Background: an optimization exercise with open tools, aiming at small area, a short achievable clock period and few clock cycles per item. Do not read the settings as production practice. At most, simulation tests tie the RTL to the original design; equivalence was not proved. Not every run is shown, and edits may drop behaviour that the tests do not exercise. The RTL of run 3 was laid out without a check of its function.

**Run 1: placed cells, one color a class**

Scale bar: 100 um. Fill, decap, tap and diode cells in gray.
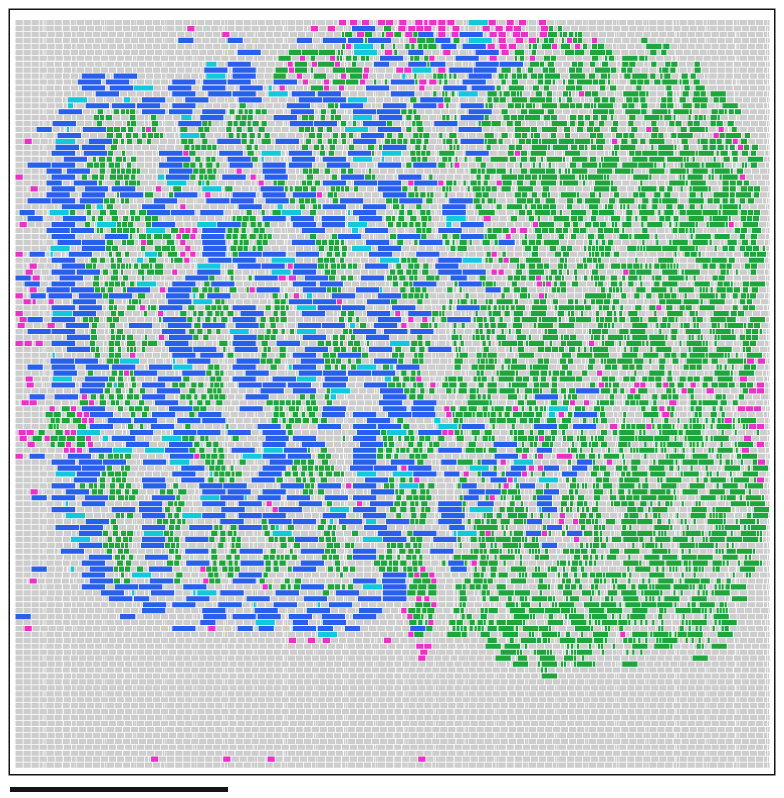
**Run 1: worst path highlighted**

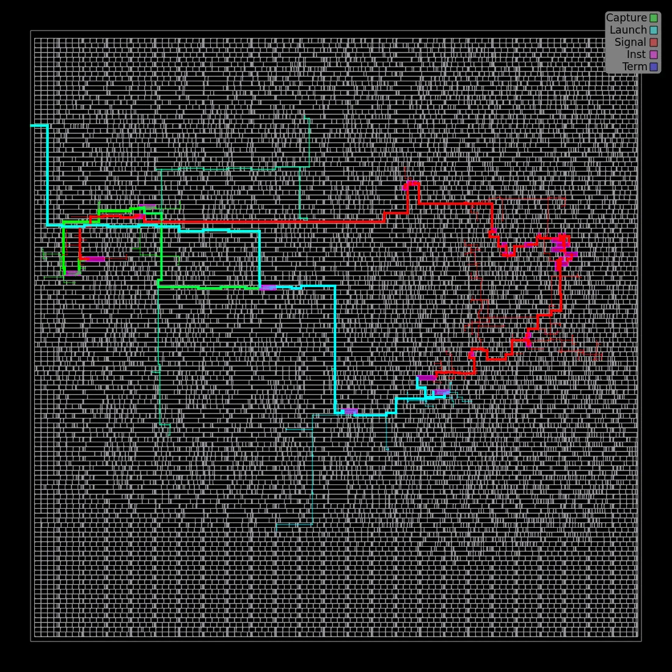
**Run 1: cell sizes after repair**

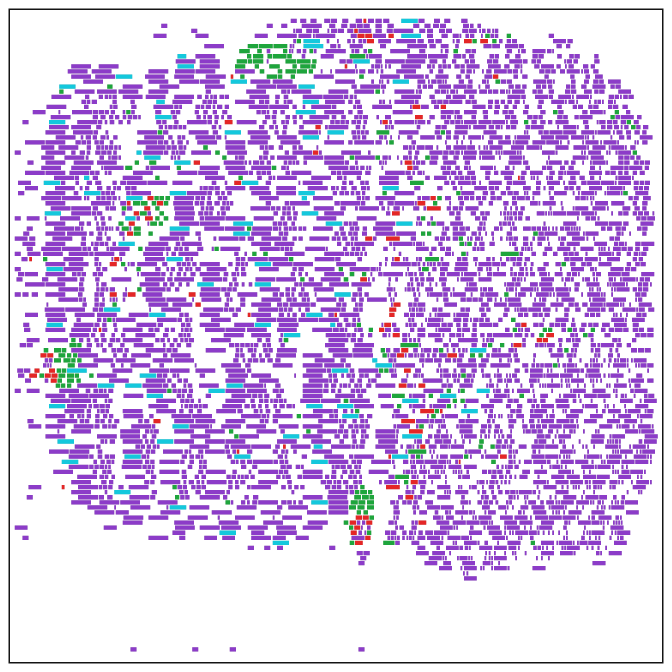
### flow/run.sh
#!/bin/bash
# synth_recipe.tcl (not shown) runs the flow's synth.tcl, then flattens the netlist and writes it again
# the make line also repeats each setting of config.mk as NAME=value (left out here)
make -C /OpenROAD-flow-scripts/flow DESIGN_CONFIG=/design/flow/config.mk WORK_HOME=/design/flow/orfs CLKGATE_MAP_FILE= SYNTH_SCRIPT=/design/flow/synth_recipe.tcl finish
### flow/config.mk
export PLATFORM = sky130hd
export DESIGN_NAME = main_sync
export DESIGN_NICKNAME = main_sync
export VERILOG_FILES = /design/flow/design.v
export SDC_FILE = /design/flow/constraint.sdc
export NUM_CORES = 4
export LEC_CHECK = 0
export CAP_MARGIN = 20
export CORE_MARGIN = 2
export CORE_UTILIZATION = 40
export SLEW_MARGIN = 20
### flow/design.v
`timescale 1ns / 1ps
module mul32_booth(input [31:0] x, input [31:0] y, output [31:0] p);
wire t0 = y[0] ^ 1'b0;
wire t1 = (y[1] & ~y[0] & ~1'b0) | (~y[1] & y[0] & 1'b0);
wire t2 = y[1] & ~(y[0] & 1'b0);
wire t3 = ((t0 & x[0]) | (t1 & 1'b0)) ^ t2;
wire t4 = ((t0 & x[1]) | (t1 & x[0])) ^ t2;
wire t5 = ((t0 & x[2]) | (t1 & x[1])) ^ t2;
wire t6 = ((t0 & x[3]) | (t1 & x[2])) ^ t2;
wire t7 = ((t0 & x[4]) | (t1 & x[3])) ^ t2;
wire t8 = ((t0 & x[5]) | (t1 & x[4])) ^ t2;
wire t9 = ((t0 & x[6]) | (t1 & x[5])) ^ t2;
wire t10 = ((t0 & x[7]) | (t1 & x[6])) ^ t2;
wire t11 = ((t0 & x[8]) | (t1 & x[7])) ^ t2;
wire t12 = ((t0 & x[9]) | (t1 & x[8])) ^ t2;
wire t13 = ((t0 & x[10]) | (t1 & x[9])) ^ t2;
wire t14 = ((t0 & x[11]) | (t1 & x[10])) ^ t2;
wire t15 = ((t0 & x[12]) | (t1 & x[11])) ^ t2;
wire t16 = ((t0 & x[13]) | (t1 & x[12])) ^ t2;
wire t17 = ((t0 & x[14]) | (t1 & x[13])) ^ t2;
wire t18 = ((t0 & x[15]) | (t1 & x[14])) ^ t2;
wire t19 = ((t0 & x[16]) | (t1 & x[15])) ^ t2;
wire t20 = ((t0 & x[17]) | (t1 & x[16])) ^ t2;
wire t21 = ((t0 & x[18]) | (t1 & x[17])) ^ t2;
wire t22 = ((t0 & x[19]) | (t1 & x[18])) ^ t2;
wire t23 = ((t0 & x[20]) | (t1 & x[19])) ^ t2;
wire t24 = ((t0 & x[21]) | (t1 & x[20])) ^ t2;
wire t25 = ((t0 & x[22]) | (t1 & x[21])) ^ t2;
wire t26 = ((t0 & x[23]) | (t1 & x[22])) ^ t2;
wire t27 = ((t0 & x[24]) | (t1 & x[23])) ^ t2;
wire t28 = ((t0 & x[25]) | (t1 & x[24])) ^ t2;
wire t29 = ((t0 & x[26]) | (t1 & x[25])) ^ t2;
wire t30 = ((t0 & x[27]) | (t1 & x[26])) ^ t2;
wire t31 = ((t0 & x[28]) | (t1 & x[27])) ^ t2;
wire t32 = ((t0 & x[29]) | (t1 & x[28])) ^ t2;
wire t33 = ((t0 & x[30]) | (t1 & x[29])) ^ t2;
wire t34 = ((t0 & x[31]) | (t1 & x[30])) ^ t2;
wire t35 = y[2] ^ y[1];
wire t36 = (y[3] & ~y[2] & ~y[1]) | (~y[3] & y[2] & y[1]);
wire t37 = y[3] & ~(y[2] & y[1]);
wire t38 = ((t35 & x[0]) | (t36 & 1'b0)) ^ t37;
wire t39 = ((t35 & x[1]) | (t36 & x[0])) ^ t37;
wire t40 = ((t35 & x[2]) | (t36 & x[1])) ^ t37;
wire t41 = ((t35 & x[3]) | (t36 & x[2])) ^ t37;
wire t42 = ((t35 & x[4]) | (t36 & x[3])) ^ t37;
wire t43 = ((t35 & x[5]) | (t36 & x[4])) ^ t37;
wire t44 = ((t35 & x[6]) | (t36 & x[5])) ^ t37;
wire t45 = ((t35 & x[7]) | (t36 & x[6])) ^ t37;
wire t46 = ((t35 & x[8]) | (t36 & x[7])) ^ t37;
wire t47 = ((t35 & x[9]) | (t36 & x[8])) ^ t37;
wire t48 = ((t35 & x[10]) | (t36 & x[9])) ^ t37;
wire t49 = ((t35 & x[11]) | (t36 & x[10])) ^ t37;
wire t50 = ((t35 & x[12]) | (t36 & x[11])) ^ t37;
wire t51 = ((t35 & x[13]) | (t36 & x[12])) ^ t37;
wire t52 = ((t35 & x[14]) | (t36 & x[13])) ^ t37;
wire t53 = ((t35 & x[15]) | (t36 & x[14])) ^ t37;
wire t54 = ((t35 & x[16]) | (t36 & x[15])) ^ t37;
wire t55 = ((t35 & x[17]) | (t36 & x[16])) ^ t37;
wire t56 = ((t35 & x[18]) | (t36 & x[17])) ^ t37;
wire t57 = ((t35 & x[19]) | (t36 & x[18])) ^ t37;
wire t58 = ((t35 & x[20]) | (t36 & x[19])) ^ t37;
wire t59 = ((t35 & x[21]) | (t36 & x[20])) ^ t37;
wire t60 = ((t35 & x[22]) | (t36 & x[21])) ^ t37;
wire t61 = ((t35 & x[23]) | (t36 & x[22])) ^ t37;
wire t62 = ((t35 & x[24]) | (t36 & x[23])) ^ t37;
wire t63 = ((t35 & x[25]) | (t36 & x[24])) ^ t37;
wire t64 = ((t35 & x[26]) | (t36 & x[25])) ^ t37;
wire t65 = ((t35 & x[27]) | (t36 & x[26])) ^ t37;
wire t66 = ((t35 & x[28]) | (t36 & x[27])) ^ t37;
wire t67 = ((t35 & x[29]) | (t36 & x[28])) ^ t37;
wire t68 = y[4] ^ y[3];
wire t69 = (y[5] & ~y[4] & ~y[3]) | (~y[5] & y[4] & y[3]);
wire t70 = y[5] & ~(y[4] & y[3]);
wire t71 = ((t68 & x[0]) | (t69 & 1'b0)) ^ t70;
wire t72 = ((t68 & x[1]) | (t69 & x[0])) ^ t70;
wire t73 = ((t68 & x[2]) | (t69 & x[1])) ^ t70;
wire t74 = ((t68 & x[3]) | (t69 & x[2])) ^ t70;
wire t75 = ((t68 & x[4]) | (t69 & x[3])) ^ t70;
wire t76 = ((t68 & x[5]) | (t69 & x[4])) ^ t70;
wire t77 = ((t68 & x[6]) | (t69 & x[5])) ^ t70;
wire t78 = ((t68 & x[7]) | (t69 & x[6])) ^ t70;
wire t79 = ((t68 & x[8]) | (t69 & x[7])) ^ t70;
wire t80 = ((t68 & x[9]) | (t69 & x[8])) ^ t70;
wire t81 = ((t68 & x[10]) | (t69 & x[9])) ^ t70;
wire t82 = ((t68 & x[11]) | (t69 & x[10])) ^ t70;
wire t83 = ((t68 & x[12]) | (t69 & x[11])) ^ t70;
wire t84 = ((t68 & x[13]) | (t69 & x[12])) ^ t70;
wire t85 = ((t68 & x[14]) | (t69 & x[13])) ^ t70;
wire t86 = ((t68 & x[15]) | (t69 & x[14])) ^ t70;
wire t87 = ((t68 & x[16]) | (t69 & x[15])) ^ t70;
wire t88 = ((t68 & x[17]) | (t69 & x[16])) ^ t70;
wire t89 = ((t68 & x[18]) | (t69 & x[17])) ^ t70;
wire t90 = ((t68 & x[19]) | (t69 & x[18])) ^ t70;
wire t91 = ((t68 & x[20]) | (t69 & x[19])) ^ t70;
wire t92 = ((t68 & x[21]) | (t69 & x[20])) ^ t70;
wire t93 = ((t68 & x[22]) | (t69 & x[21])) ^ t70;
wire t94 = ((t68 & x[23]) | (t69 & x[22])) ^ t70;
wire t95 = ((t68 & x[24]) | (t69 & x[23])) ^ t70;
wire t96 = ((t68 & x[25]) | (t69 & x[24])) ^ t70;
wire t97 = ((t68 & x[26]) | (t69 & x[25])) ^ t70;
wire t98 = ((t68 & x[27]) | (t69 & x[26])) ^ t70;
wire t99 = y[6] ^ y[5];
wire t100 = (y[7] & ~y[6] & ~y[5]) | (~y[7] & y[6] & y[5]);
wire t101 = y[7] & ~(y[6] & y[5]);
wire t102 = ((t99 & x[0]) | (t100 & 1'b0)) ^ t101;
wire t103 = ((t99 & x[1]) | (t100 & x[0])) ^ t101;
wire t104 = ((t99 & x[2]) | (t100 & x[1])) ^ t101;
wire t105 = ((t99 & x[3]) | (t100 & x[2])) ^ t101;
wire t106 = ((t99 & x[4]) | (t100 & x[3])) ^ t101;
wire t107 = ((t99 & x[5]) | (t100 & x[4])) ^ t101;
wire t108 = ((t99 & x[6]) | (t100 & x[5])) ^ t101;
wire t109 = ((t99 & x[7]) | (t100 & x[6])) ^ t101;
wire t110 = ((t99 & x[8]) | (t100 & x[7])) ^ t101;
wire t111 = ((t99 & x[9]) | (t100 & x[8])) ^ t101;
wire t112 = ((t99 & x[10]) | (t100 & x[9])) ^ t101;
wire t113 = ((t99 & x[11]) | (t100 & x[10])) ^ t101;
wire t114 = ((t99 & x[12]) | (t100 & x[11])) ^ t101;
wire t115 = ((t99 & x[13]) | (t100 & x[12])) ^ t101;
wire t116 = ((t99 & x[14]) | (t100 & x[13])) ^ t101;
wire t117 = ((t99 & x[15]) | (t100 & x[14])) ^ t101;
wire t118 = ((t99 & x[16]) | (t100 & x[15])) ^ t101;
wire t119 = ((t99 & x[17]) | (t100 & x[16])) ^ t101;
wire t120 = ((t99 & x[18]) | (t100 & x[17])) ^ t101;
wire t121 = ((t99 & x[19]) | (t100 & x[18])) ^ t101;
wire t122 = ((t99 & x[20]) | (t100 & x[19])) ^ t101;
wire t123 = ((t99 & x[21]) | (t100 & x[20])) ^ t101;
wire t124 = ((t99 & x[22]) | (t100 & x[21])) ^ t101;
wire t125 = ((t99 & x[23]) | (t100 & x[22])) ^ t101;
wire t126 = ((t99 & x[24]) | (t100 & x[23])) ^ t101;
wire t127 = ((t99 & x[25]) | (t100 & x[24])) ^ t101;
wire t128 = y[8] ^ y[7];
wire t129 = (y[9] & ~y[8] & ~y[7]) | (~y[9] & y[8] & y[7]);
wire t130 = y[9] & ~(y[8] & y[7]);
wire t131 = ((t128 & x[0]) | (t129 & 1'b0)) ^ t130;
wire t132 = ((t128 & x[1]) | (t129 & x[0])) ^ t130;
wire t133 = ((t128 & x[2]) | (t129 & x[1])) ^ t130;
wire t134 = ((t128 & x[3]) | (t129 & x[2])) ^ t130;
wire t135 = ((t128 & x[4]) | (t129 & x[3])) ^ t130;
wire t136 = ((t128 & x[5]) | (t129 & x[4])) ^ t130;
wire t137 = ((t128 & x[6]) | (t129 & x[5])) ^ t130;
wire t138 = ((t128 & x[7]) | (t129 & x[6])) ^ t130;
wire t139 = ((t128 & x[8]) | (t129 & x[7])) ^ t130;
wire t140 = ((t128 & x[9]) | (t129 & x[8])) ^ t130;
wire t141 = ((t128 & x[10]) | (t129 & x[9])) ^ t130;
wire t142 = ((t128 & x[11]) | (t129 & x[10])) ^ t130;
wire t143 = ((t128 & x[12]) | (t129 & x[11])) ^ t130;
wire t144 = ((t128 & x[13]) | (t129 & x[12])) ^ t130;
wire t145 = ((t128 & x[14]) | (t129 & x[13])) ^ t130;
wire t146 = ((t128 & x[15]) | (t129 & x[14])) ^ t130;
wire t147 = ((t128 & x[16]) | (t129 & x[15])) ^ t130;
wire t148 = ((t128 & x[17]) | (t129 & x[16])) ^ t130;
wire t149 = ((t128 & x[18]) | (t129 & x[17])) ^ t130;
wire t150 = ((t128 & x[19]) | (t129 & x[18])) ^ t130;
wire t151 = ((t128 & x[20]) | (t129 & x[19])) ^ t130;
wire t152 = ((t128 & x[21]) | (t129 & x[20])) ^ t130;
wire t153 = ((t128 & x[22]) | (t129 & x[21])) ^ t130;
wire t154 = ((t128 & x[23]) | (t129 & x[22])) ^ t130;
wire t155 = y[10] ^ y[9];
wire t156 = (y[11] & ~y[10] & ~y[9]) | (~y[11] & y[10] & y[9]);
wire t157 = y[11] & ~(y[10] & y[9]);
wire t158 = ((t155 & x[0]) | (t156 & 1'b0)) ^ t157;
wire t159 = ((t155 & x[1]) | (t156 & x[0])) ^ t157;
wire t160 = ((t155 & x[2]) | (t156 & x[1])) ^ t157;
wire t161 = ((t155 & x[3]) | (t156 & x[2])) ^ t157;
wire t162 = ((t155 & x[4]) | (t156 & x[3])) ^ t157;
wire t163 = ((t155 & x[5]) | (t156 & x[4])) ^ t157;
wire t164 = ((t155 & x[6]) | (t156 & x[5])) ^ t157;
wire t165 = ((t155 & x[7]) | (t156 & x[6])) ^ t157;
wire t166 = ((t155 & x[8]) | (t156 & x[7])) ^ t157;
wire t167 = ((t155 & x[9]) | (t156 & x[8])) ^ t157;
wire t168 = ((t155 & x[10]) | (t156 & x[9])) ^ t157;
wire t169 = ((t155 & x[11]) | (t156 & x[10])) ^ t157;
wire t170 = ((t155 & x[12]) | (t156 & x[11])) ^ t157;
wire t171 = ((t155 & x[13]) | (t156 & x[12])) ^ t157;
wire t172 = ((t155 & x[14]) | (t156 & x[13])) ^ t157;
wire t173 = ((t155 & x[15]) | (t156 & x[14])) ^ t157;
wire t174 = ((t155 & x[16]) | (t156 & x[15])) ^ t157;
wire t175 = ((t155 & x[17]) | (t156 & x[16])) ^ t157;
wire t176 = ((t155 & x[18]) | (t156 & x[17])) ^ t157;
wire t177 = ((t155 & x[19]) | (t156 & x[18])) ^ t157;
wire t178 = ((t155 & x[20]) | (t156 & x[19])) ^ t157;
wire t179 = ((t155 & x[21]) | (t156 & x[20])) ^ t157;
wire t180 = y[12] ^ y[11];
wire t181 = (y[13] & ~y[12] & ~y[11]) | (~y[13] & y[12] & y[11]);
wire t182 = y[13] & ~(y[12] & y[11]);
wire t183 = ((t180 & x[0]) | (t181 & 1'b0)) ^ t182;
wire t184 = ((t180 & x[1]) | (t181 & x[0])) ^ t182;
wire t185 = ((t180 & x[2]) | (t181 & x[1])) ^ t182;
wire t186 = ((t180 & x[3]) | (t181 & x[2])) ^ t182;
wire t187 = ((t180 & x[4]) | (t181 & x[3])) ^ t182;
wire t188 = ((t180 & x[5]) | (t181 & x[4])) ^ t182;
wire t189 = ((t180 & x[6]) | (t181 & x[5])) ^ t182;
wire t190 = ((t180 & x[7]) | (t181 & x[6])) ^ t182;
wire t191 = ((t180 & x[8]) | (t181 & x[7])) ^ t182;
wire t192 = ((t180 & x[9]) | (t181 & x[8])) ^ t182;
wire t193 = ((t180 & x[10]) | (t181 & x[9])) ^ t182;
wire t194 = ((t180 & x[11]) | (t181 & x[10])) ^ t182;
wire t195 = ((t180 & x[12]) | (t181 & x[11])) ^ t182;
wire t196 = ((t180 & x[13]) | (t181 & x[12])) ^ t182;
wire t197 = ((t180 & x[14]) | (t181 & x[13])) ^ t182;
wire t198 = ((t180 & x[15]) | (t181 & x[14])) ^ t182;
wire t199 = ((t180 & x[16]) | (t181 & x[15])) ^ t182;
wire t200 = ((t180 & x[17]) | (t181 & x[16])) ^ t182;
wire t201 = ((t180 & x[18]) | (t181 & x[17])) ^ t182;
wire t202 = ((t180 & x[19]) | (t181 & x[18])) ^ t182;
wire t203 = y[14] ^ y[13];
wire t204 = (y[15] & ~y[14] & ~y[13]) | (~y[15] & y[14] & y[13]);
wire t205 = y[15] & ~(y[14] & y[13]);
wire t206 = ((t203 & x[0]) | (t204 & 1'b0)) ^ t205;
wire t207 = ((t203 & x[1]) | (t204 & x[0])) ^ t205;
wire t208 = ((t203 & x[2]) | (t204 & x[1])) ^ t205;
wire t209 = ((t203 & x[3]) | (t204 & x[2])) ^ t205;
wire t210 = ((t203 & x[4]) | (t204 & x[3])) ^ t205;
wire t211 = ((t203 & x[5]) | (t204 & x[4])) ^ t205;
wire t212 = ((t203 & x[6]) | (t204 & x[5])) ^ t205;
wire t213 = ((t203 & x[7]) | (t204 & x[6])) ^ t205;
wire t214 = ((t203 & x[8]) | (t204 & x[7])) ^ t205;
wire t215 = ((t203 & x[9]) | (t204 & x[8])) ^ t205;
wire t216 = ((t203 & x[10]) | (t204 & x[9])) ^ t205;
wire t217 = ((t203 & x[11]) | (t204 & x[10])) ^ t205;
wire t218 = ((t203 & x[12]) | (t204 & x[11])) ^ t205;
wire t219 = ((t203 & x[13]) | (t204 & x[12])) ^ t205;
wire t220 = ((t203 & x[14]) | (t204 & x[13])) ^ t205;
wire t221 = ((t203 & x[15]) | (t204 & x[14])) ^ t205;
wire t222 = ((t203 & x[16]) | (t204 & x[15])) ^ t205;
wire t223 = ((t203 & x[17]) | (t204 & x[16])) ^ t205;
wire t224 = y[16] ^ y[15];
wire t225 = (y[17] & ~y[16] & ~y[15]) | (~y[17] & y[16] & y[15]);
wire t226 = y[17] & ~(y[16] & y[15]);
wire t227 = ((t224 & x[0]) | (t225 & 1'b0)) ^ t226;
wire t228 = ((t224 & x[1]) | (t225 & x[0])) ^ t226;
wire t229 = ((t224 & x[2]) | (t225 & x[1])) ^ t226;
wire t230 = ((t224 & x[3]) | (t225 & x[2])) ^ t226;
wire t231 = ((t224 & x[4]) | (t225 & x[3])) ^ t226;
wire t232 = ((t224 & x[5]) | (t225 & x[4])) ^ t226;
wire t233 = ((t224 & x[6]) | (t225 & x[5])) ^ t226;
wire t234 = ((t224 & x[7]) | (t225 & x[6])) ^ t226;
wire t235 = ((t224 & x[8]) | (t225 & x[7])) ^ t226;
wire t236 = ((t224 & x[9]) | (t225 & x[8])) ^ t226;
wire t237 = ((t224 & x[10]) | (t225 & x[9])) ^ t226;
wire t238 = ((t224 & x[11]) | (t225 & x[10])) ^ t226;
wire t239 = ((t224 & x[12]) | (t225 & x[11])) ^ t226;
wire t240 = ((t224 & x[13]) | (t225 & x[12])) ^ t226;
wire t241 = ((t224 & x[14]) | (t225 & x[13])) ^ t226;
wire t242 = ((t224 & x[15]) | (t225 & x[14])) ^ t226;
wire t243 = y[18] ^ y[17];
wire t244 = (y[19] & ~y[18] & ~y[17]) | (~y[19] & y[18] & y[17]);
wire t245 = y[19] & ~(y[18] & y[17]);
wire t246 = ((t243 & x[0]) | (t244 & 1'b0)) ^ t245;
wire t247 = ((t243 & x[1]) | (t244 & x[0])) ^ t245;
wire t248 = ((t243 & x[2]) | (t244 & x[1])) ^ t245;
wire t249 = ((t243 & x[3]) | (t244 & x[2])) ^ t245;
wire t250 = ((t243 & x[4]) | (t244 & x[3])) ^ t245;
wire t251 = ((t243 & x[5]) | (t244 & x[4])) ^ t245;
wire t252 = ((t243 & x[6]) | (t244 & x[5])) ^ t245;
wire t253 = ((t243 & x[7]) | (t244 & x[6])) ^ t245;
wire t254 = ((t243 & x[8]) | (t244 & x[7])) ^ t245;
wire t255 = ((t243 & x[9]) | (t244 & x[8])) ^ t245;
wire t256 = ((t243 & x[10]) | (t244 & x[9])) ^ t245;
wire t257 = ((t243 & x[11]) | (t244 & x[10])) ^ t245;
wire t258 = ((t243 & x[12]) | (t244 & x[11])) ^ t245;
wire t259 = ((t243 & x[13]) | (t244 & x[12])) ^ t245;
wire t260 = y[20] ^ y[19];
wire t261 = (y[21] & ~y[20] & ~y[19]) | (~y[21] & y[20] & y[19]);
wire t262 = y[21] & ~(y[20] & y[19]);
wire t263 = ((t260 & x[0]) | (t261 & 1'b0)) ^ t262;
wire t264 = ((t260 & x[1]) | (t261 & x[0])) ^ t262;
wire t265 = ((t260 & x[2]) | (t261 & x[1])) ^ t262;
wire t266 = ((t260 & x[3]) | (t261 & x[2])) ^ t262;
wire t267 = ((t260 & x[4]) | (t261 & x[3])) ^ t262;
wire t268 = ((t260 & x[5]) | (t261 & x[4])) ^ t262;
wire t269 = ((t260 & x[6]) | (t261 & x[5])) ^ t262;
wire t270 = ((t260 & x[7]) | (t261 & x[6])) ^ t262;
wire t271 = ((t260 & x[8]) | (t261 & x[7])) ^ t262;
wire t272 = ((t260 & x[9]) | (t261 & x[8])) ^ t262;
wire t273 = ((t260 & x[10]) | (t261 & x[9])) ^ t262;
wire t274 = ((t260 & x[11]) | (t261 & x[10])) ^ t262;
wire t275 = y[22] ^ y[21];
wire t276 = (y[23] & ~y[22] & ~y[21]) | (~y[23] & y[22] & y[21]);
wire t277 = y[23] & ~(y[22] & y[21]);
wire t278 = ((t275 & x[0]) | (t276 & 1'b0)) ^ t277;
wire t279 = ((t275 & x[1]) | (t276 & x[0])) ^ t277;
wire t280 = ((t275 & x[2]) | (t276 & x[1])) ^ t277;
wire t281 = ((t275 & x[3]) | (t276 & x[2])) ^ t277;
wire t282 = ((t275 & x[4]) | (t276 & x[3])) ^ t277;
wire t283 = ((t275 & x[5]) | (t276 & x[4])) ^ t277;
wire t284 = ((t275 & x[6]) | (t276 & x[5])) ^ t277;
wire t285 = ((t275 & x[7]) | (t276 & x[6])) ^ t277;
wire t286 = ((t275 & x[8]) | (t276 & x[7])) ^ t277;
wire t287 = ((t275 & x[9]) | (t276 & x[8])) ^ t277;
wire t288 = y[24] ^ y[23];
wire t289 = (y[25] & ~y[24] & ~y[23]) | (~y[25] & y[24] & y[23]);
wire t290 = y[25] & ~(y[24] & y[23]);
wire t291 = ((t288 & x[0]) | (t289 & 1'b0)) ^ t290;
wire t292 = ((t288 & x[1]) | (t289 & x[0])) ^ t290;
wire t293 = ((t288 & x[2]) | (t289 & x[1])) ^ t290;
wire t294 = ((t288 & x[3]) | (t289 & x[2])) ^ t290;
wire t295 = ((t288 & x[4]) | (t289 & x[3])) ^ t290;
wire t296 = ((t288 & x[5]) | (t289 & x[4])) ^ t290;
wire t297 = ((t288 & x[6]) | (t289 & x[5])) ^ t290;
wire t298 = ((t288 & x[7]) | (t289 & x[6])) ^ t290;
wire t299 = y[26] ^ y[25];
wire t300 = (y[27] & ~y[26] & ~y[25]) | (~y[27] & y[26] & y[25]);
wire t301 = y[27] & ~(y[26] & y[25]);
wire t302 = ((t299 & x[0]) | (t300 & 1'b0)) ^ t301;
wire t303 = ((t299 & x[1]) | (t300 & x[0])) ^ t301;
wire t304 = ((t299 & x[2]) | (t300 & x[1])) ^ t301;
wire t305 = ((t299 & x[3]) | (t300 & x[2])) ^ t301;
wire t306 = ((t299 & x[4]) | (t300 & x[3])) ^ t301;
wire t307 = ((t299 & x[5]) | (t300 & x[4])) ^ t301;
wire t308 = y[28] ^ y[27];
wire t309 = (y[29] & ~y[28] & ~y[27]) | (~y[29] & y[28] & y[27]);
wire t310 = y[29] & ~(y[28] & y[27]);
wire t311 = ((t308 & x[0]) | (t309 & 1'b0)) ^ t310;
wire t312 = ((t308 & x[1]) | (t309 & x[0])) ^ t310;
wire t313 = ((t308 & x[2]) | (t309 & x[1])) ^ t310;
wire t314 = ((t308 & x[3]) | (t309 & x[2])) ^ t310;
wire t315 = y[30] ^ y[29];
wire t316 = (y[31] & ~y[30] & ~y[29]) | (~y[31] & y[30] & y[29]);
wire t317 = y[31] & ~(y[30] & y[29]);
wire t318 = ((t315 & x[0]) | (t316 & 1'b0)) ^ t317;
wire t319 = ((t315 & x[1]) | (t316 & x[0])) ^ t317;
wire t320 = t27 ^ t60;
wire t321 = t27 & t60;
wire t322 = t28 ^ t61;
wire t323 = t28 & t61;
wire t324 = t29 ^ t62 ^ t93;
wire t325 = (t29 & t62) | (t29 & t93) | (t62 & t93);
wire t326 = t122 ^ t149;
wire t327 = t122 & t149;
wire t328 = t30 ^ t63 ^ t94;
wire t329 = (t30 & t63) | (t30 & t94) | (t63 & t94);
wire t330 = t123 ^ t150;
wire t331 = t123 & t150;
wire t332 = t31 ^ t64 ^ t95;
wire t333 = (t31 & t64) | (t31 & t95) | (t64 & t95);
wire t334 = t124 ^ t151 ^ t176;
wire t335 = (t124 & t151) | (t124 & t176) | (t151 & t176);
wire t336 = t199 ^ t220;
wire t337 = t199 & t220;
wire t338 = t32 ^ t65 ^ t96;
wire t339 = (t32 & t65) | (t32 & t96) | (t65 & t96);
wire t340 = t125 ^ t152 ^ t177;
wire t341 = (t125 & t152) | (t125 & t177) | (t152 & t177);
wire t342 = t200 ^ t221;
wire t343 = t200 & t221;
wire t344 = t33 ^ t66 ^ t97;
wire t345 = (t33 & t66) | (t33 & t97) | (t66 & t97);
wire t346 = t126 ^ t153 ^ t178;
wire t347 = (t126 & t153) | (t126 & t178) | (t153 & t178);
wire t348 = t201 ^ t222 ^ t241;
wire t349 = (t201 & t222) | (t201 & t241) | (t222 & t241);
wire t350 = t258 ^ t273;
wire t351 = t258 & t273;
wire t352 = t34 ^ t67 ^ t98;
wire t353 = (t34 & t67) | (t34 & t98) | (t67 & t98);
wire t354 = t127 ^ t154 ^ t179;
wire t355 = (t127 & t154) | (t127 & t179) | (t154 & t179);
wire t356 = t202 ^ t223 ^ t242;
wire t357 = (t202 & t223) | (t202 & t242) | (t223 & t242);
wire t358 = t259 ^ t274;
wire t359 = t19 ^ t52;
wire t360 = t19 & t52;
wire t361 = t20 ^ t53;
wire t362 = t20 & t53;
wire t363 = t21 ^ t54 ^ t85;
wire t364 = (t21 & t54) | (t21 & t85) | (t54 & t85);
wire t365 = t114 ^ t141;
wire t366 = t114 & t141;
wire t367 = t22 ^ t55 ^ t86;
wire t368 = (t22 & t55) | (t22 & t86) | (t55 & t86);
wire t369 = t115 ^ t142;
wire t370 = t115 & t142;
wire t371 = t23 ^ t56 ^ t87;
wire t372 = (t23 & t56) | (t23 & t87) | (t56 & t87);
wire t373 = t116 ^ t143 ^ t168;
wire t374 = (t116 & t143) | (t116 & t168) | (t143 & t168);
wire t375 = t191 ^ t212;
wire t376 = t191 & t212;
wire t377 = t24 ^ t57 ^ t88;
wire t378 = (t24 & t57) | (t24 & t88) | (t57 & t88);
wire t379 = t117 ^ t144 ^ t169;
wire t380 = (t117 & t144) | (t117 & t169) | (t144 & t169);
wire t381 = t192 ^ t213;
wire t382 = t192 & t213;
wire t383 = t25 ^ t58 ^ t89;
wire t384 = (t25 & t58) | (t25 & t89) | (t58 & t89);
wire t385 = t118 ^ t145 ^ t170;
wire t386 = (t118 & t145) | (t118 & t170) | (t145 & t170);
wire t387 = t193 ^ t214 ^ t233;
wire t388 = (t193 & t214) | (t193 & t233) | (t214 & t233);
wire t389 = t250 ^ t265;
wire t390 = t250 & t265;
wire t391 = t26 ^ t59 ^ t90;
wire t392 = (t26 & t59) | (t26 & t90) | (t59 & t90);
wire t393 = t119 ^ t146 ^ t171;
wire t394 = (t119 & t146) | (t119 & t171) | (t146 & t171);
wire t395 = t194 ^ t215 ^ t234;
wire t396 = (t194 & t215) | (t194 & t234) | (t215 & t234);
wire t397 = t251 ^ t266;
wire t398 = t251 & t266;
wire t399 = t320 ^ t91 ^ t120;
wire t400 = (t320 & t91) | (t320 & t120) | (t91 & t120);
wire t401 = t147 ^ t172 ^ t195;
wire t402 = (t147 & t172) | (t147 & t195) | (t172 & t195);
wire t403 = t216 ^ t235 ^ t252;
wire t404 = (t216 & t235) | (t216 & t252) | (t235 & t252);
wire t405 = t267 ^ t280 ^ t291;
wire t406 = (t267 & t280) | (t267 & t291) | (t280 & t291);
wire t407 = t321 ^ t322 ^ t92;
wire t408 = (t321 & t322) | (t321 & t92) | (t322 & t92);
wire t409 = t121 ^ t148 ^ t173;
wire t410 = (t121 & t148) | (t121 & t173) | (t148 & t173);
wire t411 = t196 ^ t217 ^ t236;
wire t412 = (t196 & t217) | (t196 & t236) | (t217 & t236);
wire t413 = t253 ^ t268 ^ t281;
wire t414 = (t253 & t268) | (t253 & t281) | (t268 & t281);
wire t415 = t323 ^ t324 ^ t326;
wire t416 = (t323 & t324) | (t323 & t326) | (t324 & t326);
wire t417 = t174 ^ t197 ^ t218;
wire t418 = (t174 & t197) | (t174 & t218) | (t197 & t218);
wire t419 = t237 ^ t254 ^ t269;
wire t420 = (t237 & t254) | (t237 & t269) | (t254 & t269);
wire t421 = t282 ^ t293 ^ t302;
wire t422 = (t282 & t293) | (t282 & t302) | (t293 & t302);
wire t423 = t325 ^ t327 ^ t328;
wire t424 = (t325 & t327) | (t325 & t328) | (t327 & t328);
wire t425 = t330 ^ t175 ^ t198;
wire t426 = (t330 & t175) | (t330 & t198) | (t175 & t198);
wire t427 = t219 ^ t238 ^ t255;
wire t428 = (t219 & t238) | (t219 & t255) | (t238 & t255);
wire t429 = t270 ^ t283 ^ t294;
wire t430 = (t270 & t283) | (t270 & t294) | (t283 & t294);
wire t431 = t329 ^ t331 ^ t332;
wire t432 = (t329 & t331) | (t329 & t332) | (t331 & t332);
wire t433 = t334 ^ t336 ^ t239;
wire t434 = (t334 & t336) | (t334 & t239) | (t336 & t239);
wire t435 = t256 ^ t271 ^ t284;
wire t436 = (t256 & t271) | (t256 & t284) | (t271 & t284);
wire t437 = t295 ^ t304 ^ t311;
wire t438 = (t295 & t304) | (t295 & t311) | (t304 & t311);
wire t439 = t333 ^ t335 ^ t337;
wire t440 = (t333 & t335) | (t333 & t337) | (t335 & t337);
wire t441 = t338 ^ t340 ^ t342;
wire t442 = (t338 & t340) | (t338 & t342) | (t340 & t342);
wire t443 = t240 ^ t257 ^ t272;
wire t444 = (t240 & t257) | (t240 & t272) | (t257 & t272);
wire t445 = t285 ^ t296 ^ t305;
wire t446 = (t285 & t296) | (t285 & t305) | (t296 & t305);
wire t447 = t339 ^ t341 ^ t343;
wire t448 = (t339 & t341) | (t339 & t343) | (t341 & t343);
wire t449 = t344 ^ t346 ^ t348;
wire t450 = (t344 & t346) | (t344 & t348) | (t346 & t348);
wire t451 = t350 ^ t286 ^ t297;
wire t452 = (t350 & t286) | (t350 & t297) | (t286 & t297);
wire t453 = t306 ^ t313 ^ t318;
wire t454 = (t306 & t313) | (t306 & t318) | (t313 & t318);
wire t455 = t345 ^ t347 ^ t349;
wire t456 = (t345 & t347) | (t345 & t349) | (t347 & t349);
wire t457 = t351 ^ t352 ^ t354;
wire t458 = (t351 & t352) | (t351 & t354) | (t352 & t354);
wire t459 = t356 ^ t358 ^ t287;
wire t460 = (t356 & t358) | (t356 & t287) | (t358 & t287);
wire t461 = t298 ^ t307 ^ t314;
wire t462 = (t298 & t307) | (t298 & t314) | (t307 & t314);
wire t463 = t13 ^ t46;
wire t464 = t13 & t46;
wire t465 = t14 ^ t47;
wire t466 = t14 & t47;
wire t467 = t15 ^ t48 ^ t79;
wire t468 = (t15 & t48) | (t15 & t79) | (t48 & t79);
wire t469 = t108 ^ t135;
wire t470 = t108 & t135;
wire t471 = t16 ^ t49 ^ t80;
wire t472 = (t16 & t49) | (t16 & t80) | (t49 & t80);
wire t473 = t109 ^ t136;
wire t474 = t109 & t136;
wire t475 = t17 ^ t50 ^ t81;
wire t476 = (t17 & t50) | (t17 & t81) | (t50 & t81);
wire t477 = t110 ^ t137 ^ t162;
wire t478 = (t110 & t137) | (t110 & t162) | (t137 & t162);
wire t479 = t185 ^ t206;
wire t480 = t185 & t206;
wire t481 = t18 ^ t51 ^ t82;
wire t482 = (t18 & t51) | (t18 & t82) | (t51 & t82);
wire t483 = t111 ^ t138 ^ t163;
wire t484 = (t111 & t138) | (t111 & t163) | (t138 & t163);
wire t485 = t186 ^ t207;
wire t486 = t186 & t207;
wire t487 = t359 ^ t83 ^ t112;
wire t488 = (t359 & t83) | (t359 & t112) | (t83 & t112);
wire t489 = t139 ^ t164 ^ t187;
wire t490 = (t139 & t164) | (t139 & t187) | (t164 & t187);
wire t491 = t208 ^ t227 ^ t226;
wire t492 = (t208 & t227) | (t208 & t226) | (t227 & t226);
wire t493 = t360 ^ t361 ^ t84;
wire t494 = (t360 & t361) | (t360 & t84) | (t361 & t84);
wire t495 = t113 ^ t140 ^ t165;
wire t496 = (t113 & t140) | (t113 & t165) | (t140 & t165);
wire t497 = t188 ^ t209 ^ t228;
wire t498 = (t188 & t209) | (t188 & t228) | (t209 & t228);
wire t499 = t362 ^ t363 ^ t365;
wire t500 = (t362 & t363) | (t362 & t365) | (t363 & t365);
wire t501 = t166 ^ t189 ^ t210;
wire t502 = (t166 & t189) | (t166 & t210) | (t189 & t210);
wire t503 = t229 ^ t246 ^ t245;
wire t504 = (t229 & t246) | (t229 & t245) | (t246 & t245);
wire t505 = t364 ^ t366 ^ t367;
wire t506 = (t364 & t366) | (t364 & t367) | (t366 & t367);
wire t507 = t369 ^ t167 ^ t190;
wire t508 = (t369 & t167) | (t369 & t190) | (t167 & t190);
wire t509 = t211 ^ t230 ^ t247;
wire t510 = (t211 & t230) | (t211 & t247) | (t230 & t247);
wire t511 = t368 ^ t370 ^ t371;
wire t512 = (t368 & t370) | (t368 & t371) | (t370 & t371);
wire t513 = t373 ^ t375 ^ t231;
wire t514 = (t373 & t375) | (t373 & t231) | (t375 & t231);
wire t515 = t248 ^ t263 ^ t262;
wire t516 = (t248 & t263) | (t248 & t262) | (t263 & t262);
wire t517 = t372 ^ t374 ^ t376;
wire t518 = (t372 & t374) | (t372 & t376) | (t374 & t376);
wire t519 = t377 ^ t379 ^ t381;
wire t520 = (t377 & t379) | (t377 & t381) | (t379 & t381);
wire t521 = t232 ^ t249 ^ t264;
wire t522 = (t232 & t249) | (t232 & t264) | (t249 & t264);
wire t523 = t378 ^ t380 ^ t382;
wire t524 = (t378 & t380) | (t378 & t382) | (t380 & t382);
wire t525 = t383 ^ t385 ^ t387;
wire t526 = (t383 & t385) | (t383 & t387) | (t385 & t387);
wire t527 = t389 ^ t278 ^ t277;
wire t528 = (t389 & t278) | (t389 & t277) | (t278 & t277);
wire t529 = t384 ^ t386 ^ t388;
wire t530 = (t384 & t386) | (t384 & t388) | (t386 & t388);
wire t531 = t390 ^ t391 ^ t393;
wire t532 = (t390 & t391) | (t390 & t393) | (t391 & t393);
wire t533 = t395 ^ t397 ^ t279;
wire t534 = (t395 & t397) | (t395 & t279) | (t397 & t279);
wire t535 = t392 ^ t394 ^ t396;
wire t536 = (t392 & t394) | (t392 & t396) | (t394 & t396);
wire t537 = t398 ^ t399 ^ t401;
wire t538 = (t398 & t399) | (t398 & t401) | (t399 & t401);
wire t539 = t403 ^ t405 ^ t290;
wire t540 = (t403 & t405) | (t403 & t290) | (t405 & t290);
wire t541 = t400 ^ t402 ^ t404;
wire t542 = (t400 & t402) | (t400 & t404) | (t402 & t404);
wire t543 = t406 ^ t407 ^ t409;
wire t544 = (t406 & t407) | (t406 & t409) | (t407 & t409);
wire t545 = t411 ^ t413 ^ t292;
wire t546 = (t411 & t413) | (t411 & t292) | (t413 & t292);
wire t547 = t408 ^ t410 ^ t412;
wire t548 = (t408 & t410) | (t408 & t412) | (t410 & t412);
wire t549 = t414 ^ t415 ^ t417;
wire t550 = (t414 & t415) | (t414 & t417) | (t415 & t417);
wire t551 = t419 ^ t421 ^ t301;
wire t552 = (t419 & t421) | (t419 & t301) | (t421 & t301);
wire t553 = t416 ^ t418 ^ t420;
wire t554 = (t416 & t418) | (t416 & t420) | (t418 & t420);
wire t555 = t422 ^ t423 ^ t425;
wire t556 = (t422 & t423) | (t422 & t425) | (t423 & t425);
wire t557 = t427 ^ t429 ^ t303;
wire t558 = (t427 & t429) | (t427 & t303) | (t429 & t303);
wire t559 = t424 ^ t426 ^ t428;
wire t560 = (t424 & t426) | (t424 & t428) | (t426 & t428);
wire t561 = t430 ^ t431 ^ t433;
wire t562 = (t430 & t431) | (t430 & t433) | (t431 & t433);
wire t563 = t435 ^ t437 ^ t310;
wire t564 = (t435 & t437) | (t435 & t310) | (t437 & t310);
wire t565 = t432 ^ t434 ^ t436;
wire t566 = (t432 & t434) | (t432 & t436) | (t434 & t436);
wire t567 = t438 ^ t439 ^ t441;
wire t568 = (t438 & t439) | (t438 & t441) | (t439 & t441);
wire t569 = t443 ^ t445 ^ t312;
wire t570 = (t443 & t445) | (t443 & t312) | (t445 & t312);
wire t571 = t440 ^ t442 ^ t444;
wire t572 = (t440 & t442) | (t440 & t444) | (t442 & t444);
wire t573 = t446 ^ t447 ^ t449;
wire t574 = (t446 & t447) | (t446 & t449) | (t447 & t449);
wire t575 = t451 ^ t453 ^ t317;
wire t576 = (t451 & t453) | (t451 & t317) | (t453 & t317);
wire t577 = t448 ^ t450 ^ t452;
wire t578 = (t448 & t450) | (t448 & t452) | (t450 & t452);
wire t579 = t454 ^ t455 ^ t457;
wire t580 = (t454 & t455) | (t454 & t457) | (t455 & t457);
wire t581 = t459 ^ t461 ^ t319;
wire t582 = (t459 & t461) | (t459 & t319) | (t461 & t319);
wire t583 = t9 ^ t42;
wire t584 = t9 & t42;
wire t585 = t10 ^ t43;
wire t586 = t10 & t43;
wire t587 = t11 ^ t44 ^ t75;
wire t588 = (t11 & t44) | (t11 & t75) | (t44 & t75);
wire t589 = t104 ^ t131;
wire t590 = t104 & t131;
wire t591 = t12 ^ t45 ^ t76;
wire t592 = (t12 & t45) | (t12 & t76) | (t45 & t76);
wire t593 = t105 ^ t132;
wire t594 = t105 & t132;
wire t595 = t463 ^ t77 ^ t106;
wire t596 = (t463 & t77) | (t463 & t106) | (t77 & t106);
wire t597 = t133 ^ t158 ^ t157;
wire t598 = (t133 & t158) | (t133 & t157) | (t158 & t157);
wire t599 = t464 ^ t465 ^ t78;
wire t600 = (t464 & t465) | (t464 & t78) | (t465 & t78);
wire t601 = t107 ^ t134 ^ t159;
wire t602 = (t107 & t134) | (t107 & t159) | (t134 & t159);
wire t603 = t466 ^ t467 ^ t469;
wire t604 = (t466 & t467) | (t466 & t469) | (t467 & t469);
wire t605 = t160 ^ t183 ^ t182;
wire t606 = (t160 & t183) | (t160 & t182) | (t183 & t182);
wire t607 = t468 ^ t470 ^ t471;
wire t608 = (t468 & t470) | (t468 & t471) | (t470 & t471);
wire t609 = t473 ^ t161 ^ t184;
wire t610 = (t473 & t161) | (t473 & t184) | (t161 & t184);
wire t611 = t472 ^ t474 ^ t475;
wire t612 = (t472 & t474) | (t472 & t475) | (t474 & t475);
wire t613 = t477 ^ t479 ^ t205;
wire t614 = (t477 & t479) | (t477 & t205) | (t479 & t205);
wire t615 = t476 ^ t478 ^ t480;
wire t616 = (t476 & t478) | (t476 & t480) | (t478 & t480);
wire t617 = t481 ^ t483 ^ t485;
wire t618 = (t481 & t483) | (t481 & t485) | (t483 & t485);
wire t619 = t482 ^ t484 ^ t486;
wire t620 = (t482 & t484) | (t482 & t486) | (t484 & t486);
wire t621 = t487 ^ t489 ^ t491;
wire t622 = (t487 & t489) | (t487 & t491) | (t489 & t491);
wire t623 = t488 ^ t490 ^ t492;
wire t624 = (t488 & t490) | (t488 & t492) | (t490 & t492);
wire t625 = t493 ^ t495 ^ t497;
wire t626 = (t493 & t495) | (t493 & t497) | (t495 & t497);
wire t627 = t494 ^ t496 ^ t498;
wire t628 = (t494 & t496) | (t494 & t498) | (t496 & t498);
wire t629 = t499 ^ t501 ^ t503;
wire t630 = (t499 & t501) | (t499 & t503) | (t501 & t503);
wire t631 = t500 ^ t502 ^ t504;
wire t632 = (t500 & t502) | (t500 & t504) | (t502 & t504);
wire t633 = t505 ^ t507 ^ t509;
wire t634 = (t505 & t507) | (t505 & t509) | (t507 & t509);
wire t635 = t506 ^ t508 ^ t510;
wire t636 = (t506 & t508) | (t506 & t510) | (t508 & t510);
wire t637 = t511 ^ t513 ^ t515;
wire t638 = (t511 & t513) | (t511 & t515) | (t513 & t515);
wire t639 = t512 ^ t514 ^ t516;
wire t640 = (t512 & t514) | (t512 & t516) | (t514 & t516);
wire t641 = t517 ^ t519 ^ t521;
wire t642 = (t517 & t519) | (t517 & t521) | (t519 & t521);
wire t643 = t518 ^ t520 ^ t522;
wire t644 = (t518 & t520) | (t518 & t522) | (t520 & t522);
wire t645 = t523 ^ t525 ^ t527;
wire t646 = (t523 & t525) | (t523 & t527) | (t525 & t527);
wire t647 = t524 ^ t526 ^ t528;
wire t648 = (t524 & t526) | (t524 & t528) | (t526 & t528);
wire t649 = t529 ^ t531 ^ t533;
wire t650 = (t529 & t531) | (t529 & t533) | (t531 & t533);
wire t651 = t530 ^ t532 ^ t534;
wire t652 = (t530 & t532) | (t530 & t534) | (t532 & t534);
wire t653 = t535 ^ t537 ^ t539;
wire t654 = (t535 & t537) | (t535 & t539) | (t537 & t539);
wire t655 = t536 ^ t538 ^ t540;
wire t656 = (t536 & t538) | (t536 & t540) | (t538 & t540);
wire t657 = t541 ^ t543 ^ t545;
wire t658 = (t541 & t543) | (t541 & t545) | (t543 & t545);
wire t659 = t542 ^ t544 ^ t546;
wire t660 = (t542 & t544) | (t542 & t546) | (t544 & t546);
wire t661 = t547 ^ t549 ^ t551;
wire t662 = (t547 & t549) | (t547 & t551) | (t549 & t551);
wire t663 = t548 ^ t550 ^ t552;
wire t664 = (t548 & t550) | (t548 & t552) | (t550 & t552);
wire t665 = t553 ^ t555 ^ t557;
wire t666 = (t553 & t555) | (t553 & t557) | (t555 & t557);
wire t667 = t554 ^ t556 ^ t558;
wire t668 = (t554 & t556) | (t554 & t558) | (t556 & t558);
wire t669 = t559 ^ t561 ^ t563;
wire t670 = (t559 & t561) | (t559 & t563) | (t561 & t563);
wire t671 = t560 ^ t562 ^ t564;
wire t672 = (t560 & t562) | (t560 & t564) | (t562 & t564);
wire t673 = t565 ^ t567 ^ t569;
wire t674 = (t565 & t567) | (t565 & t569) | (t567 & t569);
wire t675 = t566 ^ t568 ^ t570;
wire t676 = (t566 & t568) | (t566 & t570) | (t568 & t570);
wire t677 = t571 ^ t573 ^ t575;
wire t678 = (t571 & t573) | (t571 & t575) | (t573 & t575);
wire t679 = t572 ^ t574 ^ t576;
wire t680 = (t572 & t574) | (t572 & t576) | (t574 & t576);
wire t681 = t577 ^ t579 ^ t581;
wire t682 = (t577 & t579) | (t577 & t581) | (t579 & t581);
wire t683 = t7 ^ t40;
wire t684 = t7 & t40;
wire t685 = t8 ^ t41;
wire t686 = t8 & t41;
wire t687 = t583 ^ t73 ^ t102;
wire t688 = (t583 & t73) | (t583 & t102) | (t73 & t102);
wire t689 = t584 ^ t585 ^ t74;
wire t690 = (t584 & t585) | (t584 & t74) | (t585 & t74);
wire t691 = t586 ^ t587 ^ t589;
wire t692 = (t586 & t587) | (t586 & t589) | (t587 & t589);
wire t693 = t588 ^ t590 ^ t591;
wire t694 = (t588 & t590) | (t588 & t591) | (t590 & t591);
wire t695 = t592 ^ t594 ^ t595;
wire t696 = (t592 & t594) | (t592 & t595) | (t594 & t595);
wire t697 = t596 ^ t598 ^ t599;
wire t698 = (t596 & t598) | (t596 & t599) | (t598 & t599);
wire t699 = t600 ^ t602 ^ t603;
wire t700 = (t600 & t602) | (t600 & t603) | (t602 & t603);
wire t701 = t604 ^ t606 ^ t607;
wire t702 = (t604 & t606) | (t604 & t607) | (t606 & t607);
wire t703 = t608 ^ t610 ^ t611;
wire t704 = (t608 & t610) | (t608 & t611) | (t610 & t611);
wire t705 = t612 ^ t614 ^ t615;
wire t706 = (t612 & t614) | (t612 & t615) | (t614 & t615);
wire t707 = t616 ^ t618 ^ t619;
wire t708 = (t616 & t618) | (t616 & t619) | (t618 & t619);
wire t709 = t620 ^ t622 ^ t623;
wire t710 = (t620 & t622) | (t620 & t623) | (t622 & t623);
wire t711 = t624 ^ t626 ^ t627;
wire t712 = (t624 & t626) | (t624 & t627) | (t626 & t627);
wire t713 = t628 ^ t630 ^ t631;
wire t714 = (t628 & t630) | (t628 & t631) | (t630 & t631);
wire t715 = t632 ^ t634 ^ t635;
wire t716 = (t632 & t634) | (t632 & t635) | (t634 & t635);
wire t717 = t636 ^ t638 ^ t639;
wire t718 = (t636 & t638) | (t636 & t639) | (t638 & t639);
wire t719 = t640 ^ t642 ^ t643;
wire t720 = (t640 & t642) | (t640 & t643) | (t642 & t643);
wire t721 = t644 ^ t646 ^ t647;
wire t722 = (t644 & t646) | (t644 & t647) | (t646 & t647);
wire t723 = t648 ^ t650 ^ t651;
wire t724 = (t648 & t650) | (t648 & t651) | (t650 & t651);
wire t725 = t652 ^ t654 ^ t655;
wire t726 = (t652 & t654) | (t652 & t655) | (t654 & t655);
wire t727 = t656 ^ t658 ^ t659;
wire t728 = (t656 & t658) | (t656 & t659) | (t658 & t659);
wire t729 = t660 ^ t662 ^ t663;
wire t730 = (t660 & t662) | (t660 & t663) | (t662 & t663);
wire t731 = t664 ^ t666 ^ t667;
wire t732 = (t664 & t666) | (t664 & t667) | (t666 & t667);
wire t733 = t668 ^ t670 ^ t671;
wire t734 = (t668 & t670) | (t668 & t671) | (t670 & t671);
wire t735 = t672 ^ t674 ^ t675;
wire t736 = (t672 & t674) | (t672 & t675) | (t674 & t675);
wire t737 = t676 ^ t678 ^ t679;
wire t738 = (t676 & t678) | (t676 & t679) | (t678 & t679);
wire t739 = t5 ^ t38;
wire t740 = t5 & t38;
wire t741 = t6 ^ t39;
wire t742 = t6 & t39;
wire t743 = t683 ^ t71 ^ t70;
wire t744 = (t683 & t71) | (t683 & t70) | (t71 & t70);
wire t745 = t684 ^ t685 ^ t72;
wire t746 = (t684 & t685) | (t684 & t72) | (t685 & t72);
wire t747 = t686 ^ t687 ^ t101;
wire t748 = (t686 & t687) | (t686 & t101) | (t687 & t101);
wire t749 = t688 ^ t689 ^ t103;
wire t750 = (t688 & t689) | (t688 & t103) | (t689 & t103);
wire t751 = t690 ^ t691 ^ t130;
wire t752 = (t690 & t691) | (t690 & t130) | (t691 & t130);
wire t753 = t692 ^ t693 ^ t593;
wire t754 = (t692 & t693) | (t692 & t593) | (t693 & t593);
wire t755 = t694 ^ t695 ^ t597;
wire t756 = (t694 & t695) | (t694 & t597) | (t695 & t597);
wire t757 = t696 ^ t697 ^ t601;
wire t758 = (t696 & t697) | (t696 & t601) | (t697 & t601);
wire t759 = t698 ^ t699 ^ t605;
wire t760 = (t698 & t699) | (t698 & t605) | (t699 & t605);
wire t761 = t700 ^ t701 ^ t609;
wire t762 = (t700 & t701) | (t700 & t609) | (t701 & t609);
wire t763 = t702 ^ t703 ^ t613;
wire t764 = (t702 & t703) | (t702 & t613) | (t703 & t613);
wire t765 = t704 ^ t705 ^ t617;
wire t766 = (t704 & t705) | (t704 & t617) | (t705 & t617);
wire t767 = t706 ^ t707 ^ t621;
wire t768 = (t706 & t707) | (t706 & t621) | (t707 & t621);
wire t769 = t708 ^ t709 ^ t625;
wire t770 = (t708 & t709) | (t708 & t625) | (t709 & t625);
wire t771 = t710 ^ t711 ^ t629;
wire t772 = (t710 & t711) | (t710 & t629) | (t711 & t629);
wire t773 = t712 ^ t713 ^ t633;
wire t774 = (t712 & t713) | (t712 & t633) | (t713 & t633);
wire t775 = t714 ^ t715 ^ t637;
wire t776 = (t714 & t715) | (t714 & t637) | (t715 & t637);
wire t777 = t716 ^ t717 ^ t641;
wire t778 = (t716 & t717) | (t716 & t641) | (t717 & t641);
wire t779 = t718 ^ t719 ^ t645;
wire t780 = (t718 & t719) | (t718 & t645) | (t719 & t645);
wire t781 = t720 ^ t721 ^ t649;
wire t782 = (t720 & t721) | (t720 & t649) | (t721 & t649);
wire t783 = t722 ^ t723 ^ t653;
wire t784 = (t722 & t723) | (t722 & t653) | (t723 & t653);
wire t785 = t724 ^ t725 ^ t657;
wire t786 = (t724 & t725) | (t724 & t657) | (t725 & t657);
wire t787 = t726 ^ t727 ^ t661;
wire t788 = (t726 & t727) | (t726 & t661) | (t727 & t661);
wire t789 = t728 ^ t729 ^ t665;
wire t790 = (t728 & t729) | (t728 & t665) | (t729 & t665);
wire t791 = t730 ^ t731 ^ t669;
wire t792 = (t730 & t731) | (t730 & t669) | (t731 & t669);
wire t793 = t732 ^ t733 ^ t673;
wire t794 = (t732 & t733) | (t732 & t673) | (t733 & t673);
wire t795 = t734 ^ t735 ^ t677;
wire t796 = (t734 & t735) | (t734 & t677) | (t735 & t677);
wire t797 = t736 ^ t737 ^ t681;
wire t798 = (t736 & t737) | (t736 & t681) | (t737 & t681);
wire [31:0] r0 = {t796, t794, t792, t790, t788, t786, t784, t782, t780, t778, t776, t774, t772, t770, t768, t766, t764, t762, t760, t758, t756, t754, t752, t750, t748, t746, t744, t742, t740, t739, t4, t3};
wire [31:0] r1 = {t797, t795, t793, t791, t789, t787, t785, t783, t781, t779, t777, t775, t773, t771, t769, t767, t765, t763, t761, t759, t757, t755, t753, t751, t749, t747, t745, t743, t741, t37, 1'b0, t2};
assign p = r0 + r1;
endmodule
module sq32(input [31:0] x, output [31:0] p);
wire t0 = x[0] & x[1];
wire t1 = x[0] & x[2];
wire t2 = x[0] & x[3];
wire t3 = x[0] & x[4];
wire t4 = x[0] & x[5];
wire t5 = x[0] & x[6];
wire t6 = x[0] & x[7];
wire t7 = x[0] & x[8];
wire t8 = x[0] & x[9];
wire t9 = x[0] & x[10];
wire t10 = x[0] & x[11];
wire t11 = x[0] & x[12];
wire t12 = x[0] & x[13];
wire t13 = x[0] & x[14];
wire t14 = x[0] & x[15];
wire t15 = x[0] & x[16];
wire t16 = x[0] & x[17];
wire t17 = x[0] & x[18];
wire t18 = x[0] & x[19];
wire t19 = x[0] & x[20];
wire t20 = x[0] & x[21];
wire t21 = x[0] & x[22];
wire t22 = x[0] & x[23];
wire t23 = x[0] & x[24];
wire t24 = x[0] & x[25];
wire t25 = x[0] & x[26];
wire t26 = x[0] & x[27];
wire t27 = x[0] & x[28];
wire t28 = x[0] & x[29];
wire t29 = x[0] & x[30];
wire t30 = x[1] & x[2];
wire t31 = x[1] & x[3];
wire t32 = x[1] & x[4];
wire t33 = x[1] & x[5];
wire t34 = x[1] & x[6];
wire t35 = x[1] & x[7];
wire t36 = x[1] & x[8];
wire t37 = x[1] & x[9];
wire t38 = x[1] & x[10];
wire t39 = x[1] & x[11];
wire t40 = x[1] & x[12];
wire t41 = x[1] & x[13];
wire t42 = x[1] & x[14];
wire t43 = x[1] & x[15];
wire t44 = x[1] & x[16];
wire t45 = x[1] & x[17];
wire t46 = x[1] & x[18];
wire t47 = x[1] & x[19];
wire t48 = x[1] & x[20];
wire t49 = x[1] & x[21];
wire t50 = x[1] & x[22];
wire t51 = x[1] & x[23];
wire t52 = x[1] & x[24];
wire t53 = x[1] & x[25];
wire t54 = x[1] & x[26];
wire t55 = x[1] & x[27];
wire t56 = x[1] & x[28];
wire t57 = x[1] & x[29];
wire t58 = x[2] & x[3];
wire t59 = x[2] & x[4];
wire t60 = x[2] & x[5];
wire t61 = x[2] & x[6];
wire t62 = x[2] & x[7];
wire t63 = x[2] & x[8];
wire t64 = x[2] & x[9];
wire t65 = x[2] & x[10];
wire t66 = x[2] & x[11];
wire t67 = x[2] & x[12];
wire t68 = x[2] & x[13];
wire t69 = x[2] & x[14];
wire t70 = x[2] & x[15];
wire t71 = x[2] & x[16];
wire t72 = x[2] & x[17];
wire t73 = x[2] & x[18];
wire t74 = x[2] & x[19];
wire t75 = x[2] & x[20];
wire t76 = x[2] & x[21];
wire t77 = x[2] & x[22];
wire t78 = x[2] & x[23];
wire t79 = x[2] & x[24];
wire t80 = x[2] & x[25];
wire t81 = x[2] & x[26];
wire t82 = x[2] & x[27];
wire t83 = x[2] & x[28];
wire t84 = x[3] & x[4];
wire t85 = x[3] & x[5];
wire t86 = x[3] & x[6];
wire t87 = x[3] & x[7];
wire t88 = x[3] & x[8];
wire t89 = x[3] & x[9];
wire t90 = x[3] & x[10];
wire t91 = x[3] & x[11];
wire t92 = x[3] & x[12];
wire t93 = x[3] & x[13];
wire t94 = x[3] & x[14];
wire t95 = x[3] & x[15];
wire t96 = x[3] & x[16];
wire t97 = x[3] & x[17];
wire t98 = x[3] & x[18];
wire t99 = x[3] & x[19];
wire t100 = x[3] & x[20];
wire t101 = x[3] & x[21];
wire t102 = x[3] & x[22];
wire t103 = x[3] & x[23];
wire t104 = x[3] & x[24];
wire t105 = x[3] & x[25];
wire t106 = x[3] & x[26];
wire t107 = x[3] & x[27];
wire t108 = x[4] & x[5];
wire t109 = x[4] & x[6];
wire t110 = x[4] & x[7];
wire t111 = x[4] & x[8];
wire t112 = x[4] & x[9];
wire t113 = x[4] & x[10];
wire t114 = x[4] & x[11];
wire t115 = x[4] & x[12];
wire t116 = x[4] & x[13];
wire t117 = x[4] & x[14];
wire t118 = x[4] & x[15];
wire t119 = x[4] & x[16];
wire t120 = x[4] & x[17];
wire t121 = x[4] & x[18];
wire t122 = x[4] & x[19];
wire t123 = x[4] & x[20];
wire t124 = x[4] & x[21];
wire t125 = x[4] & x[22];
wire t126 = x[4] & x[23];
wire t127 = x[4] & x[24];
wire t128 = x[4] & x[25];
wire t129 = x[4] & x[26];
wire t130 = x[5] & x[6];
wire t131 = x[5] & x[7];
wire t132 = x[5] & x[8];
wire t133 = x[5] & x[9];
wire t134 = x[5] & x[10];
wire t135 = x[5] & x[11];
wire t136 = x[5] & x[12];
wire t137 = x[5] & x[13];
wire t138 = x[5] & x[14];
wire t139 = x[5] & x[15];
wire t140 = x[5] & x[16];
wire t141 = x[5] & x[17];
wire t142 = x[5] & x[18];
wire t143 = x[5] & x[19];
wire t144 = x[5] & x[20];
wire t145 = x[5] & x[21];
wire t146 = x[5] & x[22];
wire t147 = x[5] & x[23];
wire t148 = x[5] & x[24];
wire t149 = x[5] & x[25];
wire t150 = x[6] & x[7];
wire t151 = x[6] & x[8];
wire t152 = x[6] & x[9];
wire t153 = x[6] & x[10];
wire t154 = x[6] & x[11];
wire t155 = x[6] & x[12];
wire t156 = x[6] & x[13];
wire t157 = x[6] & x[14];
wire t158 = x[6] & x[15];
wire t159 = x[6] & x[16];
wire t160 = x[6] & x[17];
wire t161 = x[6] & x[18];
wire t162 = x[6] & x[19];
wire t163 = x[6] & x[20];
wire t164 = x[6] & x[21];
wire t165 = x[6] & x[22];
wire t166 = x[6] & x[23];
wire t167 = x[6] & x[24];
wire t168 = x[7] & x[8];
wire t169 = x[7] & x[9];
wire t170 = x[7] & x[10];
wire t171 = x[7] & x[11];
wire t172 = x[7] & x[12];
wire t173 = x[7] & x[13];
wire t174 = x[7] & x[14];
wire t175 = x[7] & x[15];
wire t176 = x[7] & x[16];
wire t177 = x[7] & x[17];
wire t178 = x[7] & x[18];
wire t179 = x[7] & x[19];
wire t180 = x[7] & x[20];
wire t181 = x[7] & x[21];
wire t182 = x[7] & x[22];
wire t183 = x[7] & x[23];
wire t184 = x[8] & x[9];
wire t185 = x[8] & x[10];
wire t186 = x[8] & x[11];
wire t187 = x[8] & x[12];
wire t188 = x[8] & x[13];
wire t189 = x[8] & x[14];
wire t190 = x[8] & x[15];
wire t191 = x[8] & x[16];
wire t192 = x[8] & x[17];
wire t193 = x[8] & x[18];
wire t194 = x[8] & x[19];
wire t195 = x[8] & x[20];
wire t196 = x[8] & x[21];
wire t197 = x[8] & x[22];
wire t198 = x[9] & x[10];
wire t199 = x[9] & x[11];
wire t200 = x[9] & x[12];
wire t201 = x[9] & x[13];
wire t202 = x[9] & x[14];
wire t203 = x[9] & x[15];
wire t204 = x[9] & x[16];
wire t205 = x[9] & x[17];
wire t206 = x[9] & x[18];
wire t207 = x[9] & x[19];
wire t208 = x[9] & x[20];
wire t209 = x[9] & x[21];
wire t210 = x[10] & x[11];
wire t211 = x[10] & x[12];
wire t212 = x[10] & x[13];
wire t213 = x[10] & x[14];
wire t214 = x[10] & x[15];
wire t215 = x[10] & x[16];
wire t216 = x[10] & x[17];
wire t217 = x[10] & x[18];
wire t218 = x[10] & x[19];
wire t219 = x[10] & x[20];
wire t220 = x[11] & x[12];
wire t221 = x[11] & x[13];
wire t222 = x[11] & x[14];
wire t223 = x[11] & x[15];
wire t224 = x[11] & x[16];
wire t225 = x[11] & x[17];
wire t226 = x[11] & x[18];
wire t227 = x[11] & x[19];
wire t228 = x[12] & x[13];
wire t229 = x[12] & x[14];
wire t230 = x[12] & x[15];
wire t231 = x[12] & x[16];
wire t232 = x[12] & x[17];
wire t233 = x[12] & x[18];
wire t234 = x[13] & x[14];
wire t235 = x[13] & x[15];
wire t236 = x[13] & x[16];
wire t237 = x[13] & x[17];
wire t238 = x[14] & x[15];
wire t239 = x[14] & x[16];
wire t240 = x[13] ^ t24;
wire t241 = x[13] & t24;
wire t242 = t25 ^ t53;
wire t243 = t25 & t53;
wire t244 = x[14] ^ t26 ^ t54;
wire t245 = (x[14] & t26) | (x[14] & t54) | (t26 & t54);
wire t246 = t80 ^ t104;
wire t247 = t80 & t104;
wire t248 = t27 ^ t55 ^ t81;
wire t249 = (t27 & t55) | (t27 & t81) | (t55 & t81);
wire t250 = t105 ^ t127;
wire t251 = t105 & t127;
wire t252 = x[15] ^ t28 ^ t56;
wire t253 = (x[15] & t28) | (x[15] & t56) | (t28 & t56);
wire t254 = t82 ^ t106 ^ t128;
wire t255 = (t82 & t106) | (t82 & t128) | (t106 & t128);
wire t256 = t148 ^ t166;
wire t257 = t148 & t166;
wire t258 = t29 ^ t57 ^ t83;
wire t259 = (t29 & t57) | (t29 & t83) | (t57 & t83);
wire t260 = t107 ^ t129 ^ t149;
wire t261 = (t107 & t129) | (t107 & t149) | (t129 & t149);
wire t262 = t167 ^ t183;
wire t263 = x[9] ^ t16;
wire t264 = x[9] & t16;
wire t265 = t17 ^ t45;
wire t266 = t17 & t45;
wire t267 = x[10] ^ t18 ^ t46;
wire t268 = (x[10] & t18) | (x[10] & t46) | (t18 & t46);
wire t269 = t72 ^ t96;
wire t270 = t72 & t96;
wire t271 = t19 ^ t47 ^ t73;
wire t272 = (t19 & t47) | (t19 & t73) | (t47 & t73);
wire t273 = t97 ^ t119;
wire t274 = t97 & t119;
wire t275 = x[11] ^ t20 ^ t48;
wire t276 = (x[11] & t20) | (x[11] & t48) | (t20 & t48);
wire t277 = t74 ^ t98 ^ t120;
wire t278 = (t74 & t98) | (t74 & t120) | (t98 & t120);
wire t279 = t140 ^ t158;
wire t280 = t140 & t158;
wire t281 = t21 ^ t49 ^ t75;
wire t282 = (t21 & t49) | (t21 & t75) | (t49 & t75);
wire t283 = t99 ^ t121 ^ t141;
wire t284 = (t99 & t121) | (t99 & t141) | (t121 & t141);
wire t285 = t159 ^ t175;
wire t286 = t159 & t175;
wire t287 = x[12] ^ t22 ^ t50;
wire t288 = (x[12] & t22) | (x[12] & t50) | (t22 & t50);
wire t289 = t76 ^ t100 ^ t122;
wire t290 = (t76 & t100) | (t76 & t122) | (t100 & t122);
wire t291 = t142 ^ t160 ^ t176;
wire t292 = (t142 & t160) | (t142 & t176) | (t160 & t176);
wire t293 = t190 ^ t202;
wire t294 = t190 & t202;
wire t295 = t23 ^ t51 ^ t77;
wire t296 = (t23 & t51) | (t23 & t77) | (t51 & t77);
wire t297 = t101 ^ t123 ^ t143;
wire t298 = (t101 & t123) | (t101 & t143) | (t123 & t143);
wire t299 = t161 ^ t177 ^ t191;
wire t300 = (t161 & t177) | (t161 & t191) | (t177 & t191);
wire t301 = t203 ^ t213;
wire t302 = t203 & t213;
wire t303 = t240 ^ t52 ^ t78;
wire t304 = (t240 & t52) | (t240 & t78) | (t52 & t78);
wire t305 = t102 ^ t124 ^ t144;
wire t306 = (t102 & t124) | (t102 & t144) | (t124 & t144);
wire t307 = t162 ^ t178 ^ t192;
wire t308 = (t162 & t178) | (t162 & t192) | (t178 & t192);
wire t309 = t204 ^ t214 ^ t222;
wire t310 = (t204 & t214) | (t204 & t222) | (t214 & t222);
wire t311 = t241 ^ t242 ^ t79;
wire t312 = (t241 & t242) | (t241 & t79) | (t242 & t79);
wire t313 = t103 ^ t125 ^ t145;
wire t314 = (t103 & t125) | (t103 & t145) | (t125 & t145);
wire t315 = t163 ^ t179 ^ t193;
wire t316 = (t163 & t179) | (t163 & t193) | (t179 & t193);
wire t317 = t205 ^ t215 ^ t223;
wire t318 = (t205 & t215) | (t205 & t223) | (t215 & t223);
wire t319 = t243 ^ t244 ^ t246;
wire t320 = (t243 & t244) | (t243 & t246) | (t244 & t246);
wire t321 = t126 ^ t146 ^ t164;
wire t322 = (t126 & t146) | (t126 & t164) | (t146 & t164);
wire t323 = t180 ^ t194 ^ t206;
wire t324 = (t180 & t194) | (t180 & t206) | (t194 & t206);
wire t325 = t216 ^ t224 ^ t230;
wire t326 = (t216 & t224) | (t216 & t230) | (t224 & t230);
wire t327 = t245 ^ t247 ^ t248;
wire t328 = (t245 & t247) | (t245 & t248) | (t247 & t248);
wire t329 = t250 ^ t147 ^ t165;
wire t330 = (t250 & t147) | (t250 & t165) | (t147 & t165);
wire t331 = t181 ^ t195 ^ t207;
wire t332 = (t181 & t195) | (t181 & t207) | (t195 & t207);
wire t333 = t217 ^ t225 ^ t231;
wire t334 = (t217 & t225) | (t217 & t231) | (t225 & t231);
wire t335 = t249 ^ t251 ^ t252;
wire t336 = (t249 & t251) | (t249 & t252) | (t251 & t252);
wire t337 = t254 ^ t256 ^ t182;
wire t338 = (t254 & t256) | (t254 & t182) | (t256 & t182);
wire t339 = t196 ^ t208 ^ t218;
wire t340 = (t196 & t208) | (t196 & t218) | (t208 & t218);
wire t341 = t226 ^ t232 ^ t236;
wire t342 = (t226 & t232) | (t226 & t236) | (t232 & t236);
wire t343 = t253 ^ t255 ^ t257;
wire t344 = (t253 & t255) | (t253 & t257) | (t255 & t257);
wire t345 = t258 ^ t260 ^ t262;
wire t346 = (t258 & t260) | (t258 & t262) | (t260 & t262);
wire t347 = t197 ^ t209 ^ t219;
wire t348 = (t197 & t209) | (t197 & t219) | (t209 & t219);
wire t349 = t227 ^ t233 ^ t237;
wire t350 = (t227 & t233) | (t227 & t237) | (t233 & t237);
wire t351 = x[6] ^ t10;
wire t352 = x[6] & t10;
wire t353 = t11 ^ t39;
wire t354 = t11 & t39;
wire t355 = x[7] ^ t12 ^ t40;
wire t356 = (x[7] & t12) | (x[7] & t40) | (t12 & t40);
wire t357 = t66 ^ t90;
wire t358 = t66 & t90;
wire t359 = t13 ^ t41 ^ t67;
wire t360 = (t13 & t41) | (t13 & t67) | (t41 & t67);
wire t361 = t91 ^ t113;
wire t362 = t91 & t113;
wire t363 = x[8] ^ t14 ^ t42;
wire t364 = (x[8] & t14) | (x[8] & t42) | (t14 & t42);
wire t365 = t68 ^ t92 ^ t114;
wire t366 = (t68 & t92) | (t68 & t114) | (t92 & t114);
wire t367 = t134 ^ t152;
wire t368 = t134 & t152;
wire t369 = t15 ^ t43 ^ t69;
wire t370 = (t15 & t43) | (t15 & t69) | (t43 & t69);
wire t371 = t93 ^ t115 ^ t135;
wire t372 = (t93 & t115) | (t93 & t135) | (t115 & t135);
wire t373 = t153 ^ t169;
wire t374 = t153 & t169;
wire t375 = t263 ^ t44 ^ t70;
wire t376 = (t263 & t44) | (t263 & t70) | (t44 & t70);
wire t377 = t94 ^ t116 ^ t136;
wire t378 = (t94 & t116) | (t94 & t136) | (t116 & t136);
wire t379 = t154 ^ t170 ^ t184;
wire t380 = (t154 & t170) | (t154 & t184) | (t170 & t184);
wire t381 = t264 ^ t265 ^ t71;
wire t382 = (t264 & t265) | (t264 & t71) | (t265 & t71);
wire t383 = t95 ^ t117 ^ t137;
wire t384 = (t95 & t117) | (t95 & t137) | (t117 & t137);
wire t385 = t155 ^ t171 ^ t185;
wire t386 = (t155 & t171) | (t155 & t185) | (t171 & t185);
wire t387 = t266 ^ t267 ^ t269;
wire t388 = (t266 & t267) | (t266 & t269) | (t267 & t269);
wire t389 = t118 ^ t138 ^ t156;
wire t390 = (t118 & t138) | (t118 & t156) | (t138 & t156);
wire t391 = t172 ^ t186 ^ t198;
wire t392 = (t172 & t186) | (t172 & t198) | (t186 & t198);
wire t393 = t268 ^ t270 ^ t271;
wire t394 = (t268 & t270) | (t268 & t271) | (t270 & t271);
wire t395 = t273 ^ t139 ^ t157;
wire t396 = (t273 & t139) | (t273 & t157) | (t139 & t157);
wire t397 = t173 ^ t187 ^ t199;
wire t398 = (t173 & t187) | (t173 & t199) | (t187 & t199);
wire t399 = t272 ^ t274 ^ t275;
wire t400 = (t272 & t274) | (t272 & t275) | (t274 & t275);
wire t401 = t277 ^ t279 ^ t174;
wire t402 = (t277 & t279) | (t277 & t174) | (t279 & t174);
wire t403 = t188 ^ t200 ^ t210;
wire t404 = (t188 & t200) | (t188 & t210) | (t200 & t210);
wire t405 = t276 ^ t278 ^ t280;
wire t406 = (t276 & t278) | (t276 & t280) | (t278 & t280);
wire t407 = t281 ^ t283 ^ t285;
wire t408 = (t281 & t283) | (t281 & t285) | (t283 & t285);
wire t409 = t189 ^ t201 ^ t211;
wire t410 = (t189 & t201) | (t189 & t211) | (t201 & t211);
wire t411 = t282 ^ t284 ^ t286;
wire t412 = (t282 & t284) | (t282 & t286) | (t284 & t286);
wire t413 = t287 ^ t289 ^ t291;
wire t414 = (t287 & t289) | (t287 & t291) | (t289 & t291);
wire t415 = t293 ^ t212 ^ t220;
wire t416 = (t293 & t212) | (t293 & t220) | (t212 & t220);
wire t417 = t288 ^ t290 ^ t292;
wire t418 = (t288 & t290) | (t288 & t292) | (t290 & t292);
wire t419 = t294 ^ t295 ^ t297;
wire t420 = (t294 & t295) | (t294 & t297) | (t295 & t297);
wire t421 = t299 ^ t301 ^ t221;
wire t422 = (t299 & t301) | (t299 & t221) | (t301 & t221);
wire t423 = t296 ^ t298 ^ t300;
wire t424 = (t296 & t298) | (t296 & t300) | (t298 & t300);
wire t425 = t302 ^ t303 ^ t305;
wire t426 = (t302 & t303) | (t302 & t305) | (t303 & t305);
wire t427 = t307 ^ t309 ^ t228;
wire t428 = (t307 & t309) | (t307 & t228) | (t309 & t228);
wire t429 = t304 ^ t306 ^ t308;
wire t430 = (t304 & t306) | (t304 & t308) | (t306 & t308);
wire t431 = t310 ^ t311 ^ t313;
wire t432 = (t310 & t311) | (t310 & t313) | (t311 & t313);
wire t433 = t315 ^ t317 ^ t229;
wire t434 = (t315 & t317) | (t315 & t229) | (t317 & t229);
wire t435 = t312 ^ t314 ^ t316;
wire t436 = (t312 & t314) | (t312 & t316) | (t314 & t316);
wire t437 = t318 ^ t319 ^ t321;
wire t438 = (t318 & t319) | (t318 & t321) | (t319 & t321);
wire t439 = t323 ^ t325 ^ t234;
wire t440 = (t323 & t325) | (t323 & t234) | (t325 & t234);
wire t441 = t320 ^ t322 ^ t324;
wire t442 = (t320 & t322) | (t320 & t324) | (t322 & t324);
wire t443 = t326 ^ t327 ^ t329;
wire t444 = (t326 & t327) | (t326 & t329) | (t327 & t329);
wire t445 = t331 ^ t333 ^ t235;
wire t446 = (t331 & t333) | (t331 & t235) | (t333 & t235);
wire t447 = t328 ^ t330 ^ t332;
wire t448 = (t328 & t330) | (t328 & t332) | (t330 & t332);
wire t449 = t334 ^ t335 ^ t337;
wire t450 = (t334 & t335) | (t334 & t337) | (t335 & t337);
wire t451 = t339 ^ t341 ^ t238;
wire t452 = (t339 & t341) | (t339 & t238) | (t341 & t238);
wire t453 = t336 ^ t338 ^ t340;
wire t454 = (t336 & t338) | (t336 & t340) | (t338 & t340);
wire t455 = t342 ^ t343 ^ t345;
wire t456 = (t342 & t343) | (t342 & t345) | (t343 & t345);
wire t457 = t347 ^ t349 ^ t239;
wire t458 = (t347 & t349) | (t347 & t239) | (t349 & t239);
wire t459 = x[4] ^ t6;
wire t460 = x[4] & t6;
wire t461 = t7 ^ t35;
wire t462 = t7 & t35;
wire t463 = x[5] ^ t8 ^ t36;
wire t464 = (x[5] & t8) | (x[5] & t36) | (t8 & t36);
wire t465 = t62 ^ t86;
wire t466 = t62 & t86;
wire t467 = t9 ^ t37 ^ t63;
wire t468 = (t9 & t37) | (t9 & t63) | (t37 & t63);
wire t469 = t87 ^ t109;
wire t470 = t87 & t109;
wire t471 = t351 ^ t38 ^ t64;
wire t472 = (t351 & t38) | (t351 & t64) | (t38 & t64);
wire t473 = t88 ^ t110 ^ t130;
wire t474 = (t88 & t110) | (t88 & t130) | (t110 & t130);
wire t475 = t352 ^ t353 ^ t65;
wire t476 = (t352 & t353) | (t352 & t65) | (t353 & t65);
wire t477 = t89 ^ t111 ^ t131;
wire t478 = (t89 & t111) | (t89 & t131) | (t111 & t131);
wire t479 = t354 ^ t355 ^ t357;
wire t480 = (t354 & t355) | (t354 & t357) | (t355 & t357);
wire t481 = t112 ^ t132 ^ t150;
wire t482 = (t112 & t132) | (t112 & t150) | (t132 & t150);
wire t483 = t356 ^ t358 ^ t359;
wire t484 = (t356 & t358) | (t356 & t359) | (t358 & t359);
wire t485 = t361 ^ t133 ^ t151;
wire t486 = (t361 & t133) | (t361 & t151) | (t133 & t151);
wire t487 = t360 ^ t362 ^ t363;
wire t488 = (t360 & t362) | (t360 & t363) | (t362 & t363);
wire t489 = t365 ^ t367 ^ t168;
wire t490 = (t365 & t367) | (t365 & t168) | (t367 & t168);
wire t491 = t364 ^ t366 ^ t368;
wire t492 = (t364 & t366) | (t364 & t368) | (t366 & t368);
wire t493 = t369 ^ t371 ^ t373;
wire t494 = (t369 & t371) | (t369 & t373) | (t371 & t373);
wire t495 = t370 ^ t372 ^ t374;
wire t496 = (t370 & t372) | (t370 & t374) | (t372 & t374);
wire t497 = t375 ^ t377 ^ t379;
wire t498 = (t375 & t377) | (t375 & t379) | (t377 & t379);
wire t499 = t376 ^ t378 ^ t380;
wire t500 = (t376 & t378) | (t376 & t380) | (t378 & t380);
wire t501 = t381 ^ t383 ^ t385;
wire t502 = (t381 & t383) | (t381 & t385) | (t383 & t385);
wire t503 = t382 ^ t384 ^ t386;
wire t504 = (t382 & t384) | (t382 & t386) | (t384 & t386);
wire t505 = t387 ^ t389 ^ t391;
wire t506 = (t387 & t389) | (t387 & t391) | (t389 & t391);
wire t507 = t388 ^ t390 ^ t392;
wire t508 = (t388 & t390) | (t388 & t392) | (t390 & t392);
wire t509 = t393 ^ t395 ^ t397;
wire t510 = (t393 & t395) | (t393 & t397) | (t395 & t397);
wire t511 = t394 ^ t396 ^ t398;
wire t512 = (t394 & t396) | (t394 & t398) | (t396 & t398);
wire t513 = t399 ^ t401 ^ t403;
wire t514 = (t399 & t401) | (t399 & t403) | (t401 & t403);
wire t515 = t400 ^ t402 ^ t404;
wire t516 = (t400 & t402) | (t400 & t404) | (t402 & t404);
wire t517 = t405 ^ t407 ^ t409;
wire t518 = (t405 & t407) | (t405 & t409) | (t407 & t409);
wire t519 = t406 ^ t408 ^ t410;
wire t520 = (t406 & t408) | (t406 & t410) | (t408 & t410);
wire t521 = t411 ^ t413 ^ t415;
wire t522 = (t411 & t413) | (t411 & t415) | (t413 & t415);
wire t523 = t412 ^ t414 ^ t416;
wire t524 = (t412 & t414) | (t412 & t416) | (t414 & t416);
wire t525 = t417 ^ t419 ^ t421;
wire t526 = (t417 & t419) | (t417 & t421) | (t419 & t421);
wire t527 = t418 ^ t420 ^ t422;
wire t528 = (t418 & t420) | (t418 & t422) | (t420 & t422);
wire t529 = t423 ^ t425 ^ t427;
wire t530 = (t423 & t425) | (t423 & t427) | (t425 & t427);
wire t531 = t424 ^ t426 ^ t428;
wire t532 = (t424 & t426) | (t424 & t428) | (t426 & t428);
wire t533 = t429 ^ t431 ^ t433;
wire t534 = (t429 & t431) | (t429 & t433) | (t431 & t433);
wire t535 = t430 ^ t432 ^ t434;
wire t536 = (t430 & t432) | (t430 & t434) | (t432 & t434);
wire t537 = t435 ^ t437 ^ t439;
wire t538 = (t435 & t437) | (t435 & t439) | (t437 & t439);
wire t539 = t436 ^ t438 ^ t440;
wire t540 = (t436 & t438) | (t436 & t440) | (t438 & t440);
wire t541 = t441 ^ t443 ^ t445;
wire t542 = (t441 & t443) | (t441 & t445) | (t443 & t445);
wire t543 = t442 ^ t444 ^ t446;
wire t544 = (t442 & t444) | (t442 & t446) | (t444 & t446);
wire t545 = t447 ^ t449 ^ t451;
wire t546 = (t447 & t449) | (t447 & t451) | (t449 & t451);
wire t547 = t448 ^ t450 ^ t452;
wire t548 = (t448 & t450) | (t448 & t452) | (t450 & t452);
wire t549 = t453 ^ t455 ^ t457;
wire t550 = (t453 & t455) | (t453 & t457) | (t455 & t457);
wire t551 = x[3] ^ t4;
wire t552 = x[3] & t4;
wire t553 = t5 ^ t33;
wire t554 = t5 & t33;
wire t555 = t459 ^ t34 ^ t60;
wire t556 = (t459 & t34) | (t459 & t60) | (t34 & t60);
wire t557 = t460 ^ t461 ^ t61;
wire t558 = (t460 & t461) | (t460 & t61) | (t461 & t61);
wire t559 = t462 ^ t463 ^ t465;
wire t560 = (t462 & t463) | (t462 & t465) | (t463 & t465);
wire t561 = t464 ^ t466 ^ t467;
wire t562 = (t464 & t466) | (t464 & t467) | (t466 & t467);
wire t563 = t468 ^ t470 ^ t471;
wire t564 = (t468 & t470) | (t468 & t471) | (t470 & t471);
wire t565 = t472 ^ t474 ^ t475;
wire t566 = (t472 & t474) | (t472 & t475) | (t474 & t475);
wire t567 = t476 ^ t478 ^ t479;
wire t568 = (t476 & t478) | (t476 & t479) | (t478 & t479);
wire t569 = t480 ^ t482 ^ t483;
wire t570 = (t480 & t482) | (t480 & t483) | (t482 & t483);
wire t571 = t484 ^ t486 ^ t487;
wire t572 = (t484 & t486) | (t484 & t487) | (t486 & t487);
wire t573 = t488 ^ t490 ^ t491;
wire t574 = (t488 & t490) | (t488 & t491) | (t490 & t491);
wire t575 = t492 ^ t494 ^ t495;
wire t576 = (t492 & t494) | (t492 & t495) | (t494 & t495);
wire t577 = t496 ^ t498 ^ t499;
wire t578 = (t496 & t498) | (t496 & t499) | (t498 & t499);
wire t579 = t500 ^ t502 ^ t503;
wire t580 = (t500 & t502) | (t500 & t503) | (t502 & t503);
wire t581 = t504 ^ t506 ^ t507;
wire t582 = (t504 & t506) | (t504 & t507) | (t506 & t507);
wire t583 = t508 ^ t510 ^ t511;
wire t584 = (t508 & t510) | (t508 & t511) | (t510 & t511);
wire t585 = t512 ^ t514 ^ t515;
wire t586 = (t512 & t514) | (t512 & t515) | (t514 & t515);
wire t587 = t516 ^ t518 ^ t519;
wire t588 = (t516 & t518) | (t516 & t519) | (t518 & t519);
wire t589 = t520 ^ t522 ^ t523;
wire t590 = (t520 & t522) | (t520 & t523) | (t522 & t523);
wire t591 = t524 ^ t526 ^ t527;
wire t592 = (t524 & t526) | (t524 & t527) | (t526 & t527);
wire t593 = t528 ^ t530 ^ t531;
wire t594 = (t528 & t530) | (t528 & t531) | (t530 & t531);
wire t595 = t532 ^ t534 ^ t535;
wire t596 = (t532 & t534) | (t532 & t535) | (t534 & t535);
wire t597 = t536 ^ t538 ^ t539;
wire t598 = (t536 & t538) | (t536 & t539) | (t538 & t539);
wire t599 = t540 ^ t542 ^ t543;
wire t600 = (t540 & t542) | (t540 & t543) | (t542 & t543);
wire t601 = t544 ^ t546 ^ t547;
wire t602 = (t544 & t546) | (t544 & t547) | (t546 & t547);
wire t603 = x[2] ^ t2;
wire t604 = x[2] & t2;
wire t605 = t3 ^ t31;
wire t606 = t3 & t31;
wire t607 = t551 ^ t32 ^ t58;
wire t608 = (t551 & t32) | (t551 & t58) | (t32 & t58);
wire t609 = t552 ^ t553 ^ t59;
wire t610 = (t552 & t553) | (t552 & t59) | (t553 & t59);
wire t611 = t554 ^ t555 ^ t84;
wire t612 = (t554 & t555) | (t554 & t84) | (t555 & t84);
wire t613 = t556 ^ t557 ^ t85;
wire t614 = (t556 & t557) | (t556 & t85) | (t557 & t85);
wire t615 = t558 ^ t559 ^ t108;
wire t616 = (t558 & t559) | (t558 & t108) | (t559 & t108);
wire t617 = t560 ^ t561 ^ t469;
wire t618 = (t560 & t561) | (t560 & t469) | (t561 & t469);
wire t619 = t562 ^ t563 ^ t473;
wire t620 = (t562 & t563) | (t562 & t473) | (t563 & t473);
wire t621 = t564 ^ t565 ^ t477;
wire t622 = (t564 & t565) | (t564 & t477) | (t565 & t477);
wire t623 = t566 ^ t567 ^ t481;
wire t624 = (t566 & t567) | (t566 & t481) | (t567 & t481);
wire t625 = t568 ^ t569 ^ t485;
wire t626 = (t568 & t569) | (t568 & t485) | (t569 & t485);
wire t627 = t570 ^ t571 ^ t489;
wire t628 = (t570 & t571) | (t570 & t489) | (t571 & t489);
wire t629 = t572 ^ t573 ^ t493;
wire t630 = (t572 & t573) | (t572 & t493) | (t573 & t493);
wire t631 = t574 ^ t575 ^ t497;
wire t632 = (t574 & t575) | (t574 & t497) | (t575 & t497);
wire t633 = t576 ^ t577 ^ t501;
wire t634 = (t576 & t577) | (t576 & t501) | (t577 & t501);
wire t635 = t578 ^ t579 ^ t505;
wire t636 = (t578 & t579) | (t578 & t505) | (t579 & t505);
wire t637 = t580 ^ t581 ^ t509;
wire t638 = (t580 & t581) | (t580 & t509) | (t581 & t509);
wire t639 = t582 ^ t583 ^ t513;
wire t640 = (t582 & t583) | (t582 & t513) | (t583 & t513);
wire t641 = t584 ^ t585 ^ t517;
wire t642 = (t584 & t585) | (t584 & t517) | (t585 & t517);
wire t643 = t586 ^ t587 ^ t521;
wire t644 = (t586 & t587) | (t586 & t521) | (t587 & t521);
wire t645 = t588 ^ t589 ^ t525;
wire t646 = (t588 & t589) | (t588 & t525) | (t589 & t525);
wire t647 = t590 ^ t591 ^ t529;
wire t648 = (t590 & t591) | (t590 & t529) | (t591 & t529);
wire t649 = t592 ^ t593 ^ t533;
wire t650 = (t592 & t593) | (t592 & t533) | (t593 & t533);
wire t651 = t594 ^ t595 ^ t537;
wire t652 = (t594 & t595) | (t594 & t537) | (t595 & t537);
wire t653 = t596 ^ t597 ^ t541;
wire t654 = (t596 & t597) | (t596 & t541) | (t597 & t541);
wire t655 = t598 ^ t599 ^ t545;
wire t656 = (t598 & t599) | (t598 & t545) | (t599 & t545);
wire t657 = t600 ^ t601 ^ t549;
wire t658 = (t600 & t601) | (t600 & t549) | (t601 & t549);
wire [31:0] r0 = {t656, t654, t652, t650, t648, t646, t644, t642, t640, t638, t636, t634, t632, t630, t628, t626, t624, t622, t620, t618, t616, t614, t612, t610, t608, t606, t604, t603, t1, x[1], 1'b0, x[0]};
wire [31:0] r1 = {t657, t655, t653, t651, t649, t647, t645, t643, t641, t639, t637, t635, t633, t631, t629, t627, t625, t623, t621, t619, t617, t615, t613, t611, t609, t607, t605, t30, 1'b0, t0, 1'b0, 1'b0};
assign p = r0 + r1;
endmodule
`timescale 1ns / 1ps
module reg_sync(clk, rst, we, waddr, wdata, raddr_1, raddr_2, raddr_3,
		rdata_1, rdata_2, rdata_3);
parameter N = 32;
input clk;
input rst;
input we;
input [3:0] waddr;
input [N-1:0] wdata;
input [3:0] raddr_1;
input [3:0] raddr_2;
input [3:0] raddr_3;
output [N-1:0] rdata_1;
output [N-1:0] rdata_2;
output [N-1:0] rdata_3;
reg [N-1:0] R [0:15];
wire [N-1:0] wd = wdata & {N{~rst}};
integer i;
always @(posedge clk)
	for (i = 0; i < 16; i = i + 1)
		if (rst | (we & (waddr == i))) R[i] <= wd;
assign rdata_1 = R[raddr_1];
assign rdata_2 = R[raddr_2];
assign rdata_3 = R[raddr_3];
endmodule
`timescale 1ns / 1ps
module main_sync(clk, rst, ld_we, ld_addr, ld_data, start, a_addr, b_addr, c_addr,
		count, ready, done, result, rd_addr, rd_data);
parameter N = 32;
input clk;
input rst;
input ld_we;
input [3:0] ld_addr;
input [N-1:0] ld_data;
input start;
input [3:0] a_addr;
input [3:0] b_addr;
input [3:0] c_addr;
input [3:0] count;
output ready;
output reg done;
output [N-1:0] result;
input [3:0] rd_addr;
output reg [N-1:0] rd_data;
reg busy;
reg [3:0] e;       
reg [3:0] dst;
reg [N-1:0] X;     
reg [N-1:0] P;     
wire [N-1:0] ra, rb, rr;
wire [N-1:0] sq, prod;
wire last = busy & (e[3:1] == 3'd0);
wire we = busy ? last : (start ? (count == 4'd0) : ld_we);
wire [3:0] waddr = busy ? dst : (start ? c_addr : ld_addr);
wire [N-1:0] wdata = busy ? prod : (start ? rb : ld_data);
reg_sync register(.clk(clk), .rst(rst), .we(we), .waddr(waddr), .wdata(wdata),
		.raddr_1(a_addr), .raddr_2(b_addr), .raddr_3(rd_addr),
		.rdata_1(ra), .rdata_2(rb), .rdata_3(rr));
sq32 square(.x(X), .p(sq));
mul32_booth mult(.x(X), .y(P), .p(prod));
assign ready = ~busy;
assign result = P;
always @(posedge clk) begin
	rd_data <= rr;
	if (busy) begin
		X <= sq;
		if (e[0]) P <= prod;
		e <= e >> 1;
	end else begin
		X <= ra;
		P <= rb;
		e <= count;
		dst <= c_addr;
	end
	if (rst) begin
		busy <= 1'b0;
		done <= 1'b0;
	end else begin
		done <= busy ? last : (start & (count == 4'd0));
		if (busy) busy <= ~last;
		else busy <= start & (count != 4'd0);
	end
end
endmodule
### flow/constraint.sdc
create_clock -name core_clock -period 10.0 [get_ports {clk}]
set_input_delay 2.0000 -clock core_clock [delete_from_list [all_inputs] [get_ports {clk}]]
set_output_delay 2.0000 -clock core_clock [all_outputs]
set_load 0.01 [all_outputs]
==> impl_metrics.ini, run 1 <==
[worst_setup_path]
timing.critical_path.fanout_max = 47
cp-startpoint = P[1]$_DFFE_PP_
crit_slowest_cell = edfxtp_1
arrival_ns = 8.81
slowest_delay_ns = 0.84

[synth]
synth_area_sq_um = 47800
synth-edff-count = 549
synth-seq-cells = 618
syn_nets = 5112

[cts]
path_clk_slew_ns = 0.06
htree_levels = 3
cts_hold_buf = 0
cts_tree = yes
insertion_delay_ns = 0.64
cts_resized = 0

[drt]
via_count = 42200
wl_um = 212000
postRouteAntennaNets = 0
wire_per_inst_um = 34.2

[run_status]
outcome = no timing/DRC/antenna violations

[placement]
routabilityCongestion = 0.963
dp_hpwl_um = 130000
dpl_cell_area_sq_um = 51500
port_buffers = 125

[final_layout]
drive_above_1_share = 0.0909
layout_commonest_cell = a22oi_1

[grt]
grt_pass1_vias = 41400
grt_pass1_wl_um = 301000

[floorplan]
num_rows = 126
die_area_sq_um = 122000
start_util = 0.404

[run]
drv_cap = 0

[timing]
min_period_ns = 8.45
fmax_mhz = 118
Testbench counts for the RTL of run 1, summed over its fixed seeds: cycles 35,421, commands 8,192.
Notes on 'placed cells, one color a class' above:
legend:
  blue:
    class: sequential cells
    cells: 618
    share_of_their_area: 34%
  green:
    class: combinational and other logic
    cells: 3573
    share_of_their_area: 56%
  cyan:
    class: clock drivers and dummy loads
    cells: 126
    share_of_their_area: 4.5%
  magenta:
    class: remaining buffers and delay cells
    cells: 293
    share_of_their_area: 4.9%

Notes on 'worst path highlighted' above:
Setup TNS Final: 0 ns
fin util: 0.455

Notes on 'cell sizes after repair' above:
legend:
  cyan:
    size: _6 and larger
    cells: 89
    share: 1.9%
  purple:
    size: _0 and _1 cells
    cells: 4191
    share: 91%
  green:
    size: _3 and _4 cells
    cells: 232
    share: 5.0%
  red:
    size: _2 cells
    cells: 98
    share: 2.1%

## run 1: routing by layer
metal,vias up,GRT usage
met5,-,0
met2,3916,0.496
met3,1102,0.148
li1,16700,-
met1,20400,0.427
met4,26,0.186
## run 1: kinds of logic (layout without fill, tap and decap cells)
| kind of cell | count (synthesis) | in the layout | share of synthesized area |
|---|---|---|---|
| compound gates | 1421 | 1421 | 0.217 |
| buf+inv | 833 | 879 | 0.0662 |
| simple gates | 776 | 776 | 0.0793 |
| flops | 618 | 618 | 0.373 |
| fa+ha+maj | 488 | 488 | 0.184 |
| xor+xnor | 380 | 380 | 0.0698 |
| mux | 48 | 48 | 0.0105 |
| other cells | 0 | 7 | 0 |
## run 1: cells in the mapped netlist, drive strengths merged, types with 7 or more instances
| cell | number | area share |
|---|---|---|
| and3 | 7 | 0.00092 |
| nand3 | 88 | 0.0092 |
| or3 | 7 | 0.00092 |
| o21ai | 80 | 0.0084 |
| nand2 | 174 | 0.014 |
| a222oi | 8 | 0.0017 |
| mux2i | 32 | 0.0067 |
| ha | 130 | 0.034 |
| nor3 | 33 | 0.0035 |
| a21o | 35 | 0.0055 |
| a221oi | 86 | 0.016 |
| o31ai | 8 | 0.0015 |
| a21oi | 219 | 0.023 |
| o22ai | 43 | 0.0064 |
| nand2b | 46 | 0.0060 |
| nor2 | 203 | 0.016 |
| clkbuf | 286 | 0.022 |
| and2 | 59 | 0.0077 |
| a22oi | 725 | 0.11 |
| nand4 | 118 | 0.015 |
| fa | 358 | 0.15 |
| dfxtp | 69 | 0.029 |
| xor2 | 144 | 0.026 |
| buf | 87 | 0.0077 |
| nor3b | 8 | 0.0013 |
| a211oi | 14 | 0.0025 |
| a22o | 77 | 0.014 |
| edfxtp | 549 | 0.34 |
| o21a | 14 | 0.0022 |
| xnor2 | 235 | 0.043 |
| o21bai | 13 | 0.0022 |
| o22a | 54 | 0.0099 |
| o221ai | 9 | 0.0016 |
| inv | 454 | 0.036 |
| mux2 | 16 | 0.0038 |
| a31oi | 7 | 0.0012 |
| nor2b | 14 | 0.0018 |
## run 1: area by class of cell
type                            instances  area share
Multi-Input combinational cell       3113       0.509
Sequential cell                       618       0.332
Timing Repair Buffer                  293      0.0467
Tap cell                             1600      0.0372
Clock buffer                           88      0.0351
Inverter                              460      0.0321
Clock inverter                         38     0.00776
Antenna cell                            7    0.000325
## run 1: worst min-delay path by stage
stage	startpoint	to	slack, ns	cells past startpoint
2_1_floorplan	e[2]$_DFF_P_	e[1]$_DFF_P_	0.46	1
3_3_place_gp	e[2]$_DFF_P_	e[1]$_DFF_P_	0.47	1
3_5_place_dp	e[3]$_SDFF_PP0_	e[2]$_DFF_P_	0.47	1
4_1_cts	e[3]$_SDFF_PP0_	e[2]$_DFF_P_	0.48	1
5_1_grt	e[3]$_SDFF_PP0_	e[2]$_DFF_P_	0.51	1
6_report	e[3]$_SDFF_PP0_	e[2]$_DFF_P_	0.49	1
## run 1: state kept, by name (all words and copies together) (netlist names)
name        cells
e               4
X              32
P              32
dst             4
done            1
rd_data        32
register.R    512
busy            1
## run 1: worst max-delay path: cells and delay by family, from the launching register on
kind / cells / cell delay (ns)
fa+ha+maj: 6 / 2.85
xor+xnor: 2 / 0.89
compound gates: 7 / 1.64
buf+inv: 7 / 1.43
simple gates: 3 / 0.50
flops: 1 / 0.84
## run 1: stage by stage
step | setup WS, ns | instances
detailed placement | 1.70 | 6082
global placement | 1.77 | 6081
CTS | 1.62 | 6208
global route | 1.19 | 6212
floorplan | 2.87 | 4564
finish | 1.55 | 6217
==> run 1 -> run 2 <==
--- a/flow/config.mk
+++ b/flow/config.mk
@@ -6,6 +6,8 @@
 export NUM_CORES = 4
 export LEC_CHECK = 0
+export ABC_CLOCK_PERIOD_IN_PS = 7000
 export CAP_MARGIN = 20
 export CORE_MARGIN = 2
 export CORE_UTILIZATION = 40
+export SETUP_SLACK_MARGIN = 3
 export SLEW_MARGIN = 20
**Run 2: placed cells, one color a class**

Scale bar: 100 um. Fill, decap, tap and diode cells in gray.
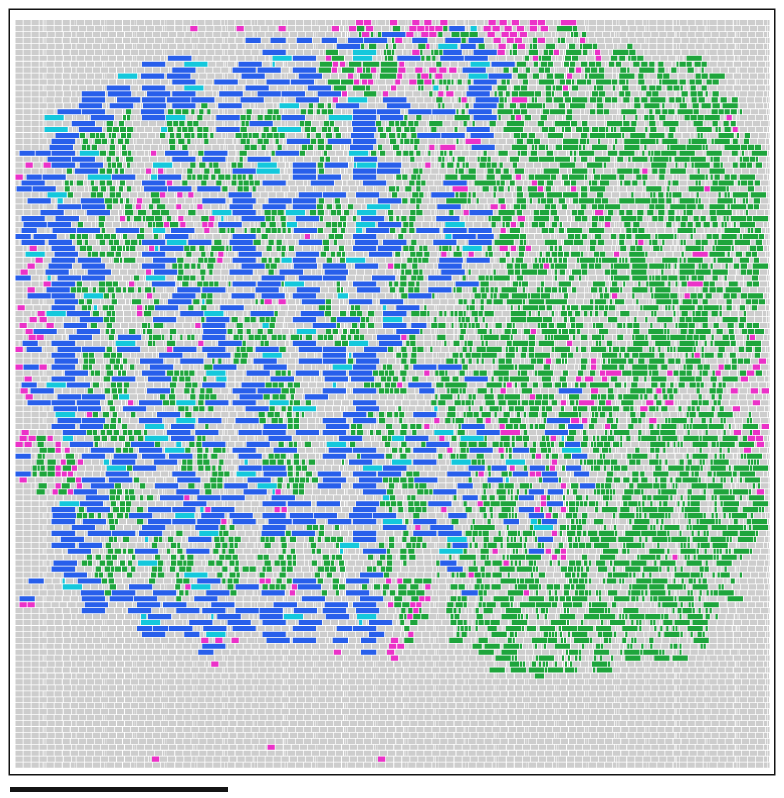
legend:
  blue:
    class: sequential cells
    cells: 618
    share_of_their_area: 34%
  magenta:
    class: remaining buffers and delay cells
    cells: 323
    share_of_their_area: 5.5%
  cyan:
    class: clock drivers and dummy loads
    cells: 124
    share_of_their_area: 4.6%
  green:
    class: combinational and other logic
    cells: 3573
    share_of_their_area: 56%

**Run 2: where the registers sit**

Other sequential cells in the stronger gray, the rest of the logic in the fainter gray.
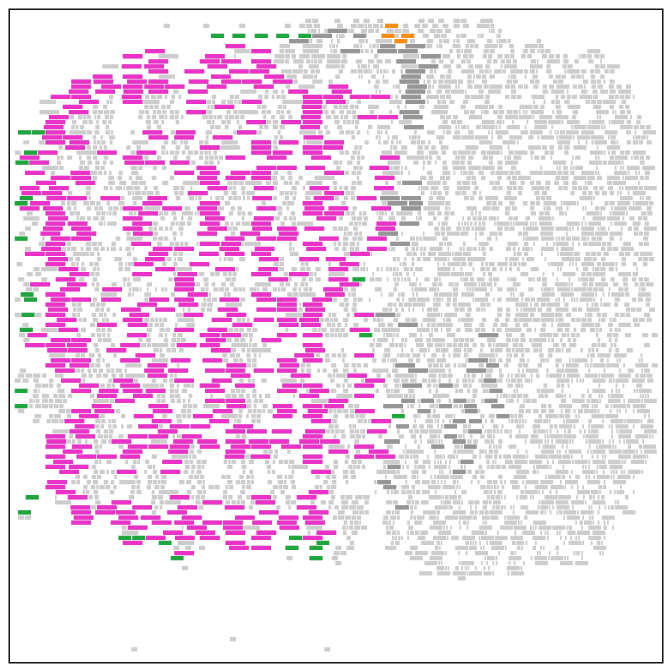
legend:
  magenta:
    name_in_the_netlist: register.R
    sequential_cells: 512
  orange:
    name_in_the_netlist: e
    sequential_cells: 4
    where: north
  green:
    name_in_the_netlist: rd_data
    sequential_cells: 32

==> impl_metrics.ini, run 2 <==
[run_status]
outcome = no timing/DRC/antenna violations

[worst_setup_path]
crit_slowest_cell = fa_1
slowest_delay_ns = 0.55

[placement]
post-place-ws_ns = 1.56
dpl_cell_area_sq_um = 51400
dp_cells = 6079

[final_layout]
largest_reg_flops = 512
final_cells = 6247

[synth]
synth.area.mux_share = 0.0105
synth_common_cells = a22oi_1 (725), edfxtp_1 (549), inv_1 (452)
synthXorXnorAreaFrac = 0.0698
synthSimpleGateAreaFrac = 0.0793
syn_nets = 5112
synth_area_sq_um = 47800
synth_top_area_share = 0.345
synth-seq-cells = 618

[grt]
grt_use_met3 = 0.136
grt_busiest_layer = met2

[cts]
path_clk_slew_ns = 0.06

[drt]
wire_per_inst_um = 34.5

[timing]
setup_tns_ns = 0
worst_slack_ns = 3.12
fmax_mhz = 145
min_period_ns = 6.88
-- run 2: worst max path at each step --
stage                    start                      endpoint  slack, ns  cells past startpoint
4_1_cts        P[11]$_DFFE_PP_  register.R[10][29]$_DFFE_PP_       3.00                     22
3_5_place_dp    P[1]$_DFFE_PP_  register.R[12][28]$_DFFE_PP_       1.56                     23
3_3_place_gp    P[1]$_DFFE_PP_  register.R[12][28]$_DFFE_PP_       1.77                     25
6_report       P[12]$_DFFE_PP_   register.R[4][25]$_DFFE_PP_       3.12                     21
2_1_floorplan   P[2]$_DFFE_PP_   register.R[0][23]$_DFFE_PP_       3.02                     24
5_1_grt        P[12]$_DFFE_PP_   register.R[7][25]$_DFFE_PP_       2.92                     21
-- run 2: kinds of logic after synthesis --
group / after synthesis
XOR/XNOR: 380
AO/OA/AOI/OAI: 1421
adder cells (fa/ha/maj): 488
AND/OR/NAND/NOR: 776
buffers and inverters: 833
flip-flops: 618
multiplexers: 48
-- run 2: area by class of cell --
class,count,area [sq um]
Fill cell,10900,63800
Tap cell,1600,2000
Clock buffer,80,1830
Clock inverter,44,606
Multi-Input combinational cell,3113,27700
Inverter,460,1750
Timing Repair Buffer,323,2880
Sequential cell,618,17900
Antenna cell,9,22.5
-- run 2: critical path, delay by kind of cell, from the launching register on --
family                   cells  cell delay, ns
adder cells (fa/ha/maj)      7            3.37
AND/OR/NAND/NOR              4            0.94
AO/OA/AOI/OAI                3            0.82
buffers and inverters        5            0.54
flip-flops                   1            0.52
XOR/XNOR                     2            0.38
-- run 2: layer usage --
| metal | up-vias | part of all wire |
|---|---|---|
| li1 | 16800 | - |
| met1 | 20700 | 0.35 |
| met2 | 4034 | 0.42 |
| met3 | 1100 | 0.16 |
| met4 | 24 | 0.069 |
| met5 | - | 0.0011 |
-- run 2: what timing repair did --
item,CTS,global route
buffers inserted,7,25
hold buffers,0,0
setup endpoints to repair,334,231
gates cloned,0,2
pin swaps,3,8
resized for setup,34,32
## Run 3: files that changed since run 2, shown whole
==> flow/design.v <==
`timescale 1ns / 1ps
module multiplier(    Rs, Rm, result  );
parameter N = 32; 
output wire[N-1:0] result;
input wire[N-1:0] Rs;
input wire[N-1:0] Rm;
assign result = Rm*Rs;
endmodule
`timescale 1ns / 1ps
module reg_sync(in_address_1,in_address_2,in_address_3,
						out_data_1,out_data_2,out_data_3,
						write_address_1, write_address_2,
						write_data_1, write_data_2,
						write_enable_1, write_enable_2,
						read_enable_1, read_enable_2, read_enable_3,
						rst, clk );
parameter N = 32;			  
reg [N-1:0] R [15:0];	 
input [3:0]in_address_1;
input [3:0]in_address_2;
input [3:0]in_address_3;
output reg [N-1:0]out_data_1;
output reg [N-1:0]out_data_2;
output reg [N-1:0]out_data_3;
input [3:0] write_address_1;
input[N-1:0] write_data_1;
input [3:0] write_address_2;
input[N-1:0] write_data_2;
input clk;
input rst;
input write_enable_1;
input write_enable_2;
input read_enable_1;
input read_enable_2;
input read_enable_3;
integer i;
always@(posedge clk) begin
	if (rst) begin
		for (i = 0; i < 16; i = i + 1)
			R[i] <= 0;
		out_data_1 <= 0;
		out_data_2 <= 0;
		out_data_3 <= 0;
	end else begin
		if (read_enable_1 == 1)
		out_data_1 <= R[in_address_1];
		if (read_enable_2 == 1)
		out_data_2 <= R[in_address_2];
		if (read_enable_3 == 1)
		out_data_3 <= R[in_address_3];
		if (write_enable_1 == 1) R[write_address_1] <= write_data_1;
		if (write_enable_2 == 1) R[write_address_2] <= write_data_2;
	end
end
endmodule 
`timescale 1ns / 1ps
module main_sync(clk, rst, ld_we, ld_addr, ld_data, start, a_addr, b_addr, c_addr,
		count, ready, done, result, rd_addr, rd_data);
parameter N = 32;
input clk;
input rst;
input ld_we;
input [3:0] ld_addr;
input [N-1:0] ld_data;
input start;
input [3:0] a_addr;
input [3:0] b_addr;
input [3:0] c_addr;
input [3:0] count;
output ready;
output reg done;
output [N-1:0] result;
input [3:0] rd_addr;
output [N-1:0] rd_data;
localparam IDLE = 2'd0, FIRST = 2'd1, MUL = 2'd2, WB = 2'd3;
reg [1:0] state;
reg [3:0] cnt;
reg [3:0] dst;
reg [N-1:0] reg_C;
wire [N-1:0] reg_A;
wire [N-1:0] reg_B;
wire [N-1:0] product;
wire go = (state == IDLE) && start;
reg_sync register(.in_address_1(a_addr), .in_address_2(b_addr), .in_address_3(rd_addr),
		.out_data_1(reg_A), .out_data_2(reg_B), .out_data_3(rd_data),
		.write_address_1(ld_addr), .write_address_2(dst),
		.write_data_1(ld_data), .write_data_2(reg_C),
		.write_enable_1(ld_we && (state == IDLE) && !start), .write_enable_2(state == WB),
		.read_enable_1(go), .read_enable_2(go), .read_enable_3(1'b1),
		.rst(rst), .clk(clk));
multiplier mult(.Rm(reg_A), .Rs((state == FIRST) ? reg_B : reg_C), .result(product));
assign ready = (state == IDLE);
assign result = reg_C;
always @(posedge clk) begin
	if (rst) begin
		state <= IDLE;
		cnt <= 0;
		dst <= 0;
		reg_C <= 0;
		done <= 0;
	end else begin
		done <= 0;
		case (state)
		IDLE: if (start) begin
			cnt <= count;
			dst <= c_addr;
			state <= FIRST;
		end
		FIRST: begin
			if (cnt == 0) begin
				reg_C <= reg_B;
				state <= WB;
			end else begin
				reg_C <= product;
				cnt <= cnt - 1;
				state <= (cnt == 1) ? WB : MUL;
			end
		end
		MUL: begin
			reg_C <= product;
			cnt <= cnt - 1;
			if (cnt == 1) state <= WB;
		end
		WB: begin
			state <= IDLE;
			done <= 1;
		end
		endcase
	end
end
endmodule
==> flow/config.mk <==
export PLATFORM = sky130hd
export DESIGN_NAME = main_sync
export DESIGN_NICKNAME = main_sync
export VERILOG_FILES = /design/flow/design.v
export SDC_FILE = /design/flow/constraint.sdc
export NUM_CORES = 4
export LEC_CHECK = 0
export CAP_MARGIN = 20
export CORE_MARGIN = 2
export CORE_UTILIZATION = 40
export SLEW_MARGIN = 20
**Run 3: cell sizes after repair**

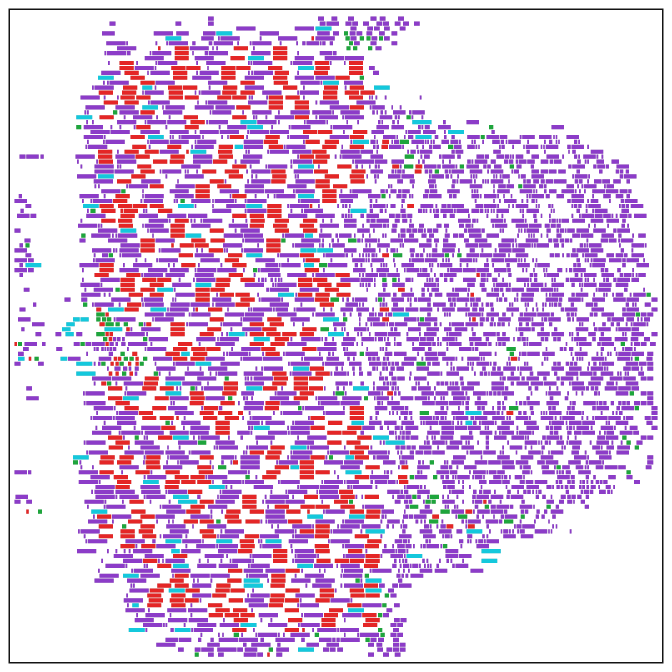
legend:
  cyan:
    size: _6 and larger
    cells: 105
    share: 2.5%
  red:
    size: _2 cells
    cells: 541
    share: 13%
  green:
    size: _3 and _4 cells
    cells: 132
    share: 3.2%
  purple:
    size: _0 and _1 cells
    cells: 3400
    share: 81%

==> impl_metrics.ini, run 3 <==
[run_status]
outcome = no timing/DRC/antenna violations

[synth]
synth_area_sq_um = 50600
yosys.area.top_type = edfxtp_1
synth_common_cells = nor2_1 (565), edfxtp_1 (512), mux4_2 (480)
synth-edff-count = 512
synth_top_area_share = 0.304
synth-seq-cells = 651
synth.area.top_cells = edfxtp_1 (30%), mux4_2 (21%), fa_1 (16%)

[drt]
routed-wl-met2_um = 81300
wirelength_met1_um = 65100
via_count = 35100
wire_per_inst_um = 29.6

[timing]
setup_tns_ns = 0
worst_slack_ns = 0.904
min_period_ns = 9.10

[run]
drv_cap = 0

[worst_setup_path]
cp_top_family = adder cells
crit_slowest_cell = mux2_2
slowest_delay_ns = 0.60
timing.critical_path.fanout_max = 22
critPathBufInv = 4

[cts]
path_clk_slew_ns = 0.06
htree_levels = 3
cts_resized = 0
insertion_delay_ns = 0.67
cts_setup_buffers = 0

[final_layout]
utilization = 0.447
largest_reg_flops = 512
largest_register = register.R
drive_above_1_share = 0.186
layout_commonest_cell = nor2_1

[placement]
dp_hpwl_um = 108000
routabilityCongestion = 0.911
port_buffers = 125

[floorplan]
start_util = 0.403
num_rows = 130
die_area_sq_um = 129000

[grt]
grt_pass1_wl_um = 253000
grt_pass1_vias = 36400

[hold_path]
min_to = cnt[1]$_SDFFE_PP0P_
hp-start = cnt[1]$_SDFFE_PP0P_
**Run 3: port wiring**

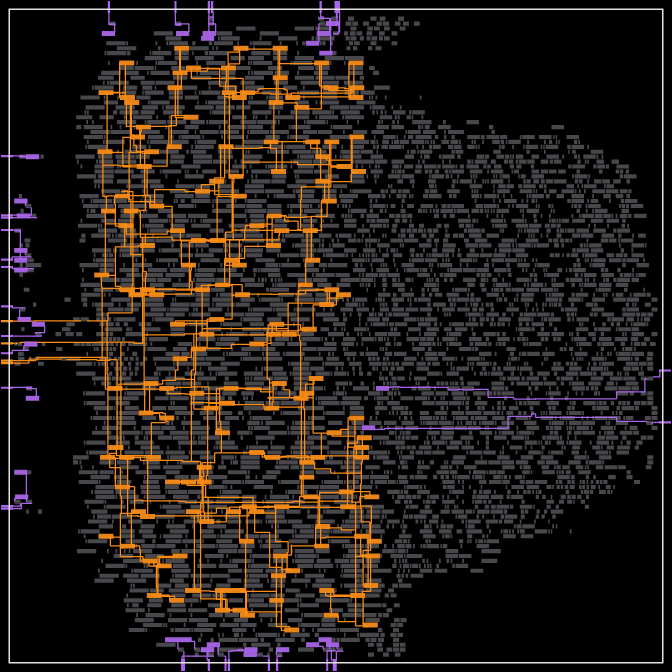
legend:
  orange:
    port: a_addr
    direction: input
    edge: west
    end_cells: 160
    buffers: 9
    wire: 7410 um
  purple:
    port: rd_data
    direction: output
    edge: 12 west, 10 south, 8 north, 2 east
    end_cells: 32
    buffers: 32
    wire: 907 um

==> run 3: cell count changes after synthesis, moves of 68 or more <==
cell,before,now
nand4_1,118,4
xor2_1,144,13
nor2_1,203,565
a22o_1,77,0
xnor2_1,235,71
inv_1,452,384
nand2_1,174,431
a22oi_1,725,3
and2_1,59,306
dfxtp_1,69,139
mux4_2,0,480
nand3_1,88,5
a21oi_1,217,92
a221oi_1,85,1
==> run 3: how the worst max path moves through the flow <==
stage | startpoint | end | slack (ns) | cells after the start
after detailed placement | state[1]$_SDFFE_PP0P_ | reg_C[31]$_SDFFE_PP0N_ | 1.09 | 24
after global placement | state[1]$_SDFFE_PP0P_ | reg_C[31]$_SDFFE_PP0N_ | 1.08 | 24
after global routing | state[1]$_SDFFE_PP0P_ | reg_C[31]$_SDFFE_PP0N_ | 0.69 | 24
final | state[1]$_SDFFE_PP0P_ | reg_C[31]$_SDFFE_PP0N_ | 0.90 | 24
after floorplan | state[1]$_SDFFE_PP0P_ | reg_C[31]$_SDFFE_PP0N_ | 2.38 | 30
after CTS | state[1]$_SDFFE_PP0P_ | reg_C[31]$_SDFFE_PP0N_ | 1.01 | 24
==> run 3: final cells by class <==
type / count / area, sq um
inverter: 384 / 1440
clock buffer: 101 / 2120
fill: 11400 / 69500
clock inverter: 40 / 442
sequential: 651 / 18200
multi-input combinational: 2780 / 29900
tap: 1650 / 2060
timing repair buffer: 222 / 1990
antenna: 2 / 5.00
==> run 3: stage by stage <==
| step | hold WS [ns] | std cells | area (sq um) |
|---|---|---|---|
| 2_1_floorplan | 0.436 | 4144 | 50600 |
| 3_3_place_gp | 0.444 | 5686 | 53500 |
| 3_5_place_dp | 0.460 | 5686 | 53500 |
| 4_1_cts | 0.468 | 5827 | 56100 |
| 5_1_grt | 0.491 | 5828 | 56100 |
| 6_report | 0.466 | 5830 | 56100 |
==> run 3: logic make-up (layout without fill, tap and decap cells) <==
group,count (synthesis),in the layout,share of synthesized area
AO/OA/AOI/OAI,195,195,0.0243
XOR/XNOR,85,85,0.0150
adder cells (fa/ha/maj),538,538,0.193
buffers and inverters,713,747,0.0539
flip-flops,651,651,0.359
multiplexers,551,551,0.229
other,0,2,0
AND/OR/NAND/NOR,1411,1411,0.125
==> run 3: worst reg2reg max path: stages, from the launching register on <==
cell      delay [ns]
dfxtp_1         0.34
inv_1           0.09
ha_2            0.53
buf_4           0.48
mux2_2          0.61
and2_1          0.29
fa_1            0.52
fa_1            0.55
inv_1           0.07
fa_1            0.48
fa_1            0.52
inv_1           0.06
fa_1            0.58
fa_1            0.45
fa_1            0.52
fa_1            0.43
ha_1            0.41
nand4_1         0.30
a211oi_1        0.59
nor3_1          0.23
o21ai_0         0.32
a21oi_1         0.13
xnor2_1         0.18
nand2_1         0.09
a311oi_2        0.24
==> run 3: metal layers <==
metal | track usage | vias to the layer above
met5 | 0 | -
met4 | 0.0977 | 4
met3 | 0.0591 | 361
met2 | 0.431 | 2215
met1 | 0.360 | 18300
li1 | - | 14300
## Run 4: large edit since run 3, in outline
flow/design.v: 131 -> 1561 lines; modules unchanged: 0
  booth_enc: new, 50 lines
  mul32_booth_enc: new, 756 lines
  sq32: new, 664 lines
  reg_sync: edited, 46 -> 24 lines
  main_sync: edited, 75 -> 64 lines
  removed: multiplier
==> module main_sync as of run 4 <==
module main_sync(clk, rst, ld_we, ld_addr, ld_data, start, a_addr, b_addr, c_addr,
		count, ready, done, result, rd_addr, rd_data);
parameter N = 32;
input clk;
input rst;
input ld_we;
input [3:0] ld_addr;
input [N-1:0] ld_data;
input start;
input [3:0] a_addr;
input [3:0] b_addr;
input [3:0] c_addr;
input [3:0] count;
output ready;
output reg done;
output [N-1:0] result;
input [3:0] rd_addr;
output reg [N-1:0] rd_data;
reg busy;
reg [3:0] e;       
reg [3:0] dst;
reg [N-1:0] X;     
reg [15:0] X_one, X_two, X_neg;   
reg [N-1:0] P;     
wire [N-1:0] ra, rb, rr;
wire [N-1:0] sq, prod;
wire [N-1:0] X_next = busy ? sq : ra;
wire [15:0] one_next, two_next, neg_next;
wire last = busy & (e[3:1] == 3'd0);
wire we = busy ? last : (start ? (count == 4'd0) : ld_we);
wire [3:0] waddr = busy ? dst : (start ? c_addr : ld_addr);
wire [N-1:0] wdata = busy ? prod : (start ? rb : ld_data);
reg_sync register(.clk(clk), .rst(rst), .we(we), .waddr(waddr), .wdata(wdata),
		.raddr_1(a_addr), .raddr_2(b_addr), .raddr_3(rd_addr),
		.rdata_1(ra), .rdata_2(rb), .rdata_3(rr));
sq32 square(.x(X), .p(sq));
booth_enc encode(.y(X_next), .one(one_next), .two(two_next), .neg(neg_next));
mul32_booth_enc mult(.x(P), .one(X_one), .two(X_two), .neg(X_neg), .p(prod));
assign ready = ~busy;
assign result = P;
always @(posedge clk) begin
	rd_data <= rr;
	X <= X_next;
	X_one <= one_next;
	X_two <= two_next;
	X_neg <= neg_next;
	if (busy) begin
		if (e[0]) P <= prod;
		e <= e >> 1;
	end else begin
		P <= rb;
		e <= count;
		dst <= c_addr;
	end
	if (rst) begin
		busy <= 1'b0;
		done <= 1'b0;
	end else begin
		done <= busy ? last : (start & (count == 4'd0));
		if (busy) busy <= ~last;
		else busy <= start & (count != 4'd0);
	end
end
endmodule
==> module booth_enc as of run 4 <==
module booth_enc(input [31:0] y, output [15:0] one, output [15:0] two, output [15:0] neg);
assign one[0] = y[0] ^ 1'b0;
assign two[0] = (y[1] & ~y[0] & ~1'b0) | (~y[1] & y[0] & 1'b0);
assign neg[0] = y[1] & ~(y[0] & 1'b0);
assign one[1] = y[2] ^ y[1];
assign two[1] = (y[3] & ~y[2] & ~y[1]) | (~y[3] & y[2] & y[1]);
assign neg[1] = y[3] & ~(y[2] & y[1]);
assign one[2] = y[4] ^ y[3];
assign two[2] = (y[5] & ~y[4] & ~y[3]) | (~y[5] & y[4] & y[3]);
assign neg[2] = y[5] & ~(y[4] & y[3]);
assign one[3] = y[6] ^ y[5];
assign two[3] = (y[7] & ~y[6] & ~y[5]) | (~y[7] & y[6] & y[5]);
assign neg[3] = y[7] & ~(y[6] & y[5]);
assign one[4] = y[8] ^ y[7];
assign two[4] = (y[9] & ~y[8] & ~y[7]) | (~y[9] & y[8] & y[7]);
assign neg[4] = y[9] & ~(y[8] & y[7]);
assign one[5] = y[10] ^ y[9];
assign two[5] = (y[11] & ~y[10] & ~y[9]) | (~y[11] & y[10] & y[9]);
assign neg[5] = y[11] & ~(y[10] & y[9]);
assign one[6] = y[12] ^ y[11];
assign two[6] = (y[13] & ~y[12] & ~y[11]) | (~y[13] & y[12] & y[11]);
assign neg[6] = y[13] & ~(y[12] & y[11]);
assign one[7] = y[14] ^ y[13];
assign two[7] = (y[15] & ~y[14] & ~y[13]) | (~y[15] & y[14] & y[13]);
assign neg[7] = y[15] & ~(y[14] & y[13]);
assign one[8] = y[16] ^ y[15];
assign two[8] = (y[17] & ~y[16] & ~y[15]) | (~y[17] & y[16] & y[15]);
assign neg[8] = y[17] & ~(y[16] & y[15]);
assign one[9] = y[18] ^ y[17];
assign two[9] = (y[19] & ~y[18] & ~y[17]) | (~y[19] & y[18] & y[17]);
assign neg[9] = y[19] & ~(y[18] & y[17]);
assign one[10] = y[20] ^ y[19];
assign two[10] = (y[21] & ~y[20] & ~y[19]) | (~y[21] & y[20] & y[19]);
assign neg[10] = y[21] & ~(y[20] & y[19]);
assign one[11] = y[22] ^ y[21];
assign two[11] = (y[23] & ~y[22] & ~y[21]) | (~y[23] & y[22] & y[21]);
assign neg[11] = y[23] & ~(y[22] & y[21]);
assign one[12] = y[24] ^ y[23];
assign two[12] = (y[25] & ~y[24] & ~y[23]) | (~y[25] & y[24] & y[23]);
assign neg[12] = y[25] & ~(y[24] & y[23]);
assign one[13] = y[26] ^ y[25];
assign two[13] = (y[27] & ~y[26] & ~y[25]) | (~y[27] & y[26] & y[25]);
assign neg[13] = y[27] & ~(y[26] & y[25]);
assign one[14] = y[28] ^ y[27];
assign two[14] = (y[29] & ~y[28] & ~y[27]) | (~y[29] & y[28] & y[27]);
assign neg[14] = y[29] & ~(y[28] & y[27]);
assign one[15] = y[30] ^ y[29];
assign two[15] = (y[31] & ~y[30] & ~y[29]) | (~y[31] & y[30] & y[29]);
assign neg[15] = y[31] & ~(y[30] & y[29]);
endmodule
==> module reg_sync as of run 4 <==
module reg_sync(clk, rst, we, waddr, wdata, raddr_1, raddr_2, raddr_3,
		rdata_1, rdata_2, rdata_3);
parameter N = 32;
input clk;
input rst;
input we;
input [3:0] waddr;
input [N-1:0] wdata;
input [3:0] raddr_1;
input [3:0] raddr_2;
input [3:0] raddr_3;
output [N-1:0] rdata_1;
output [N-1:0] rdata_2;
output [N-1:0] rdata_3;
reg [N-1:0] R [0:15];
wire [N-1:0] wd = wdata & {N{~rst}};
integer i;
always @(posedge clk)
	for (i = 0; i < 16; i = i + 1)
		if (rst | (we & (waddr == i))) R[i] <= wd;
assign rdata_1 = R[raddr_1];
assign rdata_2 = R[raddr_2];
assign rdata_3 = R[raddr_3];
endmodule
==> impl_metrics.ini, run 4 <==
[synth]
synth-edff-count = 548
syn_nets = 5219
synth_area_sq_um = 49300

[grt]
grt_pass1_vias = 42100
grt_pass1_wl_um = 306000

[run_status]
outcome = no timing/DRC/antenna violations

[drt]
wl_um = 216000
postRouteAntennaNets = 0

[timing]
fmax_mhz = 136
fin_hold_ws_ns = 0.485
worst_slack_ns = 2.64

[final_layout]
postLayoutCellArea_sq_um = 55300
multiInputGateArea_sq_um = 27900
largest_reg_flops = 512
fill_cells = 11400

[floorplan]
num_rows = 128

[placement]
post-place-ws_ns = 2.52

[worst_setup_path]
cp_top_family = adder cells
slowest_delay_ns = 1.10
timing.critical_path.fanout_max = 24

[cts]
cts_resized = 0
path_clk_slew_ns = 0.08
cts_setup_buffers = 0
insertion_delay_ns = 0.68
Testbench counts for the RTL of run 4, summed over its fixed seeds: cycles 35,421, commands 8,192.
==> run 4: per-layer routing <==
metal	vias to the layer above	wire [um]	GRT usage
met5	-	90	0.00528
met4	16	14100	0.167
met3	1110	34600	0.142
met2	4011	89300	0.482
met1	21000	78000	0.430
li1	17100	-	-
==> run 4: stage by stage <==
stage	instances	util
after detailed placement	6196	0.432
final	6331	0.453
after CTS	6326	0.452
after global placement	6195	0.432
after global routing	6326	0.453
after floorplan	4671	-
==> run 4: worst reg2reg max path, stage by stage (launching register included) <==
cell and delay (ns):
edfxtp_1 1.10, a22oi_1 0.28, xor2_1 0.21, fa_1 0.59
inv_1 0.07, fa_1 0.51, fa_1 0.55, inv_1 0.06
fa_1 0.51, inv_1 0.04, ha_1 0.39, nand4_1 0.18
or4_1 0.62, a31oi_2 0.32, o211ai_1 0.16, a31oi_1 0.26
mux2i_1 0.16, a211oi_2 0.96
==> run 4: final timing paths <==
path | to | slack [ns]
worst max-delay path | register.R[3][29]$_DFFE_PP_ | 2.64
worst min-delay path | e[1]$_DFF_P_ | 0.48
worst max register to register | register.R[3][29]$_DFFE_PP_ | 2.64
worst min register to register | e[1]$_DFF_P_ | 0.48
==> run 4: area by class of cell <==
class | count | area share
sequential | 663 | 0.339
clock inverter | 43 | 0.0105
antenna | 5 | 0.000226
tap | 1625 | 0.0368
inverter | 473 | 0.0321
clock buffer | 87 | 0.0340
multi-input combinational | 3160 | 0.504
timing repair buffer | 275 | 0.0427
==> run 4: logic make-up (layout without fill, tap and decap cells) <==
logic type | count (synthesis) | after routing | synth area share
compound gates | 1381 | 1381 | 0.205
other cells | 0 | 5 | 0
mux | 75 | 75 | 0.0159
simple gates | 843 | 843 | 0.0889
fa+ha+maj | 488 | 488 | 0.178
xor+xnor | 373 | 373 | 0.0664
flops | 663 | 663 | 0.380
buf+inv | 848 | 878 | 0.0655
**Run 4: where the registers sit**

Other sequential cells in the stronger gray, the rest of the logic in the fainter gray.
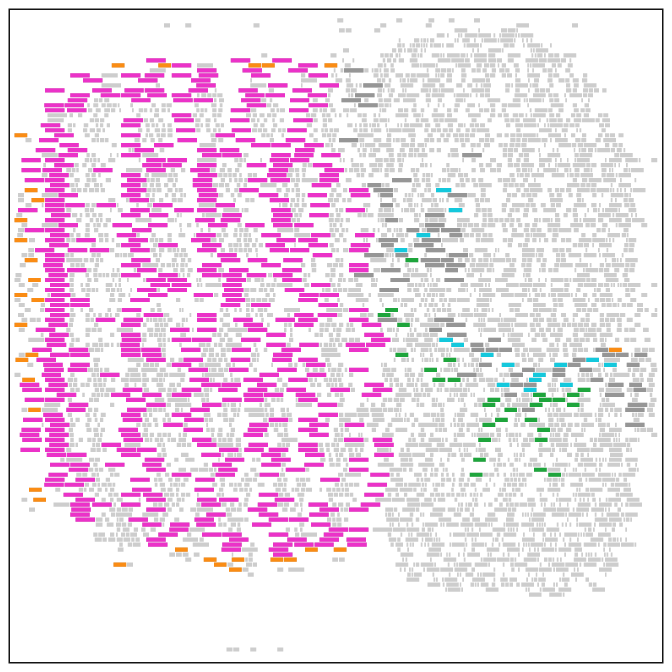
legend:
  green:
    name_in_the_netlist: X
    sequential_cells: 29
    where: east
  orange:
    name_in_the_netlist: rd_data
    sequential_cells: 32
  magenta:
    name_in_the_netlist: register.R
    sequential_cells: 512
  cyan:
    name_in_the_netlist: X_neg
    sequential_cells: 16
    where: east
not colored: 74

**Run 4: placed cells, one color a class**

Scale bar: 100 um. Fill, decap, tap and diode cells in gray.
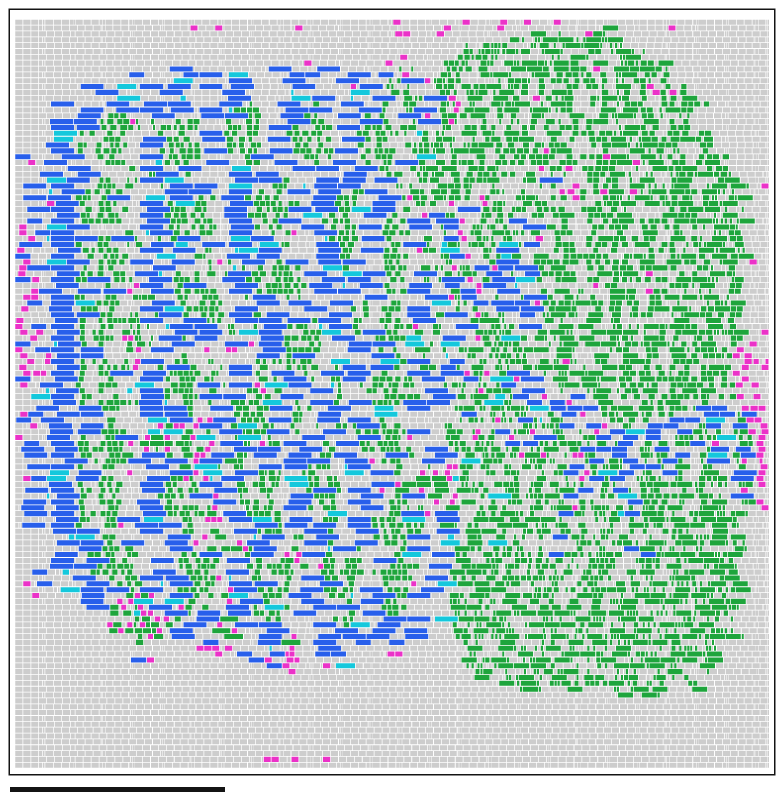
legend:
  cyan:
    class: clock drivers and dummy loads
    cells: 130
    share_of_their_area: 4.6%
  blue:
    class: sequential cells
    cells: 663
    share_of_their_area: 35%
  green:
    class: combinational and other logic
    cells: 3633
    share_of_their_area: 56%
  magenta:
    class: remaining buffers and delay cells
    cells: 275
    share_of_their_area: 4.4%

==> run 4 -> run 5 <==
--- a/flow/config.mk
+++ b/flow/config.mk
@@ -6,6 +6,9 @@
 export NUM_CORES = 4
 export LEC_CHECK = 0
+export ABC_CLOCK_PERIOD_IN_PS = 6000
 export CAP_MARGIN = 20
 export CORE_MARGIN = 2
-export CORE_UTILIZATION = 40
+export CORE_UTILIZATION = 35
+export PLACE_DENSITY = 0.5
+export SETUP_SLACK_MARGIN = 4
 export SLEW_MARGIN = 20
==> impl_metrics.ini, run 5 <==
[drt]
wire_per_inst_um = 34.4
dr.max_layer_used = met5
wirelength_met1_um = 88300
postRouteAntennaNets = 0
wl_um = 231000
routed-wl-met2_um = 96700
via_count = 43200

[run]
drv_cap = 0

[synth]
synth-edff-count = 548
synth-seq-cells = 663
synth.area.top_cells = edfxtp_1 (33%), fa_1 (15%), a22oi_1 (11%)
synth_common_cells = a22oi_1 (744), edfxtp_1 (548), inv_1 (471)
synth_area_sq_um = 49300
syn_nets = 5219
synth_top_area_share = 0.334
yosys.area.top_type = edfxtp_1

[floorplan]
num_rows = 137
start_util = 0.353
die_area_sq_um = 144000

[run_status]
outcome = no timing/DRC/antenna violations

[placement]
dp_cells = 6449
post-place-ws_ns = 2.74
dpl_cell_area_sq_um = 53200
dp_hpwl_um = 142000

[cts]
cts_tree = yes
htree_levels = 3
path_clk_slew_ns = 0.06

[final_layout]
largest_reg_flops = 512
drive_above_1_share = 0.140
fill_cells = 13300
postLayoutCellArea_sq_um = 57800
multiInputGateArea_sq_um = 28600
layout_commonest_cell = a22oi_1

[worst_setup_path]
critPathBufInv = 3
reg2reg_slack_ns = 3.78
crit_cells = 11
cp-startpoint = b_addr[2]
arrival_ns = 6.75
cp_top_family = compound AO/OA/AOI/OAI gates
timing.critical_path.fanout_max = 16

[timing]
fin_hold_ws_ns = 0.492
fmax_mhz = 155
setup_tns_ns = 0

[grt]
grt_pass1_wl_um = 321000
grt_pass1_vias = 42100
## run 5: cell counts after synthesis
Identical to the previous run, type by type.
## run 5: worst min-delay path by stage
stage,startpoint,to,slack (ns),depth (start not counted)
final,e[3]$_SDFF_PP0_,e[2]$_DFF_P_,0.49,1
after global routing,e[1]$_DFF_P_,e[0]$_DFF_P_,0.52,1
after CTS,e[3]$_SDFF_PP0_,e[2]$_DFF_P_,0.49,1
after detailed placement,e[3]$_SDFF_PP0_,e[2]$_DFF_P_,0.48,1
after global placement,e[2]$_DFF_P_,e[1]$_DFF_P_,0.47,1
after floorplan,e[2]$_DFF_P_,e[1]$_DFF_P_,0.46,1
## run 5: logic make-up after synthesis
kind of cell	after synthesis	synth area share
compound gates	1381	0.205
xor+xnor	373	0.0664
fa+ha+maj	488	0.178
buf+inv	848	0.0655
flops	663	0.380
mux	75	0.0159
simple gates	843	0.0889
## run 5: timing repair
| action | 4_1_cts | 5_1_grt |
|---|---|---|
| cloned | 2 | 2 |
| gates resized for setup | 107 | 93 |
| setup buffers | 86 | 30 |
| pin swaps | 37 | 43 |
| setup endpoints to repair | 340 | 226 |
## run 5: layer usage
layer | vias up | track usage
li1 | 17300 | -
met1 | 21300 | 0.412
met2 | 3583 | 0.462
met3 | 936 | 0.109
met4 | 6 | 0.148
met5 | - | 0.00103
## run 5: final cells by class
cell class / count / area share
Clock inverter: 41 / 0.00720
Timing Repair Buffer: 398 / 0.0648
Clock buffer: 98 / 0.0362
Sequential cell: 663 / 0.325
Multi-Input combinational cell: 3161 / 0.495
Tap cell: 1876 / 0.0406
Antenna cell: 6 / 0.000260
Inverter: 473 / 0.0307
## run 5: worst register-to-register path: cells and delay by family (launching register included)
| family | cells | cell delay, ns |
|---|---|---|
| buffers and inverters | 3 | 0.33 |
| adder cells (fa/ha/maj) | 7 | 3.16 |
| flip-flops | 1 | 0.55 |
| XOR/XNOR | 1 | 0.11 |
| AND/OR/NAND/NOR | 3 | 0.97 |
| AO/OA/AOI/OAI | 4 | 0.96 |
**Run 5: worst path highlighted**

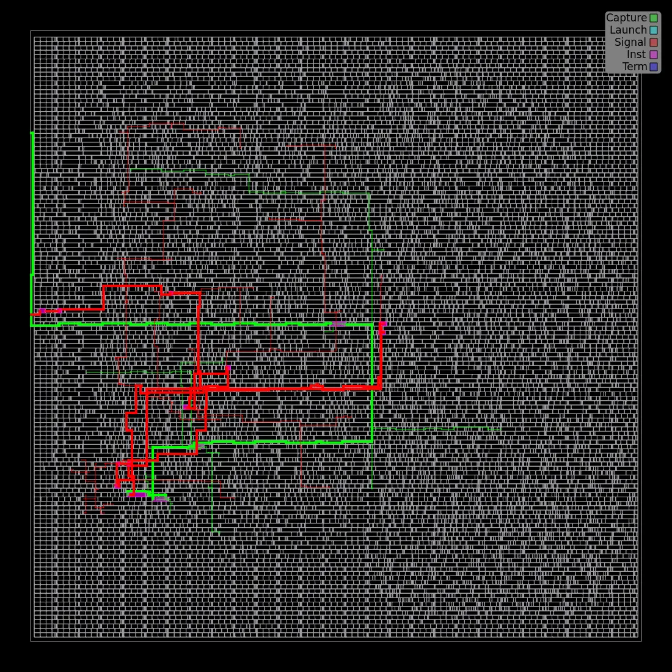
Post-Layout Cell Count: 6716
Final WS setup: 3.55 ns
fin util: 0.414
fin crit period: 6.45 ns

**Run 5: cell sizes after repair**

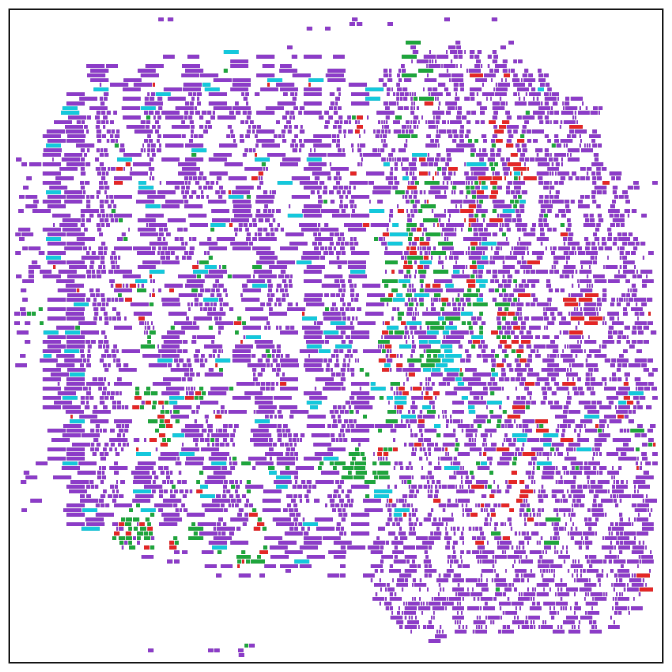
legend:
  cyan:
    size: _6 and larger
    cells: 152
    share: 3.1%
  red:
    size: _2 cells
    cells: 210
    share: 4.3%
  green:
    size: _3 and _4 cells
    cells: 313
    share: 6.5%
  purple:
    size: _0 and _1 cells
    cells: 4159
    share: 86%

==> run 5 -> run 6 <==
==> flow/flow/run.sh (new file) <==
#!/bin/bash
# Own flow: the standard layout, with Yosys's synth told not to run its
# early "abc -fast" pass (SYNTH_ARGS=-noabc). That pass rewrites the
# multiplier's full-adder logic so that extract_fa later finds most full
# adders with an inverted input or output, and the flow then adds about one
# inverter per full adder. Everything else, including the later ABC mapping,
# the flip-flops and their names, is the standard flow's.
set -euo pipefail
cd "$(dirname "$0")/.."
bash standard.sh SYNTH_ARGS=-noabc finish > run_standard.log 2>&1
==> flow/standard.sh (new file) <==
#!/bin/bash
# synth_recipe.tcl (not shown) runs the flow's synth.tcl, then flattens the netlist and writes it again
# the make line also repeats each setting of config.mk as NAME=value (left out here)
make -C /OpenROAD-flow-scripts/flow DESIGN_CONFIG=/design/flow/config.mk WORK_HOME=/design/flow/orfs CLKGATE_MAP_FILE= SYNTH_SCRIPT=/design/flow/synth_recipe.tcl "${@:-finish}"
--- a/flow/config.mk
+++ b/flow/config.mk
@@ -6,9 +6,9 @@
 export NUM_CORES = 4
 export LEC_CHECK = 0
-export ABC_CLOCK_PERIOD_IN_PS = 6000
+export ABC_CLOCK_PERIOD_IN_PS = 6500
 export CAP_MARGIN = 20
 export CORE_MARGIN = 2
 export CORE_UTILIZATION = 35
 export PLACE_DENSITY = 0.5
-export SETUP_SLACK_MARGIN = 4
+export SETUP_SLACK_MARGIN = 3.5
 export SLEW_MARGIN = 20
removed: flow/run.sh
**Run 6: where the registers sit**

Other sequential cells in the stronger gray, the rest of the logic in the fainter gray.
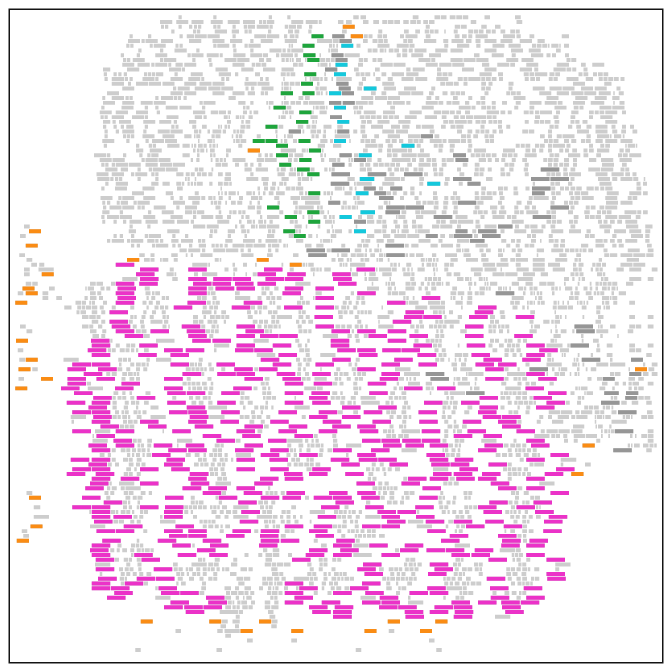
legend:
  green:
    name_in_the_netlist: X
    sequential_cells: 29
    where: north
  magenta:
    name_in_the_netlist: register.R
    sequential_cells: 512
  cyan:
    name_in_the_netlist: X_neg
    sequential_cells: 16
    where: north
  orange:
    name_in_the_netlist: rd_data
    sequential_cells: 32
    where: all over the die
not colored: 74

**Run 6: port wiring**

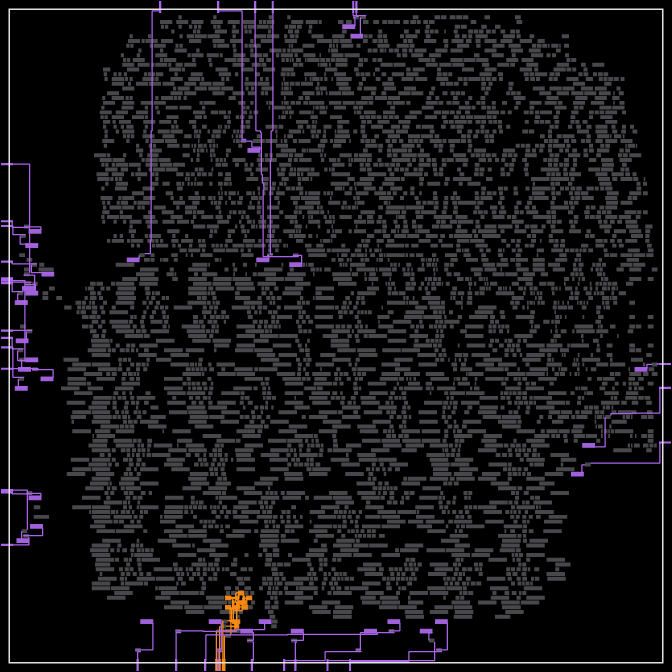
legend:
  orange:
    port: a_addr
    direction: input
    edge: south
    end_cells: 14
    buffers: 4
    wire: 241 um
  purple:
    port: rd_data
    direction: output
    edge: 14 west, 9 south, 6 north, 3 east
    end_cells: 32
    buffers: 32
    wire: 1790 um

==> impl_metrics.ini, run 6 <==
[floorplan]
start_util = 0.352
core_area_sq_um = 135000
die_area_sq_um = 139000
num_rows = 135

[cts]
path_clk_slew_ns = 0.06
cts_tree = yes
insertion_delay_ns = 0.72
htree_levels = 3

[hold_path]
hp-start = e[3]$_SDFF_PP0_

[worst_setup_path]
critPathBufInv = 1
timing.critical_path.fanout_max = 22
slowest_delay_ns = 1.02
cp-startpoint = X_neg[1]$_DFF_P_
crit_slowest_cell = a21oi_2
reg2reg_slack_ns = 3.72
cp_top_family = adder cells

[synth]
synth.area.top_cells = edfxtp_1 (35%), fa_1 (15%), a22oi_1 (12%)
synthMostInstantiatedCell = a22oi_1
synth_common_cells = a22oi_1 (776), edfxtp_1 (548), fa_1 (365)
synth_area_sq_um = 47600
synth-seq-cells = 663
yosys.area.top_type = edfxtp_1
synth_top_area_share = 0.346

[grt]
grt_pass1_wl_um = 312000
grt_pass1_vias = 39800

[run_status]
outcome = no timing/DRC/antenna violations

[final_layout]
final_cells = 6047
largest_reg_flops = 512
top_regs = register.R (512), P (32), rd_data (32)
layout_commonest_cell = a22oi_1
drive_above_1_share = 0.112
largest_register = register.R

[timing]
fmax_mhz = 159
setup_tns_ns = 0
min_period_ns = 6.28

[drt]
wire_per_inst_um = 37.1
via_count = 40800
wl_um = 224000

[run]
drv_cap = 0

[placement]
dp_hpwl_um = 133000
port_buffers = 125
dp_cells = 5853
routabilityCongestion = 0.907
[run 6: through the flow]
| stage | cell area [sq um] | utilization | hold WS [ns] | setup slack [ns] |
|---|---|---|---|---|
| global placement | 51300 | 0.380 | 0.472 | 2.58 |
| finish | 54700 | 0.405 | 0.491 | 3.72 |
| floorplan | 47600 | - | 0.457 | 3.51 |
| global route | 54700 | 0.405 | 0.516 | 3.49 |
| detailed placement | 51300 | 0.380 | 0.479 | 2.41 |
| CTS | 54300 | 0.402 | 0.493 | 3.51 |
[run 6: final timing paths]
kind,end,cells past startpoint
setup / recovery,register.R[4][21]$_DFFE_PP_,15
hold / removal,e[2]$_DFF_P_,1
hold reg to reg,e[2]$_DFF_P_,1
setup reg to reg,register.R[4][21]$_DFFE_PP_,15
[run 6: layout make-up]
class	count	area [sq um]
fill	12900	80400
clock inverter	57	616
inverter	47	179
sequential	663	18800
tap	1781	2230
antenna	4	10.0
timing repair buffer	310	2820
multi-input combinational	3090	27900
clock buffer	95	2150
[run 6: metal layers]
metal / share of wire / global-route usage / up-vias
met3: 0.14 / 0.107 / 876
met2: 0.41 / 0.449 / 3512
li1: - / - / 16000
met4: 0.062 / 0.150 / 12
met5: 0.00041 / 0.00140 / -
met1: 0.39 / 0.424 / 20300
[run 6: cell families after synthesis]
logic type      count (synthesis)  share of synthesized area
compound gates               1399                      0.215
xor+xnor                      371                     0.0683
fa+ha+maj                     504                      0.190
buf+inv                       408                     0.0328
flops                         663                      0.394
mux                            54                     0.0119
simple gates                  762                     0.0871
[run 6: what timing repair did]
item	CTS	global route
pin swaps	4	3
gates resized for setup	23	31
buffers inserted	14	24
hold buffers	0	0
endpoints found under the setup margin	152	178
==> run 7: too many edits to list; what changed since run 6 <==
flow/design.v: 1561 -> 1534 lines; modules unchanged: 3
  mul32_booth_enc: edited, 756 -> 742 lines
  sq32: edited, 664 -> 651 lines
--- a/flow/config.mk
+++ b/flow/config.mk
@@ -6,9 +6,9 @@
 export NUM_CORES = 4
 export LEC_CHECK = 0
-export ABC_CLOCK_PERIOD_IN_PS = 6500
+export ABC_CLOCK_PERIOD_IN_PS = 6000
 export CAP_MARGIN = 20
 export CORE_MARGIN = 2
 export CORE_UTILIZATION = 35
 export PLACE_DENSITY = 0.5
-export SETUP_SLACK_MARGIN = 3.5
+export SETUP_SLACK_MARGIN = 4
 export SLEW_MARGIN = 20
==> impl_metrics.ini, run 7 <==
[final_layout]
layout_commonest_cell = a22oi_1
largest_reg_flops = 512

[run_status]
outcome = no timing/DRC/antenna violations

[drt]
wl_um = 229000
wire_per_inst_um = 37.4
via_count = 41200
postRouteAntennaNets = 0

[synth]
yosys.area.top_type = edfxtp_1
synth-seq-cells = 663
synth-edff-count = 548
synthSimpleGateAreaFrac = 0.0891
synth_common_cells = a22oi_1 (722), edfxtp_1 (548), fa_1 (365)
synth_compound_area_frac = 0.213
synth_area_sq_um = 47800
synthXorXnorAreaFrac = 0.0680
synth.area.top_cells = edfxtp_1 (34%), fa_1 (15%), a22oi_1 (11%)
syn_nets = 4759
synthAdderAreaFrac = 0.190

[worst_setup_path]
slowest_delay_ns = 0.56
cp_top_family = adder cells
arrival_ns = 6.52
crit_slowest_cell = fa_1
timing.critical_path.fanout_max = 8

[cts]
cts_tree = yes
path_clk_slew_ns = 0.06
cts_hold_buf = 0
insertion_delay_ns = 0.71

[grt]
grt_pass1_vias = 40400
use_met2 = 0.456
use_met1 = 0.415
grt_busiest_layer = met2
grt_pass1_wl_um = 317000
grt_use_met3 = 0.125

[timing]
min_period_ns = 5.96
setup_tns_ns = 0
fmax_mhz = 168

[floorplan]
core_area_sq_um = 135000
die_area_sq_um = 139000
start_util = 0.353

[placement]
port_buffers = 125
routabilityCongestion = 0.920

[run]
drv_cap = 0
Testbench counts for the RTL of run 7, summed over its fixed seeds: cycles 35,421, commands 8,192.
-- run 7: kinds of logic after synthesis --
group	Yosys count
flops	663
simple gates	797
mux	53
fa+ha+maj	507
xor+xnor	371
buf+inv	428
compound gates	1373
-- run 7: timing repair --
item / in CTS / in global routing
pin swaps: 13 / 71
endpoints found under the setup margin: 253 / 211
cloned: 1 / 5
gates resized for setup: 93 / 159
endpoints found under the hold margin: 0 / 0
buffers inserted: 59 / 36
-- run 7: final timing paths --
| check | to | slack, ns | cells past startpoint | from |
|---|---|---|---|---|
| max | register.R[15][30]$_DFFE_PP_ | 4.04 | 19 | P[18]$_DFFE_PP_ |
| min | e[2]$_DFF_P_ | 0.49 | 1 | e[3]$_SDFF_PP0_ |
| max reg2reg | register.R[15][30]$_DFFE_PP_ | 4.04 | 19 | P[18]$_DFFE_PP_ |
| min reg2reg | e[2]$_DFF_P_ | 0.49 | 1 | e[3]$_SDFF_PP0_ |
-- run 7: cell type report --
cell class | instances | area [sq um]
Multi-Input combinational cell | 3102 | 28600
Antenna cell | 2 | 5.00
Tap cell | 1781 | 2230
Fill cell | 12800 | 79100
Sequential cell | 663 | 18800
Timing Repair Buffer | 366 | 3610
Inverter | 62 | 235
Clock inverter | 40 | 646
Clock buffer | 106 | 2210
-- run 7: per-stage QoR --
stage          setup WS, ns  utilization  area [sq um]  std cells  hold WS [ns]
3_3_place_gp           3.10        0.379         51400       5873         0.469
4_1_cts                3.94        0.408         55300       6079         0.490
6_report               4.04        0.416         56400       6122         0.488
2_1_floorplan          4.00            -         47900       4192         0.457
5_1_grt                3.88        0.416         56400       6120         0.514
3_5_place_dp           3.04        0.380         51400       5873         0.469
-- run 7: routing by layer --
metal,vias up,routed length [um]
li1,16200,-
met1,20300,85400
met2,3671,94900
met3,955,34400
met4,24,13700
met5,-,391
**Run 7: placed cells, one color a class**

Scale bar: 100 um. Fill, decap, tap and diode cells in gray.
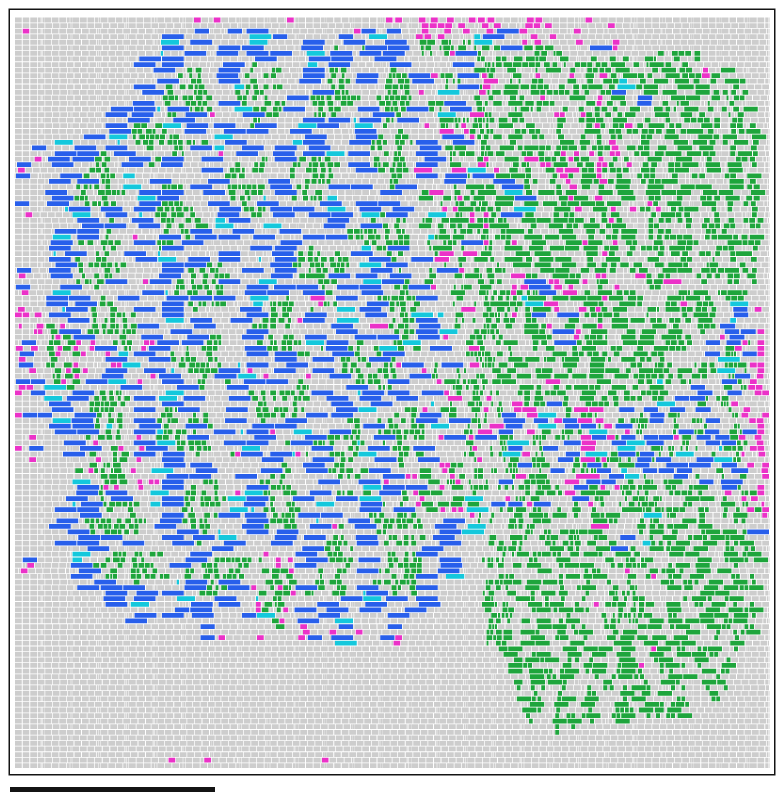
legend:
  green:
    class: combinational and other logic
    cells: 3164
    share_of_their_area: 53%
  blue:
    class: sequential cells
    cells: 663
    share_of_their_area: 35%
  magenta:
    class: remaining buffers and delay cells
    cells: 366
    share_of_their_area: 6.7%
  cyan:
    class: clock drivers and dummy loads
    cells: 146
    share_of_their_area: 5.3%

**Run 7: where the registers sit**

Other sequential cells in the stronger gray, the rest of the logic in the fainter gray.
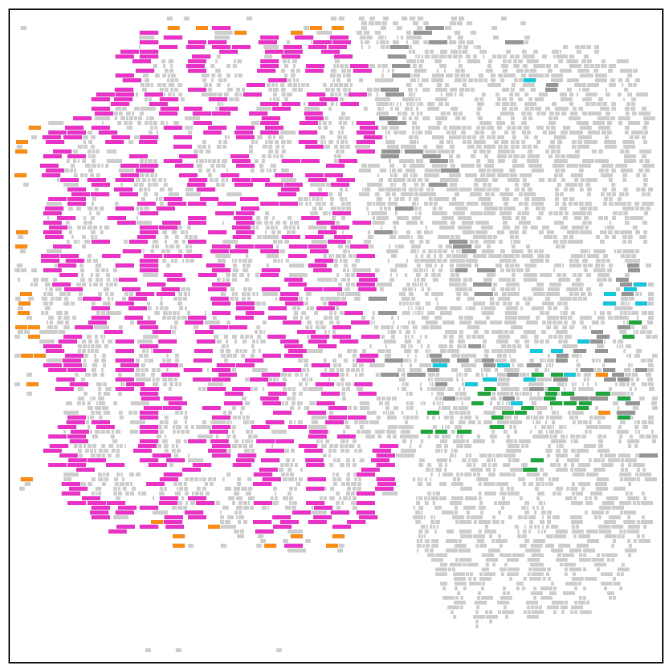
legend:
  magenta:
    name_in_the_netlist: register.R
    sequential_cells: 512
  green:
    name_in_the_netlist: X
    sequential_cells: 29
    where: east
  orange:
    name_in_the_netlist: rd_data
    sequential_cells: 32
  cyan:
    name_in_the_netlist: X_neg
    sequential_cells: 16
    where: east
not colored: 74

==> run 7 -> run 8 <==
--- a/flow/config.mk
+++ b/flow/config.mk
@@ -6,9 +6,9 @@
 export NUM_CORES = 4
 export LEC_CHECK = 0
-export ABC_CLOCK_PERIOD_IN_PS = 6000
+export ABC_CLOCK_PERIOD_IN_PS = 6500
 export CAP_MARGIN = 20
 export CORE_MARGIN = 2
 export CORE_UTILIZATION = 35
 export PLACE_DENSITY = 0.5
-export SETUP_SLACK_MARGIN = 4
+export SETUP_SLACK_MARGIN = 3.5
 export SLEW_MARGIN = 20
==> impl_metrics.ini, run 8 <==
[cts]
cts_hold_buf = 0
htree_levels = 3
cts_tree = yes
path_clk_slew_ns = 0.05

[final_layout]
largest_register = register.R
largest_reg_flops = 512
drive_above_1_share = 0.116
top_regs = register.R (512), P (32), rd_data (32)

[grt]
use_met2 = 0.470
use_met1 = 0.408
grt_pass1_vias = 40100
grt_use_met3 = 0.104

[synth]
synth_top_family_by_area = compound AO/OA/AOI/OAI gates
synthXorXnorAreaFrac = 0.0680
synth.area.mux_share = 0.0119
synth_area_sq_um = 47800
synth_common_cells = a22oi_1 (722), edfxtp_1 (548), fa_1 (365)
synth_top_area_share = 0.344
synthMostInstantiatedCell = a22oi_1
synthAdderAreaFrac = 0.190

[run_status]
outcome = no timing/DRC/antenna violations

[placement]
routabilityCongestion = 0.907
dp_hpwl_um = 135000
post-place-ws_ns = 2.47
dp_cells = 5869

[worst_setup_path]
crit_slowest_cell = fa_1
slowest_delay_ns = 0.59
cp_top_family = adder cells
timing.critical_path.fanout_max = 16
critPathBufInv = 1

[timing]
min_period_ns = 6.33
fin_hold_ws_ns = 0.486
worst_slack_ns = 3.67

[drt]
postRouteAntennaNets = 0

[floorplan]
core_area_sq_um = 135000
die_area_sq_um = 139000
num_rows = 135
start_util = 0.353
## run 8: changes by cell type in the layout (fill, tap and decap cells not counted), moves of 8 or more
cell | previous run | this run
buf_12 | 27 | 11
buf_6 | 21 | 5
ha_4 | 12 | 0
fa_1 | 333 | 365
clkbuf_8 | 12 | 4
a22oi_2 | 29 | 0
a22oi_1 | 693 | 722
ha_1 | 124 | 139
fa_2 | 32 | 0
xnor2_2 | 10 | 2
xnor2_1 | 327 | 337
## run 8: what timing repair did
action	in CTS	in global routing
cloned	0	1
setup endpoints to repair	139	168
resized for setup	26	42
setup buffers	27	27
pin swaps	5	5
## run 8: cell families after synthesis
logic type | Yosys count
flip-flops | 663
adder cells (fa/ha/maj) | 507
XOR/XNOR | 371
multiplexers | 53
AO/OA/AOI/OAI | 1373
AND/OR/NAND/NOR | 797
buffers and inverters | 428
## run 8: path summary, 6_finish.rpt
path | start | endpoint | slack (ns) | cells after the start
max | P[9]$_DFFE_PP_ | register.R[1][24]$_DFFE_PP_ | 3.67 | 18
min | e[3]$_SDFF_PP0_ | e[2]$_DFF_P_ | 0.49 | 1
max reg2reg | P[9]$_DFFE_PP_ | register.R[1][24]$_DFFE_PP_ | 3.67 | 18
min reg2reg | e[3]$_SDFF_PP0_ | e[2]$_DFF_P_ | 0.49 | 1
## run 8: metal layers
layer / up-vias / routed length, um
li1: 16100 / -
met1: 20300 / 84100
met2: 3612 / 96600
met3: 916 / 30700
met4: 12 / 14300
met5: - / 74
## run 8: worst register-to-register path, stage by stage, from the launching register on
cell and delay [ns]:
edfxtp_1 0.55, buf_6 0.25, a22oi_1 0.20, xnor2_1 0.09
ha_1 0.35, fa_1 0.52, fa_1 0.46, fa_1 0.52
fa_1 0.59, ha_2 0.35, a21o_1 0.19, a211o_1 0.29
a221o_1 0.27, a21oi_2 0.24, o21bai_1 0.23, o21bai_1 0.10
a21oi_1 0.20, xnor2_1 0.35, o211a_4 0.41
## run 8: final cells by class
cell class | instances | area [sq um]
multi-input cells | 3101 | 28000
fillers | 13000 | 80500
well taps | 1781 | 2230
clock inverters | 45 | 629
repair buffers | 317 | 2870
clock buffers | 101 | 2100
diodes | 2 | 5.00
inverters | 62 | 235
flip-flops and latches | 663 | 18800
**Run 8: cell sizes after repair**

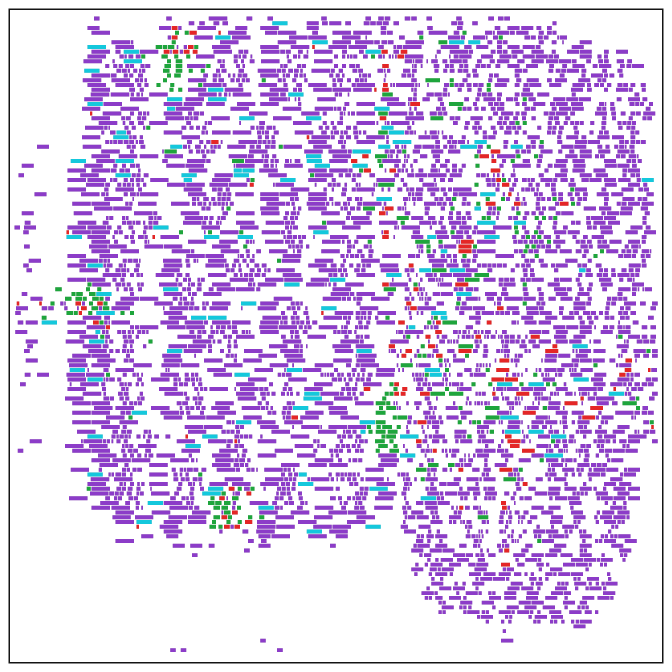
legend:
  purple:
    size: _0 and _1 cells
    cells: 3791
    share: 88%
  red:
    size: _2 cells
    cells: 127
    share: 3.0%
  green:
    size: _3 and _4 cells
    cells: 251
    share: 5.9%
  cyan:
    size: _6 and larger
    cells: 120
    share: 2.8%

**Run 8: port wiring**

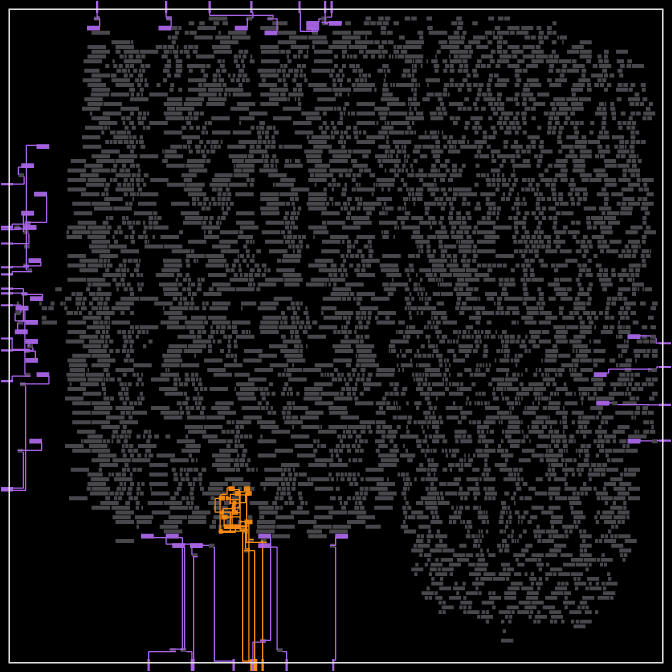
legend:
  purple:
    port: rd_data
    direction: output
    edge: 14 west, 7 north, 7 south, 4 east
    end_cells: 32
    buffers: 32
    wire: 1380 um
  orange:
    port: a_addr
    direction: input
    edge: south
    end_cells: 16
    buffers: 4
    wire: 645 um

**Run 8: placed cells, one color a class**

Scale bar: 100 um. Fill, decap, tap and diode cells in gray.
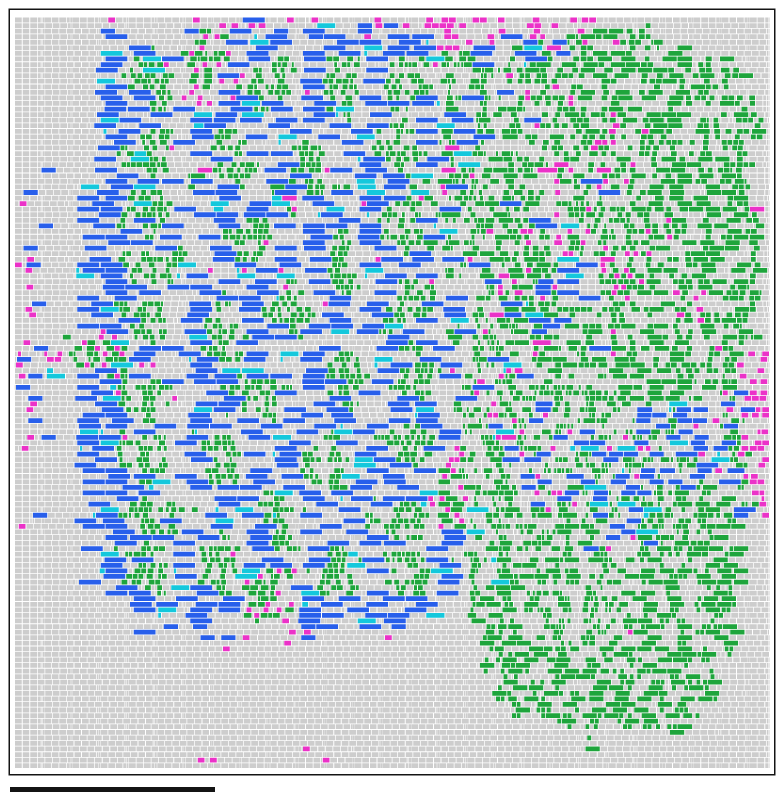

==> run 8 -> run 9 <==
==> flow/flow/run.sh (replaced) <==
#!/bin/bash
# Own flow: the standard layout with two changes.
# 1. Yosys's synth does not run its early "abc -fast" pass (SYNTH_ARGS=-noabc).
#    That pass rewrites the multiplier's full-adder logic so that extract_fa
#    later finds most full adders with an inverted input or output, and about
#    one inverter per full adder is added. The later ABC mapping, the
#    flip-flops and their names are the standard flow's.
# 2. Every input and output port still gets its own buffer, but a buf_1
#    (BUFFER_PORTS_ARGS) instead of the delay buffer buffer_ports picks by
#    default; repair may still resize it.
set -euo pipefail
cd "$(dirname "$0")/.."
bash standard.sh SYNTH_ARGS=-noabc "BUFFER_PORTS_ARGS=-buffer_cell sky130_fd_sc_hd__buf_1" finish > run_standard.log 2>&1
--- a/flow/config.mk
+++ b/flow/config.mk
@@ -6,9 +6,9 @@
 export NUM_CORES = 4
 export LEC_CHECK = 0
-export ABC_CLOCK_PERIOD_IN_PS = 6500
+export ABC_CLOCK_PERIOD_IN_PS = 5500
 export CAP_MARGIN = 20
 export CORE_MARGIN = 2
 export CORE_UTILIZATION = 35
 export PLACE_DENSITY = 0.5
-export SETUP_SLACK_MARGIN = 3.5
+export SETUP_SLACK_MARGIN = 4.5
 export SLEW_MARGIN = 20
**Run 9: placed cells, one color a class**

Scale bar: 100 um. Fill, decap, tap and diode cells in gray.
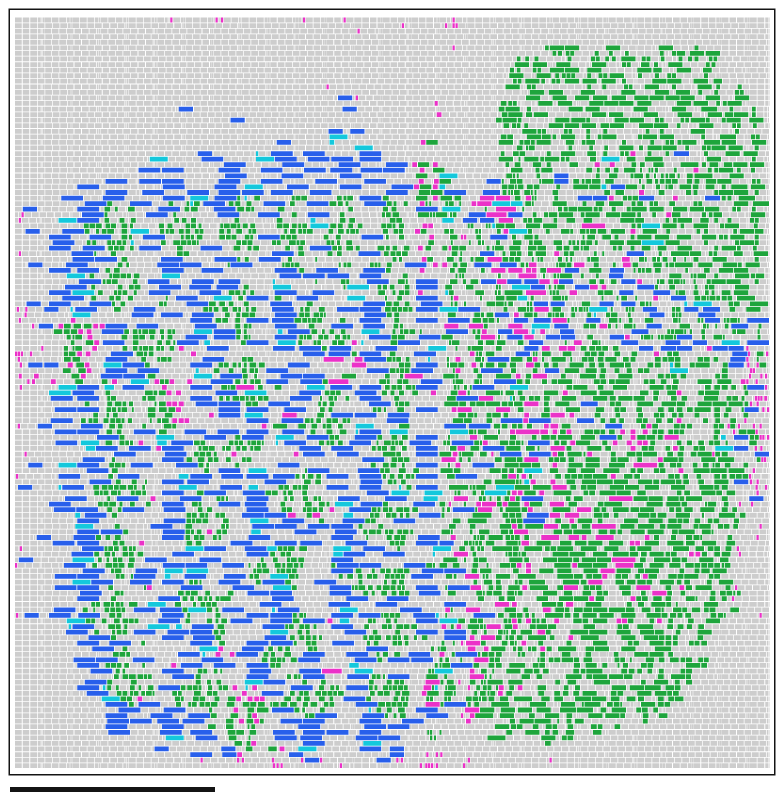
legend:
  green:
    class: combinational and other logic
    cells: 3165
    share_of_their_area: 54%
  cyan:
    class: clock drivers and dummy loads
    cells: 141
    share_of_their_area: 4.8%
  magenta:
    class: remaining buffers and delay cells
    cells: 435
    share_of_their_area: 7.2%
  blue:
    class: sequential cells
    cells: 663
    share_of_their_area: 34%

**Run 9: worst path highlighted**

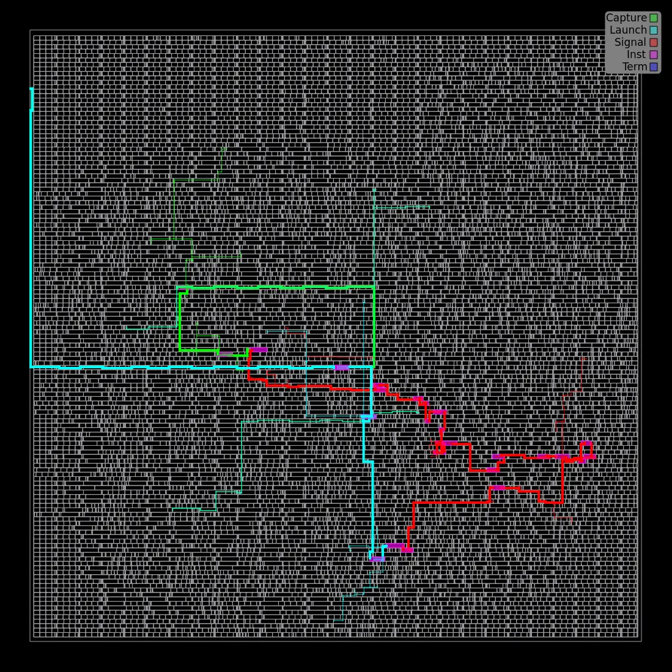
fin util: 0.423
fin crit period: 5.92 ns

==> impl_metrics.ini, run 9 <==
[worst_setup_path]
cp-startpoint = P[11]$_DFFE_PP_
reg2reg_depth = 20
reg2reg_slack_ns = 4.08
timing.rr.end = register.R[14][30]$_DFFE_PP_
timing.critical_path.fanout_max = 8
worstReg2RegStart = P[11]$_DFFE_PP_

[floorplan]
die_area_sq_um = 139000
die_width_um = 373
pin_count = 126
num_rows = 135
start_util = 0.353
core_area_sq_um = 135000

[hold_path]
hp-start = e[2]$_DFF_P_

[final_layout]
largest_register = register.R
layout_commonest_cell = a22oi_1
final_cell_mix = a22oi_1 (664), edfxtp_1 (548), fa_1 (312)
largest_reg_flops = 512
top_regs = register.R (512), P (32), rd_data (32)
drive_above_1_share = 0.195
postLayoutCellArea_sq_um = 57400

[grt]
grt_pass1_wl_um = 324000
grt_pass1_vias = 41400

[cts]
cts_tree = yes
cts_hold_buf = 0
clock_sink_count = 663
insertion_delay_ns = 0.68
htree_levels = 3
cts_root_buffer = clkbuf_16
path_clk_slew_ns = 0.06

[synth]
synth_top_area_share = 0.344
synth_common_cells = a22oi_1 (722), edfxtp_1 (548), fa_1 (365)
syn_nets = 4759
synthMostInstantiatedCell = a22oi_1
synth_area_sq_um = 47800
synth.area.top_cells = edfxtp_1 (34%), fa_1 (15%), a22oi_1 (11%)
synth-edff-count = 548
synth-seq-cells = 663

[drt]
wire_per_inst_um = 38.0
via_count = 41900
postRouteAntennaNets = 0
wl_um = 235000

[run_status]
outcome = no timing/DRC/antenna violations

[timing]
min_period_over_period = 0.592
setup_tns_ns = 0
fmax_mhz = 169

[run]
drv_cap = 0

[placement]
routabilityCongestion = 0.938
dp_hpwl_um = 133000
run 9: worst min path at each step:
| stage | to | slack (ns) |
|---|---|---|
| global placement | e[1]$_DFF_P_ | 0.47 |
| global route | e[2]$_DFF_P_ | 0.52 |
| CTS | e[1]$_DFF_P_ | 0.50 |
| detailed placement | e[1]$_DFF_P_ | 0.48 |
| finish | e[1]$_DFF_P_ | 0.49 |
| floorplan | e[1]$_DFF_P_ | 0.46 |
run 9: area by class of cell:
class	count	area, sq um
multi-input cells	3103	29400
clock buffers	93	2110
fillers	12800	78100
diodes	4	10.0
inverters	62	239
well taps	1781	2230
clock inverters	48	522
flip-flops and latches	663	18900
repair buffers	435	3990
run 9: routing by layer:
metal / track usage / vias up / share of wire
met4: 0.159 / 14 / 0.065
li1: - / 16400 / -
met1: 0.415 / 20600 / 0.36
met3: 0.123 / 1058 / 0.15
met2: 0.482 / 3883 / 0.42
met5: 0.000686 / - / 0.00032
run 9: worst max-delay path, stage by stage, from the launching register on:
cell	delay [ns]
edfxtp_1	0.41
buf_12	0.16
buf_12	0.14
a22oi_2	0.21
xnor2_2	0.15
fa_1	0.49
fa_2	0.41
fa_1	0.54
fa_1	0.46
fa_1	0.65
ha_4	0.25
a21o_1	0.17
a21o_1	0.17
a21o_1	0.17
a21oi_2	0.17
o31ai_4	0.10
a21o_1	0.20
a21oi_2	0.18
xor2_2	0.26
a21oi_4	0.15
buf_12	0.19
run 9: cells by family after synthesis:
family                     Yosys count  synth area share
xor gates and xnor gates           371            0.0680
buffers and inverters              428            0.0352
muxes                               53            0.0119
and+or+nand+nor                    797            0.0891
AOI/OAI and AO/OA                 1373             0.213
adders and majority gates          507             0.190
DFF                                663             0.393
run 9: repair_timing:
item,4_1_cts,5_1_grt
resized for setup,276,135
buffers inserted,120,32
pin swaps,133,111
endpoints found under the setup margin,368,292
gates cloned,10,9
run 9: metrics by stage:
step	std cells	setup slack, ns
2_1_floorplan	4192	4.12
3_3_place_gp	5871	3.15
3_5_place_dp	5873	3.12
4_1_cts	6144	4.15
5_1_grt	6185	3.98
6_report	6189	4.08
==> run 9 -> run 10 <==
--- a/flow/config.mk
+++ b/flow/config.mk
@@ -6,9 +6,9 @@
 export NUM_CORES = 4
 export LEC_CHECK = 0
-export ABC_CLOCK_PERIOD_IN_PS = 5500
+export ABC_CLOCK_PERIOD_IN_PS = 6000
 export CAP_MARGIN = 20
 export CORE_MARGIN = 2
 export CORE_UTILIZATION = 35
 export PLACE_DENSITY = 0.5
-export SETUP_SLACK_MARGIN = 4.5
+export SETUP_SLACK_MARGIN = 4
 export SLEW_MARGIN = 20
**Run 10: where the registers sit**

Other sequential cells in the stronger gray, the rest of the logic in the fainter gray.
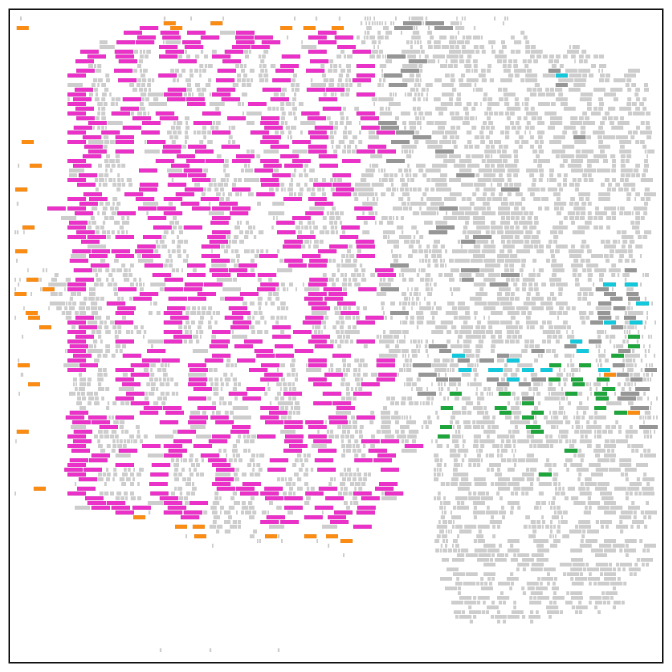
legend:
  cyan:
    name_in_the_netlist: X_neg
    sequential_cells: 16
    where: east
  magenta:
    name_in_the_netlist: register.R
    sequential_cells: 512
  green:
    name_in_the_netlist: X
    sequential_cells: 29
    where: east
  orange:
    name_in_the_netlist: rd_data
    sequential_cells: 32

**Run 10: placed cells, one color a class**

Scale bar: 100 um. Fill, decap, tap and diode cells in gray.
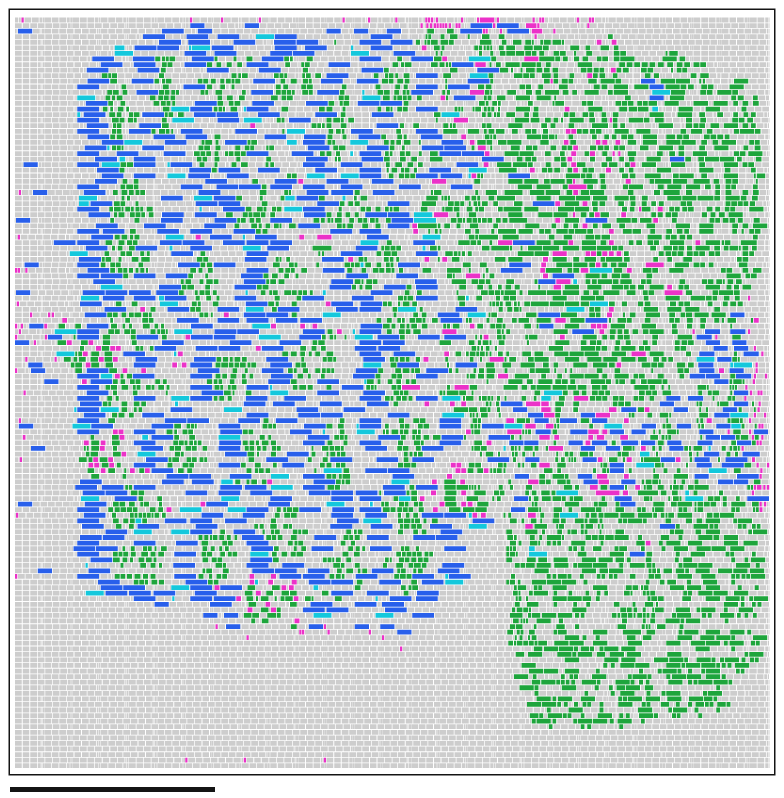
legend:
  magenta:
    class: remaining buffers and delay cells
    cells: 350
    share_of_their_area: 5.0%
  green:
    class: combinational and other logic
    cells: 3163
    share_of_their_area: 54%
  blue:
    class: sequential cells
    cells: 663
    share_of_their_area: 36%
  cyan:
    class: clock drivers and dummy loads
    cells: 144
    share_of_their_area: 5.0%

==> impl_metrics.ini, run 10 <==
[drt]
via_count = 41100
wire_per_inst_um = 36.9

[final_layout]
largest_reg_flops = 512
top_regs = register.R (512), P (32), rd_data (32)
layout_commonest_cell = a22oi_1
drive_above_1_share = 0.139
final_cell_mix = a22oi_1 (703), edfxtp_1 (548), fa_1 (346)
final_cells = 6102
largest_register = register.R
utilization = 0.406

[worst_setup_path]
slowest_delay_ns = 0.54
timing.rr.end = register.R[12][30]$_DFFE_PP_
reg2reg_depth = 18
crit_top_cell = fa_1
arrival_ns = 6.36
worstReg2RegStart = P[23]$_DFFE_PP_

[timing]
min_period_ns = 5.93
fmax_mhz = 169
min_period_over_period = 0.593

[run_status]
outcome = no timing/DRC/antenna violations

[floorplan]
start_util = 0.353
die_width_um = 373
num_rows = 135
die_area_sq_um = 139000

[placement]
port_buffers = 125
routabilityCongestion = 0.937
dp_cells = 5874

[grt]
grt_pass1_wl_um = 313000

[synth]
synth.area.top_cells = edfxtp_1 (34%), fa_1 (15%), a22oi_1 (11%)
synth_top_area_share = 0.344
synth-seq-cells = 663
syn_nets = 4759

[cts]
cts_tree = yes
htree_levels = 3

[run]
drv_cap = 0
## run 10: cell counts after synthesis
Identical to the previous run, type by type.
## run 10: timing repair
action	in CTS	in global routing
pin swaps	15	46
cloned	1	4
buffers inserted	59	19
gates resized for setup	98	97
endpoints found under the setup margin	236	167
## run 10: worst max path at each step
stage                                 from                           end  slack (ns)  cells after the start
after global routing       P[26]$_DFFE_PP_  register.R[15][31]$_DFFE_PP_        3.84                     17
after global placement    X_neg[0]$_DFF_P_  register.R[12][26]$_DFFE_PP_        3.24                     17
after floorplan            P[13]$_DFFE_PP_   register.R[0][30]$_DFFE_PP_        4.00                     20
after CTS                 X_one[1]$_DFF_P_  register.R[11][30]$_DFFE_PP_        4.00                     19
final                      P[23]$_DFFE_PP_  register.R[12][30]$_DFFE_PP_        4.07                     18
after detailed placement  X_neg[0]$_DFF_P_   register.R[9][26]$_DFFE_PP_        3.21                     17
## run 10: kinds of logic (layout without fill, tap and decap cells)
family,count (synthesis),in the layout,share of synthesized area
and+or+nand+nor,797,797,0.0891
buffers and inverters,428,556,0.0352
AOI/OAI and AO/OA,1373,1373,0.213
other,0,1,0
adders and majority gates,507,507,0.190
DFF,663,663,0.393
xor gates and xnor gates,371,371,0.0680
muxes,53,53,0.0119
## run 10: per-layer routing
| layer | global-route usage | share of wire |
|---|---|---|
| met1 | 0.411 | 0.38 |
| met2 | 0.451 | 0.42 |
| met3 | 0.121 | 0.15 |
| met4 | 0.146 | 0.060 |
| met5 | 0 | 0.00044 |
## run 10: stage by stage
stage / setup slack, ns / instance area [sq um]
detailed placement: 3.21 / 50700
global placement: 3.24 / 50600
finish: 4.07 / 55000
floorplan: 4.00 / 47900
CTS: 4.00 / 54300
global route: 3.84 / 55000
## run 10: critical path: cells and delay by family, from the launching register on
| family | cells | cell delay [ns] |
|---|---|---|
| AND/OR/NAND/NOR | 1 | 0.34 |
| XOR/XNOR | 2 | 0.35 |
| AO/OA/AOI/OAI | 5 | 0.85 |
| flip-flops | 1 | 0.54 |
| adder cells (fa/ha/maj) | 7 | 3.10 |
| buffers and inverters | 3 | 0.49 |
## run 10: area by class of cell
type                       count  area [sq um]
clock inverter                46           581
antenna                        1          2.50
inverter                      62           235
clock buffer                  98          2080
multi-input combinational   3101         28400
timing repair buffer         350          2660
tap                         1781          2230
sequential                   663         18800
fill                       13000         80500
**Run 10: cell sizes after repair**

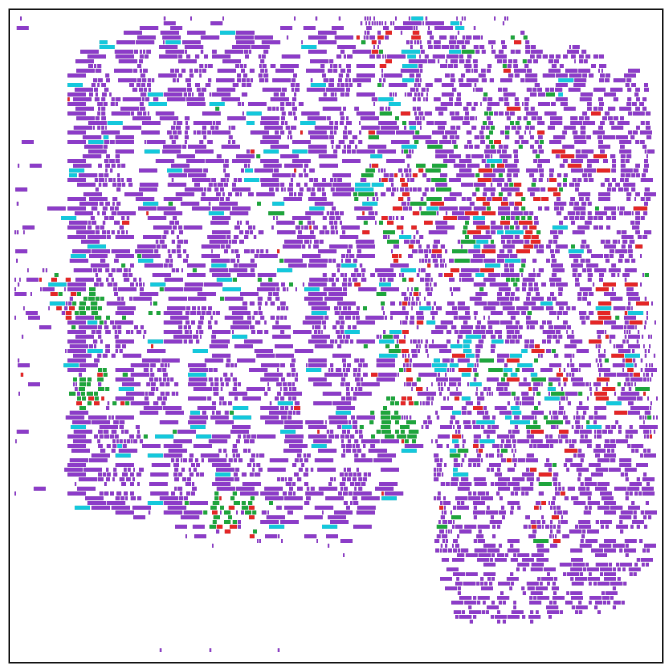

==> run 10 -> run 11 <==
--- a/flow/config.mk
+++ b/flow/config.mk
@@ -10,4 +10,7 @@
 export CORE_MARGIN = 2
 export CORE_UTILIZATION = 35
+export CTS_BUF_LIST = sky130_fd_sc_hd__clkbuf_16
+export CTS_CLUSTER_DIAMETER = 60
+export CTS_CLUSTER_SIZE = 16
 export PLACE_DENSITY = 0.5
 export SETUP_SLACK_MARGIN = 4
**Run 11: cell sizes after repair**

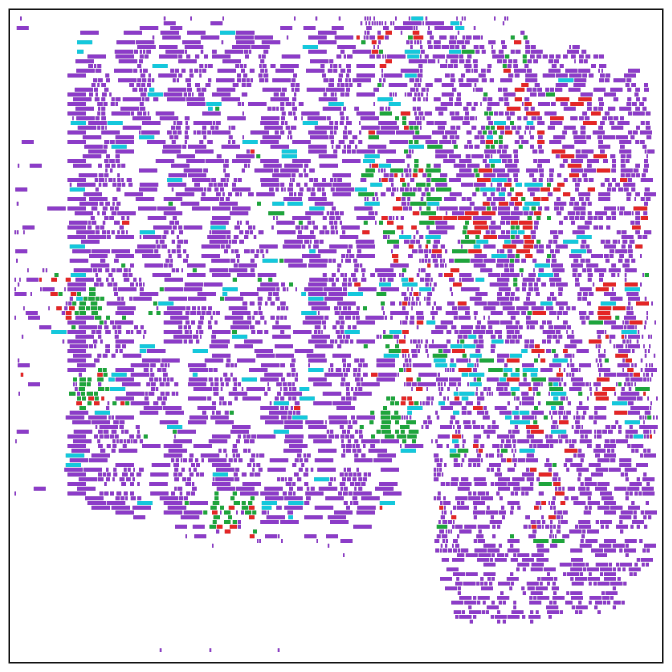
legend:
  green:
    size: _3 and _4 cells
    cells: 268
    share: 6.2%
  red:
    size: _2 cells
    cells: 201
    share: 4.6%
  purple:
    size: _0 and _1 cells
    cells: 3697
    share: 85%
  cyan:
    size: _6 and larger
    cells: 164
    share: 3.8%

**Run 11: worst path highlighted**

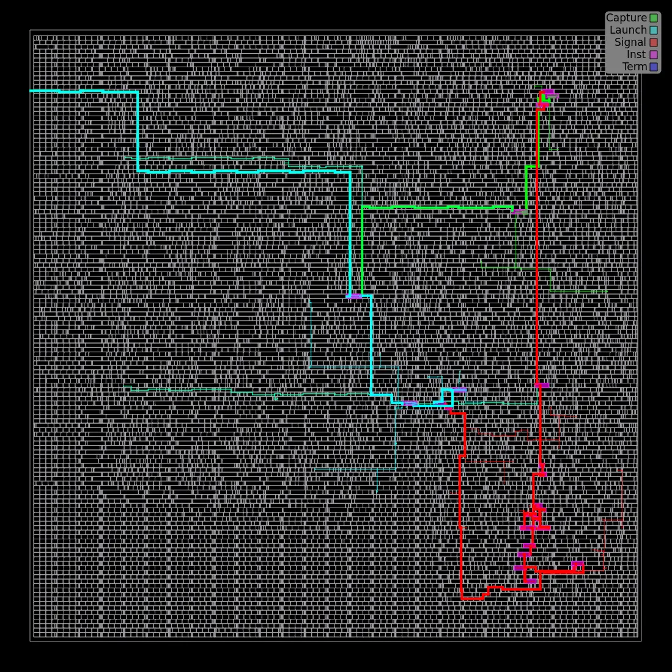
Post-Layout Cell Count: 6119
fin crit period: 5.95 ns

==> impl_metrics.ini, run 11 <==
[placement]
port_buffers = 125
dp_hpwl_um = 132000
dp_cells = 5874
dpl_cell_area_sq_um = 50700
routabilityCongestion = 0.937

[final_layout]
multiInputGateArea_sq_um = 28500
utilization = 0.407
top_regs = register.R (512), P (32), rd_data (32)
largest_register = register.R
fill_cells = 13000
drive_above_1_share = 0.146

[floorplan]
start_util = 0.353
die_area_sq_um = 139000

[cts]
clock_sink_count = 663
htree_levels = 3
path_clk_slew_ns = 0.06
cts_tree = yes

[synth]
synth_common_cells = a22oi_1 (722), edfxtp_1 (548), fa_1 (365)
synthMostInstantiatedCell = a22oi_1
synth-seq-cells = 663
yosys.area.top_type = edfxtp_1
synth_area_sq_um = 47800

[hold_path]
min_to = e[1]$_DFF_P_

[drt]
postRouteAntennaNets = 0

[worst_setup_path]
reg2reg_depth = 19

[timing]
setup_tns_ns = 0

[run_status]
outcome = no timing/DRC/antenna violations
[run 11: logic make-up (layout without fill, tap and decap cells)]
logic type      Yosys count  count (layout)  synth area share
compound gates         1373            1373             0.213
simple gates            797             797            0.0891
flops                   663             663             0.393
fa+ha+maj               507             507             0.190
buf+inv                 428             566            0.0352
xor+xnor                371             371            0.0680
mux                      53              53            0.0119
other cells               0               8                 0
[run 11: how the worst max path moves through the flow]
| stage | start | endpoint | slack [ns] | cells after the start |
|---|---|---|---|---|
| final | X[4]$_DFF_P_ | X_neg[15]$_DFF_P_ | 4.05 | 19 |
| after global routing | X[4]$_DFF_P_ | X_neg[15]$_DFF_P_ | 3.91 | 19 |
| after CTS | P[18]$_DFFE_PP_ | register.R[5][31]$_DFFE_PP_ | 4.01 | 20 |
| after detailed placement | X_neg[0]$_DFF_P_ | register.R[9][26]$_DFFE_PP_ | 3.21 | 17 |
| after global placement | X_neg[0]$_DFF_P_ | register.R[12][26]$_DFFE_PP_ | 3.24 | 17 |
| after floorplan | P[13]$_DFFE_PP_ | register.R[0][30]$_DFFE_PP_ | 4.00 | 20 |
[run 11: final cells by class]
type | instances | share of cell area
Antenna cell | 8 | 0.000363
Sequential cell | 663 | 0.341
Clock inverter | 57 | 0.00824
Timing Repair Buffer | 373 | 0.0542
Tap cell | 1781 | 0.0404
Clock buffer | 74 | 0.0336
Inverter | 62 | 0.00427
Multi-Input combinational cell | 3101 | 0.518
[run 11: metal layers]
metal	routed length, um	global-route usage	part of all wire
met4	14100	0.145	0.063
met1	84700	0.408	0.37
met2	94300	0.451	0.42
met3	33100	0.124	0.15
met5	41	0	0.00018
[run 11: per-stage QoR]
step / hold WS (ns) / setup slack, ns
CTS: 0.487 / 4.01
global route: 0.510 / 3.91
finish: 0.486 / 4.05
global placement: 0.467 / 3.24
floorplan: 0.457 / 4.00
detailed placement: 0.472 / 3.21
[run 11: timing repair]
item / CTS / global route
buffers inserted: 60 / 36
gates resized for setup: 99 / 137
pin swaps: 16 / 101
gates cloned: 1 / 9
setup endpoints to repair: 236 / 161
hold buffers: 0 / 0
[run 11: worst max-delay path: stages, from the launching register on]
cell      delay [ns]
dfxtp_1         0.30
buf_6           0.18
and2_1          0.20
fa_1            0.55
fa_1            0.54
fa_1            0.47
fa_1            0.50
fa_1            0.61
ha_4            0.24
a21o_1          0.17
a21o_1          0.18
a21oi_1         0.18
nor2_1          0.08
a211oi_2        0.24
o31ai_4         0.15
o31ai_2         0.22
xor2_1          0.36
mux2i_4         0.21
ha_1            0.25
a211oi_1        0.17
**Run 11: port wiring**

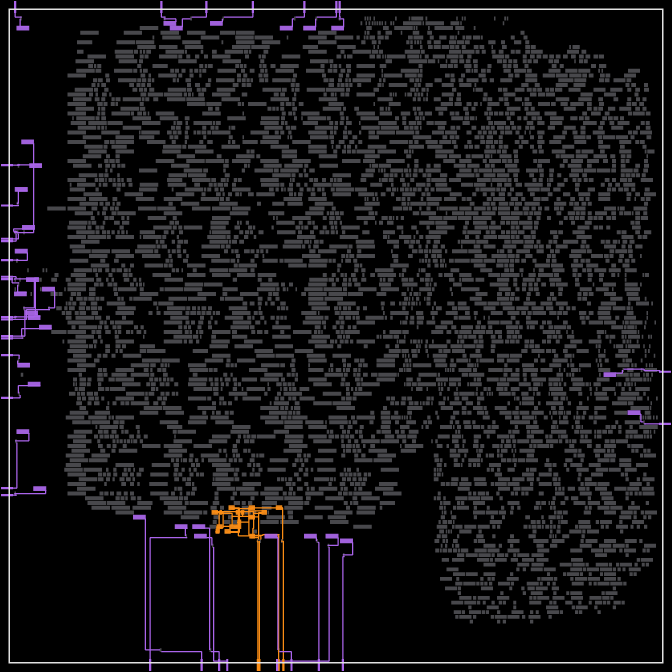

==> run 11 -> run 12 <==
--- a/flow/config.mk
+++ b/flow/config.mk
@@ -11,6 +11,6 @@
 export CORE_UTILIZATION = 35
 export CTS_BUF_LIST = sky130_fd_sc_hd__clkbuf_16
-export CTS_CLUSTER_DIAMETER = 60
-export CTS_CLUSTER_SIZE = 16
+export CTS_CLUSTER_DIAMETER = 80
+export CTS_CLUSTER_SIZE = 20
 export PLACE_DENSITY = 0.5
 export SETUP_SLACK_MARGIN = 4
**Run 12: port wiring**

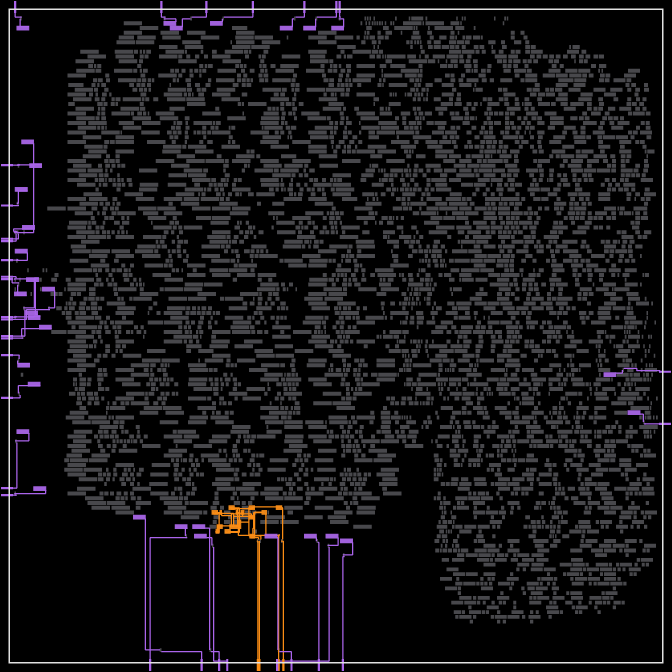
legend:
  orange:
    port: a_addr
    direction: input
    edge: south
    end_cells: 16
    buffers: 4
    wire: 593 um
  purple:
    port: rd_data
    direction: output
    edge: 15 west, 8 south, 7 north, 2 east
    end_cells: 32
    buffers: 32
    wire: 1310 um

**Run 12: cell sizes after repair**

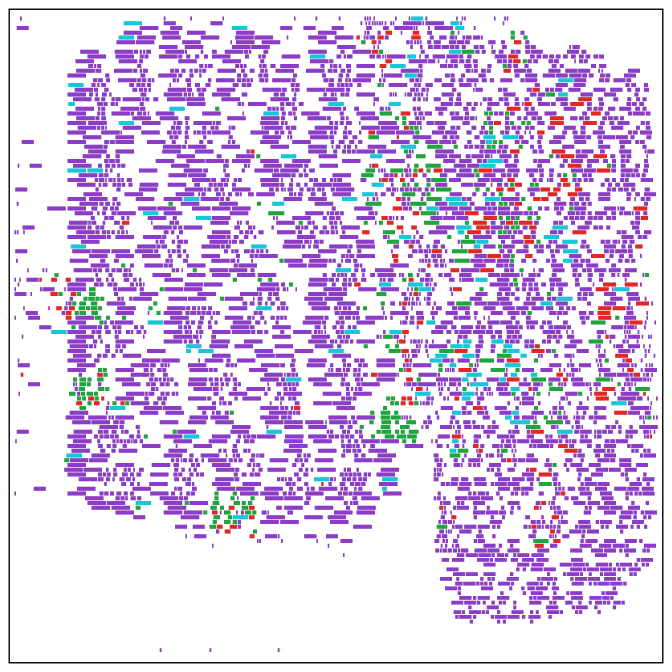
legend:
  red:
    size: _2 cells
    cells: 186
    share: 4.3%
  cyan:
    size: _6 and larger
    cells: 111
    share: 2.6%
  purple:
    size: _0 and _1 cells
    cells: 3701
    share: 86%
  green:
    size: _3 and _4 cells
    cells: 281
    share: 6.6%

==> impl_metrics.ini, run 12 <==
[cts]
cts_hold_buf = 0
cts_root_buffer = clkbuf_16

[synth]
synth_common_cells = a22oi_1 (722), edfxtp_1 (548), fa_1 (365)
synth_area_sq_um = 47800
synth-seq-cells = 663
synth.area.top_cells = edfxtp_1 (34%), fa_1 (15%), a22oi_1 (11%)
syn_nets = 4759

[floorplan]
num_rows = 135
die_area_sq_um = 139000

[timing]
min_period_over_period = 0.589
setup_tns_ns = 0
fin_hold_ws_ns = 0.494

[hold_path]
hp-start = e[2]$_DFF_P_

[worst_setup_path]
worstReg2RegStart = X[4]$_DFF_P_
crit_top_cell = fa_1
arrival_ns = 6.42
reg2reg_depth = 19
crit_path_end = X_neg[15]$_DFF_P_
reg2reg_slack_ns = 4.11
path_cells = buf_8, and2_1, fa_1, fa_1, fa_1, fa_1, fa_1, ha_4, a21o_1, a21o_1, a21oi_2, nor2_1, a211oi_2, o31ai_2, o31ai_1, xor2_1, mux2i_4, ha_1, a211oi_1

[drt]
via_count = 41000

[run_status]
outcome = no timing/DRC/antenna violations

[final_layout]
layout_commonest_cell = a22oi_1
drive_above_1_share = 0.135
postLayoutCellArea_sq_um = 54100
largest_reg_flops = 512

[placement]
routabilityCongestion = 0.937
port_buffers = 125

[run]
drv_cap = 0
## run 12: final cells by class
class / count / area [sq um]
antenna: 3 / 7.51
clock buffer: 44 / 1100
clock inverter: 36 / 310
fill: 13000 / 81300
inverter: 62 / 235
multi-input combinational: 3101 / 28500
sequential: 663 / 18800
tap: 1781 / 2230
timing repair buffer: 373 / 2950
## run 12: how the worst min path moves through the flow
stage / endpoint / depth (start not counted)
4_1_cts: e[1]$_DFF_P_ / 1
6_report: e[1]$_DFF_P_ / 1
2_1_floorplan: e[1]$_DFF_P_ / 1
5_1_grt: e[1]$_DFF_P_ / 1
3_5_place_dp: e[1]$_DFF_P_ / 1
3_3_place_gp: e[1]$_DFF_P_ / 1
## run 12: metal layers
metal / GRT usage / wire (um) / vias up
met2: 0.452 / 93900 / 3583
met5: 0 / 85 / -
li1: - / - / 16100
met3: 0.117 / 33700 / 908
met1: 0.408 / 84300 / 20400
met4: 0.138 / 13900 / 12
## run 12: stage by stage
step	setup WS, ns	std cells	utilization
final	4.11	6063	0.400
after global routing	3.95	6060	0.400
after CTS	4.00	6015	0.392
after detailed placement	3.21	5874	0.374
after global placement	3.24	5874	0.374
after floorplan	4.00	4192	-
## run 12: what timing repair did
| action | in CTS | in global routing |
|---|---|---|
| resized for setup | 99 | 119 |
| gates cloned | 1 | 10 |
| buffers inserted | 60 | 35 |
| pin swaps | 18 | 95 |
| endpoints found under the setup margin | 204 | 170 |
## run 12: critical path, delay by kind of cell, from the launching register on
kind,cells,cell delay [ns]
adders and majority gates,7,3.11
xor gates and xnor gates,1,0.37
DFF,1,0.33
buffers and inverters,1,0.17
and+or+nand+nor,2,0.27
muxes,1,0.21
AOI/OAI and AO/OA,7,1.28
## run 12: cells by family after synthesis
logic type,after synthesis,share of synthesized area
compound gates,1373,0.213
xor+xnor,371,0.0680
fa+ha+maj,507,0.190
buf+inv,428,0.0352
flops,663,0.393
mux,53,0.0119
simple gates,797,0.0891
==> run 12 -> run 13 <==
--- a/flow/config.mk
+++ b/flow/config.mk
@@ -14,4 +14,4 @@
 export CTS_CLUSTER_SIZE = 20
 export PLACE_DENSITY = 0.5
-export SETUP_SLACK_MARGIN = 4
+export SETUP_SLACK_MARGIN = 4.2
 export SLEW_MARGIN = 20
**Run 13: where the registers sit**

Other sequential cells in the stronger gray, the rest of the logic in the fainter gray.
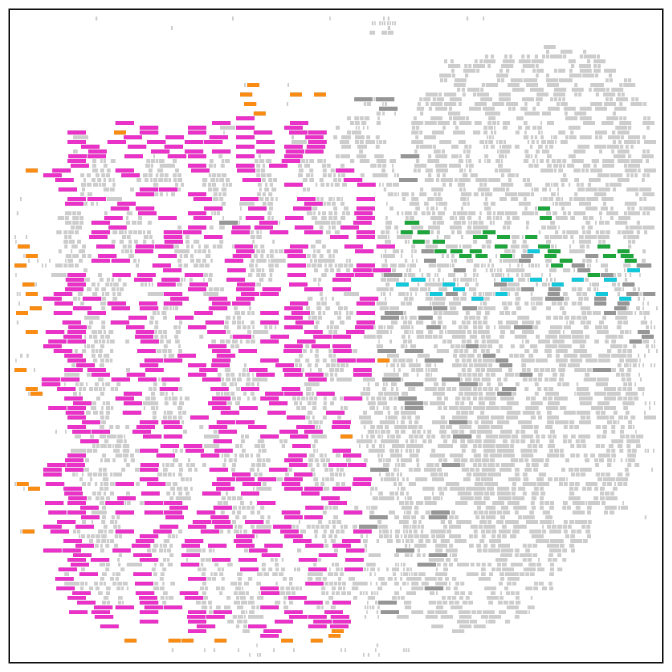
legend:
  cyan:
    name_in_the_netlist: X_neg
    sequential_cells: 16
    where: east
  green:
    name_in_the_netlist: X
    sequential_cells: 29
  orange:
    name_in_the_netlist: rd_data
    sequential_cells: 32
  magenta:
    name_in_the_netlist: register.R
    sequential_cells: 512
not colored: 74

==> impl_metrics.ini, run 13 <==
[cts]
insertion_delay_ns = 0.71
cts_root_buffer = clkbuf_16
cts_tree = yes
clock_sink_count = 663
htree_levels = 2
path_clk_slew_ns = 0.09

[floorplan]
die_width_um = 373
num_rows = 135
start_util = 0.353
die_area_sq_um = 139000

[worst_setup_path]
cp_top_family = adder cells
worstReg2RegStart = P[24]$_DFFE_PP_
path_cells = buf_4, a22oi_1, xnor2_1, fa_1, fa_1, fa_1, fa_2, fa_1, fa_2, xnor2_1, xnor2_1, xnor2_1, xnor2_1, xnor2_1, xnor2_2, xnor2_2, a211oi_4, buf_4, buf_12
crit_path_end = register.R[0][31]$_DFFE_PP_
arrival_ns = 6.29
crit_cells = 19
timing.rr.end = register.R[0][31]$_DFFE_PP_
slowest_delay_ns = 0.56
crit_slowest_cell = fa_1
critPathBufInv = 3

[synth]
syn_nets = 4759
synth.area.top_cells = edfxtp_1 (34%), fa_1 (15%), a22oi_1 (11%)
synth_area_sq_um = 47800
synth-edff-count = 548
synthMostInstantiatedCell = a22oi_1
yosys.area.top_type = edfxtp_1

[placement]
routabilityCongestion = 0.919
dp_cells = 5876

[timing]
fmax_mhz = 170
min_period_over_period = 0.587
worst_slack_ns = 4.13

[drt]
wire_per_inst_um = 36.9
wl_um = 225000
postRouteAntennaNets = 0

[final_layout]
layout_commonest_cell = a22oi_1
fill_cells = 13000
drive_above_1_share = 0.154
top_regs = register.R (512), P (32), rd_data (32)
utilization = 0.404
largest_reg_flops = 512
largest_register = register.R
regArea_sq_um = 18800
multiInputGateArea_sq_um = 28700
final_cells = 6105

[run_status]
outcome = no timing/DRC/antenna violations

[run]
drv_cap = 0

[grt]
grt_busiest_layer = met2
use_met1 = 0.409
grt_pass1_vias = 40700
grt_use_met3 = 0.122
**Run 13: cell sizes after repair**

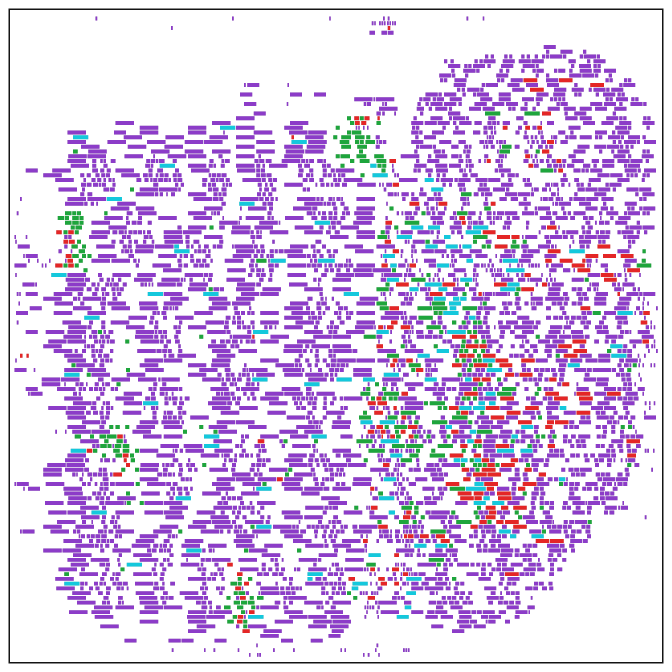
legend:
  purple:
    size: _0 and _1 cells
    cells: 3654
    share: 85%
  red:
    size: _2 cells
    cells: 223
    share: 5.2%
  green:
    size: _3 and _4 cells
    cells: 317
    share: 7.3%
  cyan:
    size: _6 and larger
    cells: 125
    share: 2.9%

==> run 13: cell counts after synthesis <==
Identical to the previous run, type by type.
==> run 13: kinds of logic after synthesis <==
family,share of synthesized area
muxes,0.0119
buffers and inverters,0.0352
DFF,0.393
adders and majority gates,0.190
AOI/OAI and AO/OA,0.213
xor gates and xnor gates,0.0680
and+or+nand+nor,0.0891
==> run 13: final cells by class <==
type                            count  share of cell area
Multi-Input combinational cell   3102               0.524
Clock inverter                     36             0.00551
Clock buffer                       45              0.0206
Antenna cell                        5            0.000228
Timing Repair Buffer              411              0.0607
Inverter                           62             0.00429
Tap cell                         1781              0.0407
Sequential cell                   663               0.344
==> run 13: how the worst min path moves through the flow <==
stage / start / slack (ns) / cells past startpoint / endpoint
2_1_floorplan: e[2]$_DFF_P_ / 0.46 / 1 / e[1]$_DFF_P_
3_3_place_gp: e[2]$_DFF_P_ / 0.47 / 1 / e[1]$_DFF_P_
3_5_place_dp: e[3]$_SDFF_PP0_ / 0.49 / 1 / e[2]$_DFF_P_
4_1_cts: e[3]$_SDFF_PP0_ / 0.49 / 1 / e[2]$_DFF_P_
5_1_grt: e[3]$_SDFF_PP0_ / 0.49 / 1 / e[2]$_DFF_P_
6_report: e[3]$_SDFF_PP0_ / 0.49 / 1 / e[2]$_DFF_P_
==> run 13: layer usage <==
| layer | share of wire | up-vias |
|---|---|---|
| li1 | - | 16200 |
| met1 | 0.37 | 20300 |
| met2 | 0.42 | 3566 |
| met3 | 0.15 | 930 |
| met4 | 0.057 | 26 |
| met5 | 0.0015 | - |
==> run 13: what timing repair did <==
item                       in CTS  in global routing
setup buffers                 120                 14
pin swaps                      86                 73
setup endpoints to repair     288                233
gates resized for setup       185                 84
hold buffers                    0                  0
cloned                          5                  3
==> run 13: through the flow <==
stage	area, sq um
after floorplan	48000
after global placement	50700
after detailed placement	50700
after CTS	54200
after global routing	54800
final	54800
**Run 13: port wiring**

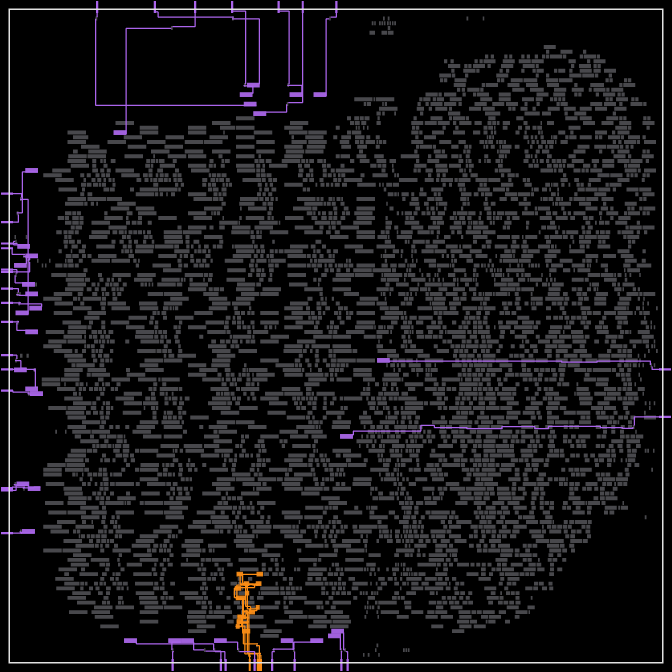

==> run 13 -> run 14 <==
--- a/flow/config.mk
+++ b/flow/config.mk
@@ -14,4 +14,4 @@
 export CTS_CLUSTER_SIZE = 20
 export PLACE_DENSITY = 0.5
-export SETUP_SLACK_MARGIN = 4.2
+export SETUP_SLACK_MARGIN = 3.8
 export SLEW_MARGIN = 20
**Run 14: port wiring**

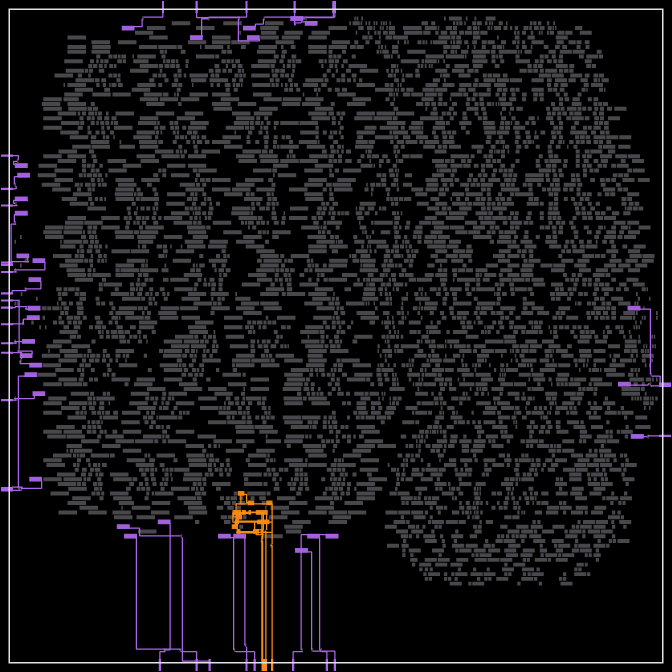
legend:
  orange:
    port: a_addr
    direction: input
    edge: south
    end_cells: 16
    buffers: 4
    wire: 539 um
  purple:
    port: rd_data
    direction: output
    edge: 15 west, 8 south, 6 north, 3 east
    end_cells: 32
    buffers: 32
    wire: 1400 um

**Run 14: placed cells, one color a class**

Scale bar: 100 um. Fill, decap, tap and diode cells in gray.
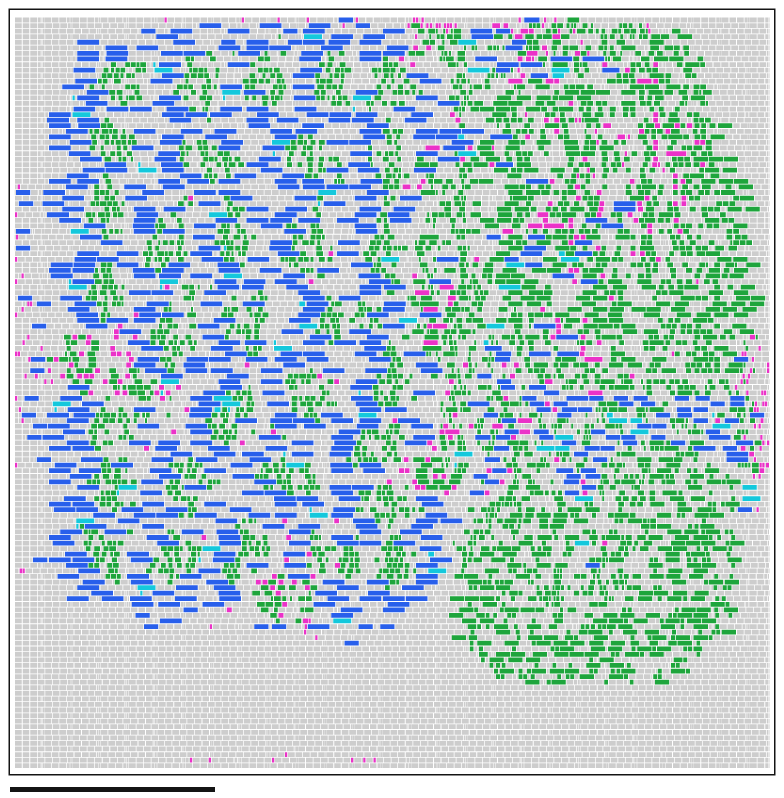
legend:
  magenta:
    class: remaining buffers and delay cells
    cells: 360
    share_of_their_area: 4.9%
  cyan:
    class: clock drivers and dummy loads
    cells: 81
    share_of_their_area: 2.7%
  blue:
    class: sequential cells
    cells: 663
    share_of_their_area: 37%
  green:
    class: combinational and other logic
    cells: 3163
    share_of_their_area: 55%

==> impl_metrics.ini, run 14 <==
[run_status]
outcome = no timing/DRC/antenna violations

[timing]
fmax_mhz = 162
worst_slack_ns = 3.84
min_period_over_period = 0.616
min_period_ns = 6.16
setup_tns_ns = 0

[floorplan]
core_area_sq_um = 135000
die_width_um = 373
die_area_sq_um = 139000
start_util = 0.353
pin_count = 126
num_rows = 135

[synth]
synth_area_sq_um = 47800
synth_top_area_share = 0.344
synth_common_cells = a22oi_1 (722), edfxtp_1 (548), fa_1 (365)
synth.area.top_cells = edfxtp_1 (34%), fa_1 (15%), a22oi_1 (11%)
yosys.area.top_type = edfxtp_1
synthMostInstantiatedCell = a22oi_1
synth-edff-count = 548
syn_nets = 4759

[placement]
dp_hpwl_um = 136000
routabilityCongestion = 0.924
post-place-ws_ns = 3.10

[final_layout]
fill_cells = 13100
drive_above_1_share = 0.116
largest_reg_flops = 512
regArea_sq_um = 18800
multiInputGateArea_sq_um = 28100
top_regs = register.R (512), P (32), rd_data (32)
largest_register = register.R

[worst_setup_path]
reg2reg_depth = 19
slowest_delay_ns = 0.67
path_cells = buf_4, a22oi_2, xnor2_2, fa_1, fa_1, fa_1, fa_1, fa_1, fa_2, ha_2, a21oi_4, inv_1, a21oi_1, o21a_1, o31ai_2, a21oi_2, xnor2_2, a211oi_4, buf_4

[drt]
dr.max_layer_used = met5
wl_um = 227000
wirelength_met1_um = 85200
via_count = 40900
wire_per_inst_um = 37.4
routed-wl-met2_um = 94700

[cts]
cts_hold_buf = 0
htree_levels = 2
clock_sink_count = 663
cts_root_buffer = clkbuf_16
cts_tree = yes
path_clk_slew_ns = 0.08

[hold_path]
holdPathStages = 1

[run]
drv_cap = 0

[grt]
grt_pass1_wl_um = 313000
==> run 14: stage by stage <==
step	instances	util	instance area, sq um	hold WS [ns]
finish	6056	0.394	53300	0.504
global placement	5870	0.374	50600	0.473
detailed placement	5871	0.374	50600	0.478
CTS	6010	0.389	52700	0.502
floorplan	4192	-	47800	0.457
global route	6048	0.393	53300	0.529
==> run 14: final timing paths <==
kind / end / slack (ns) / from
worst max-delay path: register.R[14][31]$_DFFE_PP_ / 3.84 / P[25]$_DFFE_PP_
worst min-delay path: e[2]$_DFF_P_ / 0.50 / e[3]$_SDFF_PP0_
worst max register to register: register.R[14][31]$_DFFE_PP_ / 3.84 / P[25]$_DFFE_PP_
worst min register to register: e[2]$_DFF_P_ / 0.50 / e[3]$_SDFF_PP0_
==> run 14: kinds of logic after synthesis <==
kind of cell,share of synthesized area
compound gates,0.213
xor+xnor,0.0680
fa+ha+maj,0.190
buf+inv,0.0352
flops,0.393
mux,0.0119
simple gates,0.0891
==> run 14: final cells by class <==
class,count,share of cell area
Antenna cell,8,0.000376
Timing Repair Buffer,360,0.0473
Multi-Input combinational cell,3101,0.527
Tap cell,1781,0.0418
Inverter,62,0.00441
Sequential cell,663,0.353
Clock buffer,44,0.0207
Clock inverter,37,0.00561
==> run 14: what timing repair did <==
item,CTS,global route
gates resized for setup,36,66
endpoints found under the hold margin,0,0
gates cloned,0,1
setup buffers,58,37
pin swaps,5,16
setup endpoints to repair,161,200
==> run 14: routing by layer <==
metal	vias to the layer above	global-route usage
met4	14	0.135
li1	16100	-
met3	901	0.115
met5	-	0
met2	3645	0.457
met1	20200	0.416
==> run 14: critical path, delay by kind of cell, from the launching register on <==
family,cells,cell delay [ns]
flip-flops,1,0.57
XOR/XNOR,2,0.27
AO/OA/AOI/OAI,7,1.25
buffers and inverters,3,0.48
adder cells (fa/ha/maj),7,3.44
==> run 14 -> run 15 <==
--- a/flow/config.mk
+++ b/flow/config.mk
@@ -7,5 +7,5 @@
 export LEC_CHECK = 0
 export ABC_CLOCK_PERIOD_IN_PS = 6000
-export CAP_MARGIN = 20
+export CAP_MARGIN = 10
 export CORE_MARGIN = 2
 export CORE_UTILIZATION = 35
@@ -14,4 +14,4 @@
 export CTS_CLUSTER_SIZE = 20
 export PLACE_DENSITY = 0.5
-export SETUP_SLACK_MARGIN = 3.8
-export SLEW_MARGIN = 20
+export SETUP_SLACK_MARGIN = 4
+export SLEW_MARGIN = 10
**Run 15: worst path highlighted**

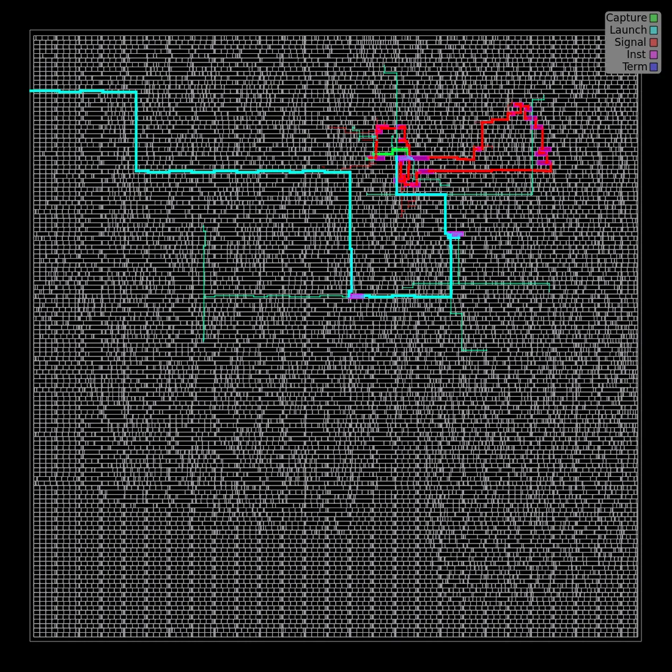
Final WS setup: 4.08 ns
fin crit period: 5.92 ns

**Run 15: port wiring**

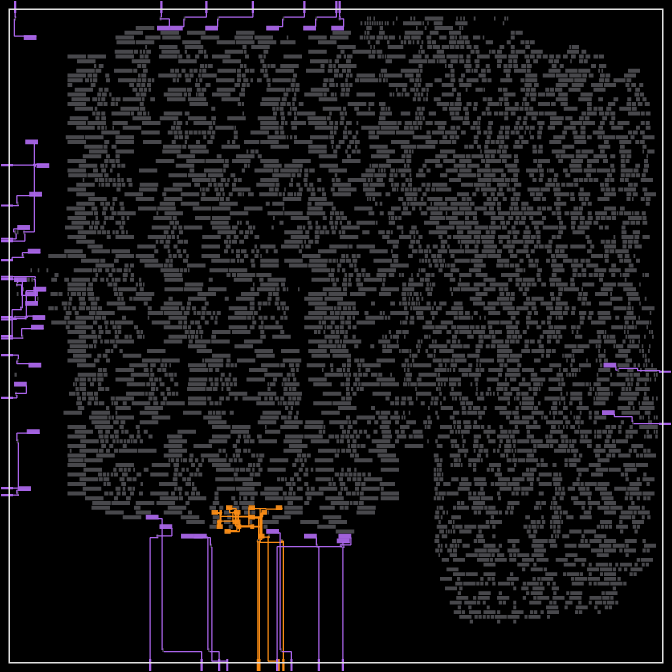
legend:
  orange:
    port: a_addr
    direction: input
    edge: south
    end_cells: 16
    buffers: 4
    wire: 577 um
  purple:
    port: rd_data
    direction: output
    edge: 15 west, 8 south, 7 north, 2 east
    end_cells: 32
    buffers: 32
    wire: 1330 um

==> impl_metrics.ini, run 15 <==
[run_status]
outcome = no timing/DRC/antenna violations

[synth]
synth-edff-count = 548
synth_area_sq_um = 47800
synthMostInstantiatedCell = a22oi_1
synth.area.top_cells = edfxtp_1 (34%), fa_1 (15%), a22oi_1 (11%)
yosys.area.top_type = edfxtp_1
synth-seq-cells = 663
synth_top_area_share = 0.344
syn_nets = 4759
synth_common_cells = a22oi_1 (722), edfxtp_1 (548), fa_1 (365)

[cts]
htree_levels = 2
insertion_delay_ns = 0.68
cts_root_buffer = clkbuf_16
clock_sink_count = 663
path_clk_slew_ns = 0.08
cts_tree = yes

[final_layout]
drive_above_1_share = 0.131
final_cell_mix = a22oi_1 (701), edfxtp_1 (548), fa_1 (343)
utilization = 0.399
largest_register = register.R

[floorplan]
pin_count = 126
core_area_sq_um = 135000
start_util = 0.353
num_rows = 135
die_area_sq_um = 139000
die_width_um = 373

[timing]
min_period_over_period = 0.592
fmax_mhz = 169
setup_tns_ns = 0

[worst_setup_path]
crit_slowest_cell = fa_2
arrival_ns = 6.41
slowest_delay_ns = 0.65
crit_top_cell = fa_1
cp_top_family = adder cells
reg2reg_slack_ns = 4.08
path_cells = buf_4, buf_4, a22oi_1, xnor2_1, ha_1, fa_1, fa_1, fa_1, fa_1, fa_2, ha_4, a21oi_4, inv_1, a21oi_1, o21a_1, o31ai_4, a21oi_2, xnor2_2, a211oi_4, buf_6
timing.rr.end = register.R[5][31]$_DFFE_PP_
worstReg2RegStart = P[21]$_DFFE_PP_

[drt]
wl_um = 226000
wire_per_inst_um = 37.3
via_count = 41200
postRouteAntennaNets = 0

[hold_path]
min_to = e[1]$_DFF_P_
hp-start = e[2]$_DFF_P_

[grt]
grt_pass1_wl_um = 313000
grt_pass1_vias = 39700

[run]
drv_cap = 0

[placement]
dp_hpwl_um = 132000
port_buffers = 125
## run 15: cell count changes in the layout (fill, tap and decap cells not counted), moves of 16 or more
cell / before / now
a22oi_2: 5 / 21
buf_4: 205 / 177
a22oi_1: 717 / 701
fa_2: 1 / 22
fa_1: 364 / 343
## run 15: stage by stage
step                      worst slack [ns]  std cells  area, sq um  hold slack, ns
final                                 4.08       6055        54000           0.495
after global placement                3.24       5874        50600           0.467
after detailed placement              3.19       5874        50600           0.472
after floorplan                       4.00       4192        47900           0.457
after CTS                             4.00       6017        53000           0.493
after global routing                  3.92       6050        54000           0.516
## run 15: how the worst max path moves through the flow
| stage | endpoint | slack, ns | cells after the start |
|---|---|---|---|
| finish | register.R[5][31]$_DFFE_PP_ | 4.08 | 20 |
| global route | register.R[5][31]$_DFFE_PP_ | 3.92 | 20 |
| CTS | register.R[14][30]$_DFFE_PP_ | 4.00 | 21 |
| detailed placement | register.R[15][24]$_DFFE_PP_ | 3.19 | 17 |
| global placement | register.R[12][26]$_DFFE_PP_ | 3.24 | 17 |
| floorplan | register.R[0][30]$_DFFE_PP_ | 4.00 | 20 |
## run 15: cell type report
type | instances | area (sq um)
Antenna cell | 6 | 15.0
Inverter | 62 | 235
Tap cell | 1781 | 2230
Fill cell | 13000 | 81500
Clock buffer | 48 | 1200
Clock inverter | 37 | 304
Timing Repair Buffer | 357 | 2730
Sequential cell | 663 | 18800
Multi-Input combinational cell | 3101 | 28500
## run 15: cell families (layout without fill, tap and decap cells)
family,Yosys count,count (layout),synth area share
buf+inv,428,504,0.0352
compound gates,1373,1373,0.213
other cells,0,6,0
mux,53,53,0.0119
xor+xnor,371,371,0.0680
fa+ha+maj,507,507,0.190
flops,663,663,0.393
simple gates,797,797,0.0891
## run 15: layer usage
metal | up-vias | global-route usage | wire [um]
met4 | 18 | 0.133 | 13400
met5 | - | 0 | 158
met3 | 940 | 0.117 | 33400
li1 | 16100 | - | -
met2 | 3618 | 0.454 | 94100
met1 | 20500 | 0.413 | 84800
## run 15: what timing repair did
action | in CTS | in global routing
hold buffers | 0 | 0
gates cloned | 1 | 7
buffers inserted | 57 | 24
gates resized for setup | 89 | 122
pin swaps | 18 | 81
setup endpoints to repair | 220 | 190

==> what the ideal ports hide <==
Ports are ideal in the flow. The routed layouts listed here were re-timed in OpenROAD.
Step 1 sets driving cells, clkbuf_16 on the clock port and buf_2 on the other inputs (assumed; they add their load-dependent delay and slew).
Step 2 also shifts input and output timing later by t, the mid clock arrival at the registers, as if the neighbouring blocks saw the same clock.
a / b / c = ideal / step 1 / step 2; a / b = the first two.
run | t, ns | setup slack, ns | worst setup path after step 2 | worst register clock-pin slew, ns
run 1 | 0.691 | 1.551 / 1.551 / 1.551 | register to register | 0.07 / 0.07
run 2 | 0.693 | 3.117 / 3.117 / 2.673 | input to register | 0.07 / 0.07
run 3 | 0.730 | 0.904 / 0.904 / 0.904 | register to register | 0.08 / 0.08
run 4 | 0.722 | 2.638 / 2.638 / 2.638 | register to register | 0.08 / 0.08
run 5 | 0.750 | 3.548 / 3.597 / 2.847 | input to register | 0.07 / 0.07
run 6 | 0.760 | 3.724 / 3.724 / 3.113 | input to register | 0.07 / 0.07
run 7 | 0.760 | 4.035 / 4.035 / 3.383 | input to register | 0.07 / 0.07
run 8 | 0.753 | 3.669 / 3.669 / 3.406 | input to register | 0.07 / 0.07
run 9 | 0.738 | 4.078 / 4.078 / 3.809 | input to register | 0.07 / 0.07
run 10 | 0.762 | 4.073 / 4.073 / 3.448 | input to register | 0.08 / 0.08
run 11 | 0.736 | 4.052 / 4.052 / 3.538 | input to register | 0.08 / 0.08
run 12 | 0.723 | 4.109 / 4.109 / 3.529 | input to register | 0.10 / 0.10
run 13 | 0.749 | 4.130 / 4.130 / 3.977 | input to register | 0.09 / 0.09
run 14 | 0.728 | 3.840 / 3.840 / 3.693 | input to register | 0.10 / 0.10
run 15 | 0.726 | 4.077 / 4.077 / 3.442 | input to register | 0.10 / 0.10
After both steps every run listed still meets setup and hold. For run 5, which loses most, drivers alone change the setup slack by +0.049 ns; drivers and shift together by -0.701 ns.
